What follows belongs to an exercise in optimizing a design on an open flow for small area, a short achievable clock period and few clock cycles per item; a production flow would make more cautious choices. The RTL was checked by simulation tests, not by an equivalence proof against the original design. Some runs may be left out. An edit can pass the tests and still lose a function that they never use.

==> design.v <==
module add_pos_a (
    input  wire [30:0] a,
    input  wire [30:0] b,
    output wire [23:0] x,             
    output wire [23:0] y,
    output wire [7:0]  ec             
);
    wire [7:0]  ea = a[30:23];
    wire [7:0]  eb = b[30:23];
    wire [23:0] ma = {1'b1, a[22:0]};
    wire [23:0] mb = {1'b1, b[22:0]};
    wire [8:0]  dab = {1'b0, ea} - {1'b0, eb};    
    wire [7:0]  dba = eb - ea;
    wire        gt  = !dab[8] && (dab[7:0] != 8'd0);
    wire [23:0] mbs = mb >> dab[7:0];
    wire [23:0] mas = ma >> dba;
    assign x  = gt ? ma : mas;
    assign y  = gt ? mbs : mb;
    assign ec = gt ? ea : eb;
endmodule
module add_pos_b (
    input  wire [23:0] x,
    input  wire [23:0] y,
    output wire [23:0] z,
    output reg  [4:0]  lz             
);
    assign z = x + y;
    integer i;
    always @(*) begin
        lz = 5'd24;
        for (i = 0; i < 24; i = i + 1)
            if (z[i]) lz = 5'd23 - i[4:0];
    end
endmodule
module add_norm (
    input  wire [23:0] z,
    input  wire [7:0]  ec,
    input  wire [4:0]  lz,
    output wire [30:0] s
);
    wire [23:0] zn = z << lz;
    assign s = {ec - {3'd0, lz}, zn[22:0]};
endmodule
module exp_booth (
    input  wire [3:0]  c,
    output wire [11:0] neg,
    output wire [11:0] one,
    output wire [11:0] two,
    output wire [7:0]  e
);
    wire [30:0] d;
    exp_const u_d (.c(c), .d(d));
    wire [26:0] bx = {2'b00, 1'b1, d[22:0], 1'b0};
    assign e = d[30:23];
    genvar k;
    generate
        for (k = 0; k < 12; k = k + 1) begin : dg
            assign neg[k] = bx[2*k+2];
            assign one[k] = bx[2*k+1] ^ bx[2*k];
            assign two[k] = (bx[2*k+2] & ~bx[2*k+1] & ~bx[2*k]) |
                            (~bx[2*k+2] & bx[2*k+1] & bx[2*k]);
        end
    endgenerate
endmodule
module mul_fin (
    input  wire [47:0] s,
    input  wire [47:0] c,
    input  wire [7:0]  e0,            
    input  wire        z,             
    output wire [30:0] r
);
    wire [47:0] p  = s + c;
    wire [7:0]  e1 = e0 + 8'd1;
    wire [7:0]  e  = p[47] ? e1 : e0;
    assign r = z ? 31'd0
             : (e == 8'hff) ? {8'hff, 23'd0}
             : {e, p[47] ? p[46:24] : p[45:23]};
endmodule
module mul_pp (
    input  wire [23:0] a,
    input  wire [11:0] neg,
    input  wire [11:0] one,
    input  wire [11:0] two,
    output wire [47:0] s,
    output wire [47:0] c
);
    wire pp1 = ((one[0] & a[0]) | (two[0] & 1'b0)) ^ neg[0];
    wire pp2 = ((one[0] & a[1]) | (two[0] & a[0])) ^ neg[0];
    wire pp3 = ((one[0] & a[2]) | (two[0] & a[1])) ^ neg[0];
    wire pp4 = ((one[0] & a[3]) | (two[0] & a[2])) ^ neg[0];
    wire pp5 = ((one[0] & a[4]) | (two[0] & a[3])) ^ neg[0];
    wire pp6 = ((one[0] & a[5]) | (two[0] & a[4])) ^ neg[0];
    wire pp7 = ((one[0] & a[6]) | (two[0] & a[5])) ^ neg[0];
    wire pp8 = ((one[0] & a[7]) | (two[0] & a[6])) ^ neg[0];
    wire pp9 = ((one[0] & a[8]) | (two[0] & a[7])) ^ neg[0];
    wire pp10 = ((one[0] & a[9]) | (two[0] & a[8])) ^ neg[0];
    wire pp11 = ((one[0] & a[10]) | (two[0] & a[9])) ^ neg[0];
    wire pp12 = ((one[0] & a[11]) | (two[0] & a[10])) ^ neg[0];
    wire pp13 = ((one[0] & a[12]) | (two[0] & a[11])) ^ neg[0];
    wire pp14 = ((one[0] & a[13]) | (two[0] & a[12])) ^ neg[0];
    wire pp15 = ((one[0] & a[14]) | (two[0] & a[13])) ^ neg[0];
    wire pp16 = ((one[0] & a[15]) | (two[0] & a[14])) ^ neg[0];
    wire pp17 = ((one[0] & a[16]) | (two[0] & a[15])) ^ neg[0];
    wire pp18 = ((one[0] & a[17]) | (two[0] & a[16])) ^ neg[0];
    wire pp19 = ((one[0] & a[18]) | (two[0] & a[17])) ^ neg[0];
    wire pp20 = ((one[0] & a[19]) | (two[0] & a[18])) ^ neg[0];
    wire pp21 = ((one[0] & a[20]) | (two[0] & a[19])) ^ neg[0];
    wire pp22 = ((one[0] & a[21]) | (two[0] & a[20])) ^ neg[0];
    wire pp23 = ((one[0] & a[22]) | (two[0] & a[21])) ^ neg[0];
    wire pp24 = ((one[0] & a[23]) | (two[0] & a[22])) ^ neg[0];
    wire pp25 = ((one[0] & 1'b0) | (two[0] & a[23])) ^ neg[0];
    wire nn26 = ~neg[0];
    wire pp27 = ((one[1] & a[0]) | (two[1] & 1'b0)) ^ neg[1];
    wire pp28 = ((one[1] & a[1]) | (two[1] & a[0])) ^ neg[1];
    wire pp29 = ((one[1] & a[2]) | (two[1] & a[1])) ^ neg[1];
    wire pp30 = ((one[1] & a[3]) | (two[1] & a[2])) ^ neg[1];
    wire pp31 = ((one[1] & a[4]) | (two[1] & a[3])) ^ neg[1];
    wire pp32 = ((one[1] & a[5]) | (two[1] & a[4])) ^ neg[1];
    wire pp33 = ((one[1] & a[6]) | (two[1] & a[5])) ^ neg[1];
    wire pp34 = ((one[1] & a[7]) | (two[1] & a[6])) ^ neg[1];
    wire pp35 = ((one[1] & a[8]) | (two[1] & a[7])) ^ neg[1];
    wire pp36 = ((one[1] & a[9]) | (two[1] & a[8])) ^ neg[1];
    wire pp37 = ((one[1] & a[10]) | (two[1] & a[9])) ^ neg[1];
    wire pp38 = ((one[1] & a[11]) | (two[1] & a[10])) ^ neg[1];
    wire pp39 = ((one[1] & a[12]) | (two[1] & a[11])) ^ neg[1];
    wire pp40 = ((one[1] & a[13]) | (two[1] & a[12])) ^ neg[1];
    wire pp41 = ((one[1] & a[14]) | (two[1] & a[13])) ^ neg[1];
    wire pp42 = ((one[1] & a[15]) | (two[1] & a[14])) ^ neg[1];
    wire pp43 = ((one[1] & a[16]) | (two[1] & a[15])) ^ neg[1];
    wire pp44 = ((one[1] & a[17]) | (two[1] & a[16])) ^ neg[1];
    wire pp45 = ((one[1] & a[18]) | (two[1] & a[17])) ^ neg[1];
    wire pp46 = ((one[1] & a[19]) | (two[1] & a[18])) ^ neg[1];
    wire pp47 = ((one[1] & a[20]) | (two[1] & a[19])) ^ neg[1];
    wire pp48 = ((one[1] & a[21]) | (two[1] & a[20])) ^ neg[1];
    wire pp49 = ((one[1] & a[22]) | (two[1] & a[21])) ^ neg[1];
    wire pp50 = ((one[1] & a[23]) | (two[1] & a[22])) ^ neg[1];
    wire pp51 = ((one[1] & 1'b0) | (two[1] & a[23])) ^ neg[1];
    wire nn52 = ~neg[1];
    wire pp53 = ((one[2] & a[0]) | (two[2] & 1'b0)) ^ neg[2];
    wire pp54 = ((one[2] & a[1]) | (two[2] & a[0])) ^ neg[2];
    wire pp55 = ((one[2] & a[2]) | (two[2] & a[1])) ^ neg[2];
    wire pp56 = ((one[2] & a[3]) | (two[2] & a[2])) ^ neg[2];
    wire pp57 = ((one[2] & a[4]) | (two[2] & a[3])) ^ neg[2];
    wire pp58 = ((one[2] & a[5]) | (two[2] & a[4])) ^ neg[2];
    wire pp59 = ((one[2] & a[6]) | (two[2] & a[5])) ^ neg[2];
    wire pp60 = ((one[2] & a[7]) | (two[2] & a[6])) ^ neg[2];
    wire pp61 = ((one[2] & a[8]) | (two[2] & a[7])) ^ neg[2];
    wire pp62 = ((one[2] & a[9]) | (two[2] & a[8])) ^ neg[2];
    wire pp63 = ((one[2] & a[10]) | (two[2] & a[9])) ^ neg[2];
    wire pp64 = ((one[2] & a[11]) | (two[2] & a[10])) ^ neg[2];
    wire pp65 = ((one[2] & a[12]) | (two[2] & a[11])) ^ neg[2];
    wire pp66 = ((one[2] & a[13]) | (two[2] & a[12])) ^ neg[2];
    wire pp67 = ((one[2] & a[14]) | (two[2] & a[13])) ^ neg[2];
    wire pp68 = ((one[2] & a[15]) | (two[2] & a[14])) ^ neg[2];
    wire pp69 = ((one[2] & a[16]) | (two[2] & a[15])) ^ neg[2];
    wire pp70 = ((one[2] & a[17]) | (two[2] & a[16])) ^ neg[2];
    wire pp71 = ((one[2] & a[18]) | (two[2] & a[17])) ^ neg[2];
    wire pp72 = ((one[2] & a[19]) | (two[2] & a[18])) ^ neg[2];
    wire pp73 = ((one[2] & a[20]) | (two[2] & a[19])) ^ neg[2];
    wire pp74 = ((one[2] & a[21]) | (two[2] & a[20])) ^ neg[2];
    wire pp75 = ((one[2] & a[22]) | (two[2] & a[21])) ^ neg[2];
    wire pp76 = ((one[2] & a[23]) | (two[2] & a[22])) ^ neg[2];
    wire pp77 = ((one[2] & 1'b0) | (two[2] & a[23])) ^ neg[2];
    wire nn78 = ~neg[2];
    wire pp79 = ((one[3] & a[0]) | (two[3] & 1'b0)) ^ neg[3];
    wire pp80 = ((one[3] & a[1]) | (two[3] & a[0])) ^ neg[3];
    wire pp81 = ((one[3] & a[2]) | (two[3] & a[1])) ^ neg[3];
    wire pp82 = ((one[3] & a[3]) | (two[3] & a[2])) ^ neg[3];
    wire pp83 = ((one[3] & a[4]) | (two[3] & a[3])) ^ neg[3];
    wire pp84 = ((one[3] & a[5]) | (two[3] & a[4])) ^ neg[3];
    wire pp85 = ((one[3] & a[6]) | (two[3] & a[5])) ^ neg[3];
    wire pp86 = ((one[3] & a[7]) | (two[3] & a[6])) ^ neg[3];
    wire pp87 = ((one[3] & a[8]) | (two[3] & a[7])) ^ neg[3];
    wire pp88 = ((one[3] & a[9]) | (two[3] & a[8])) ^ neg[3];
    wire pp89 = ((one[3] & a[10]) | (two[3] & a[9])) ^ neg[3];
    wire pp90 = ((one[3] & a[11]) | (two[3] & a[10])) ^ neg[3];
    wire pp91 = ((one[3] & a[12]) | (two[3] & a[11])) ^ neg[3];
    wire pp92 = ((one[3] & a[13]) | (two[3] & a[12])) ^ neg[3];
    wire pp93 = ((one[3] & a[14]) | (two[3] & a[13])) ^ neg[3];
    wire pp94 = ((one[3] & a[15]) | (two[3] & a[14])) ^ neg[3];
    wire pp95 = ((one[3] & a[16]) | (two[3] & a[15])) ^ neg[3];
    wire pp96 = ((one[3] & a[17]) | (two[3] & a[16])) ^ neg[3];
    wire pp97 = ((one[3] & a[18]) | (two[3] & a[17])) ^ neg[3];
    wire pp98 = ((one[3] & a[19]) | (two[3] & a[18])) ^ neg[3];
    wire pp99 = ((one[3] & a[20]) | (two[3] & a[19])) ^ neg[3];
    wire pp100 = ((one[3] & a[21]) | (two[3] & a[20])) ^ neg[3];
    wire pp101 = ((one[3] & a[22]) | (two[3] & a[21])) ^ neg[3];
    wire pp102 = ((one[3] & a[23]) | (two[3] & a[22])) ^ neg[3];
    wire pp103 = ((one[3] & 1'b0) | (two[3] & a[23])) ^ neg[3];
    wire nn104 = ~neg[3];
    wire pp105 = ((one[4] & a[0]) | (two[4] & 1'b0)) ^ neg[4];
    wire pp106 = ((one[4] & a[1]) | (two[4] & a[0])) ^ neg[4];
    wire pp107 = ((one[4] & a[2]) | (two[4] & a[1])) ^ neg[4];
    wire pp108 = ((one[4] & a[3]) | (two[4] & a[2])) ^ neg[4];
    wire pp109 = ((one[4] & a[4]) | (two[4] & a[3])) ^ neg[4];
    wire pp110 = ((one[4] & a[5]) | (two[4] & a[4])) ^ neg[4];
    wire pp111 = ((one[4] & a[6]) | (two[4] & a[5])) ^ neg[4];
    wire pp112 = ((one[4] & a[7]) | (two[4] & a[6])) ^ neg[4];
    wire pp113 = ((one[4] & a[8]) | (two[4] & a[7])) ^ neg[4];
    wire pp114 = ((one[4] & a[9]) | (two[4] & a[8])) ^ neg[4];
    wire pp115 = ((one[4] & a[10]) | (two[4] & a[9])) ^ neg[4];
    wire pp116 = ((one[4] & a[11]) | (two[4] & a[10])) ^ neg[4];
    wire pp117 = ((one[4] & a[12]) | (two[4] & a[11])) ^ neg[4];
    wire pp118 = ((one[4] & a[13]) | (two[4] & a[12])) ^ neg[4];
    wire pp119 = ((one[4] & a[14]) | (two[4] & a[13])) ^ neg[4];
    wire pp120 = ((one[4] & a[15]) | (two[4] & a[14])) ^ neg[4];
    wire pp121 = ((one[4] & a[16]) | (two[4] & a[15])) ^ neg[4];
    wire pp122 = ((one[4] & a[17]) | (two[4] & a[16])) ^ neg[4];
    wire pp123 = ((one[4] & a[18]) | (two[4] & a[17])) ^ neg[4];
    wire pp124 = ((one[4] & a[19]) | (two[4] & a[18])) ^ neg[4];
    wire pp125 = ((one[4] & a[20]) | (two[4] & a[19])) ^ neg[4];
    wire pp126 = ((one[4] & a[21]) | (two[4] & a[20])) ^ neg[4];
    wire pp127 = ((one[4] & a[22]) | (two[4] & a[21])) ^ neg[4];
    wire pp128 = ((one[4] & a[23]) | (two[4] & a[22])) ^ neg[4];
    wire pp129 = ((one[4] & 1'b0) | (two[4] & a[23])) ^ neg[4];
    wire nn130 = ~neg[4];
    wire pp131 = ((one[5] & a[0]) | (two[5] & 1'b0)) ^ neg[5];
    wire pp132 = ((one[5] & a[1]) | (two[5] & a[0])) ^ neg[5];
    wire pp133 = ((one[5] & a[2]) | (two[5] & a[1])) ^ neg[5];
    wire pp134 = ((one[5] & a[3]) | (two[5] & a[2])) ^ neg[5];
    wire pp135 = ((one[5] & a[4]) | (two[5] & a[3])) ^ neg[5];
    wire pp136 = ((one[5] & a[5]) | (two[5] & a[4])) ^ neg[5];
    wire pp137 = ((one[5] & a[6]) | (two[5] & a[5])) ^ neg[5];
    wire pp138 = ((one[5] & a[7]) | (two[5] & a[6])) ^ neg[5];
    wire pp139 = ((one[5] & a[8]) | (two[5] & a[7])) ^ neg[5];
    wire pp140 = ((one[5] & a[9]) | (two[5] & a[8])) ^ neg[5];
    wire pp141 = ((one[5] & a[10]) | (two[5] & a[9])) ^ neg[5];
    wire pp142 = ((one[5] & a[11]) | (two[5] & a[10])) ^ neg[5];
    wire pp143 = ((one[5] & a[12]) | (two[5] & a[11])) ^ neg[5];
    wire pp144 = ((one[5] & a[13]) | (two[5] & a[12])) ^ neg[5];
    wire pp145 = ((one[5] & a[14]) | (two[5] & a[13])) ^ neg[5];
    wire pp146 = ((one[5] & a[15]) | (two[5] & a[14])) ^ neg[5];
    wire pp147 = ((one[5] & a[16]) | (two[5] & a[15])) ^ neg[5];
    wire pp148 = ((one[5] & a[17]) | (two[5] & a[16])) ^ neg[5];
    wire pp149 = ((one[5] & a[18]) | (two[5] & a[17])) ^ neg[5];
    wire pp150 = ((one[5] & a[19]) | (two[5] & a[18])) ^ neg[5];
    wire pp151 = ((one[5] & a[20]) | (two[5] & a[19])) ^ neg[5];
    wire pp152 = ((one[5] & a[21]) | (two[5] & a[20])) ^ neg[5];
    wire pp153 = ((one[5] & a[22]) | (two[5] & a[21])) ^ neg[5];
    wire pp154 = ((one[5] & a[23]) | (two[5] & a[22])) ^ neg[5];
    wire pp155 = ((one[5] & 1'b0) | (two[5] & a[23])) ^ neg[5];
    wire nn156 = ~neg[5];
    wire pp157 = ((one[6] & a[0]) | (two[6] & 1'b0)) ^ neg[6];
    wire pp158 = ((one[6] & a[1]) | (two[6] & a[0])) ^ neg[6];
    wire pp159 = ((one[6] & a[2]) | (two[6] & a[1])) ^ neg[6];
    wire pp160 = ((one[6] & a[3]) | (two[6] & a[2])) ^ neg[6];
    wire pp161 = ((one[6] & a[4]) | (two[6] & a[3])) ^ neg[6];
    wire pp162 = ((one[6] & a[5]) | (two[6] & a[4])) ^ neg[6];
    wire pp163 = ((one[6] & a[6]) | (two[6] & a[5])) ^ neg[6];
    wire pp164 = ((one[6] & a[7]) | (two[6] & a[6])) ^ neg[6];
    wire pp165 = ((one[6] & a[8]) | (two[6] & a[7])) ^ neg[6];
    wire pp166 = ((one[6] & a[9]) | (two[6] & a[8])) ^ neg[6];
    wire pp167 = ((one[6] & a[10]) | (two[6] & a[9])) ^ neg[6];
    wire pp168 = ((one[6] & a[11]) | (two[6] & a[10])) ^ neg[6];
    wire pp169 = ((one[6] & a[12]) | (two[6] & a[11])) ^ neg[6];
    wire pp170 = ((one[6] & a[13]) | (two[6] & a[12])) ^ neg[6];
    wire pp171 = ((one[6] & a[14]) | (two[6] & a[13])) ^ neg[6];
    wire pp172 = ((one[6] & a[15]) | (two[6] & a[14])) ^ neg[6];
    wire pp173 = ((one[6] & a[16]) | (two[6] & a[15])) ^ neg[6];
    wire pp174 = ((one[6] & a[17]) | (two[6] & a[16])) ^ neg[6];
    wire pp175 = ((one[6] & a[18]) | (two[6] & a[17])) ^ neg[6];
    wire pp176 = ((one[6] & a[19]) | (two[6] & a[18])) ^ neg[6];
    wire pp177 = ((one[6] & a[20]) | (two[6] & a[19])) ^ neg[6];
    wire pp178 = ((one[6] & a[21]) | (two[6] & a[20])) ^ neg[6];
    wire pp179 = ((one[6] & a[22]) | (two[6] & a[21])) ^ neg[6];
    wire pp180 = ((one[6] & a[23]) | (two[6] & a[22])) ^ neg[6];
    wire pp181 = ((one[6] & 1'b0) | (two[6] & a[23])) ^ neg[6];
    wire nn182 = ~neg[6];
    wire pp183 = ((one[7] & a[0]) | (two[7] & 1'b0)) ^ neg[7];
    wire pp184 = ((one[7] & a[1]) | (two[7] & a[0])) ^ neg[7];
    wire pp185 = ((one[7] & a[2]) | (two[7] & a[1])) ^ neg[7];
    wire pp186 = ((one[7] & a[3]) | (two[7] & a[2])) ^ neg[7];
    wire pp187 = ((one[7] & a[4]) | (two[7] & a[3])) ^ neg[7];
    wire pp188 = ((one[7] & a[5]) | (two[7] & a[4])) ^ neg[7];
    wire pp189 = ((one[7] & a[6]) | (two[7] & a[5])) ^ neg[7];
    wire pp190 = ((one[7] & a[7]) | (two[7] & a[6])) ^ neg[7];
    wire pp191 = ((one[7] & a[8]) | (two[7] & a[7])) ^ neg[7];
    wire pp192 = ((one[7] & a[9]) | (two[7] & a[8])) ^ neg[7];
    wire pp193 = ((one[7] & a[10]) | (two[7] & a[9])) ^ neg[7];
    wire pp194 = ((one[7] & a[11]) | (two[7] & a[10])) ^ neg[7];
    wire pp195 = ((one[7] & a[12]) | (two[7] & a[11])) ^ neg[7];
    wire pp196 = ((one[7] & a[13]) | (two[7] & a[12])) ^ neg[7];
    wire pp197 = ((one[7] & a[14]) | (two[7] & a[13])) ^ neg[7];
    wire pp198 = ((one[7] & a[15]) | (two[7] & a[14])) ^ neg[7];
    wire pp199 = ((one[7] & a[16]) | (two[7] & a[15])) ^ neg[7];
    wire pp200 = ((one[7] & a[17]) | (two[7] & a[16])) ^ neg[7];
    wire pp201 = ((one[7] & a[18]) | (two[7] & a[17])) ^ neg[7];
    wire pp202 = ((one[7] & a[19]) | (two[7] & a[18])) ^ neg[7];
    wire pp203 = ((one[7] & a[20]) | (two[7] & a[19])) ^ neg[7];
    wire pp204 = ((one[7] & a[21]) | (two[7] & a[20])) ^ neg[7];
    wire pp205 = ((one[7] & a[22]) | (two[7] & a[21])) ^ neg[7];
    wire pp206 = ((one[7] & a[23]) | (two[7] & a[22])) ^ neg[7];
    wire pp207 = ((one[7] & 1'b0) | (two[7] & a[23])) ^ neg[7];
    wire nn208 = ~neg[7];
    wire pp209 = ((one[8] & a[0]) | (two[8] & 1'b0)) ^ neg[8];
    wire pp210 = ((one[8] & a[1]) | (two[8] & a[0])) ^ neg[8];
    wire pp211 = ((one[8] & a[2]) | (two[8] & a[1])) ^ neg[8];
    wire pp212 = ((one[8] & a[3]) | (two[8] & a[2])) ^ neg[8];
    wire pp213 = ((one[8] & a[4]) | (two[8] & a[3])) ^ neg[8];
    wire pp214 = ((one[8] & a[5]) | (two[8] & a[4])) ^ neg[8];
    wire pp215 = ((one[8] & a[6]) | (two[8] & a[5])) ^ neg[8];
    wire pp216 = ((one[8] & a[7]) | (two[8] & a[6])) ^ neg[8];
    wire pp217 = ((one[8] & a[8]) | (two[8] & a[7])) ^ neg[8];
    wire pp218 = ((one[8] & a[9]) | (two[8] & a[8])) ^ neg[8];
    wire pp219 = ((one[8] & a[10]) | (two[8] & a[9])) ^ neg[8];
    wire pp220 = ((one[8] & a[11]) | (two[8] & a[10])) ^ neg[8];
    wire pp221 = ((one[8] & a[12]) | (two[8] & a[11])) ^ neg[8];
    wire pp222 = ((one[8] & a[13]) | (two[8] & a[12])) ^ neg[8];
    wire pp223 = ((one[8] & a[14]) | (two[8] & a[13])) ^ neg[8];
    wire pp224 = ((one[8] & a[15]) | (two[8] & a[14])) ^ neg[8];
    wire pp225 = ((one[8] & a[16]) | (two[8] & a[15])) ^ neg[8];
    wire pp226 = ((one[8] & a[17]) | (two[8] & a[16])) ^ neg[8];
    wire pp227 = ((one[8] & a[18]) | (two[8] & a[17])) ^ neg[8];
    wire pp228 = ((one[8] & a[19]) | (two[8] & a[18])) ^ neg[8];
    wire pp229 = ((one[8] & a[20]) | (two[8] & a[19])) ^ neg[8];
    wire pp230 = ((one[8] & a[21]) | (two[8] & a[20])) ^ neg[8];
    wire pp231 = ((one[8] & a[22]) | (two[8] & a[21])) ^ neg[8];
    wire pp232 = ((one[8] & a[23]) | (two[8] & a[22])) ^ neg[8];
    wire pp233 = ((one[8] & 1'b0) | (two[8] & a[23])) ^ neg[8];
    wire nn234 = ~neg[8];
    wire pp235 = ((one[9] & a[0]) | (two[9] & 1'b0)) ^ neg[9];
    wire pp236 = ((one[9] & a[1]) | (two[9] & a[0])) ^ neg[9];
    wire pp237 = ((one[9] & a[2]) | (two[9] & a[1])) ^ neg[9];
    wire pp238 = ((one[9] & a[3]) | (two[9] & a[2])) ^ neg[9];
    wire pp239 = ((one[9] & a[4]) | (two[9] & a[3])) ^ neg[9];
    wire pp240 = ((one[9] & a[5]) | (two[9] & a[4])) ^ neg[9];
    wire pp241 = ((one[9] & a[6]) | (two[9] & a[5])) ^ neg[9];
    wire pp242 = ((one[9] & a[7]) | (two[9] & a[6])) ^ neg[9];
    wire pp243 = ((one[9] & a[8]) | (two[9] & a[7])) ^ neg[9];
    wire pp244 = ((one[9] & a[9]) | (two[9] & a[8])) ^ neg[9];
    wire pp245 = ((one[9] & a[10]) | (two[9] & a[9])) ^ neg[9];
    wire pp246 = ((one[9] & a[11]) | (two[9] & a[10])) ^ neg[9];
    wire pp247 = ((one[9] & a[12]) | (two[9] & a[11])) ^ neg[9];
    wire pp248 = ((one[9] & a[13]) | (two[9] & a[12])) ^ neg[9];
    wire pp249 = ((one[9] & a[14]) | (two[9] & a[13])) ^ neg[9];
    wire pp250 = ((one[9] & a[15]) | (two[9] & a[14])) ^ neg[9];
    wire pp251 = ((one[9] & a[16]) | (two[9] & a[15])) ^ neg[9];
    wire pp252 = ((one[9] & a[17]) | (two[9] & a[16])) ^ neg[9];
    wire pp253 = ((one[9] & a[18]) | (two[9] & a[17])) ^ neg[9];
    wire pp254 = ((one[9] & a[19]) | (two[9] & a[18])) ^ neg[9];
    wire pp255 = ((one[9] & a[20]) | (two[9] & a[19])) ^ neg[9];
    wire pp256 = ((one[9] & a[21]) | (two[9] & a[20])) ^ neg[9];
    wire pp257 = ((one[9] & a[22]) | (two[9] & a[21])) ^ neg[9];
    wire pp258 = ((one[9] & a[23]) | (two[9] & a[22])) ^ neg[9];
    wire pp259 = ((one[9] & 1'b0) | (two[9] & a[23])) ^ neg[9];
    wire nn260 = ~neg[9];
    wire pp261 = ((one[10] & a[0]) | (two[10] & 1'b0)) ^ neg[10];
    wire pp262 = ((one[10] & a[1]) | (two[10] & a[0])) ^ neg[10];
    wire pp263 = ((one[10] & a[2]) | (two[10] & a[1])) ^ neg[10];
    wire pp264 = ((one[10] & a[3]) | (two[10] & a[2])) ^ neg[10];
    wire pp265 = ((one[10] & a[4]) | (two[10] & a[3])) ^ neg[10];
    wire pp266 = ((one[10] & a[5]) | (two[10] & a[4])) ^ neg[10];
    wire pp267 = ((one[10] & a[6]) | (two[10] & a[5])) ^ neg[10];
    wire pp268 = ((one[10] & a[7]) | (two[10] & a[6])) ^ neg[10];
    wire pp269 = ((one[10] & a[8]) | (two[10] & a[7])) ^ neg[10];
    wire pp270 = ((one[10] & a[9]) | (two[10] & a[8])) ^ neg[10];
    wire pp271 = ((one[10] & a[10]) | (two[10] & a[9])) ^ neg[10];
    wire pp272 = ((one[10] & a[11]) | (two[10] & a[10])) ^ neg[10];
    wire pp273 = ((one[10] & a[12]) | (two[10] & a[11])) ^ neg[10];
    wire pp274 = ((one[10] & a[13]) | (two[10] & a[12])) ^ neg[10];
    wire pp275 = ((one[10] & a[14]) | (two[10] & a[13])) ^ neg[10];
    wire pp276 = ((one[10] & a[15]) | (two[10] & a[14])) ^ neg[10];
    wire pp277 = ((one[10] & a[16]) | (two[10] & a[15])) ^ neg[10];
    wire pp278 = ((one[10] & a[17]) | (two[10] & a[16])) ^ neg[10];
    wire pp279 = ((one[10] & a[18]) | (two[10] & a[17])) ^ neg[10];
    wire pp280 = ((one[10] & a[19]) | (two[10] & a[18])) ^ neg[10];
    wire pp281 = ((one[10] & a[20]) | (two[10] & a[19])) ^ neg[10];
    wire pp282 = ((one[10] & a[21]) | (two[10] & a[20])) ^ neg[10];
    wire pp283 = ((one[10] & a[22]) | (two[10] & a[21])) ^ neg[10];
    wire pp284 = ((one[10] & a[23]) | (two[10] & a[22])) ^ neg[10];
    wire pp285 = ((one[10] & 1'b0) | (two[10] & a[23])) ^ neg[10];
    wire nn286 = ~neg[10];
    wire pp287 = ((one[11] & a[0]) | (two[11] & 1'b0)) ^ neg[11];
    wire pp288 = ((one[11] & a[1]) | (two[11] & a[0])) ^ neg[11];
    wire pp289 = ((one[11] & a[2]) | (two[11] & a[1])) ^ neg[11];
    wire pp290 = ((one[11] & a[3]) | (two[11] & a[2])) ^ neg[11];
    wire pp291 = ((one[11] & a[4]) | (two[11] & a[3])) ^ neg[11];
    wire pp292 = ((one[11] & a[5]) | (two[11] & a[4])) ^ neg[11];
    wire pp293 = ((one[11] & a[6]) | (two[11] & a[5])) ^ neg[11];
    wire pp294 = ((one[11] & a[7]) | (two[11] & a[6])) ^ neg[11];
    wire pp295 = ((one[11] & a[8]) | (two[11] & a[7])) ^ neg[11];
    wire pp296 = ((one[11] & a[9]) | (two[11] & a[8])) ^ neg[11];
    wire pp297 = ((one[11] & a[10]) | (two[11] & a[9])) ^ neg[11];
    wire pp298 = ((one[11] & a[11]) | (two[11] & a[10])) ^ neg[11];
    wire pp299 = ((one[11] & a[12]) | (two[11] & a[11])) ^ neg[11];
    wire pp300 = ((one[11] & a[13]) | (two[11] & a[12])) ^ neg[11];
    wire pp301 = ((one[11] & a[14]) | (two[11] & a[13])) ^ neg[11];
    wire pp302 = ((one[11] & a[15]) | (two[11] & a[14])) ^ neg[11];
    wire pp303 = ((one[11] & a[16]) | (two[11] & a[15])) ^ neg[11];
    wire pp304 = ((one[11] & a[17]) | (two[11] & a[16])) ^ neg[11];
    wire pp305 = ((one[11] & a[18]) | (two[11] & a[17])) ^ neg[11];
    wire pp306 = ((one[11] & a[19]) | (two[11] & a[18])) ^ neg[11];
    wire pp307 = ((one[11] & a[20]) | (two[11] & a[19])) ^ neg[11];
    wire pp308 = ((one[11] & a[21]) | (two[11] & a[20])) ^ neg[11];
    wire pp309 = ((one[11] & a[22]) | (two[11] & a[21])) ^ neg[11];
    wire pp310 = ((one[11] & a[23]) | (two[11] & a[22])) ^ neg[11];
    wire pp311 = ((one[11] & 1'b0) | (two[11] & a[23])) ^ neg[11];
    wire nn312 = ~neg[11];
    wire s313 = 1'b1 ^ a[1];
    wire c314 = 1'b1 & a[1];
    wire s315 = 1'b1 ^ a[2];
    wire c316 = 1'b1 & a[2];
    wire s317 = neg[8] ^ pp209;
    wire c318 = neg[8] & pp209;
    wire s319 = pp210 ^ pp186;
    wire c320 = pp210 & pp186;
    wire s321 = neg[9] ^ pp235 ^ pp211;
    wire c322 = (neg[9] & pp235) | (neg[9] & pp211) | (pp235 & pp211);
    wire s323 = pp187 ^ pp163;
    wire c324 = pp187 & pp163;
    wire s325 = pp236 ^ pp212 ^ pp188;
    wire c326 = (pp236 & pp212) | (pp236 & pp188) | (pp212 & pp188);
    wire s327 = pp164 ^ pp140;
    wire c328 = pp164 & pp140;
    wire s329 = neg[10] ^ pp261 ^ pp237;
    wire c330 = (neg[10] & pp261) | (neg[10] & pp237) | (pp261 & pp237);
    wire s331 = pp213 ^ pp189 ^ pp165;
    wire c332 = (pp213 & pp189) | (pp213 & pp165) | (pp189 & pp165);
    wire s333 = pp141 ^ pp117;
    wire c334 = pp141 & pp117;
    wire s335 = pp262 ^ pp238 ^ pp214;
    wire c336 = (pp262 & pp238) | (pp262 & pp214) | (pp238 & pp214);
    wire s337 = pp190 ^ pp166 ^ pp142;
    wire c338 = (pp190 & pp166) | (pp190 & pp142) | (pp166 & pp142);
    wire s339 = pp118 ^ pp94;
    wire c340 = pp118 & pp94;
    wire s341 = neg[11] ^ pp287 ^ pp263;
    wire c342 = (neg[11] & pp287) | (neg[11] & pp263) | (pp287 & pp263);
    wire s343 = pp239 ^ pp215 ^ pp191;
    wire c344 = (pp239 & pp215) | (pp239 & pp191) | (pp215 & pp191);
    wire s345 = pp167 ^ pp143 ^ pp119;
    wire c346 = (pp167 & pp143) | (pp167 & pp119) | (pp143 & pp119);
    wire s347 = pp95 ^ pp71;
    wire c348 = pp95 & pp71;
    wire s349 = pp288 ^ pp264 ^ pp240;
    wire c350 = (pp288 & pp264) | (pp288 & pp240) | (pp264 & pp240);
    wire s351 = pp216 ^ pp192 ^ pp168;
    wire c352 = (pp216 & pp192) | (pp216 & pp168) | (pp192 & pp168);
    wire s353 = pp144 ^ pp120 ^ pp96;
    wire c354 = (pp144 & pp120) | (pp144 & pp96) | (pp120 & pp96);
    wire s355 = pp72 ^ pp48;
    wire c356 = pp72 & pp48;
    wire s357 = a[0] ^ pp289 ^ pp265;
    wire c358 = (a[0] & pp289) | (a[0] & pp265) | (pp289 & pp265);
    wire s359 = pp241 ^ pp217 ^ pp193;
    wire c360 = (pp241 & pp217) | (pp241 & pp193) | (pp217 & pp193);
    wire s361 = pp169 ^ pp145 ^ pp121;
    wire c362 = (pp169 & pp145) | (pp169 & pp121) | (pp145 & pp121);
    wire s363 = pp97 ^ pp73 ^ pp49;
    wire c364 = (pp97 & pp73) | (pp97 & pp49) | (pp73 & pp49);
    wire s365 = pp290 ^ pp266 ^ pp242;
    wire c366 = (pp290 & pp266) | (pp290 & pp242) | (pp266 & pp242);
    wire s367 = pp218 ^ pp194 ^ pp170;
    wire c368 = (pp218 & pp194) | (pp218 & pp170) | (pp194 & pp170);
    wire s369 = pp146 ^ pp122 ^ pp98;
    wire c370 = (pp146 & pp122) | (pp146 & pp98) | (pp122 & pp98);
    wire s371 = pp74 ^ pp50 ^ nn26;
    wire c372 = (pp74 & pp50) | (pp74 & nn26) | (pp50 & nn26);
    wire s373 = pp291 ^ pp267 ^ pp243;
    wire c374 = (pp291 & pp267) | (pp291 & pp243) | (pp267 & pp243);
    wire s375 = pp219 ^ pp195 ^ pp171;
    wire c376 = (pp219 & pp195) | (pp219 & pp171) | (pp195 & pp171);
    wire s377 = pp147 ^ pp123 ^ pp99;
    wire c378 = (pp147 & pp123) | (pp147 & pp99) | (pp123 & pp99);
    wire s379 = pp75 ^ pp51 ^ s315;
    wire c380 = (pp75 & pp51) | (pp75 & s315) | (pp51 & s315);
    wire s381 = a[3] ^ pp292 ^ pp268;
    wire c382 = (a[3] & pp292) | (a[3] & pp268) | (pp292 & pp268);
    wire s383 = pp244 ^ pp220 ^ pp196;
    wire c384 = (pp244 & pp220) | (pp244 & pp196) | (pp220 & pp196);
    wire s385 = pp172 ^ pp148 ^ pp124;
    wire c386 = (pp172 & pp148) | (pp172 & pp124) | (pp148 & pp124);
    wire s387 = pp100 ^ pp76 ^ nn52;
    wire c388 = (pp100 & pp76) | (pp100 & nn52) | (pp76 & nn52);
    wire s389 = 1'b1 ^ a[4] ^ pp293;
    wire c390 = (1'b1 & a[4]) | (1'b1 & pp293) | (a[4] & pp293);
    wire s391 = pp269 ^ pp245 ^ pp221;
    wire c392 = (pp269 & pp245) | (pp269 & pp221) | (pp245 & pp221);
    wire s393 = pp197 ^ pp173 ^ pp149;
    wire c394 = (pp197 & pp173) | (pp197 & pp149) | (pp173 & pp149);
    wire s395 = pp125 ^ pp101;
    wire c396 = pp125 & pp101;
    wire s397 = a[5] ^ pp294 ^ pp270;
    wire c398 = (a[5] & pp294) | (a[5] & pp270) | (pp294 & pp270);
    wire s399 = pp246 ^ pp222 ^ pp198;
    wire c400 = (pp246 & pp222) | (pp246 & pp198) | (pp222 & pp198);
    wire s401 = pp174 ^ pp150 ^ pp126;
    wire c402 = (pp174 & pp150) | (pp174 & pp126) | (pp150 & pp126);
    wire s403 = 1'b1 ^ a[6] ^ pp295;
    wire c404 = (1'b1 & a[6]) | (1'b1 & pp295) | (a[6] & pp295);
    wire s405 = pp271 ^ pp247 ^ pp223;
    wire c406 = (pp271 & pp247) | (pp271 & pp223) | (pp247 & pp223);
    wire s407 = pp199 ^ pp175;
    wire c408 = pp199 & pp175;
    wire s409 = a[7] ^ pp296 ^ pp272;
    wire c410 = (a[7] & pp296) | (a[7] & pp272) | (pp296 & pp272);
    wire s411 = pp248 ^ pp224 ^ pp200;
    wire c412 = (pp248 & pp224) | (pp248 & pp200) | (pp224 & pp200);
    wire s413 = 1'b1 ^ a[8] ^ pp297;
    wire c414 = (1'b1 & a[8]) | (1'b1 & pp297) | (a[8] & pp297);
    wire s415 = pp273 ^ pp249;
    wire c416 = pp273 & pp249;
    wire s417 = a[9] ^ pp298 ^ pp274;
    wire c418 = (a[9] & pp298) | (a[9] & pp274) | (pp298 & pp274);
    wire s419 = 1'b1 ^ a[10];
    wire c420 = 1'b1 & a[10];
    wire s421 = neg[5] ^ pp131;
    wire c422 = neg[5] & pp131;
    wire s423 = pp132 ^ pp108;
    wire c424 = pp132 & pp108;
    wire s425 = neg[6] ^ pp157 ^ pp133;
    wire c426 = (neg[6] & pp157) | (neg[6] & pp133) | (pp157 & pp133);
    wire s427 = pp109 ^ pp85;
    wire c428 = pp109 & pp85;
    wire s429 = pp158 ^ pp134 ^ pp110;
    wire c430 = (pp158 & pp134) | (pp158 & pp110) | (pp134 & pp110);
    wire s431 = pp86 ^ pp62;
    wire c432 = pp86 & pp62;
    wire s433 = neg[7] ^ pp183 ^ pp159;
    wire c434 = (neg[7] & pp183) | (neg[7] & pp159) | (pp183 & pp159);
    wire s435 = pp135 ^ pp111 ^ pp87;
    wire c436 = (pp135 & pp111) | (pp135 & pp87) | (pp111 & pp87);
    wire s437 = pp63 ^ pp39;
    wire c438 = pp63 & pp39;
    wire s439 = pp184 ^ pp160 ^ pp136;
    wire c440 = (pp184 & pp160) | (pp184 & pp136) | (pp160 & pp136);
    wire s441 = pp112 ^ pp88 ^ pp64;
    wire c442 = (pp112 & pp88) | (pp112 & pp64) | (pp88 & pp64);
    wire s443 = pp40 ^ pp16;
    wire c444 = pp40 & pp16;
    wire s445 = pp185 ^ pp161 ^ pp137;
    wire c446 = (pp185 & pp161) | (pp185 & pp137) | (pp161 & pp137);
    wire s447 = pp113 ^ pp89 ^ pp65;
    wire c448 = (pp113 & pp89) | (pp113 & pp65) | (pp89 & pp65);
    wire s449 = pp41 ^ pp17 ^ s317;
    wire c450 = (pp41 & pp17) | (pp41 & s317) | (pp17 & s317);
    wire s451 = pp162 ^ pp138 ^ pp114;
    wire c452 = (pp162 & pp138) | (pp162 & pp114) | (pp138 & pp114);
    wire s453 = pp90 ^ pp66 ^ pp42;
    wire c454 = (pp90 & pp66) | (pp90 & pp42) | (pp66 & pp42);
    wire s455 = pp18 ^ s319 ^ c318;
    wire c456 = (pp18 & s319) | (pp18 & c318) | (s319 & c318);
    wire s457 = pp139 ^ pp115 ^ pp91;
    wire c458 = (pp139 & pp115) | (pp139 & pp91) | (pp115 & pp91);
    wire s459 = pp67 ^ pp43 ^ pp19;
    wire c460 = (pp67 & pp43) | (pp67 & pp19) | (pp43 & pp19);
    wire s461 = s323 ^ s321 ^ c320;
    wire c462 = (s323 & s321) | (s323 & c320) | (s321 & c320);
    wire s463 = pp116 ^ pp92 ^ pp68;
    wire c464 = (pp116 & pp92) | (pp116 & pp68) | (pp92 & pp68);
    wire s465 = pp44 ^ pp20 ^ s327;
    wire c466 = (pp44 & pp20) | (pp44 & s327) | (pp20 & s327);
    wire s467 = s325 ^ c324 ^ c322;
    wire c468 = (s325 & c324) | (s325 & c322) | (c324 & c322);
    wire s469 = pp93 ^ pp69 ^ pp45;
    wire c470 = (pp93 & pp69) | (pp93 & pp45) | (pp69 & pp45);
    wire s471 = pp21 ^ s333 ^ s331;
    wire c472 = (pp21 & s333) | (pp21 & s331) | (s333 & s331);
    wire s473 = s329 ^ c328 ^ c326;
    wire c474 = (s329 & c328) | (s329 & c326) | (c328 & c326);
    wire s475 = pp70 ^ pp46 ^ pp22;
    wire c476 = (pp70 & pp46) | (pp70 & pp22) | (pp46 & pp22);
    wire s477 = s339 ^ s337 ^ s335;
    wire c478 = (s339 & s337) | (s339 & s335) | (s337 & s335);
    wire s479 = c334 ^ c332 ^ c330;
    wire c480 = (c334 & c332) | (c334 & c330) | (c332 & c330);
    wire s481 = pp47 ^ pp23 ^ s347;
    wire c482 = (pp47 & pp23) | (pp47 & s347) | (pp23 & s347);
    wire s483 = s345 ^ s343 ^ s341;
    wire c484 = (s345 & s343) | (s345 & s341) | (s343 & s341);
    wire s485 = c340 ^ c338 ^ c336;
    wire c486 = (c340 & c338) | (c340 & c336) | (c338 & c336);
    wire s487 = pp24 ^ s355 ^ s353;
    wire c488 = (pp24 & s355) | (pp24 & s353) | (s355 & s353);
    wire s489 = s351 ^ s349 ^ c348;
    wire c490 = (s351 & s349) | (s351 & c348) | (s349 & c348);
    wire s491 = c346 ^ c344 ^ c342;
    wire c492 = (c346 & c344) | (c346 & c342) | (c344 & c342);
    wire s493 = pp25 ^ s363 ^ s361;
    wire c494 = (pp25 & s363) | (pp25 & s361) | (s363 & s361);
    wire s495 = s359 ^ s357 ^ c356;
    wire c496 = (s359 & s357) | (s359 & c356) | (s357 & c356);
    wire s497 = c354 ^ c352 ^ c350;
    wire c498 = (c354 & c352) | (c354 & c350) | (c352 & c350);
    wire s499 = s313 ^ s371 ^ s369;
    wire c500 = (s313 & s371) | (s313 & s369) | (s371 & s369);
    wire s501 = s367 ^ s365 ^ c364;
    wire c502 = (s367 & s365) | (s367 & c364) | (s365 & c364);
    wire s503 = c362 ^ c360 ^ c358;
    wire c504 = (c362 & c360) | (c362 & c358) | (c360 & c358);
    wire s505 = c314 ^ s379 ^ s377;
    wire c506 = (c314 & s379) | (c314 & s377) | (s379 & s377);
    wire s507 = s375 ^ s373 ^ c372;
    wire c508 = (s375 & s373) | (s375 & c372) | (s373 & c372);
    wire s509 = c370 ^ c368 ^ c366;
    wire c510 = (c370 & c368) | (c370 & c366) | (c368 & c366);
    wire s511 = c316 ^ s387 ^ s385;
    wire c512 = (c316 & s387) | (c316 & s385) | (s387 & s385);
    wire s513 = s383 ^ s381 ^ c380;
    wire c514 = (s383 & s381) | (s383 & c380) | (s381 & c380);
    wire s515 = c378 ^ c376 ^ c374;
    wire c516 = (c378 & c376) | (c378 & c374) | (c376 & c374);
    wire s517 = pp77 ^ s395 ^ s393;
    wire c518 = (pp77 & s395) | (pp77 & s393) | (s395 & s393);
    wire s519 = s391 ^ s389 ^ c388;
    wire c520 = (s391 & s389) | (s391 & c388) | (s389 & c388);
    wire s521 = c386 ^ c384 ^ c382;
    wire c522 = (c386 & c384) | (c386 & c382) | (c384 & c382);
    wire s523 = pp102 ^ nn78 ^ s401;
    wire c524 = (pp102 & nn78) | (pp102 & s401) | (nn78 & s401);
    wire s525 = s399 ^ s397 ^ c396;
    wire c526 = (s399 & s397) | (s399 & c396) | (s397 & c396);
    wire s527 = c394 ^ c392 ^ c390;
    wire c528 = (c394 & c392) | (c394 & c390) | (c392 & c390);
    wire s529 = pp151 ^ pp127 ^ pp103;
    wire c530 = (pp151 & pp127) | (pp151 & pp103) | (pp127 & pp103);
    wire s531 = s407 ^ s405 ^ s403;
    wire c532 = (s407 & s405) | (s407 & s403) | (s405 & s403);
    wire s533 = c402 ^ c400 ^ c398;
    wire c534 = (c402 & c400) | (c402 & c398) | (c400 & c398);
    wire s535 = pp176 ^ pp152 ^ pp128;
    wire c536 = (pp176 & pp152) | (pp176 & pp128) | (pp152 & pp128);
    wire s537 = nn104 ^ s411 ^ s409;
    wire c538 = (nn104 & s411) | (nn104 & s409) | (s411 & s409);
    wire s539 = c408 ^ c406 ^ c404;
    wire c540 = (c408 & c406) | (c408 & c404) | (c406 & c404);
    wire s541 = pp225 ^ pp201 ^ pp177;
    wire c542 = (pp225 & pp201) | (pp225 & pp177) | (pp201 & pp177);
    wire s543 = pp153 ^ pp129 ^ s415;
    wire c544 = (pp153 & pp129) | (pp153 & s415) | (pp129 & s415);
    wire s545 = s413 ^ c412 ^ c410;
    wire c546 = (s413 & c412) | (s413 & c410) | (c412 & c410);
    wire s547 = pp250 ^ pp226 ^ pp202;
    wire c548 = (pp250 & pp226) | (pp250 & pp202) | (pp226 & pp202);
    wire s549 = pp178 ^ pp154 ^ nn130;
    wire c550 = (pp178 & pp154) | (pp178 & nn130) | (pp154 & nn130);
    wire s551 = s417 ^ c416 ^ c414;
    wire c552 = (s417 & c416) | (s417 & c414) | (c416 & c414);
    wire s553 = pp299 ^ pp275 ^ pp251;
    wire c554 = (pp299 & pp275) | (pp299 & pp251) | (pp275 & pp251);
    wire s555 = pp227 ^ pp203 ^ pp179;
    wire c556 = (pp227 & pp203) | (pp227 & pp179) | (pp203 & pp179);
    wire s557 = pp155 ^ s419 ^ c418;
    wire c558 = (pp155 & s419) | (pp155 & c418) | (s419 & c418);
    wire s559 = a[11] ^ pp300 ^ pp276;
    wire c560 = (a[11] & pp300) | (a[11] & pp276) | (pp300 & pp276);
    wire s561 = pp252 ^ pp228 ^ pp204;
    wire c562 = (pp252 & pp228) | (pp252 & pp204) | (pp228 & pp204);
    wire s563 = pp180 ^ nn156 ^ c420;
    wire c564 = (pp180 & nn156) | (pp180 & c420) | (nn156 & c420);
    wire s565 = 1'b1 ^ a[12] ^ pp301;
    wire c566 = (1'b1 & a[12]) | (1'b1 & pp301) | (a[12] & pp301);
    wire s567 = pp277 ^ pp253 ^ pp229;
    wire c568 = (pp277 & pp253) | (pp277 & pp229) | (pp253 & pp229);
    wire s569 = pp205 ^ pp181;
    wire c570 = pp205 & pp181;
    wire s571 = a[13] ^ pp302 ^ pp278;
    wire c572 = (a[13] & pp302) | (a[13] & pp278) | (pp302 & pp278);
    wire s573 = pp254 ^ pp230 ^ pp206;
    wire c574 = (pp254 & pp230) | (pp254 & pp206) | (pp230 & pp206);
    wire s575 = 1'b1 ^ a[14] ^ pp303;
    wire c576 = (1'b1 & a[14]) | (1'b1 & pp303) | (a[14] & pp303);
    wire s577 = pp279 ^ pp255;
    wire c578 = pp279 & pp255;
    wire s579 = a[15] ^ pp304 ^ pp280;
    wire c580 = (a[15] & pp304) | (a[15] & pp280) | (pp304 & pp280);
    wire s581 = 1'b1 ^ a[16];
    wire c582 = 1'b1 & a[16];
    wire s583 = neg[3] ^ pp79;
    wire c584 = neg[3] & pp79;
    wire s585 = pp80 ^ pp56;
    wire c586 = pp80 & pp56;
    wire s587 = neg[4] ^ pp105 ^ pp81;
    wire c588 = (neg[4] & pp105) | (neg[4] & pp81) | (pp105 & pp81);
    wire s589 = pp57 ^ pp33;
    wire c590 = pp57 & pp33;
    wire s591 = pp106 ^ pp82 ^ pp58;
    wire c592 = (pp106 & pp82) | (pp106 & pp58) | (pp82 & pp58);
    wire s593 = pp34 ^ pp10;
    wire c594 = pp34 & pp10;
    wire s595 = pp107 ^ pp83 ^ pp59;
    wire c596 = (pp107 & pp83) | (pp107 & pp59) | (pp83 & pp59);
    wire s597 = pp35 ^ pp11 ^ s421;
    wire c598 = (pp35 & pp11) | (pp35 & s421) | (pp11 & s421);
    wire s599 = pp84 ^ pp60 ^ pp36;
    wire c600 = (pp84 & pp60) | (pp84 & pp36) | (pp60 & pp36);
    wire s601 = pp12 ^ s423 ^ c422;
    wire c602 = (pp12 & s423) | (pp12 & c422) | (s423 & c422);
    wire s603 = pp61 ^ pp37 ^ pp13;
    wire c604 = (pp61 & pp37) | (pp61 & pp13) | (pp37 & pp13);
    wire s605 = s427 ^ s425 ^ c424;
    wire c606 = (s427 & s425) | (s427 & c424) | (s425 & c424);
    wire s607 = pp38 ^ pp14 ^ s431;
    wire c608 = (pp38 & pp14) | (pp38 & s431) | (pp14 & s431);
    wire s609 = s429 ^ c428 ^ c426;
    wire c610 = (s429 & c428) | (s429 & c426) | (c428 & c426);
    wire s611 = pp15 ^ s437 ^ s435;
    wire c612 = (pp15 & s437) | (pp15 & s435) | (s437 & s435);
    wire s613 = s433 ^ c432 ^ c430;
    wire c614 = (s433 & c432) | (s433 & c430) | (c432 & c430);
    wire s615 = s443 ^ s441 ^ s439;
    wire c616 = (s443 & s441) | (s443 & s439) | (s441 & s439);
    wire s617 = c438 ^ c436 ^ c434;
    wire c618 = (c438 & c436) | (c438 & c434) | (c436 & c434);
    wire s619 = s449 ^ s447 ^ s445;
    wire c620 = (s449 & s447) | (s449 & s445) | (s447 & s445);
    wire s621 = c444 ^ c442 ^ c440;
    wire c622 = (c444 & c442) | (c444 & c440) | (c442 & c440);
    wire s623 = s455 ^ s453 ^ s451;
    wire c624 = (s455 & s453) | (s455 & s451) | (s453 & s451);
    wire s625 = c450 ^ c448 ^ c446;
    wire c626 = (c450 & c448) | (c450 & c446) | (c448 & c446);
    wire s627 = s461 ^ s459 ^ s457;
    wire c628 = (s461 & s459) | (s461 & s457) | (s459 & s457);
    wire s629 = c456 ^ c454 ^ c452;
    wire c630 = (c456 & c454) | (c456 & c452) | (c454 & c452);
    wire s631 = s467 ^ s465 ^ s463;
    wire c632 = (s467 & s465) | (s467 & s463) | (s465 & s463);
    wire s633 = c462 ^ c460 ^ c458;
    wire c634 = (c462 & c460) | (c462 & c458) | (c460 & c458);
    wire s635 = s473 ^ s471 ^ s469;
    wire c636 = (s473 & s471) | (s473 & s469) | (s471 & s469);
    wire s637 = c468 ^ c466 ^ c464;
    wire c638 = (c468 & c466) | (c468 & c464) | (c466 & c464);
    wire s639 = s479 ^ s477 ^ s475;
    wire c640 = (s479 & s477) | (s479 & s475) | (s477 & s475);
    wire s641 = c474 ^ c472 ^ c470;
    wire c642 = (c474 & c472) | (c474 & c470) | (c472 & c470);
    wire s643 = s485 ^ s483 ^ s481;
    wire c644 = (s485 & s483) | (s485 & s481) | (s483 & s481);
    wire s645 = c480 ^ c478 ^ c476;
    wire c646 = (c480 & c478) | (c480 & c476) | (c478 & c476);
    wire s647 = s491 ^ s489 ^ s487;
    wire c648 = (s491 & s489) | (s491 & s487) | (s489 & s487);
    wire s649 = c486 ^ c484 ^ c482;
    wire c650 = (c486 & c484) | (c486 & c482) | (c484 & c482);
    wire s651 = s497 ^ s495 ^ s493;
    wire c652 = (s497 & s495) | (s497 & s493) | (s495 & s493);
    wire s653 = c492 ^ c490 ^ c488;
    wire c654 = (c492 & c490) | (c492 & c488) | (c490 & c488);
    wire s655 = s503 ^ s501 ^ s499;
    wire c656 = (s503 & s501) | (s503 & s499) | (s501 & s499);
    wire s657 = c498 ^ c496 ^ c494;
    wire c658 = (c498 & c496) | (c498 & c494) | (c496 & c494);
    wire s659 = s509 ^ s507 ^ s505;
    wire c660 = (s509 & s507) | (s509 & s505) | (s507 & s505);
    wire s661 = c504 ^ c502 ^ c500;
    wire c662 = (c504 & c502) | (c504 & c500) | (c502 & c500);
    wire s663 = s515 ^ s513 ^ s511;
    wire c664 = (s515 & s513) | (s515 & s511) | (s513 & s511);
    wire s665 = c510 ^ c508 ^ c506;
    wire c666 = (c510 & c508) | (c510 & c506) | (c508 & c506);
    wire s667 = s521 ^ s519 ^ s517;
    wire c668 = (s521 & s519) | (s521 & s517) | (s519 & s517);
    wire s669 = c516 ^ c514 ^ c512;
    wire c670 = (c516 & c514) | (c516 & c512) | (c514 & c512);
    wire s671 = s527 ^ s525 ^ s523;
    wire c672 = (s527 & s525) | (s527 & s523) | (s525 & s523);
    wire s673 = c522 ^ c520 ^ c518;
    wire c674 = (c522 & c520) | (c522 & c518) | (c520 & c518);
    wire s675 = s533 ^ s531 ^ s529;
    wire c676 = (s533 & s531) | (s533 & s529) | (s531 & s529);
    wire s677 = c528 ^ c526 ^ c524;
    wire c678 = (c528 & c526) | (c528 & c524) | (c526 & c524);
    wire s679 = s539 ^ s537 ^ s535;
    wire c680 = (s539 & s537) | (s539 & s535) | (s537 & s535);
    wire s681 = c534 ^ c532 ^ c530;
    wire c682 = (c534 & c532) | (c534 & c530) | (c532 & c530);
    wire s683 = s545 ^ s543 ^ s541;
    wire c684 = (s545 & s543) | (s545 & s541) | (s543 & s541);
    wire s685 = c540 ^ c538 ^ c536;
    wire c686 = (c540 & c538) | (c540 & c536) | (c538 & c536);
    wire s687 = s551 ^ s549 ^ s547;
    wire c688 = (s551 & s549) | (s551 & s547) | (s549 & s547);
    wire s689 = c546 ^ c544 ^ c542;
    wire c690 = (c546 & c544) | (c546 & c542) | (c544 & c542);
    wire s691 = s557 ^ s555 ^ s553;
    wire c692 = (s557 & s555) | (s557 & s553) | (s555 & s553);
    wire s693 = c552 ^ c550 ^ c548;
    wire c694 = (c552 & c550) | (c552 & c548) | (c550 & c548);
    wire s695 = s563 ^ s561 ^ s559;
    wire c696 = (s563 & s561) | (s563 & s559) | (s561 & s559);
    wire s697 = c558 ^ c556 ^ c554;
    wire c698 = (c558 & c556) | (c558 & c554) | (c556 & c554);
    wire s699 = s569 ^ s567 ^ s565;
    wire c700 = (s569 & s567) | (s569 & s565) | (s567 & s565);
    wire s701 = c564 ^ c562 ^ c560;
    wire c702 = (c564 & c562) | (c564 & c560) | (c562 & c560);
    wire s703 = nn182 ^ s573 ^ s571;
    wire c704 = (nn182 & s573) | (nn182 & s571) | (s573 & s571);
    wire s705 = c570 ^ c568 ^ c566;
    wire c706 = (c570 & c568) | (c570 & c566) | (c568 & c566);
    wire s707 = pp231 ^ pp207 ^ s577;
    wire c708 = (pp231 & pp207) | (pp231 & s577) | (pp207 & s577);
    wire s709 = s575 ^ c574 ^ c572;
    wire c710 = (s575 & c574) | (s575 & c572) | (c574 & c572);
    wire s711 = pp256 ^ pp232 ^ nn208;
    wire c712 = (pp256 & pp232) | (pp256 & nn208) | (pp232 & nn208);
    wire s713 = s579 ^ c578 ^ c576;
    wire c714 = (s579 & c578) | (s579 & c576) | (c578 & c576);
    wire s715 = pp305 ^ pp281 ^ pp257;
    wire c716 = (pp305 & pp281) | (pp305 & pp257) | (pp281 & pp257);
    wire s717 = pp233 ^ s581 ^ c580;
    wire c718 = (pp233 & s581) | (pp233 & c580) | (s581 & c580);
    wire s719 = a[17] ^ pp306 ^ pp282;
    wire c720 = (a[17] & pp306) | (a[17] & pp282) | (pp306 & pp282);
    wire s721 = pp258 ^ nn234 ^ c582;
    wire c722 = (pp258 & nn234) | (pp258 & c582) | (nn234 & c582);
    wire s723 = 1'b1 ^ a[18] ^ pp307;
    wire c724 = (1'b1 & a[18]) | (1'b1 & pp307) | (a[18] & pp307);
    wire s725 = pp283 ^ pp259;
    wire c726 = pp283 & pp259;
    wire s727 = a[19] ^ pp308 ^ pp284;
    wire c728 = (a[19] & pp308) | (a[19] & pp284) | (pp308 & pp284);
    wire s729 = 1'b1 ^ a[20];
    wire c730 = 1'b1 & a[20];
    wire s731 = neg[2] ^ pp53;
    wire c732 = neg[2] & pp53;
    wire s733 = pp54 ^ pp30;
    wire c734 = pp54 & pp30;
    wire s735 = pp55 ^ pp31 ^ pp7;
    wire c736 = (pp55 & pp31) | (pp55 & pp7) | (pp31 & pp7);
    wire s737 = pp32 ^ pp8 ^ s585;
    wire c738 = (pp32 & pp8) | (pp32 & s585) | (pp8 & s585);
    wire s739 = pp9 ^ s589 ^ s587;
    wire c740 = (pp9 & s589) | (pp9 & s587) | (s589 & s587);
    wire s741 = s593 ^ s591 ^ c590;
    wire c742 = (s593 & s591) | (s593 & c590) | (s591 & c590);
    wire s743 = s597 ^ s595 ^ c594;
    wire c744 = (s597 & s595) | (s597 & c594) | (s595 & c594);
    wire s745 = s601 ^ s599 ^ c598;
    wire c746 = (s601 & s599) | (s601 & c598) | (s599 & c598);
    wire s747 = s605 ^ s603 ^ c602;
    wire c748 = (s605 & s603) | (s605 & c602) | (s603 & c602);
    wire s749 = s609 ^ s607 ^ c606;
    wire c750 = (s609 & s607) | (s609 & c606) | (s607 & c606);
    wire s751 = s613 ^ s611 ^ c610;
    wire c752 = (s613 & s611) | (s613 & c610) | (s611 & c610);
    wire s753 = s617 ^ s615 ^ c614;
    wire c754 = (s617 & s615) | (s617 & c614) | (s615 & c614);
    wire s755 = s621 ^ s619 ^ c618;
    wire c756 = (s621 & s619) | (s621 & c618) | (s619 & c618);
    wire s757 = s625 ^ s623 ^ c622;
    wire c758 = (s625 & s623) | (s625 & c622) | (s623 & c622);
    wire s759 = s629 ^ s627 ^ c626;
    wire c760 = (s629 & s627) | (s629 & c626) | (s627 & c626);
    wire s761 = s633 ^ s631 ^ c630;
    wire c762 = (s633 & s631) | (s633 & c630) | (s631 & c630);
    wire s763 = s637 ^ s635 ^ c634;
    wire c764 = (s637 & s635) | (s637 & c634) | (s635 & c634);
    wire s765 = s641 ^ s639 ^ c638;
    wire c766 = (s641 & s639) | (s641 & c638) | (s639 & c638);
    wire s767 = s645 ^ s643 ^ c642;
    wire c768 = (s645 & s643) | (s645 & c642) | (s643 & c642);
    wire s769 = s649 ^ s647 ^ c646;
    wire c770 = (s649 & s647) | (s649 & c646) | (s647 & c646);
    wire s771 = s653 ^ s651 ^ c650;
    wire c772 = (s653 & s651) | (s653 & c650) | (s651 & c650);
    wire s773 = s657 ^ s655 ^ c654;
    wire c774 = (s657 & s655) | (s657 & c654) | (s655 & c654);
    wire s775 = s661 ^ s659 ^ c658;
    wire c776 = (s661 & s659) | (s661 & c658) | (s659 & c658);
    wire s777 = s665 ^ s663 ^ c662;
    wire c778 = (s665 & s663) | (s665 & c662) | (s663 & c662);
    wire s779 = s669 ^ s667 ^ c666;
    wire c780 = (s669 & s667) | (s669 & c666) | (s667 & c666);
    wire s781 = s673 ^ s671 ^ c670;
    wire c782 = (s673 & s671) | (s673 & c670) | (s671 & c670);
    wire s783 = s677 ^ s675 ^ c674;
    wire c784 = (s677 & s675) | (s677 & c674) | (s675 & c674);
    wire s785 = s681 ^ s679 ^ c678;
    wire c786 = (s681 & s679) | (s681 & c678) | (s679 & c678);
    wire s787 = s685 ^ s683 ^ c682;
    wire c788 = (s685 & s683) | (s685 & c682) | (s683 & c682);
    wire s789 = s689 ^ s687 ^ c686;
    wire c790 = (s689 & s687) | (s689 & c686) | (s687 & c686);
    wire s791 = s693 ^ s691 ^ c690;
    wire c792 = (s693 & s691) | (s693 & c690) | (s691 & c690);
    wire s793 = s697 ^ s695 ^ c694;
    wire c794 = (s697 & s695) | (s697 & c694) | (s695 & c694);
    wire s795 = s701 ^ s699 ^ c698;
    wire c796 = (s701 & s699) | (s701 & c698) | (s699 & c698);
    wire s797 = s705 ^ s703 ^ c702;
    wire c798 = (s705 & s703) | (s705 & c702) | (s703 & c702);
    wire s799 = s709 ^ s707 ^ c706;
    wire c800 = (s709 & s707) | (s709 & c706) | (s707 & c706);
    wire s801 = s713 ^ s711 ^ c710;
    wire c802 = (s713 & s711) | (s713 & c710) | (s711 & c710);
    wire s803 = s717 ^ s715 ^ c714;
    wire c804 = (s717 & s715) | (s717 & c714) | (s715 & c714);
    wire s805 = s721 ^ s719 ^ c718;
    wire c806 = (s721 & s719) | (s721 & c718) | (s719 & c718);
    wire s807 = s725 ^ s723 ^ c722;
    wire c808 = (s725 & s723) | (s725 & c722) | (s723 & c722);
    wire s809 = nn260 ^ s727 ^ c726;
    wire c810 = (nn260 & s727) | (nn260 & c726) | (s727 & c726);
    wire s811 = pp309 ^ pp285 ^ s729;
    wire c812 = (pp309 & pp285) | (pp309 & s729) | (pp285 & s729);
    wire s813 = a[21] ^ pp310 ^ nn286;
    wire c814 = (a[21] & pp310) | (a[21] & nn286) | (pp310 & nn286);
    wire s815 = 1'b1 ^ a[22];
    wire c816 = 1'b1 & a[22];
    wire s817 = neg[1] ^ pp27;
    wire c818 = neg[1] & pp27;
    wire s819 = pp28 ^ pp4;
    wire c820 = pp28 & pp4;
    wire s821 = pp29 ^ pp5 ^ s731;
    wire c822 = (pp29 & pp5) | (pp29 & s731) | (pp5 & s731);
    wire s823 = pp6 ^ s733 ^ c732;
    wire c824 = (pp6 & s733) | (pp6 & c732) | (s733 & c732);
    wire s825 = s583 ^ s735 ^ c734;
    wire c826 = (s583 & s735) | (s583 & c734) | (s735 & c734);
    wire s827 = c584 ^ s737 ^ c736;
    wire c828 = (c584 & s737) | (c584 & c736) | (s737 & c736);
    wire s829 = c586 ^ s739 ^ c738;
    wire c830 = (c586 & s739) | (c586 & c738) | (s739 & c738);
    wire s831 = c588 ^ s741 ^ c740;
    wire c832 = (c588 & s741) | (c588 & c740) | (s741 & c740);
    wire s833 = c592 ^ s743 ^ c742;
    wire c834 = (c592 & s743) | (c592 & c742) | (s743 & c742);
    wire s835 = c596 ^ s745 ^ c744;
    wire c836 = (c596 & s745) | (c596 & c744) | (s745 & c744);
    wire s837 = c600 ^ s747 ^ c746;
    wire c838 = (c600 & s747) | (c600 & c746) | (s747 & c746);
    wire s839 = c604 ^ s749 ^ c748;
    wire c840 = (c604 & s749) | (c604 & c748) | (s749 & c748);
    wire s841 = c608 ^ s751 ^ c750;
    wire c842 = (c608 & s751) | (c608 & c750) | (s751 & c750);
    wire s843 = c612 ^ s753 ^ c752;
    wire c844 = (c612 & s753) | (c612 & c752) | (s753 & c752);
    wire s845 = c616 ^ s755 ^ c754;
    wire c846 = (c616 & s755) | (c616 & c754) | (s755 & c754);
    wire s847 = c620 ^ s757 ^ c756;
    wire c848 = (c620 & s757) | (c620 & c756) | (s757 & c756);
    wire s849 = c624 ^ s759 ^ c758;
    wire c850 = (c624 & s759) | (c624 & c758) | (s759 & c758);
    wire s851 = c628 ^ s761 ^ c760;
    wire c852 = (c628 & s761) | (c628 & c760) | (s761 & c760);
    wire s853 = c632 ^ s763 ^ c762;
    wire c854 = (c632 & s763) | (c632 & c762) | (s763 & c762);
    wire s855 = c636 ^ s765 ^ c764;
    wire c856 = (c636 & s765) | (c636 & c764) | (s765 & c764);
    wire s857 = c640 ^ s767 ^ c766;
    wire c858 = (c640 & s767) | (c640 & c766) | (s767 & c766);
    wire s859 = c644 ^ s769 ^ c768;
    wire c860 = (c644 & s769) | (c644 & c768) | (s769 & c768);
    wire s861 = c648 ^ s771 ^ c770;
    wire c862 = (c648 & s771) | (c648 & c770) | (s771 & c770);
    wire s863 = c652 ^ s773 ^ c772;
    wire c864 = (c652 & s773) | (c652 & c772) | (s773 & c772);
    wire s865 = c656 ^ s775 ^ c774;
    wire c866 = (c656 & s775) | (c656 & c774) | (s775 & c774);
    wire s867 = c660 ^ s777 ^ c776;
    wire c868 = (c660 & s777) | (c660 & c776) | (s777 & c776);
    wire s869 = c664 ^ s779 ^ c778;
    wire c870 = (c664 & s779) | (c664 & c778) | (s779 & c778);
    wire s871 = c668 ^ s781 ^ c780;
    wire c872 = (c668 & s781) | (c668 & c780) | (s781 & c780);
    wire s873 = c672 ^ s783 ^ c782;
    wire c874 = (c672 & s783) | (c672 & c782) | (s783 & c782);
    wire s875 = c676 ^ s785 ^ c784;
    wire c876 = (c676 & s785) | (c676 & c784) | (s785 & c784);
    wire s877 = c680 ^ s787 ^ c786;
    wire c878 = (c680 & s787) | (c680 & c786) | (s787 & c786);
    wire s879 = c684 ^ s789 ^ c788;
    wire c880 = (c684 & s789) | (c684 & c788) | (s789 & c788);
    wire s881 = c688 ^ s791 ^ c790;
    wire c882 = (c688 & s791) | (c688 & c790) | (s791 & c790);
    wire s883 = c692 ^ s793 ^ c792;
    wire c884 = (c692 & s793) | (c692 & c792) | (s793 & c792);
    wire s885 = c696 ^ s795 ^ c794;
    wire c886 = (c696 & s795) | (c696 & c794) | (s795 & c794);
    wire s887 = c700 ^ s797 ^ c796;
    wire c888 = (c700 & s797) | (c700 & c796) | (s797 & c796);
    wire s889 = c704 ^ s799 ^ c798;
    wire c890 = (c704 & s799) | (c704 & c798) | (s799 & c798);
    wire s891 = c708 ^ s801 ^ c800;
    wire c892 = (c708 & s801) | (c708 & c800) | (s801 & c800);
    wire s893 = c712 ^ s803 ^ c802;
    wire c894 = (c712 & s803) | (c712 & c802) | (s803 & c802);
    wire s895 = c716 ^ s805 ^ c804;
    wire c896 = (c716 & s805) | (c716 & c804) | (s805 & c804);
    wire s897 = c720 ^ s807 ^ c806;
    wire c898 = (c720 & s807) | (c720 & c806) | (s807 & c806);
    wire s899 = c724 ^ s809 ^ c808;
    wire c900 = (c724 & s809) | (c724 & c808) | (s809 & c808);
    wire s901 = c728 ^ s811 ^ c810;
    wire c902 = (c728 & s811) | (c728 & c810) | (s811 & c810);
    wire s903 = c730 ^ s813 ^ c812;
    wire c904 = (c730 & s813) | (c730 & c812) | (s813 & c812);
    wire s905 = pp311 ^ s815 ^ c814;
    wire c906 = (pp311 & s815) | (pp311 & c814) | (s815 & c814);
    wire s907 = a[23] ^ nn312 ^ c816;
    wire c908 = (a[23] & nn312) | (a[23] & c816) | (nn312 & c816);
    assign s = {c906, c904, c902, c900, c898, c896, c894, c892, c890, c888, c886, c884, c882, c880, c878, c876, c874, c872, c870, c868, c866, c864, c862, c860, c858, c856, c854, c852, c850, c848, c846, c844, c842, c840, c838, c836, c834, c832, c830, c828, c826, c824, c822, c820, c818, s817, pp2, pp1};
    assign c = {s907, s905, s903, s901, s899, s897, s895, s893, s891, s889, s887, s885, s883, s881, s879, s877, s875, s873, s871, s869, s867, s865, s863, s861, s859, s857, s855, s853, s851, s849, s847, s845, s843, s841, s839, s837, s835, s833, s831, s829, s827, s825, s823, s821, s819, pp3, 1'b0, neg[0]};
endmodule
module div_lane (
    input  wire        clk,
    input  wire        rst_n,
    input  wire        start,
    input  wire [22:0] ma,
    input  wire [22:0] mb,
    input  wire [25:0] mb3,           
    input  wire [7:0]  ediff,
    input  wire        last_in,
    output wire        ready,
    output wire        fin,           
    output reg  [23:0] qq,
    output reg  [24:0] rr,
    output reg  [7:0]  ed,
    output reg         lst
);
    localparam NC = 12;
    reg        run;
    reg [3:0]  cyc;
    reg [24:0] r;                     
    reg [23:0] q;
    reg [23:0] b;
    reg [25:0] b3;
    assign ready = !run || fin;
    assign fin   = run && (cyc == NC - 1);
    reg [25:0] t;
    reg [26:0] d1, d2, d3;
    integer i;
    always @(*) begin
        rr = r;
        qq = q;
        for (i = 0; i < 1; i = i + 1) begin
            t  = {rr, 1'b0};
            d1 = {1'b0, t} - {3'b000, b};
            d2 = {1'b0, t} - {2'b00, b, 1'b0};
            d3 = {1'b0, t} - {1'b0, b3};
            if (!d3[26]) begin
                qq = {qq[21:0], 2'd3}; rr = {d3[23:0], 1'b0};
            end else if (!d2[26]) begin
                qq = {qq[21:0], 2'd2}; rr = {d2[23:0], 1'b0};
            end else if (!d1[26]) begin
                qq = {qq[21:0], 2'd1}; rr = {d1[23:0], 1'b0};
            end else begin
                qq = {qq[21:0], 2'd0}; rr = {t[23:0], 1'b0};
            end
        end
    end
    always @(posedge clk or negedge rst_n) begin
        if (!rst_n) run <= 1'b0;
        else        run <= start || (run && !fin);
    end
    always @(posedge clk) begin
        r   <= start ? {2'b01, ma} : rr;
        q   <= start ? 24'd0 : qq;
        cyc <= start ? 4'd0 : cyc + 4'd1;
        if (start) begin
            b   <= {1'b1, mb};
            b3  <= mb3;
            ed  <= ediff;
            lst <= last_in;
        end
    end
endmodule
module fp_div_r4 #(
    parameter L = 2
) (
    input  wire         clk,
    input  wire         rst_n,
    input  wire [L-1:0] start,        
    input  wire [22:0]  ma,
    input  wire [22:0]  mb,
    input  wire [25:0]  mb3,
    input  wire [7:0]   ediff,        
    input  wire         last_in,      
    output wire [L-1:0] ready,
    output reg          out_valid,
    output reg  [30:0]  out_data,
    output reg          out_last
);
    wire [L-1:0]    fin;
    wire [24*L-1:0] qq;
    wire [25*L-1:0] rr;
    wire [8*L-1:0]  ed;
    wire [L-1:0]    lst;
    genvar g;
    generate
        for (g = 0; g < L; g = g + 1) begin : ln
            div_lane u (.clk(clk), .rst_n(rst_n), .start(start[g]), .ma(ma),
                .mb(mb), .mb3(mb3), .ediff(ediff), .last_in(last_in),
                .ready(ready[g]), .fin(fin[g]), .qq(qq[24*g +: 24]),
                .rr(rr[25*g +: 25]), .ed(ed[8*g +: 8]), .lst(lst[g]));
        end
    endgenerate
    reg        f_valid, f_last;
    reg [23:0] f_q;
    reg [24:0] f_r;
    reg [7:0]  f_ed;
    reg [23:0] m_q;
    reg [24:0] m_r;
    reg [7:0]  m_ed;
    reg        m_l;
    integer j;
    always @(*) begin
        m_q = 24'd0; m_r = 25'd0; m_ed = 8'd0; m_l = 1'b0;
        for (j = 0; j < L; j = j + 1)
            if (fin[j]) begin
                m_q  = m_q  | qq[24*j +: 24];
                m_r  = m_r  | rr[25*j +: 25];
                m_ed = m_ed | ed[8*j +: 8];
                m_l  = m_l  | lst[j];
            end
    end
    always @(posedge clk or negedge rst_n) begin
        if (!rst_n) begin
            f_valid   <= 1'b0;
            out_valid <= 1'b0;
        end else begin
            f_valid   <= |fin;
            out_valid <= f_valid;
        end
    end
    always @(posedge clk) begin
        if (|fin) begin
            f_q     <= m_q;
            f_r     <= m_r;
            f_ed    <= m_ed;
            f_last  <= m_l;
        end
    end
    reg  [4:0]  tz;
    reg         seen;                           
    integer k;
    always @(*) begin
        tz = 5'd0;
        seen = f_q[0];
        for (k = 1; k < 24; k = k + 1) begin
            tz = tz | ((f_q[k] && !seen) ? k[4:0] : 5'd0);
            seen = seen | f_q[k];
        end
    end
    wire        f_exact = (f_r == 25'd0);
    wire [7:0]  adj = (f_exact && tz >= 5'd2) ? {3'd0, tz} - 8'd1 : 8'd0;
    always @(posedge clk) begin
        if (f_valid) begin
            out_data <= f_q[23] ? {f_ed + 8'd127 - adj, f_q[22:1], 1'b0}
                                : {f_ed + 8'd126 - adj, f_q[21:0], 1'b0};
            out_last <= f_last;
        end
    end
endmodule
module exp_prep (
    input  wire [31:0] x,
    output reg  [10:0] w,
    output reg  [3:0]  lc,
    output wire        neg
);
    wire [7:0]  e  = x[30:23];
    wire [23:0] mt = {1'b1, x[22:0]};
    assign neg = x[31];
    reg [10:0] m;
    always @(*) begin
        m  = 11'd0;
        if (e >= 8'd121 && e <= 8'd131)
            m = mt >> (8'd144 - e);
        w  = m;
        lc = 4'd0;
        if (neg && e >= 8'd126 && m[4]) begin
            w  = {m[10:5], 4'b0111, m[0]};
            lc = {1'b0, m[3:1]} + 4'd1;     
        end
    end
endmodule
module exp_pick (
    input  wire [10:0] w,
    input  wire [3:0]  lc,
    input  wire        neg,
    output reg  [3:0]  c,
    output reg  [10:0] w_n,
    output reg  [3:0]  lc_n
);
    integer i;
    reg found;
    always @(*) begin
        c = 4'd0; w_n = w; lc_n = lc; found = 1'b0;
        for (i = 10; i >= 5; i = i - 1)
            if (!found && w[i]) begin
                found = 1'b1; c = 4'd11 - i[3:0]; w_n[i] = 1'b0;
            end
        if (!found && lc != 4'd0) begin
            found = 1'b1; c = 4'd15; lc_n = lc - 4'd1;
        end
        for (i = 4; i >= 0; i = i - 1)
            if (!found && w[i]) begin
                found = 1'b1; w_n[i] = 1'b0;
                c = !neg ? 4'd11 - i[3:0] : (i == 0) ? 4'd15 : 4'd12 + (4'd4 - i[3:0]);
            end
    end
endmodule
module exp_const (
    input  wire [3:0]  c,
    output reg  [30:0] d
);
    always @(*) begin
        case (c)
            4'd1:  d = 31'h4b07975f;
            4'd2:  d = 31'h453a4f54;
            4'd3:  d = 31'h425a6481;
            4'd4:  d = 31'h40ec7326;
            4'd5:  d = 31'h402df854;
            4'd6:  d = 31'h3fd3094c;
            4'd7:  d = 31'h3fa45af2;
            4'd8:  d = 31'h3f910b02;
            4'd9:  d = 31'h3f88415b;
            4'd10: d = 31'h3f84102b;
            4'd11: d = 31'h3f820405;
            4'd12: d = 31'h3f475f7d;
            4'd13: d = 31'h3f61eb51;
            4'd14: d = 31'h3f707d60;
            4'd15: d = 31'h3f781fab;
            default: d = 31'h3f800000;
        endcase
    end
endmodule
module softmax #(
    parameter N  = 8,
    parameter NS = 12,                
    parameter L  = 4                  
) (
    input  wire        clk,
    input  wire        rst_n,
    input  wire        in_valid,
    input  wire [31:0] in_data,
    output wire        in_ready,
    output wire        out_valid,
    output wire [31:0] out_data,
    output wire        out_last
);
    localparam EMPTY = 2'd0, MUL = 2'd1, LAST = 2'd2, DONE = 2'd3;
    function automatic [3:0] inc(input [3:0] v);
        inc = (v == NS - 1) ? 4'd0 : v + 4'd1;
    endfunction
    reg        x0_full, xa_full, x1_full;
    reg [31:0] x0;
    reg [10:0] xa_w;
    reg [3:0]  xa_lc;
    reg        xa_neg;
    reg [3:0]  x1_c1, x1_c2;
    reg [10:0] x1_w;
    reg [3:0]  x1_lc;
    reg        x1_neg;
    reg [3:0]  ei;                    
    wire [10:0] w0, w1, w2;
    wire [3:0]  lc0, lc1, lc2, c1, c2;
    wire        neg0;
    exp_prep u_prep (.x(x0), .w(w0), .lc(lc0), .neg(neg0));
    exp_pick u_pk1 (.w(xa_w), .lc(xa_lc), .neg(xa_neg), .c(c1), .w_n(w1), .lc_n(lc1));
    exp_pick u_pk2 (.w(w1), .lc(lc1), .neg(xa_neg), .c(c2), .w_n(w2), .lc_n(lc2));
    reg [30:0] a1;                    
    reg [11:0] bn1, bo1, bt1;         
    reg [7:0]  be1;                   
    reg [10:0] w1x;
    reg [3:0]  lc1x;
    reg        neg1x;
    reg [3:0]  id1;                   
    reg [1:0]  st1;                   
    reg [47:0] m_s, m_c;
    reg [7:0]  m_e0;
    reg        m_z;
    reg [30:0] h2;                    
    reg [3:0]  sc2;                   
    reg [10:0] w2x;
    reg [3:0]  lc2x;
    reg        neg2x;
    reg [3:0]  id2;
    reg [1:0]  st2;                   
    reg [30:0]  ebuf [0:NS-1];
    reg [NS-1:0] full;                
    reg [NS-1:0] nf;                  
    reg        wq_v;                  
    reg [3:0]  wq_i;
    reg [30:0] wq;
    reg [3:0]  sp;                    
    reg        se_v;                  
    reg [30:0] se;
    reg        sb;                    
    reg [23:0] sx, sy;
    reg [7:0]  sec;
    reg [23:0] acc_z;                 
    reg [7:0]  acc_e;
    reg [4:0]  acc_lz;
    reg [2:0]  scnt;                  
    reg        pending;               
    reg [30:0] s_div;                 
    reg [25:0] s_div3;                
    reg [3:0]  rp;                    
    reg [3:0]  rd_cnt;                
    reg [L-1:0] lane;                 
    wire [3:0]  pc, plc;
    wire [10:0] pw;
    exp_pick u_pk3 (.w(w1x), .lc(lc1x), .neg(neg1x), .c(pc), .w_n(pw), .lc_n(plc));
    wire [47:0] s_nx, c_nx;
    mul_pp u_pp (.a({1'b1, a1[22:0]}), .neg(bn1), .one(bo1), .two(bt1), .s(s_nx), .c(c_nx));
    wire [7:0]  e0_nx = a1[30:23] + be1 - 8'd127;
    wire        z_nx  = (a1[30:23] == 8'd0);
    wire [30:0] prd;
    mul_fin u_mf (.s(m_s), .c(m_c), .e0(m_e0), .z(m_z), .r(prd));
    wire        fin2 = (st2 == LAST) || (st2 == DONE);
    wire [30:0] v2   = (st2 == DONE) ? h2 : prd;
    wire [11:0] bn_s, bo_s, bt_s, bn_x, bo_x, bt_x;
    wire [7:0]  be_s, be_x;
    exp_booth u_bs (.c(sc2), .neg(bn_s), .one(bo_s), .two(bt_s), .e(be_s));
    exp_booth u_bx (.c(x1_c2), .neg(bn_x), .one(bo_x), .two(bt_x), .e(be_x));
    wire [30:0] d_c1;
    exp_const u_d1 (.c(x1_c1), .d(d_c1));
    wire x1_blk = ((st1 != EMPTY) && (id1 == ei)) || ((st2 != EMPTY) && (id2 == ei));
    wire x1_ok  = x1_full && !x1_blk;
    wire x1_big = (x1_c2 != 4'd0);
    wire g_p   = fin2 && !full[id2];
    wire g_x   = x1_ok && !x1_big && !full[ei] && !g_p;
    wire       wsel = g_p || g_x;
    wire [3:0] widx = g_p ? id2 : ei;
    wire fr1   = (st2 == EMPTY) || g_p;
    wire ld    = x1_ok && x1_big && fr1;
    wire x1_go = ld || g_x;
    wire xa_go = xa_full && (!x1_full || x1_go);
    wire x0_go = x0_full && (!xa_full || xa_go);
    assign in_ready = !x0_full || !xa_full;
    wire take  = in_valid && in_ready;
    wire        sa_go = se_v && !sb && !pending;
    wire        fetch = nf[sp] && (!se_v || sa_go);
    wire [30:0] s_cur;
    add_norm u_sn (.z(acc_z), .ec(acc_e), .lz(acc_lz), .s(s_cur));
    wire [23:0] sx_nx, sy_nx;
    wire [7:0]  sec_nx;
    add_pos_a u_sa (.a(se), .b(s_cur), .x(sx_nx), .y(sy_nx), .ec(sec_nx));
    wire [23:0] sz_nx;
    wire [4:0]  slz_nx;
    add_pos_b u_sb (.x(sx), .y(sy), .z(sz_nx), .lz(slz_nx));
    wire [L-1:0] dv_ready;
    wire        dv_go   = !rd_cnt[3] && |(dv_ready & lane);
    wire        handoff = pending && rd_cnt[3];
    wire [30:0] a_rd = ebuf[rp];
    wire [30:0] dv_out;
    fp_div_r4 #(.L(L)) u_div (
        .clk(clk), .rst_n(rst_n),
        .start(dv_go ? lane : {L{1'b0}}),
        .ma(a_rd[22:0]),
        .mb(s_div[22:0]),
        .mb3(s_div3),
        .ediff(a_rd[30:23] - s_div[30:23]),
        .last_in(rd_cnt[2:0] == 3'd7),
        .ready(dv_ready),
        .out_valid(out_valid),
        .out_data(dv_out),
        .out_last(out_last)
    );
    assign out_data = {1'b0, dv_out};
    integer k;
    always @(posedge clk or negedge rst_n) begin
        if (!rst_n) begin
            x0_full <= 1'b0;
            xa_full <= 1'b0;
            x1_full <= 1'b0;
            ei      <= 4'd0;
            st1     <= EMPTY;
            st2     <= EMPTY;
            full    <= {NS{1'b0}};
            nf      <= {NS{1'b0}};
            wq_v    <= 1'b0;
            sp      <= 4'd0;
            se_v    <= 1'b0;
            sb      <= 1'b0;
            scnt    <= 3'd0;
            pending <= 1'b0;
            rp      <= 4'd0;
            rd_cnt  <= 4'd8;
            lane    <= {{(L-1){1'b0}}, 1'b1};
            acc_z   <= 24'h800000;
            acc_e   <= 8'd0;
            acc_lz  <= 5'd0;
        end else begin
            x0_full <= take || (x0_full && !x0_go);
            xa_full <= x0_go || (xa_full && !xa_go);
            x1_full <= xa_go || (x1_full && !x1_go);
            if (x1_go) ei <= inc(ei);
            st2 <= (st1 == MUL) ? ((pc == 4'd0) ? LAST : MUL) : st1;
            st1 <= (st2 == MUL) ? MUL : (fin2 && !g_p) ? DONE : ld ? MUL : EMPTY;
            wq_v <= wsel;
            for (k = 0; k < NS; k = k + 1) begin
                if (wsel && widx == k)       full[k] <= 1'b1;
                if (dv_go && rp == k)        full[k] <= 1'b0;
                if (wq_v && wq_i == k)       nf[k]   <= 1'b1;
                if (fetch && sp == k)        nf[k]   <= 1'b0;
            end
            if (fetch) begin
                sp   <= inc(sp);
                se_v <= 1'b1;
            end else if (sa_go) begin
                se_v <= 1'b0;
            end
            sb <= sa_go;
            if (sb) begin
                acc_z  <= sz_nx;
                acc_e  <= sec;
                acc_lz <= slz_nx;
                scnt   <= scnt + 3'd1;
                if (scnt == N - 1) pending <= 1'b1;
            end
            if (handoff) begin
                pending <= 1'b0;
                rd_cnt  <= 4'd0;
                acc_z   <= 24'h800000;
                acc_e   <= 8'd0;
                acc_lz  <= 5'd0;
            end else if (dv_go) begin
                rd_cnt <= rd_cnt + 4'd1;
                rp     <= inc(rp);
                lane   <= {lane[L-2:0], lane[L-1]};
            end
        end
    end
    always @(posedge clk) begin
        if (take)
            x0 <= in_data;
        if (x0_go) begin
            xa_w   <= w0;
            xa_lc  <= lc0;
            xa_neg <= neg0;
        end
        if (xa_go) begin
            x1_c1  <= c1;
            x1_c2  <= c2;
            x1_w   <= w2;
            x1_lc  <= lc2;
            x1_neg <= xa_neg;
        end
        m_s   <= s_nx;
        m_c   <= c_nx;
        m_e0  <= e0_nx;
        m_z   <= z_nx;
        h2    <= a1;
        sc2   <= pc;
        w2x   <= pw;
        lc2x  <= plc;
        neg2x <= neg1x;
        id2   <= id1;
        if (st2 == MUL) begin
            a1 <= prd; bn1 <= bn_s; bo1 <= bo_s; bt1 <= bt_s; be1 <= be_s;
            w1x <= w2x; lc1x <= lc2x; neg1x <= neg2x; id1 <= id2;
        end else if (fin2 && !g_p) begin
            a1 <= v2; id1 <= id2;
        end else begin
            a1 <= d_c1; bn1 <= bn_x; bo1 <= bo_x; bt1 <= bt_x; be1 <= be_x;
            w1x <= x1_w; lc1x <= x1_lc; neg1x <= x1_neg; id1 <= ei;
        end
        wq   <= g_p ? v2 : (x1_c1 == 4'd0) ? 31'h3f800000 : d_c1;
        wq_i <= widx;
        if (wq_v)
            ebuf[wq_i] <= wq;
        if (fetch)
            se <= ebuf[sp];
        sx  <= sx_nx;
        sy  <= sy_nx;
        sec <= sec_nx;
        if (handoff) begin
            s_div  <= s_cur;
            s_div3 <= {2'b00, 1'b1, s_cur[22:0]} + {1'b0, 1'b1, s_cur[22:0], 1'b0};
        end
    end
endmodule
==> flow/run.sh <==
#!/bin/bash
# The standard layout (standard.sh), with ORFS's repair_timing asked for a
# larger setup margin so that it also works on paths that already meet the
# clock period. The SDC (clock period and I/O delays) is the design's.
set -e
export SETUP_SLACK_MARGIN=${MARGIN:-11.5}
bash standard.sh > standard.log 2>&1
==> standard.sh <==
#!/bin/bash
# synth_recipe.tcl (not shown) runs the flow's synth.tcl, then flattens the netlist and writes it again
# the make line also repeats each setting of config.mk as NAME=value (left out here)
make -C /OpenROAD-flow-scripts/flow DESIGN_CONFIG=/design/flow/config.mk WORK_HOME=/design/flow/orfs CLKGATE_MAP_FILE= SYNTH_SCRIPT=/design/flow/synth_recipe.tcl "${@:-finish}"
==> config.mk <==
export PLATFORM = sky130hd
export DESIGN_NAME = softmax
export DESIGN_NICKNAME = softmax
export VERILOG_FILES = /design/flow/design.v
export SDC_FILE = /design/flow/constraint.sdc
export NUM_CORES = 4
export LEC_CHECK = 0
export CAP_MARGIN = 20
export CORE_MARGIN = 2
export CORE_UTILIZATION = 40
export SLEW_MARGIN = 20
==> constraint.sdc <==
create_clock -name core_clock -period 16.0 [get_ports {clk}]
set_input_delay 3.2000 -clock core_clock [delete_from_list [all_inputs] [get_ports {clk}]]
set_output_delay 3.2000 -clock core_clock [all_outputs]
set_load 0.01 [all_outputs]
Figure 1. Wires at chosen ports, followed through buffers (run 1).
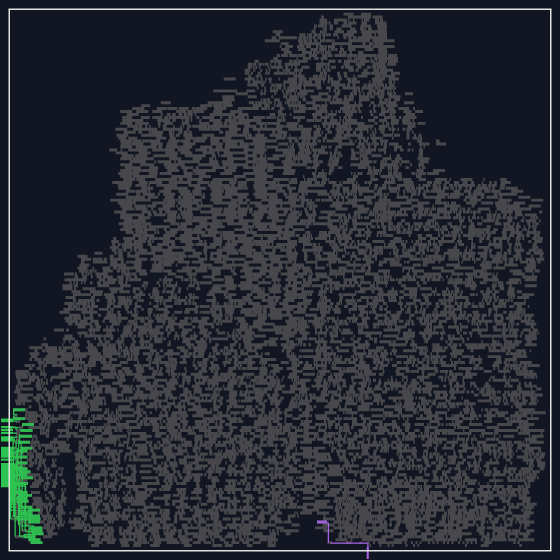
`in_data`: drawn in green, bits 32, direction input, edge left, end cells 32, buffers 32, wire 1200 µm. `out_valid`: drawn in purple, bits 1, direction output, edge bottom, end cells 1, buffers 1, wire 59.3 µm.

Figure 2. Clock network drawn from the DEF (run 1).
Scale bar: 100 µm.
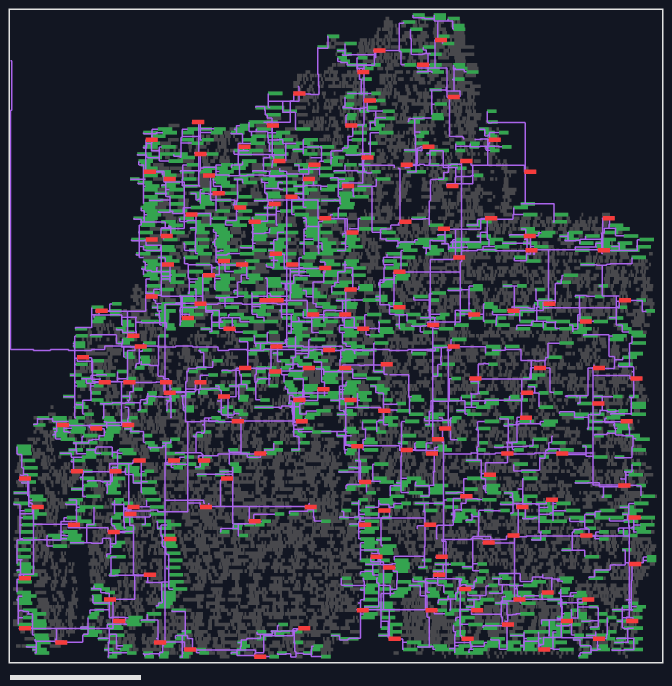
clock wires: drawn in purple, length 21.0 mm. flip-flops: drawn in green, count 1516. clock-net drivers: drawn in red, count 171.
Position of the flops: spread over the die.

Figure 3. Cells colored by class (run 1).
Fill, decap, tap and diode cells in gray.
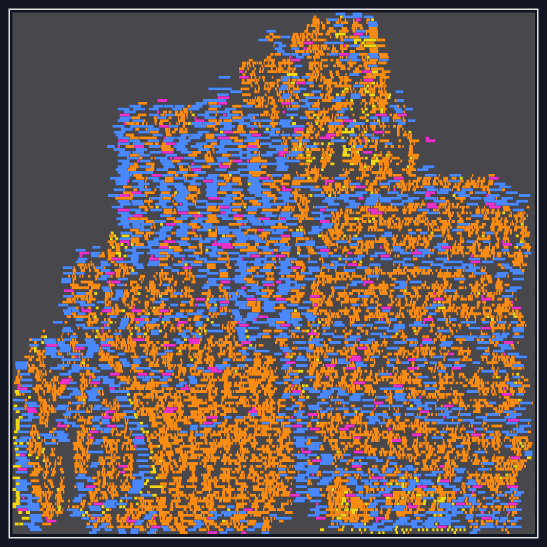
remaining logic cells: drawn in orange, cells 7433. clock drivers and dummy loads: drawn in magenta, cells 324. sequential cells: drawn in blue, cells 1516. remaining buffers and delay cells: drawn in yellow, cells 369.
Placeable Area: 243000 µm²
post-route cell area: 110000 µm²

==> reports/metrics.yaml, run 1 <==
synth_area_um2: 97400
worstSetupPathType: "reg -> out"
die_area_um2: 247000
status: "complete, no violations"
die_x_um: 497
hold_slack_ns: 0.351
firstDrtPassIters: 7
fill_cells: 22600
clk_pin_slew_ns: 0.06
ios: 70
use_met1: 0.304
slowest_delay_ns: 0.51
place_area_um2: 102000
buffer_area_frac: 0.0280
cts_max_level: 4
top_register: "ebuf"
multi_input_area_share: 0.494
final_common_cell: "edfxtp_1"
drv_slew: 0
critPathArrivalTime_ns: 1.55
cts_buffers: 171
r2r_start: "u_div.f_q[9]"
worst_hold_path.endpoint: "h2[8]"
met2_usage: 0.395
top_regs: "ebuf x372, u_div.ln.u.b3 x104, u_div.ln.u.r x100"
comb.multi_input.count: 6723
postRouteAntennaNets: 0
drc: 0
synth_cell_types: 111
tap_cells: 3202
largest_reg_flops: 372
multi_input_area_um2: 54200
crit_family: "flip-flops"
grt_max_degree: 69
met3_wirelength_mm: 20.3
synth.top_cells.by_count: "edfxtp_1 (902), nand2_1 (811), inv_1 (692), nor2_1 (590), a21oi_1 (557)"
biggestCellCategory: "multi-input gates"
grt.met3_usage: 0.0348
grt_use_total: 0.237
worstPathMaxFanout: 1
setup_viol: 0
ys_seq_area_frac: 0.409
skew_ns: 0.0780
layoutNonFillerInstCount: 12800
hp-start: "a1[8]"
start_util: 0.401
cts_root_buffer: "clkbuf_16"
regArea_um2: 39900
ys_warn_count: 7
synth_edf_count: 902
ys_ff_latch: 1516
cts_sinks: 1516
worst_ep_required_time_ns: 12.80
final_cell_mix: "edfxtp_1 (902), nand2_1 (798), inv_1 (673), nor2_1 (570), a21oi_1 (530)"
r2r_slack_ns: 11.31
synthTopCellsByArea: "edfxtp_1 (28%), dfxtp_1 (11%), ha_1 (6.7%), fa_1 (5.6%), mux4_2 (5.5%)"
diodes: 3
num_rows: 181
syn2layout_area_growth_pct: 12.7
worst_setup_path_start_kind: "register"
routed.top_layer: "met5"
dp_slack_ns: 9.79
grt.busiest_layer: "met2"
maxSlewHeadroom: 0.184
grt_pass1_wl_mm: 457
syn_area_per_cell_um2: 10.3
antenna_found_initial: 10
yosys.area.top_type: "edfxtp_1"
fmax_ghz: 0.210
dp_cells: 12400
fin_util: 0.452
clock_area_frac: 0.0536
reg2reg_depth: 24
first_global_vias: 75000
nets: 10300
fin_crit_ns: 4.75
tightestPinTransition_ns: 1.21
postSynth.asyncResetShare: 0.0660
nNonClkInverters: 710
n_all_buffers: 369
Testbench counts for the RTL of run 1, summed over its fixed seeds: cycles 5,182, vectors 192.
run 1: how the worst max path moves through the flow:
stage / startpoint / end / slack [ns] / cells past startpoint
2_1_floorplan: u_div.f_q[8] / u_div.out_data[30] / 11.50 / 22
3_3_place_gp: acc_lz[2] / sx[22] / 9.86 / 17
3_5_place_dp: acc_lz[2] / sx[22] / 9.79 / 18
4_1_cts: u_div.out_last / out_last / 11.17 / 1
5_1_grt: u_div.f_q[9] / u_div.out_data[30] / 11.07 / 24
6_report: u_div.out_last / out_last / 11.25 / 1
run 1: timing repair:
item / in CTS / in global routing
buffers inserted: 64 / 52
endpoints found under the setup margin: 180 / 192
hold buffers: 0 / 0
gates cloned: 7 / 2
resized for setup: 283 / 125
pin swaps: 44 / 59
run 1: kinds of logic after synthesis:
| logic type | count (synthesis) | share of synthesized area |
|---|---|---|
| compound gates | 2487 | 0.170 |
| xor+xnor | 620 | 0.0557 |
| fa+ha+maj | 795 | 0.123 |
| buf+inv | 1216 | 0.0477 |
| flops | 1516 | 0.409 |
| mux | 528 | 0.0855 |
| other cells | 1 | 0.0000385 |
| simple gates | 2288 | 0.109 |
==> run 1 -> run 2 <==
--- a/flow/run.sh
+++ b/flow/run.sh
@@ -5,3 +5,3 @@
 set -e
-export SETUP_SLACK_MARGIN=${MARGIN:-11.5}
+export SETUP_SLACK_MARGIN=${MARGIN:-12.5}
 bash standard.sh > standard.log 2>&1
Figure 4. Clock network drawn from the DEF (run 2).
Scale bar: 100 µm.
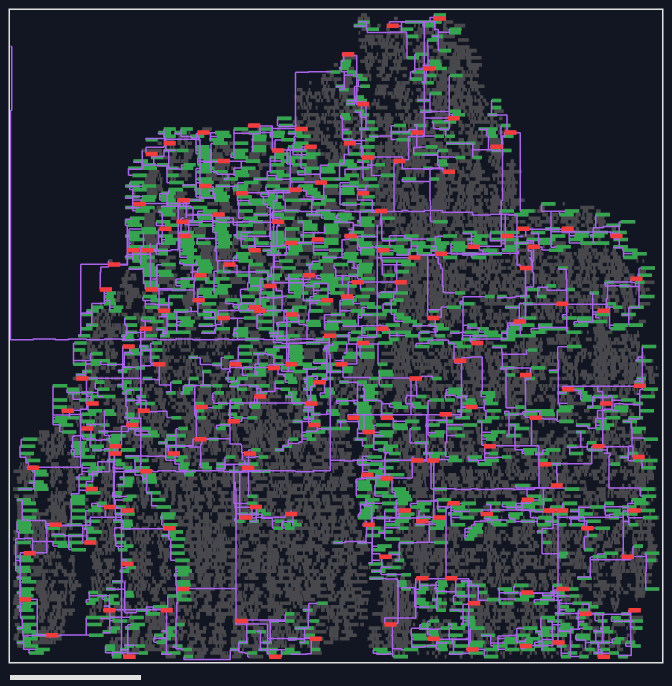
flip-flops: drawn in green, count 1516. clock-net drivers: drawn in red, count 170. clock wires: drawn in purple, length 20.6 mm.
Position of the flops: spread over the die.
clock latency on the worst-skew pair: 0.85 ns
clk_skew: 0.0543 ns

Figure 5. Wires at chosen ports, followed through buffers (run 2).
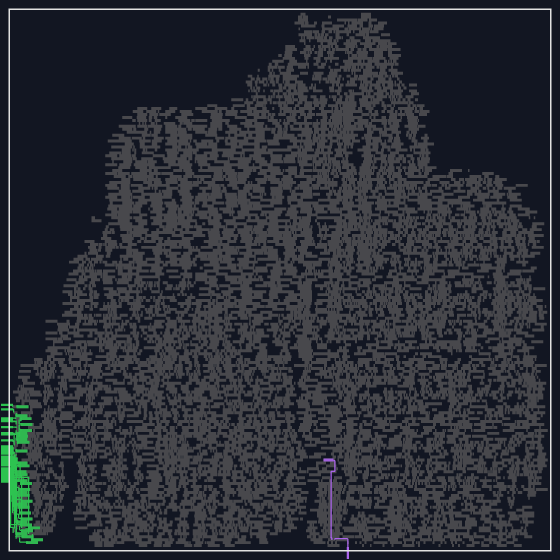
`in_data`: drawn in green, bits 32, direction input, edge left, end cells 32, buffers 32, wire 1120 µm. `out_valid`: drawn in purple, bits 1, direction output, edge bottom, end cells 1, buffers 1, wire 101 µm.

==> run 2 against run 1 <==
  * Core utilization rose by 4.1 points
  * Flip-flop and latch count did not move
  * Synthesized cell count did not move
  * Clock-buffer cell count rose by 3
  * Sequential share of layout area fell by 3.0 points
  * Critical endpoint unchanged
==> reports/metrics.yaml, run 2 <==
status: "complete, no violations"
nets: 10800
postSynth.asyncResetShare: 0.0660
die_h_um: 497
crit_family: "flip-flops"
grt_use_total: 0.251
cts_resized: 992
holdPathStages: 0
grt_pass1_wl_mm: 481
r2r_slack_ns: 11.25
synth.top_cells.by_count: "edfxtp_1 (902), nand2_1 (811), inv_1 (692), nor2_1 (590), a21oi_1 (557)"
tap_cells: 3202
tightestPinTransition_ns: 1.24
synthTopCellsByArea: "edfxtp_1 (28%), dfxtp_1 (11%), ha_1 (6.7%), fa_1 (5.6%), mux4_2 (5.5%)"
clk_pin_slew_ns: 0.06
drv_cap: 0
final_area_um2: 120000
firstDrtPassIters: 6
dp_slack_ns: 10.31
sequential_cell_total: 1516
synthesis.instances: 9451
seq_share: 0.333
worstSetupEndpointType: "output pin"
critPathArrivalTime_ns: 1.57
min_period_over_period: 0.298
worst_setup_path_start_kind: "register"
postRouteAntennaNets: 0
overflow: 0
worstSetupPathType: "reg -> out"
die_area_um2: 247000
multi_input_area_share: 0.491
antenna_found_initial: 5
rsz0062_at_grt: "true"
finalHoldViolations: 0
port_buffers: 67
hold_slack_ns: 0.357
synth_cell_types: 111
syn_area_per_cell_um2: 10.3
setup_viol: 0
slowest_delay_ns: 0.53
num_rows: 181
worst_ep_required_time_ns: 12.80
crit_end: "out_last"
hold_class: "reg -> reg"
cp_num_cells: 1
cts_buffers: 170
clock_path_buffers: 3
synthFlopType: "edfxtp_1"
diodes: 3
reg2reg_depth: 24
wl_mm: 328
fin_crit_ns: 4.77
ys_seq_area_frac: 0.409
cpMaxStageDelayCell: "edfxtp_1"
gp_congestion: 0.934
wl_per_cell_um: 24.7
ys_warn_count: 7
top_regs: "ebuf x372, u_div.ln.u.b3 x104, u_div.ln.u.r x100"
biggestCellCategory: "multi-input gates"
comb.multi_input.count: 6742
crit_path_start: "u_div.out_last"
dp_cells: 12400
clock_area_frac: 0.0487
setup_ws_ns: 11.23
grt_max_degree: 71
maxSlewHeadroom: 0.170
synth.most_common_cell: "edfxtp_1"
n_all_buffers: 789
r2r_start: "u_div.f_q[9]"
drv_slew: 0
cts_tree: "done"
final_common_cell: "edfxtp_1"
cts_sinks: 1516
yosysTopAreaCellShare: 0.278
drt-vias-per-instance: 5.95
cts_root_buffer: "clkbuf_16"
place_area_um2: 102000
nNonClkInverters: 713
fmax_ghz: 0.210
final_cell_mix: "edfxtp_1 (902), nand2_1 (755), inv_1 (611), nor2_1 (543), dfxtp_1 (492)"
layoutNonFillerInstCount: 13300
syn2layout_area_growth_pct: 23.1
dp_hpwl_mm: 213
num_vias: 79100
clock_buffers: 237
synth_area_um2: 97400
fill_cells: 21500
buffer_area_frac: 0.0691
core_area_um2: 243000
holdBufCountCts: 0
synth_edf_count: 902
crit_path_cell_trace: "buf_2"
largest_reg_flops: 372
ys_ff_latch: 1516
start_util: 0.401
regToRegEndpoint: "u_div.out_data[30]"
multi_input_area_um2: 58900
fin_util: 0.494
crit_buf_inv: 1
drc: 0
fin_tns_setup_ns: 0
yosys.area.top_type: "edfxtp_1"
worstPathMaxFanout: 1
drive_gt1_frac: 0.237
cts_setup_buffers: 332
cts_max_level: 4
first_global_vias: 78000
top_register: "ebuf"
drt_iter0_markers: 7934
regArea_um2: 40000
ios: 70
die_x_um: 497
==> run 2: worst min path at each step <==
stage	slack, ns	end	start
after floorplan	0.33	h2[0]	a1[0]
after global placement	0.35	id2[0]	id1[0]
after detailed placement	0.36	id2[2]	id1[2]
after CTS	0.36	id2[2]	id1[2]
after global routing	0.37	id2[2]	id1[2]
final	0.36	id2[2]	id1[2]
==> run 2: routing by layer <==
layer | vias to the layer above | global-route usage | wire, µm
li1 | 35500 | - | -
met2 | 3518 | 0.415 | 154000
met5 | - | 0 | 0
met3 | 861 | 0.0365 | 24700
met1 | 39200 | 0.325 | 131000
met4 | 0 | 0.118 | 18100
==> run 2: cells by family (layout without fill, tap and decap cells) <==
| kind of cell | count (synthesis) | count (layout) | share of synthesized area |
|---|---|---|---|
| AO/OA/AOI/OAI | 2487 | 2494 | 0.170 |
| buffers and inverters | 1216 | 1819 | 0.0477 |
| adder cells (fa/ha/maj) | 795 | 795 | 0.123 |
| multiplexers | 528 | 529 | 0.0855 |
| other | 1 | 6 | 0.0000385 |
| XOR/XNOR | 620 | 620 | 0.0557 |
| flip-flops | 1516 | 1516 | 0.409 |
| AND/OR/NAND/NOR | 2288 | 2301 | 0.109 |
==> run 2 -> run 3 <==
--- a/design.v
+++ b/design.v
@@ -23,6 +23,9 @@
     input  wire [23:0] y,
+    input  wire [7:0]  ec,
     output wire [23:0] z,
-    output reg  [4:0]  lz             
+    output reg  [4:0]  lz,            
+    output wire [7:0]  en             
 );
-    assign z = x + y;
+    assign z  = x + y;
+    assign en = ec - {3'd0, lz};
     integer i;
@@ -36,3 +39,3 @@
     input  wire [23:0] z,
-    input  wire [7:0]  ec,
+    input  wire [7:0]  en,
     input  wire [4:0]  lz,
@@ -41,3 +44,3 @@
     wire [23:0] zn = z << lz;
-    assign s = {ec - {3'd0, lz}, zn[22:0]};
+    assign s = {en, zn[22:0]};
 endmodule
@@ -1115,3 +1118,3 @@
             f_valid   <= |fin;
-            out_valid <= f_valid;
+            out_valid <= g_valid;
         end
@@ -1119,8 +1122,6 @@
     always @(posedge clk) begin
-        if (|fin) begin
-            f_q     <= m_q;
-            f_r     <= m_r;
-            f_ed    <= m_ed;
-            f_last  <= m_l;
-        end
+        f_q     <= m_q;
+        f_r     <= m_r;
+        f_ed    <= m_ed;
+        f_last  <= m_l;
     end
@@ -1138,9 +1139,18 @@
     wire        f_exact = (f_r == 25'd0);
-    wire [7:0]  adj = (f_exact && tz >= 5'd2) ? {3'd0, tz} - 8'd1 : 8'd0;
+    reg         g_valid, g_last;
+    reg  [7:0]  g_e, g_adj;
+    reg  [22:0] g_m;
+    always @(posedge clk or negedge rst_n) begin
+        if (!rst_n) g_valid <= 1'b0;
+        else        g_valid <= f_valid;
+    end
     always @(posedge clk) begin
-        if (f_valid) begin
-            out_data <= f_q[23] ? {f_ed + 8'd127 - adj, f_q[22:1], 1'b0}
-                                : {f_ed + 8'd126 - adj, f_q[21:0], 1'b0};
-            out_last <= f_last;
-        end
+        g_adj  <= (f_exact && tz >= 5'd2) ? {3'd0, tz} - 8'd1 : 8'd0;
+        g_e    <= f_q[23] ? f_ed + 8'd127 : f_ed + 8'd126;
+        g_m    <= f_q[23] ? {f_q[22:1], 1'b0} : {f_q[21:0], 1'b0};
+        g_last <= f_last;
+    end
+    always @(posedge clk) begin
+        out_data <= {g_e - g_adj, g_m};
+        out_last <= g_last;
     end
@@ -1285,3 +1295,3 @@
     reg [23:0] acc_z;                 
-    reg [7:0]  acc_e;
+    reg [7:0]  acc_e;                 
     reg [4:0]  acc_lz;
@@ -1290,3 +1300,2 @@
     reg [30:0] s_div;                 
-    reg [25:0] s_div3;                
     reg [3:0]  rp;                    
@@ -1323,4 +1332,5 @@
     wire x0_go = x0_full && (!xa_full || xa_go);
-    assign in_ready = !x0_full || !xa_full;
-    wire take  = in_valid && in_ready;
+    reg  rdy;                         
+    assign in_ready = rdy;
+    wire take  = in_valid && rdy;
     wire        sa_go = se_v && !sb && !pending;
@@ -1328,3 +1338,3 @@
     wire [30:0] s_cur;
-    add_norm u_sn (.z(acc_z), .ec(acc_e), .lz(acc_lz), .s(s_cur));
+    add_norm u_sn (.z(acc_z), .en(acc_e), .lz(acc_lz), .s(s_cur));
     wire [23:0] sx_nx, sy_nx;
@@ -1334,3 +1344,4 @@
     wire [4:0]  slz_nx;
-    add_pos_b u_sb (.x(sx), .y(sy), .z(sz_nx), .lz(slz_nx));
+    wire [7:0]  sen_nx;
+    add_pos_b u_sb (.x(sx), .y(sy), .ec(sec), .z(sz_nx), .lz(slz_nx), .en(sen_nx));
     wire [L-1:0] dv_ready;
@@ -1345,3 +1356,3 @@
         .mb(s_div[22:0]),
-        .mb3(s_div3),
+        .mb3({2'b00, 1'b1, s_div[22:0]} + {1'b0, 1'b1, s_div[22:0], 1'b0}),
         .ediff(a_rd[30:23] - s_div[30:23]),
@@ -1359,2 +1370,3 @@
             xa_full <= 1'b0;
+            rdy     <= 1'b1;
             x1_full <= 1'b0;
@@ -1380,2 +1392,3 @@
             xa_full <= x0_go || (xa_full && !xa_go);
+            rdy     <= !(take || (x0_full && !x0_go)) || !(x0_go || (xa_full && !xa_go));
             x1_full <= xa_go || (x1_full && !x1_go);
@@ -1400,3 +1413,3 @@
                 acc_z  <= sz_nx;
-                acc_e  <= sec;
+                acc_e  <= sen_nx;
                 acc_lz <= slz_nx;
@@ -1448,2 +1461,4 @@
             a1 <= v2; id1 <= id2;
+            bn1 <= bn_x; bo1 <= bo_x; bt1 <= bt_x; be1 <= be_x;
+            w1x <= x1_w; lc1x <= x1_lc; neg1x <= x1_neg;
         end else begin
@@ -1461,6 +1476,4 @@
         sec <= sec_nx;
-        if (handoff) begin
-            s_div  <= s_cur;
-            s_div3 <= {2'b00, 1'b1, s_cur[22:0]} + {1'b0, 1'b1, s_cur[22:0], 1'b0};
-        end
+        if (handoff)
+            s_div <= s_cur;
     end
--- a/flow/run.sh
+++ b/flow/run.sh
@@ -5,3 +5,3 @@
 set -e
-export SETUP_SLACK_MARGIN=${MARGIN:-12.5}
+export SETUP_SLACK_MARGIN=${MARGIN:-11.5}
 bash standard.sh > standard.log 2>&1
Figure 6. Cells colored by class (run 3).
Fill, decap, tap and diode cells in gray.
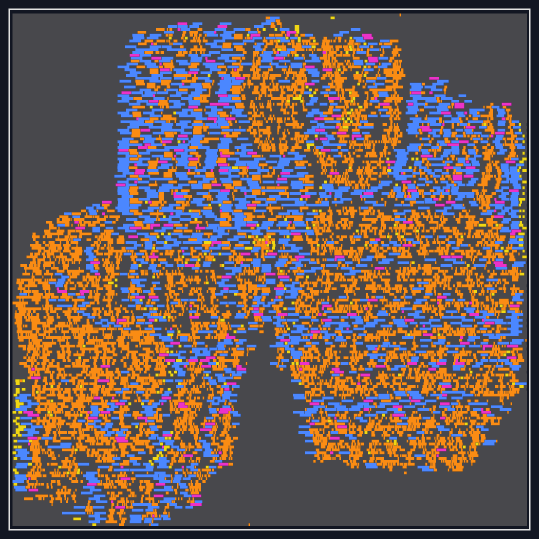
remaining buffers and delay cells: drawn in yellow, cells 297. clock drivers and dummy loads: drawn in magenta, cells 320. remaining logic cells: drawn in orange, cells 7266. sequential cells: drawn in blue, cells 1530.
row cnt: 178
sequential fraction of total cell area: 0.364

Figure 7. Routed metal per tile (run 3).
Scale bar: 100 µm. The die is cut into 25 by 25 equal tiles; black is low, pale yellow is high, scaled to the fullest tile. Values are wire area over tile area, all layers added.
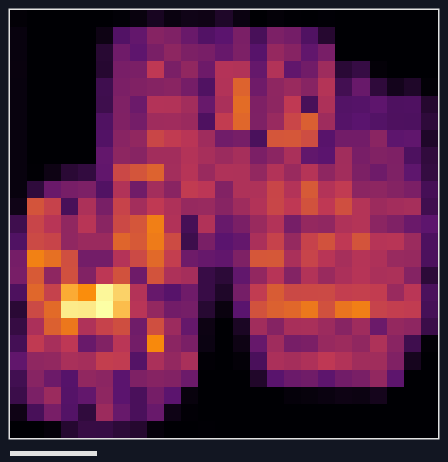
The fullest tile reaches 0.68. The emptiest ninth of the die: upper left. The mean over all tiles is 0.20. 16% of the tiles are over half the peak. 20% of the tiles are nearly empty.

==> run 3 against run 2 <==
  * Still clean
  * Global-route usage fell by 1.8 points
  * Critical path depth did not move
  * First-iteration DRC count fell by 17%
  * Core utilization fell by 4.4 points
  * Sequential share of layout area rose by 3.1 points
  * Register-to-register slack improved by 0.11 ns
  * Flip-flop and latch count rose by 14
==> reports/metrics.yaml, run 3 <==
tap_cells: 3150
ys_ff_latch: 1530
met2_usage: 0.384
nNonClkInverters: 690
crit_path_start: "rdy"
syn_area_per_cell_um2: 10.2
synth_cell_types: 103
cts_max_level: 4
wl_met2_mm: 135
r2r_start: "sx[1]"
synth.top_cells.by_count: "nand2_1 (756), edfxtp_1 (732), dfxtp_1 (696), inv_1 (673), nor2_1 (623)"
wl_per_cell_um: 23.1
drv_cap: 0
core_area_um2: 235000
hold_class: "reg -> reg"
grt.busiest_layer: "met2"
synth_area_um2: 94600
grt_max_degree: 76
final_cell_mix: "nand2_1 (750), edfxtp_1 (732), inv_1 (667), dfxtp_1 (664), nor2_1 (607)"
worst_ep_required_time_ns: 12.80
slowest_delay_ns: 0.68
first_global_vias: 72100
gp_congestion: 0.923
holdPathStages: 0
fin_tns_setup_ns: 0
synth.most_common_cell: "nand2_1"
nets: 10100
yosysTopAreaCellShare: 0.232
crit_end: "in_ready"
firstDrtPassIters: 6
postRouteAntennaNets: 0
top_regs: "ebuf x372, u_div.ln.u.b3 x104, u_div.ln.u.r x100"
use_met1: 0.305
n_all_buffers: 297
yosys.area.top_type: "edfxtp_1"
holdBufCountCts: 0
ios: 70
worst_hold_path.endpoint: "u_div.out_data[3]"
biggestCellCategory: "multi-input gates"
drc: 0
grt.met3_usage: 0.0340
status: "complete, no violations"
cp_num_cells: 1
clk_pin_slew_ns: 0.06
synth_edf_count: 732
drive_gt1_frac: 0.119
final_common_cell: "nand2_1"
multi_input_area_share: 0.496
dp_hpwl_mm: 202
die_h_um: 490
routed.top_layer: "met5"
worst_setup_path_start_kind: "register"
postSynth.asyncResetShare: 0.0667
wl_met1_mm: 122
finalHoldViolations: 0
cts_buffers: 171
cts_sinks: 1530
crit_family: "flip-flops"
worstSetupEndpointType: "output pin"
met3_wirelength_mm: 18.8
antenna_found_initial: 11
Testbench counts for the RTL of run 3, summed over its fixed seeds: cycles 5,190, vectors 192.
run 3: cell types whose count changed after synthesis, moves of 15 or more:
cell and change:
nand2_1 -55, edfxtp_1 -170, a21o_1 -18, dfxtp_1 +182, buf_1 -15, nand3_1 -27, inv_1 -19, clkbuf_1 +26
ha_1 -15, nor2_1 +33, a31oi_1 -15, o21a_1 -30, or3_1 +15
run 3: through the flow:
stage	setup slack (ns)	area, µm²	hold WS [ns]	std cells
2_1_floorplan	11.50	94600	0.310	9301
3_3_place_gp	10.89	98800	0.316	12200
3_5_place_dp	10.86	98800	0.312	12200
4_1_cts	11.13	105000	0.325	12500
5_1_grt	11.09	106000	0.329	12600
6_report	11.16	106000	0.325	12600
run 3: logic make-up after synthesis:
| group | share of synthesized area |
|---|---|
| mux | 0.0861 |
| other cells | 0.0000396 |
| simple gates | 0.111 |
| flops | 0.407 |
| fa+ha+maj | 0.124 |
| xor+xnor | 0.0588 |
| compound gates | 0.165 |
| buf+inv | 0.0480 |
run 3: timing repair:
action	CTS	global route
buffers inserted	38	28
gates cloned	1	1
gates resized for setup	232	110
setup endpoints to repair	201	249
pin swaps	50	26
==> run 3 -> run 4 <==
--- a/flow/run.sh
+++ b/flow/run.sh
@@ -5,3 +5,3 @@
 set -e
-export SETUP_SLACK_MARGIN=${MARGIN:-11.5}
+export SETUP_SLACK_MARGIN=${MARGIN:-11.8}
 bash standard.sh > standard.log 2>&1
Figure 8. Wires at chosen ports, followed through buffers (run 4).
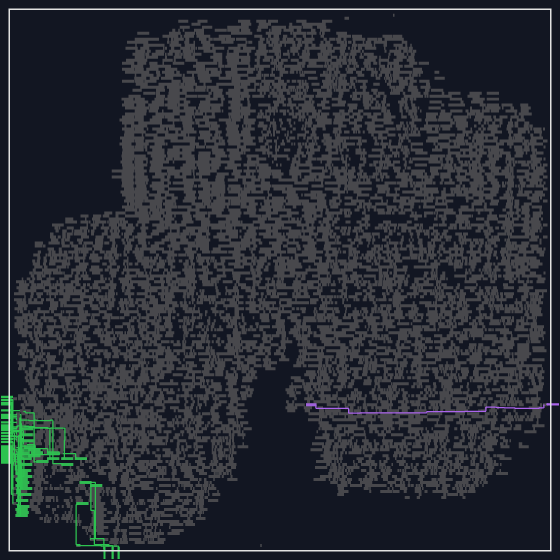
`out_valid`: drawn in purple, bits 1, direction output, edge right, end cells 1, buffers 1, wire 226 µm. `in_data`: drawn in green, bits 32, direction input, edge 29 left, 3 bottom, end cells 32, buffers 32, wire 1630 µm.
I/O Buffers: 67
I/O pins: 70

Figure 9. Routed metal per tile (run 4).
Scale bar: 100 µm. The die is cut into 25 by 25 equal tiles; black is low, pale yellow is high, scaled to the fullest tile. Values are wire area over tile area, all layers added.
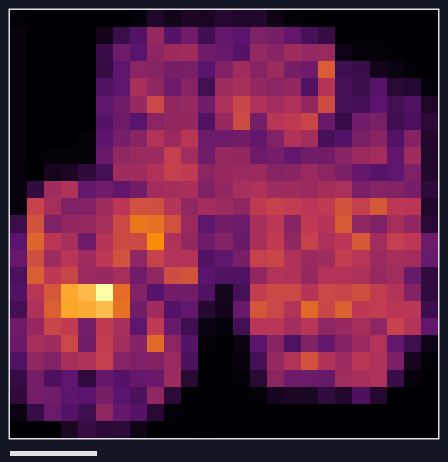
19% of the tiles are nearly empty. 13% of the tiles are over half the peak. The mean over all tiles is 0.20. The fullest tile reaches 0.72. The emptiest ninth of the die: upper left.
vias: 73700
Wirelength per Cell: 23.5 µm

==> run 4 against run 3 <==
  * Cell count rose by 0.65%
  * Hold slack got worse by 0.0017 ns
  * Die area is the same
  * Cell area increased by 1.9%
  * Synthesized area did not move
  * Clock-buffer cell count rose by 15
  * Critical path type unchanged
==> reports/metrics.yaml, run 4 <==
r2r_slack_ns: 11.42
setup_viol: 0
fin_tns_setup_ns: 0
clock_path_buffers: 3
critPathArrivalTime_ns: 1.57
die_h_um: 490
firstDrtPassIters: 9
dp_hpwl_mm: 204
crit_family: "flip-flops"
yosys.area.top_type: "edfxtp_1"
drt_iter0_markers: 6457
worstSetupPathType: "reg -> out"
dp_cells: 12200
slowest_delay_ns: 0.63
cts_root_buffer: "clkbuf_16"
start_util: 0.402
postSynth.asyncResetShare: 0.0667
synth_edf_count: 732
dp_slack_ns: 10.53
grt_max_degree: 76
crit_path_cell_trace: "buf_6"
die_area_um2: 240000
grt.met3_usage: 0.0395
ys_warn_count: 7
reg2reg_depth: 18
top_regs: "ebuf x372, u_div.ln.u.b3 x104, u_div.ln.u.r x100"
grt.busiest_layer: "met2"
fill_cells: 21800
tightestPinTransition_ns: 1.27
final_common_cell: "nand2_1"
min_period_over_period: 0.298
met2_usage: 0.396
yosysTopAreaCellShare: 0.232
worst_hold_path.endpoint: "u_div.out_data[19]"
place_area_um2: 98800
worstSetupEndpointType: "output pin"
clk_pin_slew_ns: 0.06
finalHoldViolations: 0
fin_crit_ns: 4.77
hold_slack_ns: 0.323
rsz0062_at_grt: "true"
use_met1: 0.307
drv_cap: 0
synth.top_cells.by_count: "nand2_1 (756), edfxtp_1 (732), dfxtp_1 (696), inv_1 (673), nor2_1 (623)"
final_area_um2: 108000
status: "complete, no violations"
maxSlewHeadroom: 0.148
worst_setup_path_start_kind: "register"
crit_buf_inv: 1
gp_congestion: 0.934
worstPathMaxFanout: 2
hold_class: "reg -> reg"
drive_gt1_frac: 0.142
r2r_start: "sx[1]"
crit_path_start: "rdy"
wl_mm: 297
multi_input_area_um2: 53400
overflow: 0
syn2layout_area_growth_pct: 14.0
drc: 0
layoutNonFillerInstCount: 12600
hp-start: "u_div.g_m[19]"
top_register: "ebuf"
cts_tree: "done"
first_global_vias: 73300
fmax_ghz: 0.209
cts_sinks: 1530
largest_reg_flops: 372
final_cell_mix: "nand2_1 (747), edfxtp_1 (732), inv_1 (662), dfxtp_1 (656), nor2_1 (604)"
ys_ff_latch: 1530
synthesis.instances: 9299
crit_end: "in_ready"
synthTopCellsByArea: "edfxtp_1 (23%), dfxtp_1 (15%), ha_1 (6.7%), fa_1 (5.7%), mux4_2 (5.3%)"
num_rows: 178
postRouteAntennaNets: 0
synth_area_um2: 94600
cts_buffers: 172
setup_ws_ns: 11.23
cpMaxStageDelayCell: "dfstp_2"
core_area_um2: 235000
skew_ns: 0.0471
synth_cell_types: 103
grt_pass1_wl_mm: 447
fin_util: 0.459
synth.most_common_cell: "nand2_1"
ys_seq_area_frac: 0.407
worst_ep_required_time_ns: 12.80
cp_num_cells: 1
drv_slew: 0
holdPathStages: 0
antenna_found_initial: 12
regToRegEndpoint: "acc_e[7]"
grt_use_total: 0.239
holdBufCountCts: 0
cts_max_level: 4
die_x_um: 490
nets: 10200
worstSkewPairLatency_ns: 0.85
regArea_um2: 38600
drt-vias-per-instance: 5.82
synthFlopType: "edfxtp_1"
syn_area_per_cell_um2: 10.2
-- run 4: cell counts after synthesis --
Identical to the previous run, type by type.
-- run 4: what timing repair did --
item,in CTS,in global routing
resized for setup,304,291
pin swaps,65,134
buffers inserted,65,67
gates cloned,8,7
endpoints found under the setup margin,462,316
-- run 4: metal layers --
layer	vias up	wire (µm)
met5	-	92
met4	12	13400
met3	678	21600
met2	3043	140000
met1	36200	122000
li1	33700	-
-- run 4: final cells by class --
type,instances,share of cell area
Timing Repair Buffer,368,0.0310
Antenna cell,5,0.000116
Multi-Input combinational cell,6581,0.495
Sequential cell,1530,0.358
Tap cell,3150,0.0365
Clock inverter,90,0.00880
Clock buffer,233,0.0462
Inverter,690,0.0244
-- run 4: cell families after synthesis --
logic type               share of synthesized area
other                                    0.0000396
AO/OA/AOI/OAI                                0.165
XOR/XNOR                                    0.0588
AND/OR/NAND/NOR                              0.111
buffers and inverters                       0.0480
flip-flops                                   0.407
multiplexers                                0.0861
adder cells (fa/ha/maj)                      0.124
==> run 4 -> run 5 <==
--- a/design.v
+++ b/design.v
@@ -1230,6 +1230,101 @@
 endmodule
+module exp_pair (
+    input  wire [3:0]  c1,
+    input  wire [3:0]  c2,
+    output reg  [30:0] v
+);
+    wire [30:0] d1;
+    exp_const u1 (.c(c1), .d(d1));
+    wire [7:0]  k = {c1, c2};
+    wire [30:0] pr =
+        ({31{k == 8'h12}} & 31'h50c55bfe) |
+        ({31{k == 8'h13}} & 31'h4de75844) |
+        ({31{k == 8'h14}} & 31'h4c7a7911) |
+        ({31{k == 8'h15}} & 31'h4bb849a4) |
+        ({31{k == 8'h16}} & 31'h4b5f8d5f) |
+        ({31{k == 8'h17}} & 31'h4b2e1a48) |
+        ({31{k == 8'h18}} & 31'h4b19a522) |
+        ({31{k == 8'h19}} & 31'h4b105610) |
+        ({31{k == 8'h1a}} & 31'h4b0be53a) |
+        ({31{k == 8'h1b}} & 31'h4b09b9fe) |
+        ({31{k == 8'h1d}} & 31'h4aef515a) |
+        ({31{k == 8'h1e}} & 31'h4afec0a1) |
+        ({31{k == 8'h1f}} & 31'h4b036b69) |
+        ({31{k == 8'h23}} & 31'h481ef0b2) |
+        ({31{k == 8'h24}} & 31'h46ac14ee) |
+        ({31{k == 8'h25}} & 31'h45fd38ab) |
+        ({31{k == 8'h26}} & 31'h45999626) |
+        ({31{k == 8'h27}} & 31'h456f3a03) |
+        ({31{k == 8'h28}} & 31'h45531de2) |
+        ({31{k == 8'h29}} & 31'h45465369) |
+        ({31{k == 8'h2a}} & 31'h45403957) |
+        ({31{k == 8'h2b}} & 31'h453d3e6b) |
+        ({31{k == 8'h2d}} & 31'h45246afa) |
+        ({31{k == 8'h2e}} & 31'h452f059d) |
+        ({31{k == 8'h2f}} & 31'h453493e5) |
+        ({31{k == 8'h34}} & 31'h43c9b6e2) |
+        ({31{k == 8'h35}} & 31'h431469c4) |
+        ({31{k == 8'h36}} & 31'h42b408c4) |
+        ({31{k == 8'h37}} & 31'h428c35f8) |
+        ({31{k == 8'h38}} & 31'h427778a2) |
+        ({31{k == 8'h39}} & 31'h42687a4b) |
+        ({31{k == 8'h3a}} & 31'h4261533a) |
+        ({31{k == 8'h3b}} & 31'h425dd4ee) |
+        ({31{k == 8'h3d}} & 31'h4240bb14) |
+        ({31{k == 8'h3e}} & 31'h424d292d) |
+        ({31{k == 8'h3f}} & 31'h4253ac61) |
+        ({31{k == 8'h45}} & 31'h41a0af2d) |
+        ({31{k == 8'h46}} & 31'h4142eb7e) |
+        ({31{k == 8'h47}} & 31'h4117cdc4) |
+        ({31{k == 8'h48}} & 31'h4105f763) |
+        ({31{k == 8'h49}} & 31'h40fbb312) |
+        ({31{k == 8'h4a}} & 31'h40f3f49d) |
+        ({31{k == 8'h4b}} & 31'h40f02c5f) |
+        ({31{k == 8'h4d}} & 31'h40d0aa8c) |
+        ({31{k == 8'h4e}} & 31'h40de1fc0) |
+        ({31{k == 8'h4f}} & 31'h40e52ccc) |
+        ({31{k == 8'h56}} & 31'h408f69fe) |
+        ({31{k == 8'h57}} & 31'h405f61c7) |
+        ({31{k == 8'h58}} & 31'h40452245) |
+        ({31{k == 8'h59}} & 31'h403930ad) |
+        ({31{k == 8'h5a}} & 31'h40337e10) |
+        ({31{k == 8'h5b}} & 31'h4030b5ab) |
+        ({31{k == 8'h5d}} & 31'h4019872b) |
+        ({31{k == 8'h5e}} & 31'h40236e02) |
+        ({31{k == 8'h5f}} & 31'h40289e16) |
+        ({31{k == 8'h67}} & 31'h40077ced) |
+        ({31{k == 8'h68}} & 31'h3fef22ae) |
+        ({31{k == 8'h69}} & 31'h3fe0a5a1) |
+        ({31{k == 8'h6a}} & 31'h3fd9bc3e) |
+        ({31{k == 8'h6b}} & 31'h3fd65c11) |
+        ({31{k == 8'h6d}} & 31'h3fba3d28) |
+        ({31{k == 8'h6e}} & 31'h3fc64011) |
+        ({31{k == 8'h6f}} & 31'h3fcc8b1c) |
+        ({31{k == 8'h78}} & 31'h3fba3d28) |
+        ({31{k == 8'h79}} & 31'h3faef48c) |
+        ({31{k == 8'h7a}} & 31'h3fa9928c) |
+        ({31{k == 8'h7b}} & 31'h3fa6f187) |
+        ({31{k == 8'h89}} & 31'h3f9a65c0) |
+        ({31{k == 8'h8a}} & 31'h3f95a5ac) |
+        ({31{k == 8'h8b}} & 31'h3f9353bc) |
+        ({31{k == 8'h9a}} & 31'h3f8c949b) |
+        ({31{k == 8'h9b}} & 31'h3f8a66a7) |
+        ({31{k == 8'hab}} & 31'h3f862491) |
+        ({31{k == 8'hcd}} & 31'h3f2ff230) |
+        ({31{k == 8'hce}} & 31'h3f3b4b29) |
+        ({31{k == 8'hcf}} & 31'h3f413d2a) |
+        ({31{k == 8'hde}} & 31'h3f543b40) |
+        ({31{k == 8'hdf}} & 31'h3f5af7e8) |
+        ({31{k == 8'hef}} & 31'h3f691734) |
+        ({31{k == 8'hff}} & 31'h3f707d5f);
+    always @(*) begin
+        if (c1 == 4'd0)      v = 31'h3f800000;
+        else if (c2 == 4'd0) v = d1;
+        else                 v = pr;
+    end
+endmodule
 module softmax #(
     parameter N  = 8,
-    parameter NS = 12,                
-    parameter L  = 4                  
+    parameter NS = 16,                
+    parameter L  = 5                  
 ) (
@@ -1253,3 +1348,3 @@
     reg        xa_neg;
-    reg [3:0]  x1_c1, x1_c2;
+    reg [3:0]  x1_c1, x1_c2, x1_c3;
     reg [10:0] x1_w;
@@ -1258,4 +1353,4 @@
     reg [3:0]  ei;                    
-    wire [10:0] w0, w1, w2;
-    wire [3:0]  lc0, lc1, lc2, c1, c2;
+    wire [10:0] w0, w1, w2, w3;
+    wire [3:0]  lc0, lc1, lc2, lc3, c1, c2, c3;
     wire        neg0;
@@ -1264,2 +1359,3 @@
     exp_pick u_pk2 (.w(w1), .lc(lc1), .neg(xa_neg), .c(c2), .w_n(w2), .lc_n(lc2));
+    exp_pick u_pk4 (.w(w2), .lc(lc2), .neg(xa_neg), .c(c3), .w_n(w3), .lc_n(lc3));
     reg [30:0] a1;                    
@@ -1317,8 +1413,8 @@
     exp_booth u_bs (.c(sc2), .neg(bn_s), .one(bo_s), .two(bt_s), .e(be_s));
-    exp_booth u_bx (.c(x1_c2), .neg(bn_x), .one(bo_x), .two(bt_x), .e(be_x));
-    wire [30:0] d_c1;
-    exp_const u_d1 (.c(x1_c1), .d(d_c1));
+    exp_booth u_bx (.c(x1_c3), .neg(bn_x), .one(bo_x), .two(bt_x), .e(be_x));
+    wire [30:0] pv;
+    exp_pair u_pv (.c1(x1_c1), .c2(x1_c2), .v(pv));
     wire x1_blk = ((st1 != EMPTY) && (id1 == ei)) || ((st2 != EMPTY) && (id2 == ei));
     wire x1_ok  = x1_full && !x1_blk;
-    wire x1_big = (x1_c2 != 4'd0);
+    wire x1_big = (x1_c3 != 4'd0);
     wire g_p   = fin2 && !full[id2];
@@ -1332,5 +1428,5 @@
     wire x0_go = x0_full && (!xa_full || xa_go);
-    reg  rdy;                         
-    assign in_ready = rdy;
-    wire take  = in_valid && rdy;
+    reg  nrdy;                        
+    assign in_ready = !nrdy;
+    wire take  = in_valid && !nrdy;
     wire        sa_go = se_v && !sb && !pending;
@@ -1370,3 +1466,3 @@
             xa_full <= 1'b0;
-            rdy     <= 1'b1;
+            nrdy    <= 1'b0;
             x1_full <= 1'b0;
@@ -1392,3 +1488,3 @@
             xa_full <= x0_go || (xa_full && !xa_go);
-            rdy     <= !(take || (x0_full && !x0_go)) || !(x0_go || (xa_full && !xa_go));
+            nrdy    <= (take || (x0_full && !x0_go)) && (x0_go || (xa_full && !xa_go));
             x1_full <= xa_go || (x1_full && !x1_go);
@@ -1442,4 +1538,5 @@
             x1_c2  <= c2;
-            x1_w   <= w2;
-            x1_lc  <= lc2;
+            x1_c3  <= c3;
+            x1_w   <= w3;
+            x1_lc  <= lc3;
             x1_neg <= xa_neg;
@@ -1464,6 +1561,6 @@
         end else begin
-            a1 <= d_c1; bn1 <= bn_x; bo1 <= bo_x; bt1 <= bt_x; be1 <= be_x;
+            a1 <= pv; bn1 <= bn_x; bo1 <= bo_x; bt1 <= bt_x; be1 <= be_x;
             w1x <= x1_w; lc1x <= x1_lc; neg1x <= x1_neg; id1 <= ei;
         end
-        wq   <= g_p ? v2 : (x1_c1 == 4'd0) ? 31'h3f800000 : d_c1;
+        wq   <= g_p ? v2 : pv;
         wq_i <= widx;
--- a/flow/run.sh
+++ b/flow/run.sh
@@ -5,3 +5,3 @@
 set -e
-export SETUP_SLACK_MARGIN=${MARGIN:-11.8}
+export SETUP_SLACK_MARGIN=${MARGIN:-11.5}
 bash standard.sh > standard.log 2>&1
Figure 10. Cells colored by class (run 5).
Fill, decap, tap and diode cells in gray.
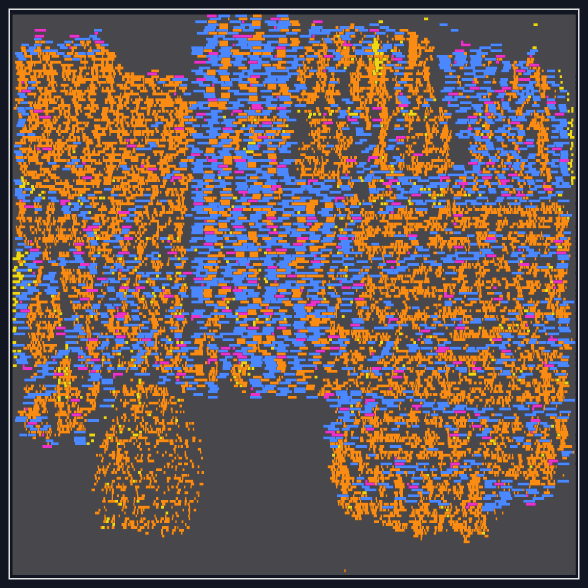
remaining logic cells: drawn in orange, cells 8705. clock drivers and dummy loads: drawn in magenta, cells 363. sequential cells: drawn in blue, cells 1775. remaining buffers and delay cells: drawn in yellow, cells 376.

Figure 11. Routed metal per tile (run 5).
Scale bar: 200 µm. The die is cut into 27 by 27 equal tiles; black is low, pale yellow is high, scaled to the fullest tile. Values are wire area over tile area, all layers added.
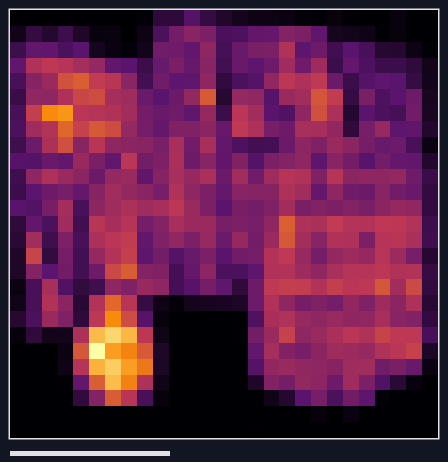
The mean over all tiles is 0.22. The fullest tile reaches 0.80. 18% of the tiles are nearly empty. 8.4% of the tiles are over half the peak. The emptiest ninth of the die: bottom center.

==> run 5 against run 4 <==
  * Flip-flop and latch count grew 245
  * Via count grew 22%
  * First-iteration DRC count grew 43%
  * Register-to-register slack lost 0.15 ns
  * Fmax grew 0.85%
  * Synthesized area grew 19%
  * Highest routed layer unchanged
==> reports/metrics.yaml, run 5 <==
antenna_found_initial: 9
synthAdderAreaFrac: 0.113
worstSetupEndpointType: "register"
use_met1: 0.326
cts_root_buffer: "clkbuf_16"
reg2reg_depth: 20
fin_tns_setup_ns: 0
maxSlewHeadroom: 0.221
clk_pin_slew_ns: 0.06
holdBufCountCts: 0
dp_cells: 14500
hold_class: "reg -> reg"
met2_usage: 0.433
drt-vias-per-instance: 6.03
nets: 11900
synth_edf_count: 916
drt_iter0_markers: 9231
ys_seq_area_frac: 0.402
synth_mux_area_frac: 0.0937
grt_max_degree: 96
finalHoldViolations: 0
tightestPinTransition_ns: 1.16
crit_path_cell_trace: "ha_4 > a21o_1 > a211o_1 > a21bo_2 > and4_4 > o2111a_2 > or3_4 > a31oi_4 > xnor2_2 > buf_4 > a211oi_2 > o311ai_2 > nand2_1 > ha_1 > a21o_1 > a21o_1 > a21o_1 > a2111o_1 > xor2_1 > a211oi_2"
wl_met2_mm: 181
worst_ep_required_time_ns: 16.75
crit_family: "compound AO/OA/AOI/OAI gates"
ys_ff_latch: 1775
die_area_um2: 286000
crit_end: "acc_e[7]"
worst_hold_path.endpoint: "u_div.out_data[2]"
synth_area_um2: 113000
slowest_delay_ns: 0.41
wl_met1_mm: 152
worst_setup_path_start_kind: "register"
synth.top_cells.by_count: "edfxtp_1 (916), nand2_1 (850), nor2_1 (776), dfxtp_1 (747), inv_1 (733)"
drc: 0
critPathArrivalTime_ns: 5.48
synthFlopType: "edfxtp_1"
crit_buf_inv: 1
synth-compound-area-share: 0.174
synth_cell_types: 112
worstSetupPathType: "reg -> reg"
synthTopCellsByArea: "edfxtp_1 (24%), dfxtp_1 (13%), mux4_2 (6.7%), ha_1 (6.4%), fa_1 (4.9%)"
fin_crit_ns: 4.73
yosys.area_share.simple: 0.118
grt.busiest_layer: "met2"
port_buffers: 67
firstDrtPassIters: 9
cts_resized: 206
r2r_start: "sy[1]"
overflow: 0
core_area_um2: 280000
cpMaxStageDelayCell: "or3_4"
rsz0062_at_grt: "true"
synth_top_family_by_area: "compound AO/OA/AOI/OAI gates"
grt_use_total: 0.258
top_regs: "ebuf x496, u_div.ln.u.b3 x130, u_div.ln.u.r x125"
syn_area_per_cell_um2: 10.2
grt_pass1_wl_mm: 567
drive_gt1_frac: 0.125
ys_warn_count: 8
fmax_ghz: 0.211
synthesis.instances: 11100
yosysTopAreaCellShare: 0.244
die_x_um: 535
dp_hpwl_mm: 267
layoutNonFillerInstCount: 14900
top_register: "ebuf"
final_cell_mix: "edfxtp_1 (916), nand2_1 (842), nor2_1 (756), inv_1 (729), dfxtp_1 (725)"
wl_mm: 379
num_vias: 90100
min_period_over_period: 0.296
wl_per_cell_um: 25.4
clock_path_buffers: 4
die_h_um: 535
syn2layout_area_growth_pct: 11.6
drv_cap: 0
hold_slack_ns: 0.323
critPathMostFrequentCell: "a21o_1"
status: "complete, no violations"
regToRegEndpoint: "acc_e[7]"
first_global_vias: 89500
cts_setup_buffers: 27
largest_reg_flops: 496
routed.top_layer: "met5"
hp-start: "u_div.g_m[2]"
worstPathMaxFanout: 3
r2r_slack_ns: 11.27
grt.met3_usage: 0.0390
synth_xor_area_frac: 0.0528
ios: 70
skew_ns: 0.0676
cp_num_cells: 20
start_util: 0.403
postSynth.asyncResetShare: 0.0631
setup_viol: 0
num_rows: 194
synth.most_common_cell: "edfxtp_1"
met3_wirelength_mm: 25.7
cts_tree: "done"
final_common_cell: "edfxtp_1"
yosys.area.top_type: "edfxtp_1"
worstSkewPairLatency_ns: 0.90
gp_congestion: 0.946
cts_sinks: 1775
cts_buffers: 200
cts_max_level: 4
drv_slew: 0
postRouteAntennaNets: 0
holdPathStages: 0
crit_path_start: "sy[1]"
Testbench counts for the RTL of run 5, summed over its fixed seeds: cycles 4,123, vectors 192.
run 5: changes by cell type after synthesis, moves of 60 or more:
cell	previous run	this run
ha_1	504	575
nand2_1	756	850
mux4_2	223	336
a21oi_1	560	715
clkbuf_1	416	494
nand3_1	131	214
edfxtp_1	732	916
nor2_1	623	776
inv_1	673	733
o21ai_0	465	585
run 5: metrics by stage:
step / setup WS, ns / instance area, µm² / util
after floorplan: 11.50 / 113000 / -
after global placement: 10.12 / 118000 / 0.421
after detailed placement: 10.83 / 118000 / 0.421
after CTS: 11.22 / 125000 / 0.446
after global routing: 11.09 / 126000 / 0.449
final: 11.27 / 126000 / 0.449
run 5: final cells by class:
| class | instances | area (µm²) |
|---|---|---|
| Timing Repair Buffer | 376 | 3040 |
| Fill cell | 26100 | 154000 |
| Tap cell | 3724 | 4660 |
| Antenna cell | 6 | 15.0 |
| Clock buffer | 263 | 5520 |
| Sequential cell | 1775 | 45300 |
| Inverter | 751 | 2840 |
| Clock inverter | 100 | 1110 |
| Multi-Input combinational cell | 7954 | 63200 |
==> run 5 -> run 6 <==
--- a/config.mk
+++ b/config.mk
@@ -9,3 +9,4 @@
 export CORE_MARGIN = 2
-export CORE_UTILIZATION = 40
+export CORE_UTILIZATION = 55
+export PLACE_DENSITY = 0.65
 export SLEW_MARGIN = 20
Figure 12. Wires at chosen ports, followed through buffers (run 6).
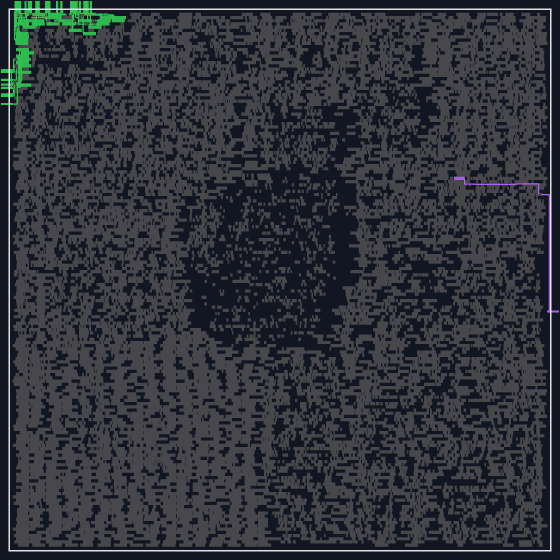
`out_valid`: drawn in purple, bits 1, direction output, edge right, end cells 1, buffers 1, wire 182 µm. `in_data`: drawn in green, bits 32, direction input, edge 24 top, 8 left, end cells 32, buffers 32, wire 698 µm.

Figure 13. Clock network drawn from the DEF (run 6).
Scale bar: 100 µm.
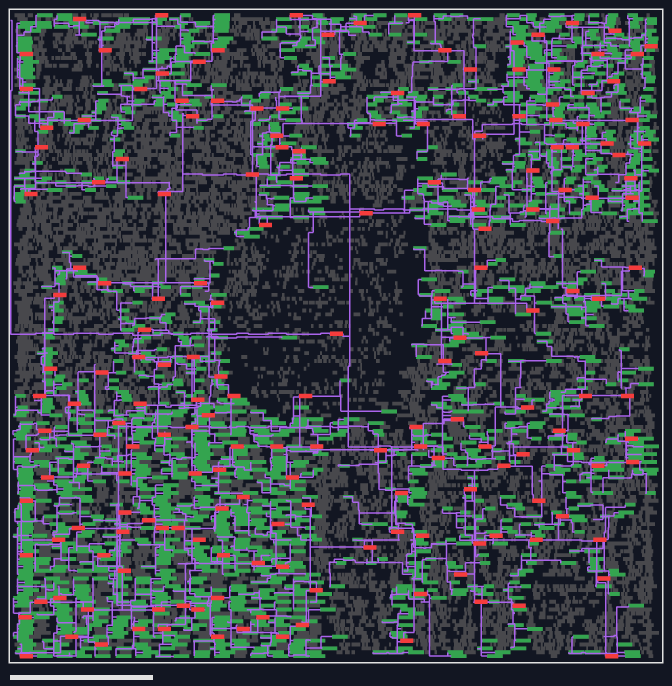
clock-net drivers: drawn in red, count 190. clock wires: drawn in purple, length 22.7 mm. flip-flops: drawn in green, count 1775.
Position of the flops: spread over the die.

==> run 6 against run 5 <==
  * Via count up 2.7%
  * Non-clock buffer count down 3
  * Largest cell class unchanged
  * Synthesized area unchanged
  * Cell count down 6.8%
  * Die area down 27%
==> reports/metrics.yaml, run 6 <==
postSynth.asyncResetShare: 0.0631
skew_ns: 0.0949
cts_setup_buffers: 21
holdBufCountCts: 0
cts_max_level: 4
routed.top_layer: "met5"
start_util: 0.552
status: "complete, no violations"
fin_util: 0.611
worst_ep_required_time_ns: 12.80
first_global_vias: 89300
place_area_um2: 117000
worstSkewPairLatency_ns: 0.91
cts_buffers: 190
synth_xor_area_frac: 0.0528
core_area_um2: 204000
drv_slew: 0
worstSetupPathType: "reg -> out"
fmax_ghz: 0.212
clk_pin_slew_ns: 0.06
grt_use_total: 0.385
use_met1: 0.482
synth_cell_types: 112
num_vias: 92500
r2r_slack_ns: 11.30
top_regs: "ebuf x496, u_div.ln.u.b3 x130, u_div.ln.u.r x125"
final_area_um2: 125000
top_register: "ebuf"
synthTopCellsByArea: "edfxtp_1 (24%), dfxtp_1 (13%), mux4_2 (6.7%), ha_1 (6.4%), fa_1 (4.9%)"
wl_mm: 411
cts_tree: "done"
synth-compound-area-share: 0.174
grt.met3_usage: 0.0790
ys_ff_latch: 1775
syn2layout_area_growth_pct: 10.8
syn_area_per_cell_um2: 10.2
yosys.area_share.simple: 0.118
firstDrtPassIters: 7
overflow: 0
nets: 11900
synth_top_family_by_area: "compound AO/OA/AOI/OAI gates"
postRouteAntennaNets: 0
hp-start: "u_div.g_m[18]"
synthFlopType: "edfxtp_1"
hold_slack_ns: 0.322
finalHoldViolations: 0
synth_edf_count: 916
yosys.area.top_type: "edfxtp_1"
tightestPinTransition_ns: 1.28
die_x_um: 457
die_area_um2: 208000
fill_cells: 16900
setup_viol: 0
dp_slack_ns: 10.67
rsz0062_at_grt: "true"
min_period_over_period: 0.294
synthesis.instances: 11100
final_cell_mix: "edfxtp_1 (916), nand2_1 (842), nor2_1 (749), inv_1 (731), dfxtp_1 (727)"
met2_usage: 0.598
wl_per_cell_um: 29.5
fin_tns_setup_ns: 0
gp_congestion: 1.15
grt_pass1_wl_mm: 597
drive_gt1_frac: 0.127
worstSetupEndpointType: "output pin"
grt_max_degree: 75
worstPathMaxFanout: 2
drv_cap: 0
dp_cells: 13500
synthAdderAreaFrac: 0.113
clock_path_buffers: 3
worst_setup_path_start_kind: "register"
fin_crit_ns: 4.71
ios: 70
grt.busiest_layer: "met2"
wl_met1_mm: 154
cts_resized: 235
met3_wirelength_mm: 38.5
ys_warn_count: 8
die_h_um: 457
layoutNonFillerInstCount: 13900
cts_sinks: 1775
synth.most_common_cell: "edfxtp_1"
num_rows: 166
critPathArrivalTime_ns: 1.51
cts_root_buffer: "clkbuf_16"
synth_mux_area_frac: 0.0937
synth.top_cells.by_count: "edfxtp_1 (916), nand2_1 (850), nor2_1 (776), dfxtp_1 (747), inv_1 (733)"
port_buffers: 67
dp_hpwl_mm: 296
setup_ws_ns: 11.29
antenna_found_initial: 43
hold_class: "reg -> reg"
ys_seq_area_frac: 0.402
drc: 0
wl_met2_mm: 185
largest_reg_flops: 496
r2r_start: "sx[1]"
synth_area_um2: 113000
crit_path_start: "nrdy"
yosysTopAreaCellShare: 0.244
drt_iter0_markers: 11300
maxSlewHeadroom: 0.145
final_common_cell: "edfxtp_1"
drt-vias-per-instance: 6.64
run 6: cell types whose count changed in the layout (fill, tap and decap cells not counted), moves of 10 or more:
| cell | previous run | this run |
|---|---|---|
| clkinv_16 | 1 | 12 |
| xnor2_1 | 465 | 455 |
| diode_2 | 6 | 31 |
| clkbuf_16 | 208 | 196 |
| clkbuf_8 | 13 | 27 |
| buf_6 | 33 | 18 |
run 6: cell type report:
class,instances,area [µm²],share of cell area
Multi-Input combinational cell,7956,63400,0.508
Tap cell,2688,3360,0.0270
Sequential cell,1775,45300,0.363
Timing Repair Buffer,373,3100,0.0249
Antenna cell,31,77.6,0.000622
Clock buffer,269,5440,0.0436
Clock inverter,92,1200,0.00965
Inverter,751,2840,0.0227
run 6: worst max-delay path, cell delays in order, from the launching register on:
cell	delay, ns
dfrtp_2	0.45
inv_2	0.08
buf_6	0.10
run 6: final timing paths:
| kind | to | cells past startpoint |
|---|---|---|
| min in group asynchronous | acc_z[1] | 1 |
| max in group asynchronous | sp[0] | 2 |
| max | in_ready | 2 |
| min | u_div.out_data[18] | 0 |
| max reg2reg | acc_e[6] | 22 |
| min reg2reg | u_div.out_data[18] | 0 |
==> run 6 -> run 7 <==
--- a/design.v
+++ b/design.v
@@ -23,9 +23,8 @@
     input  wire [23:0] y,
-    input  wire [7:0]  ec,
     output wire [23:0] z,
     output reg  [4:0]  lz,            
-    output wire [7:0]  en             
+    output wire [7:0]  nlz            
 );
-    assign z  = x + y;
-    assign en = ec - {3'd0, lz};
+    assign z   = x + y;
+    assign nlz = 8'd0 - {3'd0, lz};
     integer i;
@@ -39,4 +38,5 @@
     input  wire [23:0] z,
-    input  wire [7:0]  en,
+    input  wire [7:0]  ec,
     input  wire [4:0]  lz,
+    input  wire [7:0]  nlz,           
     output wire [30:0] s
@@ -44,3 +44,3 @@
     wire [23:0] zn = z << lz;
-    assign s = {en, zn[22:0]};
+    assign s = {ec + nlz, zn[22:0]};
 endmodule
@@ -1391,4 +1391,5 @@
     reg [23:0] acc_z;                 
-    reg [7:0]  acc_e;                 
-    reg [4:0]  acc_lz;
+    reg [7:0]  acc_e;
+    reg [4:0]  acc_lz;                
+    reg [7:0]  acc_nlz;               
     reg [2:0]  scnt;                  
@@ -1434,3 +1435,3 @@
     wire [30:0] s_cur;
-    add_norm u_sn (.z(acc_z), .en(acc_e), .lz(acc_lz), .s(s_cur));
+    add_norm u_sn (.z(acc_z), .ec(acc_e), .lz(acc_lz), .nlz(acc_nlz), .s(s_cur));
     wire [23:0] sx_nx, sy_nx;
@@ -1440,4 +1441,4 @@
     wire [4:0]  slz_nx;
-    wire [7:0]  sen_nx;
-    add_pos_b u_sb (.x(sx), .y(sy), .ec(sec), .z(sz_nx), .lz(slz_nx), .en(sen_nx));
+    wire [7:0]  snlz_nx;
+    add_pos_b u_sb (.x(sx), .y(sy), .z(sz_nx), .lz(slz_nx), .nlz(snlz_nx));
     wire [L-1:0] dv_ready;
@@ -1485,2 +1486,3 @@
             acc_lz  <= 5'd0;
+            acc_nlz <= 8'd0;
         end else begin
@@ -1508,5 +1510,6 @@
             if (sb) begin
-                acc_z  <= sz_nx;
-                acc_e  <= sen_nx;
-                acc_lz <= slz_nx;
+                acc_z   <= sz_nx;
+                acc_e   <= sec;
+                acc_lz  <= slz_nx;
+                acc_nlz <= snlz_nx;
                 scnt   <= scnt + 3'd1;
@@ -1520,2 +1523,3 @@
                 acc_lz  <= 5'd0;
+                acc_nlz <= 8'd0;
             end else if (dv_go) begin
--- a/config.mk
+++ b/config.mk
@@ -9,4 +9,3 @@
 export CORE_MARGIN = 2
-export CORE_UTILIZATION = 55
-export PLACE_DENSITY = 0.65
+export CORE_UTILIZATION = 40
 export SLEW_MARGIN = 20
Figure 14. Congestion heat map (run 7).
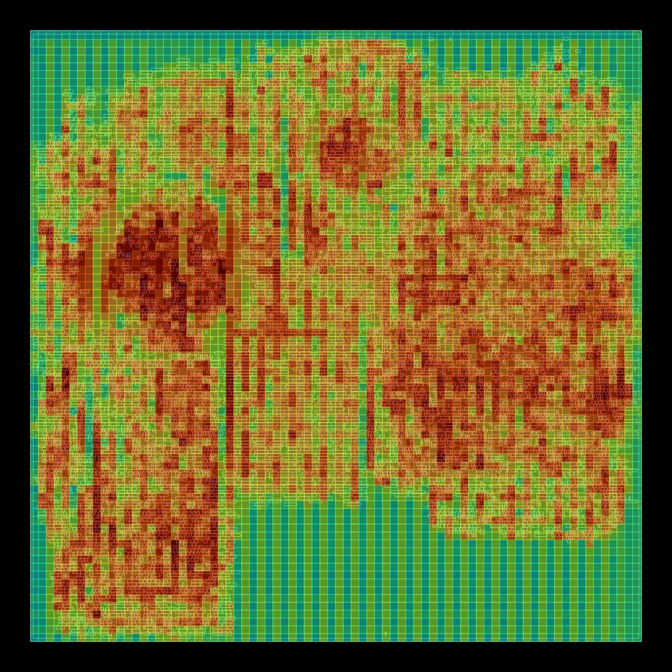
Tot GR Track Use: 0.273
Wirelength per Cell: 26.9 µm

Figure 15. Clock network drawn from the DEF (run 7).
Scale bar: 200 µm.
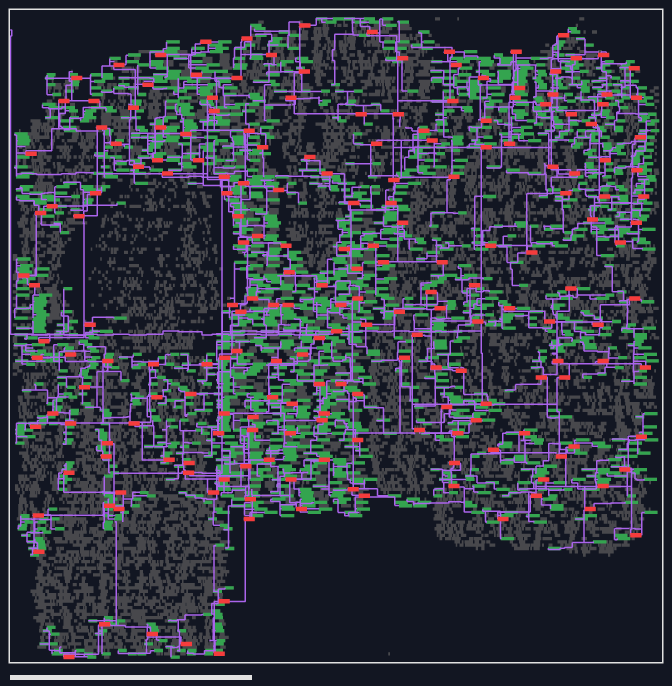
clock-net drivers: drawn in red, count 205. flip-flops: drawn in green, count 1780. clock wires: drawn in purple, length 25.3 mm.
There are 206 routed clock nets.

==> run 7 against run 6 <==
  * Die area up 39%
  * Critical endpoint is now out_valid
  * Wire length down 0.13%
  * Synthesized area up 1.7%
  * Register-to-register slack better by 0.18 ns
  * Cell count up 9.5%
  * Clock skew down 0.0095 ns
  * Still clean on timing, DRC and antenna
  * Critical path type unchanged
  * Flip-flop and latch count up 5
  * Non-clock buffer count down 6
  * Cell area up 2.4%
==> reports/metrics.yaml, run 7 <==
status: "complete, no violations"
crit_path_start: "u_div.out_valid"
syn_area_per_cell_um2: 10.1
synthFlopType: "edfxtp_1"
cts_resized: 231
multi_input_area_um2: 65000
cp_num_cells: 1
synth.most_common_cell: "nand2_1"
synth_edf_count: 916
cts_tree: "done"
reg2reg_depth: 12
start_util: 0.402
final_common_cell: "nand2_1"
regToRegEndpoint: "a1[23]"
layoutNonFillerInstCount: 15300
ys_warn_count: 8
met2_usage: 0.449
die_area_um2: 291000
overflow: 0
crit_buf_inv: 1
synthesis.instances: 11400
postRouteAntennaNets: 0
holdPathStages: 0
hp-start: "u_div.g_m[18]"
drive_gt1_frac: 0.124
largest_reg_flops: 496
crit_family: "flip-flops"
ys_ff_latch: 1780
fill_cells: 26700
top_register: "ebuf"
postSynth.asyncResetShare: 0.0657
worstSetupPathType: "reg -> out"
num_rows: 196
num_vias: 93800
gp_congestion: 1.03
holdBufCountCts: 0
yosys.area.top_type: "edfxtp_1"
worst_hold_path.endpoint: "u_div.out_data[18]"
worstSkewPairLatency_ns: 0.92
hold_class: "reg -> reg"
drv_slew: 0
slowest_delay_ns: 0.45
wl_met2_mm: 191
critPathArrivalTime_ns: 1.51
worst_setup_path_start_kind: "register"
maxSlewHeadroom: 0.194
wl_met1_mm: 158
core_area_um2: 285000
rsz0062_at_grt: "true"
setup_viol: 0
synth.top_cells.by_count: "nand2_1 (940), edfxtp_1 (916), nor2_1 (786), a21oi_1 (776), inv_1 (754)"
finalHoldViolations: 0
syn2layout_area_growth_pct: 11.6
drt_iter0_markers: 9313
synth_area_um2: 115000
ys_seq_area_frac: 0.396
worst_ep_required_time_ns: 12.80
worstPathMaxFanout: 1
cts_setup_buffers: 10
nets: 12200
crit_path_cell_trace: "buf_6"
dp_slack_ns: 10.71
dp_hpwl_mm: 291
cts_buffers: 205
r2r_start: "x1_c2[0]"
drv_cap: 0
crit_end: "out_valid"
use_met1: 0.335
Testbench counts for the RTL of run 7, summed over its fixed seeds: cycles 4,123, vectors 192.
[run 7: kinds of logic (layout without fill, tap and decap cells)]
family                   Yosys count  count (layout)  share of synthesized area
flip-flops                      1780            1780                      0.396
buffers and inverters           1417            1513                     0.0469
AO/OA/AOI/OAI                   3132            3132                      0.181
adder cells (fa/ha/maj)          858             858                      0.112
other                              1               9                  0.0000327
XOR/XNOR                         708             708                     0.0543
AND/OR/NAND/NOR                 2889            2889                      0.118
multiplexers                     609             609                     0.0921
[run 7: final cells by class]
class	count	area share
clock inverters	115	0.00899
flip-flops and latches	1780	0.355
repair buffers	367	0.0239
inverters	766	0.0226
multi-input cells	8199	0.508
well taps	3762	0.0368
diodes	6	0.000117
clock buffers	265	0.0437
[run 7: through the flow]
stage / hold slack (ns) / util / cell area, µm²
6_report: 0.323 / 0.449 / 128000
5_1_grt: 0.328 / 0.449 / 128000
2_1_floorplan: 0.310 / - / 115000
4_1_cts: 0.327 / 0.445 / 127000
3_3_place_gp: 0.312 / 0.420 / 120000
3_5_place_dp: 0.312 / 0.420 / 120000
==> run 7 -> run 8 <==
--- a/design.v
+++ b/design.v
@@ -1429,4 +1429,5 @@
     wire x0_go = x0_full && (!xa_full || xa_go);
-    reg  nrdy;                        
-    assign in_ready = !nrdy;
+    reg  nrdy;
+    reg  rdy_o;
+    assign in_ready = rdy_o;
     wire take  = in_valid && !nrdy;
@@ -1532,2 +1533,3 @@
     always @(posedge clk) begin
+        rdy_o <= !((take || (x0_full && !x0_go)) && (x0_go || (xa_full && !xa_go)));
         if (take)
Figure 16. Congestion heat map (run 8).
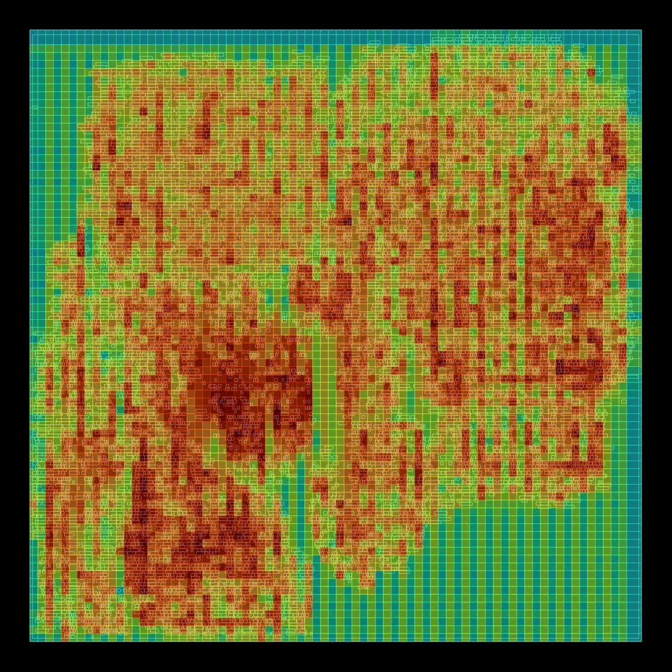
grt met3 use: 0.0431
Tot GR Track Use: 0.284
Wirelength per Cell: 27.6 µm
met1 Use GR: 0.351
met2 Usage GRT: 0.471

Figure 17. Clock network drawn from the DEF (run 8).
Scale bar: 200 µm.
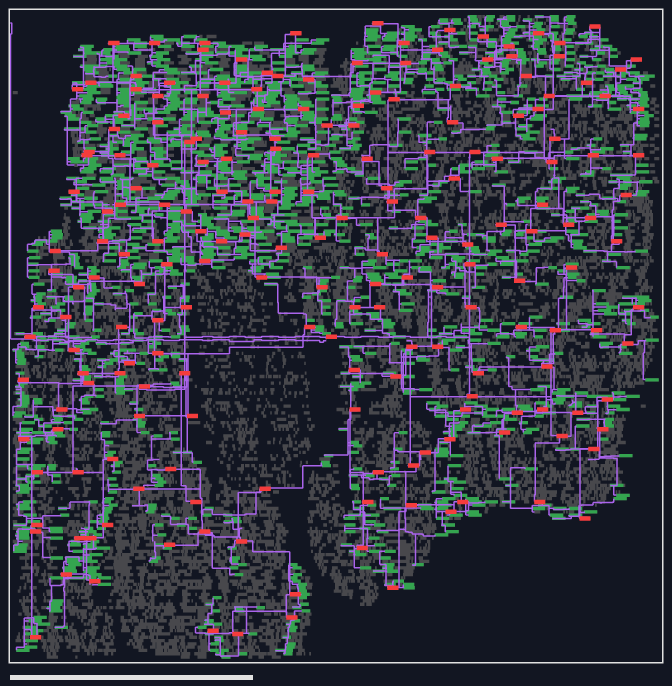
flip-flops: drawn in green, count 1781. clock wires: drawn in purple, length 25.1 mm. clock-net drivers: drawn in red, count 205.
Position of the flops: spread over the die.
clock latency on the worst-skew pair: 0.92 ns

==> run 8 against run 7 <==
  * Still clean
  * Hold slack improved by 0.0033 ns
  * Cell count decreased by 0.26%
  * Sequential share of layout area decreased by 0.20 points
  * Worst setup slack improved by 0.019 ns
  * Critical path depth unchanged
  * Global-route usage increased by 1.1 points
  * Register-to-register slack got worse by 0.13 ns
  * Critical path type unchanged
  * Largest cell class unchanged
  * Highest routed layer unchanged
==> reports/metrics.yaml, run 8 <==
cts_max_level: 4
maxSlewHeadroom: 0.240
start_util: 0.403
cpMaxStageDelayCell: "dfrtp_2"
nets: 12200
worstSetupPathType: "reg -> out"
worstSetupEndpointType: "output pin"
met3_wirelength_mm: 31.8
worst_ep_required_time_ns: 12.80
postSynth.asyncResetShare: 0.0657
place_area_um2: 119000
drv_slew: 0
yosysTopAreaCellShare: 0.242
setup_ws_ns: 11.31
first_global_vias: 92400
holdBufCountCts: 0
syn2layout_area_growth_pct: 13.2
min_period_over_period: 0.293
top_register: "ebuf"
hp-start: "u_div.g_m[21]"
ys_ff_latch: 1781
clock_path_buffers: 4
cts_root_buffer: "clkbuf_16"
fin_tns_setup_ns: 0
fill_cells: 26300
drive_gt1_frac: 0.138
drc: 0
drv_cap: 0
fin_crit_ns: 4.69
final_area_um2: 129000
critPathArrivalTime_ns: 1.49
postRouteAntennaNets: 0
routed.top_layer: "met5"
firstDrtPassIters: 8
yosys.area.top_type: "edfxtp_1"
setup_viol: 0
hold_class: "reg -> reg"
drt_iter0_markers: 9681
grt_max_degree: 75
largest_reg_flops: 496
cts_resized: 463
cts_buffers: 205
crit_path_start: "u_div.out_valid"
ios: 70
finalHoldViolations: 0
grt_pass1_wl_mm: 613
crit_path_cell_trace: "buf_6"
wl_met2_mm: 197
die_area_um2: 289000
fin_util: 0.456
cts_tree: "done"
worstPathMaxFanout: 1
crit_buf_inv: 1
skew_ns: 0.0825
tightestPinTransition_ns: 1.14
port_buffers: 67
dp_slack_ns: 10.06
crit_family: "flip-flops"
synth.top_cells.by_count: "edfxtp_1 (916), nand2_1 (904), nor2_1 (818), a21oi_1 (785), inv_1 (757)"
syn_area_per_cell_um2: 10.1
slowest_delay_ns: 0.48
antenna_found_initial: 36
dp_hpwl_mm: 295
die_x_um: 537
overflow: 0
synth_area_um2: 114000
synthesis.instances: 11300
clk_pin_slew_ns: 0.06
status: "complete, no violations"
top_regs: "ebuf x496, u_div.ln.u.b3 x130, u_div.ln.u.r x125"
fmax_ghz: 0.213
core_area_um2: 283000
die_h_um: 537
synth.most_common_cell: "edfxtp_1"
num_vias: 92900
ys_warn_count: 8
final_common_cell: "edfxtp_1"
layoutNonFillerInstCount: 15200
drt-vias-per-instance: 6.11
synth_edf_count: 916
wl_met1_mm: 162
grt.busiest_layer: "met2"
cts_sinks: 1781
hold_slack_ns: 0.326
ys_seq_area_frac: 0.399
num_rows: 195
cts_setup_buffers: 49
r2r_start: "acc_lz[0]"
gp_congestion: 0.980
dp_cells: 14700
worst_setup_path_start_kind: "register"
wl_mm: 420
rsz0062_at_grt: "true"
final_cell_mix: "edfxtp_1 (916), nand2_1 (854), nor2_1 (790), a21oi_1 (766), inv_1 (748)"
synth_cell_types: 109
synthTopCellsByArea: "edfxtp_1 (24%), dfxtp_1 (13%), mux4_2 (6.8%), ha_1 (6.4%), fa_1 (4.8%)"
synthFlopType: "edfxtp_1"
Testbench counts for the RTL of run 8, summed over its fixed seeds: cycles 4,123, vectors 192.
==> run 8: final cells by class <==
cell class                 count  area (µm²)  share of cell area
multi-input combinational   8135       65000               0.505
sequential                  1781       45500               0.353
clock buffer                 275        5810              0.0452
tap                         3743        4680              0.0364
timing repair buffer         394        3580              0.0278
inverter                     767        2900              0.0225
clock inverter               107        1220             0.00951
antenna                       17        42.5            0.000330
timing repair inverter         2        12.5           0.0000972
==> run 8: kinds of logic (layout without fill, tap and decap cells) <==
logic type | Yosys count | count (layout) | synth area share
AOI/OAI and AO/OA | 3034 | 3034 | 0.175
xor gates and xnor gates | 692 | 692 | 0.0533
adders and majority gates | 858 | 858 | 0.112
buffers and inverters | 1401 | 1545 | 0.0468
DFF | 1781 | 1781 | 0.399
muxes | 611 | 612 | 0.0926
other | 1 | 20 | 0.0000330
and+or+nand+nor | 2934 | 2936 | 0.121
==> run 8: final timing paths <==
path	endpoint	slack, ns	depth (start not counted)
setup / recovery	out_valid	11.31	1
hold / removal	u_div.out_data[21]	0.33	0
setup reg to reg	sy[7]	11.35	25
hold reg to reg	u_div.out_data[21]	0.33	0
max in group asynchronous	u_div.out_valid	12.26	2
min in group asynchronous	nf[9]	2.35	1
==> run 8 -> run 9 <==
--- a/flow/run.sh
+++ b/flow/run.sh
@@ -5,3 +5,3 @@
 set -e
-export SETUP_SLACK_MARGIN=${MARGIN:-11.5}
+export SETUP_SLACK_MARGIN=${MARGIN:-11.3}
 bash standard.sh > standard.log 2>&1
Figure 18. Clock network drawn from the DEF (run 9).
Scale bar: 200 µm.
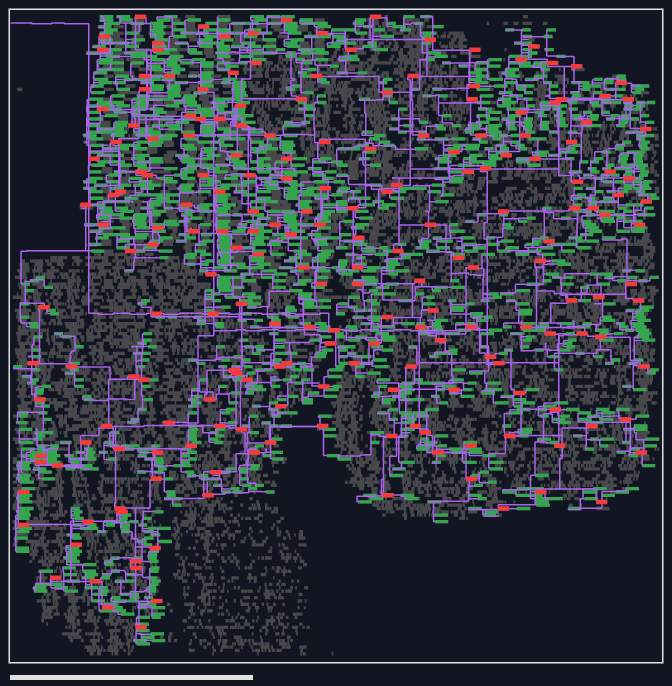
clock-net drivers: drawn in red, count 204. flip-flops: drawn in green, count 1781. clock wires: drawn in purple, length 24.8 mm.
There are 205 routed clock nets.

Figure 19. Cells colored by class (run 9).
Fill, decap, tap and diode cells in gray.
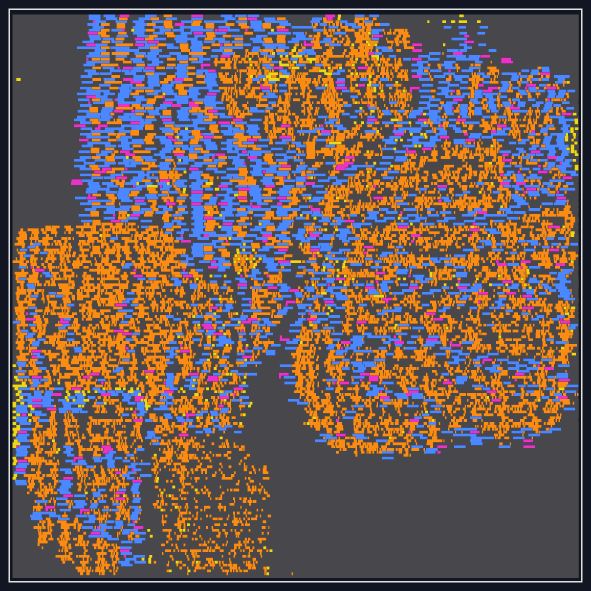
clock drivers and dummy loads: drawn in magenta, cells 378. remaining buffers and delay cells: drawn in yellow, cells 373. sequential cells: drawn in blue, cells 1781. remaining logic cells: drawn in orange, cells 8903.

==> run 9 against run 8 <==
  * Hold slack lost 0.0014 ns
  * Critical path depth is the same
  * Sequential share of layout area grew 0.21 points
  * First-iteration DRC count grew 4.5%
  * Worst setup slack lost 0.022 ns
  * Via count shrank 0.50%
  * Highest routed layer unchanged
==> reports/metrics.yaml, run 9 <==
status: "complete, no violations"
num_rows: 195
tightestPinTransition_ns: 1.16
diodes: 65
skew_ns: 0.0878
ios: 70
r2r_slack_ns: 11.31
grt_pass1_wl_mm: 580
synth.most_common_cell: "edfxtp_1"
worstPathMaxFanout: 1
regArea_um2: 45400
wl_met1_mm: 162
die_area_um2: 289000
antenna_found_initial: 39
maxSlewHeadroom: 0.229
overflow: 0
cpMaxStageDelayCell: "dfrtp_2"
crit_buf_inv: 1
cts_max_level: 4
fin_tns_setup_ns: 0
nets: 12200
synth_area_um2: 114000
num_vias: 92500
setup_viol: 0
cts_sinks: 1781
regToRegEndpoint: "sx[21]"
wl_per_cell_um: 25.8
start_util: 0.403
cts_root_buffer: "clkbuf_16"
met3_wirelength_mm: 33.3
cts_tree: "done"
n_all_buffers: 373
drt_iter0_markers: 10100
synth.top_cells.by_count: "edfxtp_1 (916), nand2_1 (904), nor2_1 (818), a21oi_1 (785), inv_1 (757)"
min_period_over_period: 0.295
firstDrtPassIters: 7
core_area_um2: 283000
grt_max_degree: 75
reg2reg_depth: 24
dp_cells: 14700
largest_reg_flops: 496
nNonClkInverters: 769
comb.multi_input.count: 8134
slowest_delay_ns: 0.50
postSynth.asyncResetShare: 0.0657
clock_area_frac: 0.0548
routed.top_layer: "met5"
worstSetupPathType: "reg -> out"
top_register: "ebuf"
hp-start: "id1[2]"
first_global_vias: 89700
clk_pin_slew_ns: 0.06
cts_buffers: 204
holdPathStages: 0
yosysTopAreaCellShare: 0.242
worst_ep_required_time_ns: 12.80
seq_share: 0.356
die_h_um: 537
drt-vias-per-instance: 6.07
ys_ff_latch: 1781
port_buffers: 67
setup_ws_ns: 11.29
top_regs: "ebuf x496, u_div.ln.u.b3 x130, u_div.ln.u.r x125"
worst_hold_path.endpoint: "id2[2]"
hold_slack_ns: 0.325
final_cell_mix: "edfxtp_1 (916), nand2_1 (881), nor2_1 (797), a21oi_1 (768), inv_1 (750)"
dp_hpwl_mm: 272
drive_gt1_frac: 0.122
biggestCellCategory: "multi-input gates"
buffer_area_frac: 0.0256
rsz0062_at_grt: "true"
synth_edf_count: 916
layoutNonFillerInstCount: 15200
worst_setup_path_start_kind: "register"
cp_num_cells: 1
grt_use_total: 0.264
worstSetupEndpointType: "output pin"
clock_path_buffers: 4
gp_congestion: 1.00
r2r_start: "acc_lz[0]"
drc: 0
critPathArrivalTime_ns: 1.51
finalHoldViolations: 0
crit_path_cell_trace: "buf_6"
wl_met2_mm: 178
fin_crit_ns: 4.71
ys_seq_area_frac: 0.399
synthFlopType: "edfxtp_1"
multi_input_area_share: 0.503
clock_buffers: 278
tap_cells: 3743
crit_family: "flip-flops"
syn2layout_area_growth_pct: 12.4
crit_end: "out_valid"
ys_warn_count: 8
crit_path_start: "u_div.out_valid"
dp_slack_ns: 9.68
synthesis.instances: 11300
final_common_cell: "edfxtp_1"
drv_slew: 0
postRouteAntennaNets: 0
yosys.area.top_type: "edfxtp_1"
fmax_ghz: 0.212
sequential_cell_total: 1781
synth_cell_types: 109
hold_class: "reg -> reg"
multi_input_area_um2: 64400
synthTopCellsByArea: "edfxtp_1 (24%), dfxtp_1 (13%), mux4_2 (6.8%), ha_1 (6.4%), fa_1 (4.8%)"
syn_area_per_cell_um2: 10.1
worstSkewPairLatency_ns: 0.92
fill_cells: 26400
drv_cap: 0
wl_mm: 393
die_x_um: 537
==> run 9: cell counts after synthesis <==
No cell type changed its count.
==> run 9: metrics by stage <==
stage	instance area, µm²	util
final	128000	0.452
after global placement	119000	0.421
after detailed placement	119000	0.421
after floorplan	114000	-
after global routing	128000	0.452
after CTS	127000	0.448
==> run 9: routing by layer <==
metal  vias to the layer above  track usage
met5                         -            0
met4                        14        0.127
met3                       906       0.0441
met2                      4287        0.416
met1                     45900        0.353
li1                      41400            -
==> run 9: cell families (layout without fill, tap and decap cells) <==
kind of cell	Yosys count	after routing	share of synthesized area
AOI/OAI and AO/OA	3034	3035	0.175
xor gates and xnor gates	692	692	0.0533
adders and majority gates	858	858	0.112
buffers and inverters	1401	1520	0.0468
DFF	1781	1781	0.399
muxes	611	611	0.0926
other	1	68	0.0000330
and+or+nand+nor	2934	2935	0.121
==> run 9: what timing repair did <==
action | in CTS | in global routing
hold buffers | 0 | 0
pin swaps | 18 | 44
cloned | 6 | 7
resized for setup | 171 | 141
setup buffers | 29 | 26
endpoints found under the setup margin | 235 | 244

-- re-timing with driven ports --
No port has a modelled driver above. Below, the same layouts with a new extraction and two added sets of constraints.
Step 1, drivers: a clkbuf_16 drives clk and a buf_2 each remaining input, both assumed.
Step 2, shift: input delay + t, output delay - t, t = (earliest + latest rising clock arrival at the registers) / 2. This alone moves slack from input paths to output paths.
Slacks: ideal ports / drivers / drivers and shift; pairs: ideal ports / drivers.
run	t (ns)	setup WS [ns]	worst hold slack (ns)
run 1	0.927	11.248 / 11.164 / 11.282	0.351 / 0.351 / 0.351
run 2	0.907	11.228 / 11.143 / 11.254	0.357 / 0.357 / 0.357
run 3	0.900	11.161 / 11.072 / 11.356	0.325 / 0.325 / 0.325
run 4	0.914	11.226 / 11.133 / 11.208	0.323 / 0.323 / 0.323
run 5	0.962	11.266 / 11.209 / 11.266	0.323 / 0.323 / 0.323
run 6	0.958	11.291 / 11.193 / 11.224	0.322 / 0.322 / 0.322
run 7	0.978	11.289 / 11.192 / 11.174	0.323 / 0.323 / 0.323
run 8	0.973	11.308 / 11.212 / 11.331	0.326 / 0.326 / 0.326
run 9	0.981	11.286 / 11.181 / 11.186	0.325 / 0.325 / 0.325
After both steps setup and hold are still met in every run listed. For run 7, which loses most, drivers alone change the setup slack by -0.097 ns; drivers and shift together by -0.115 ns. The worst setup slack also covers recovery checks on asynchronous resets.
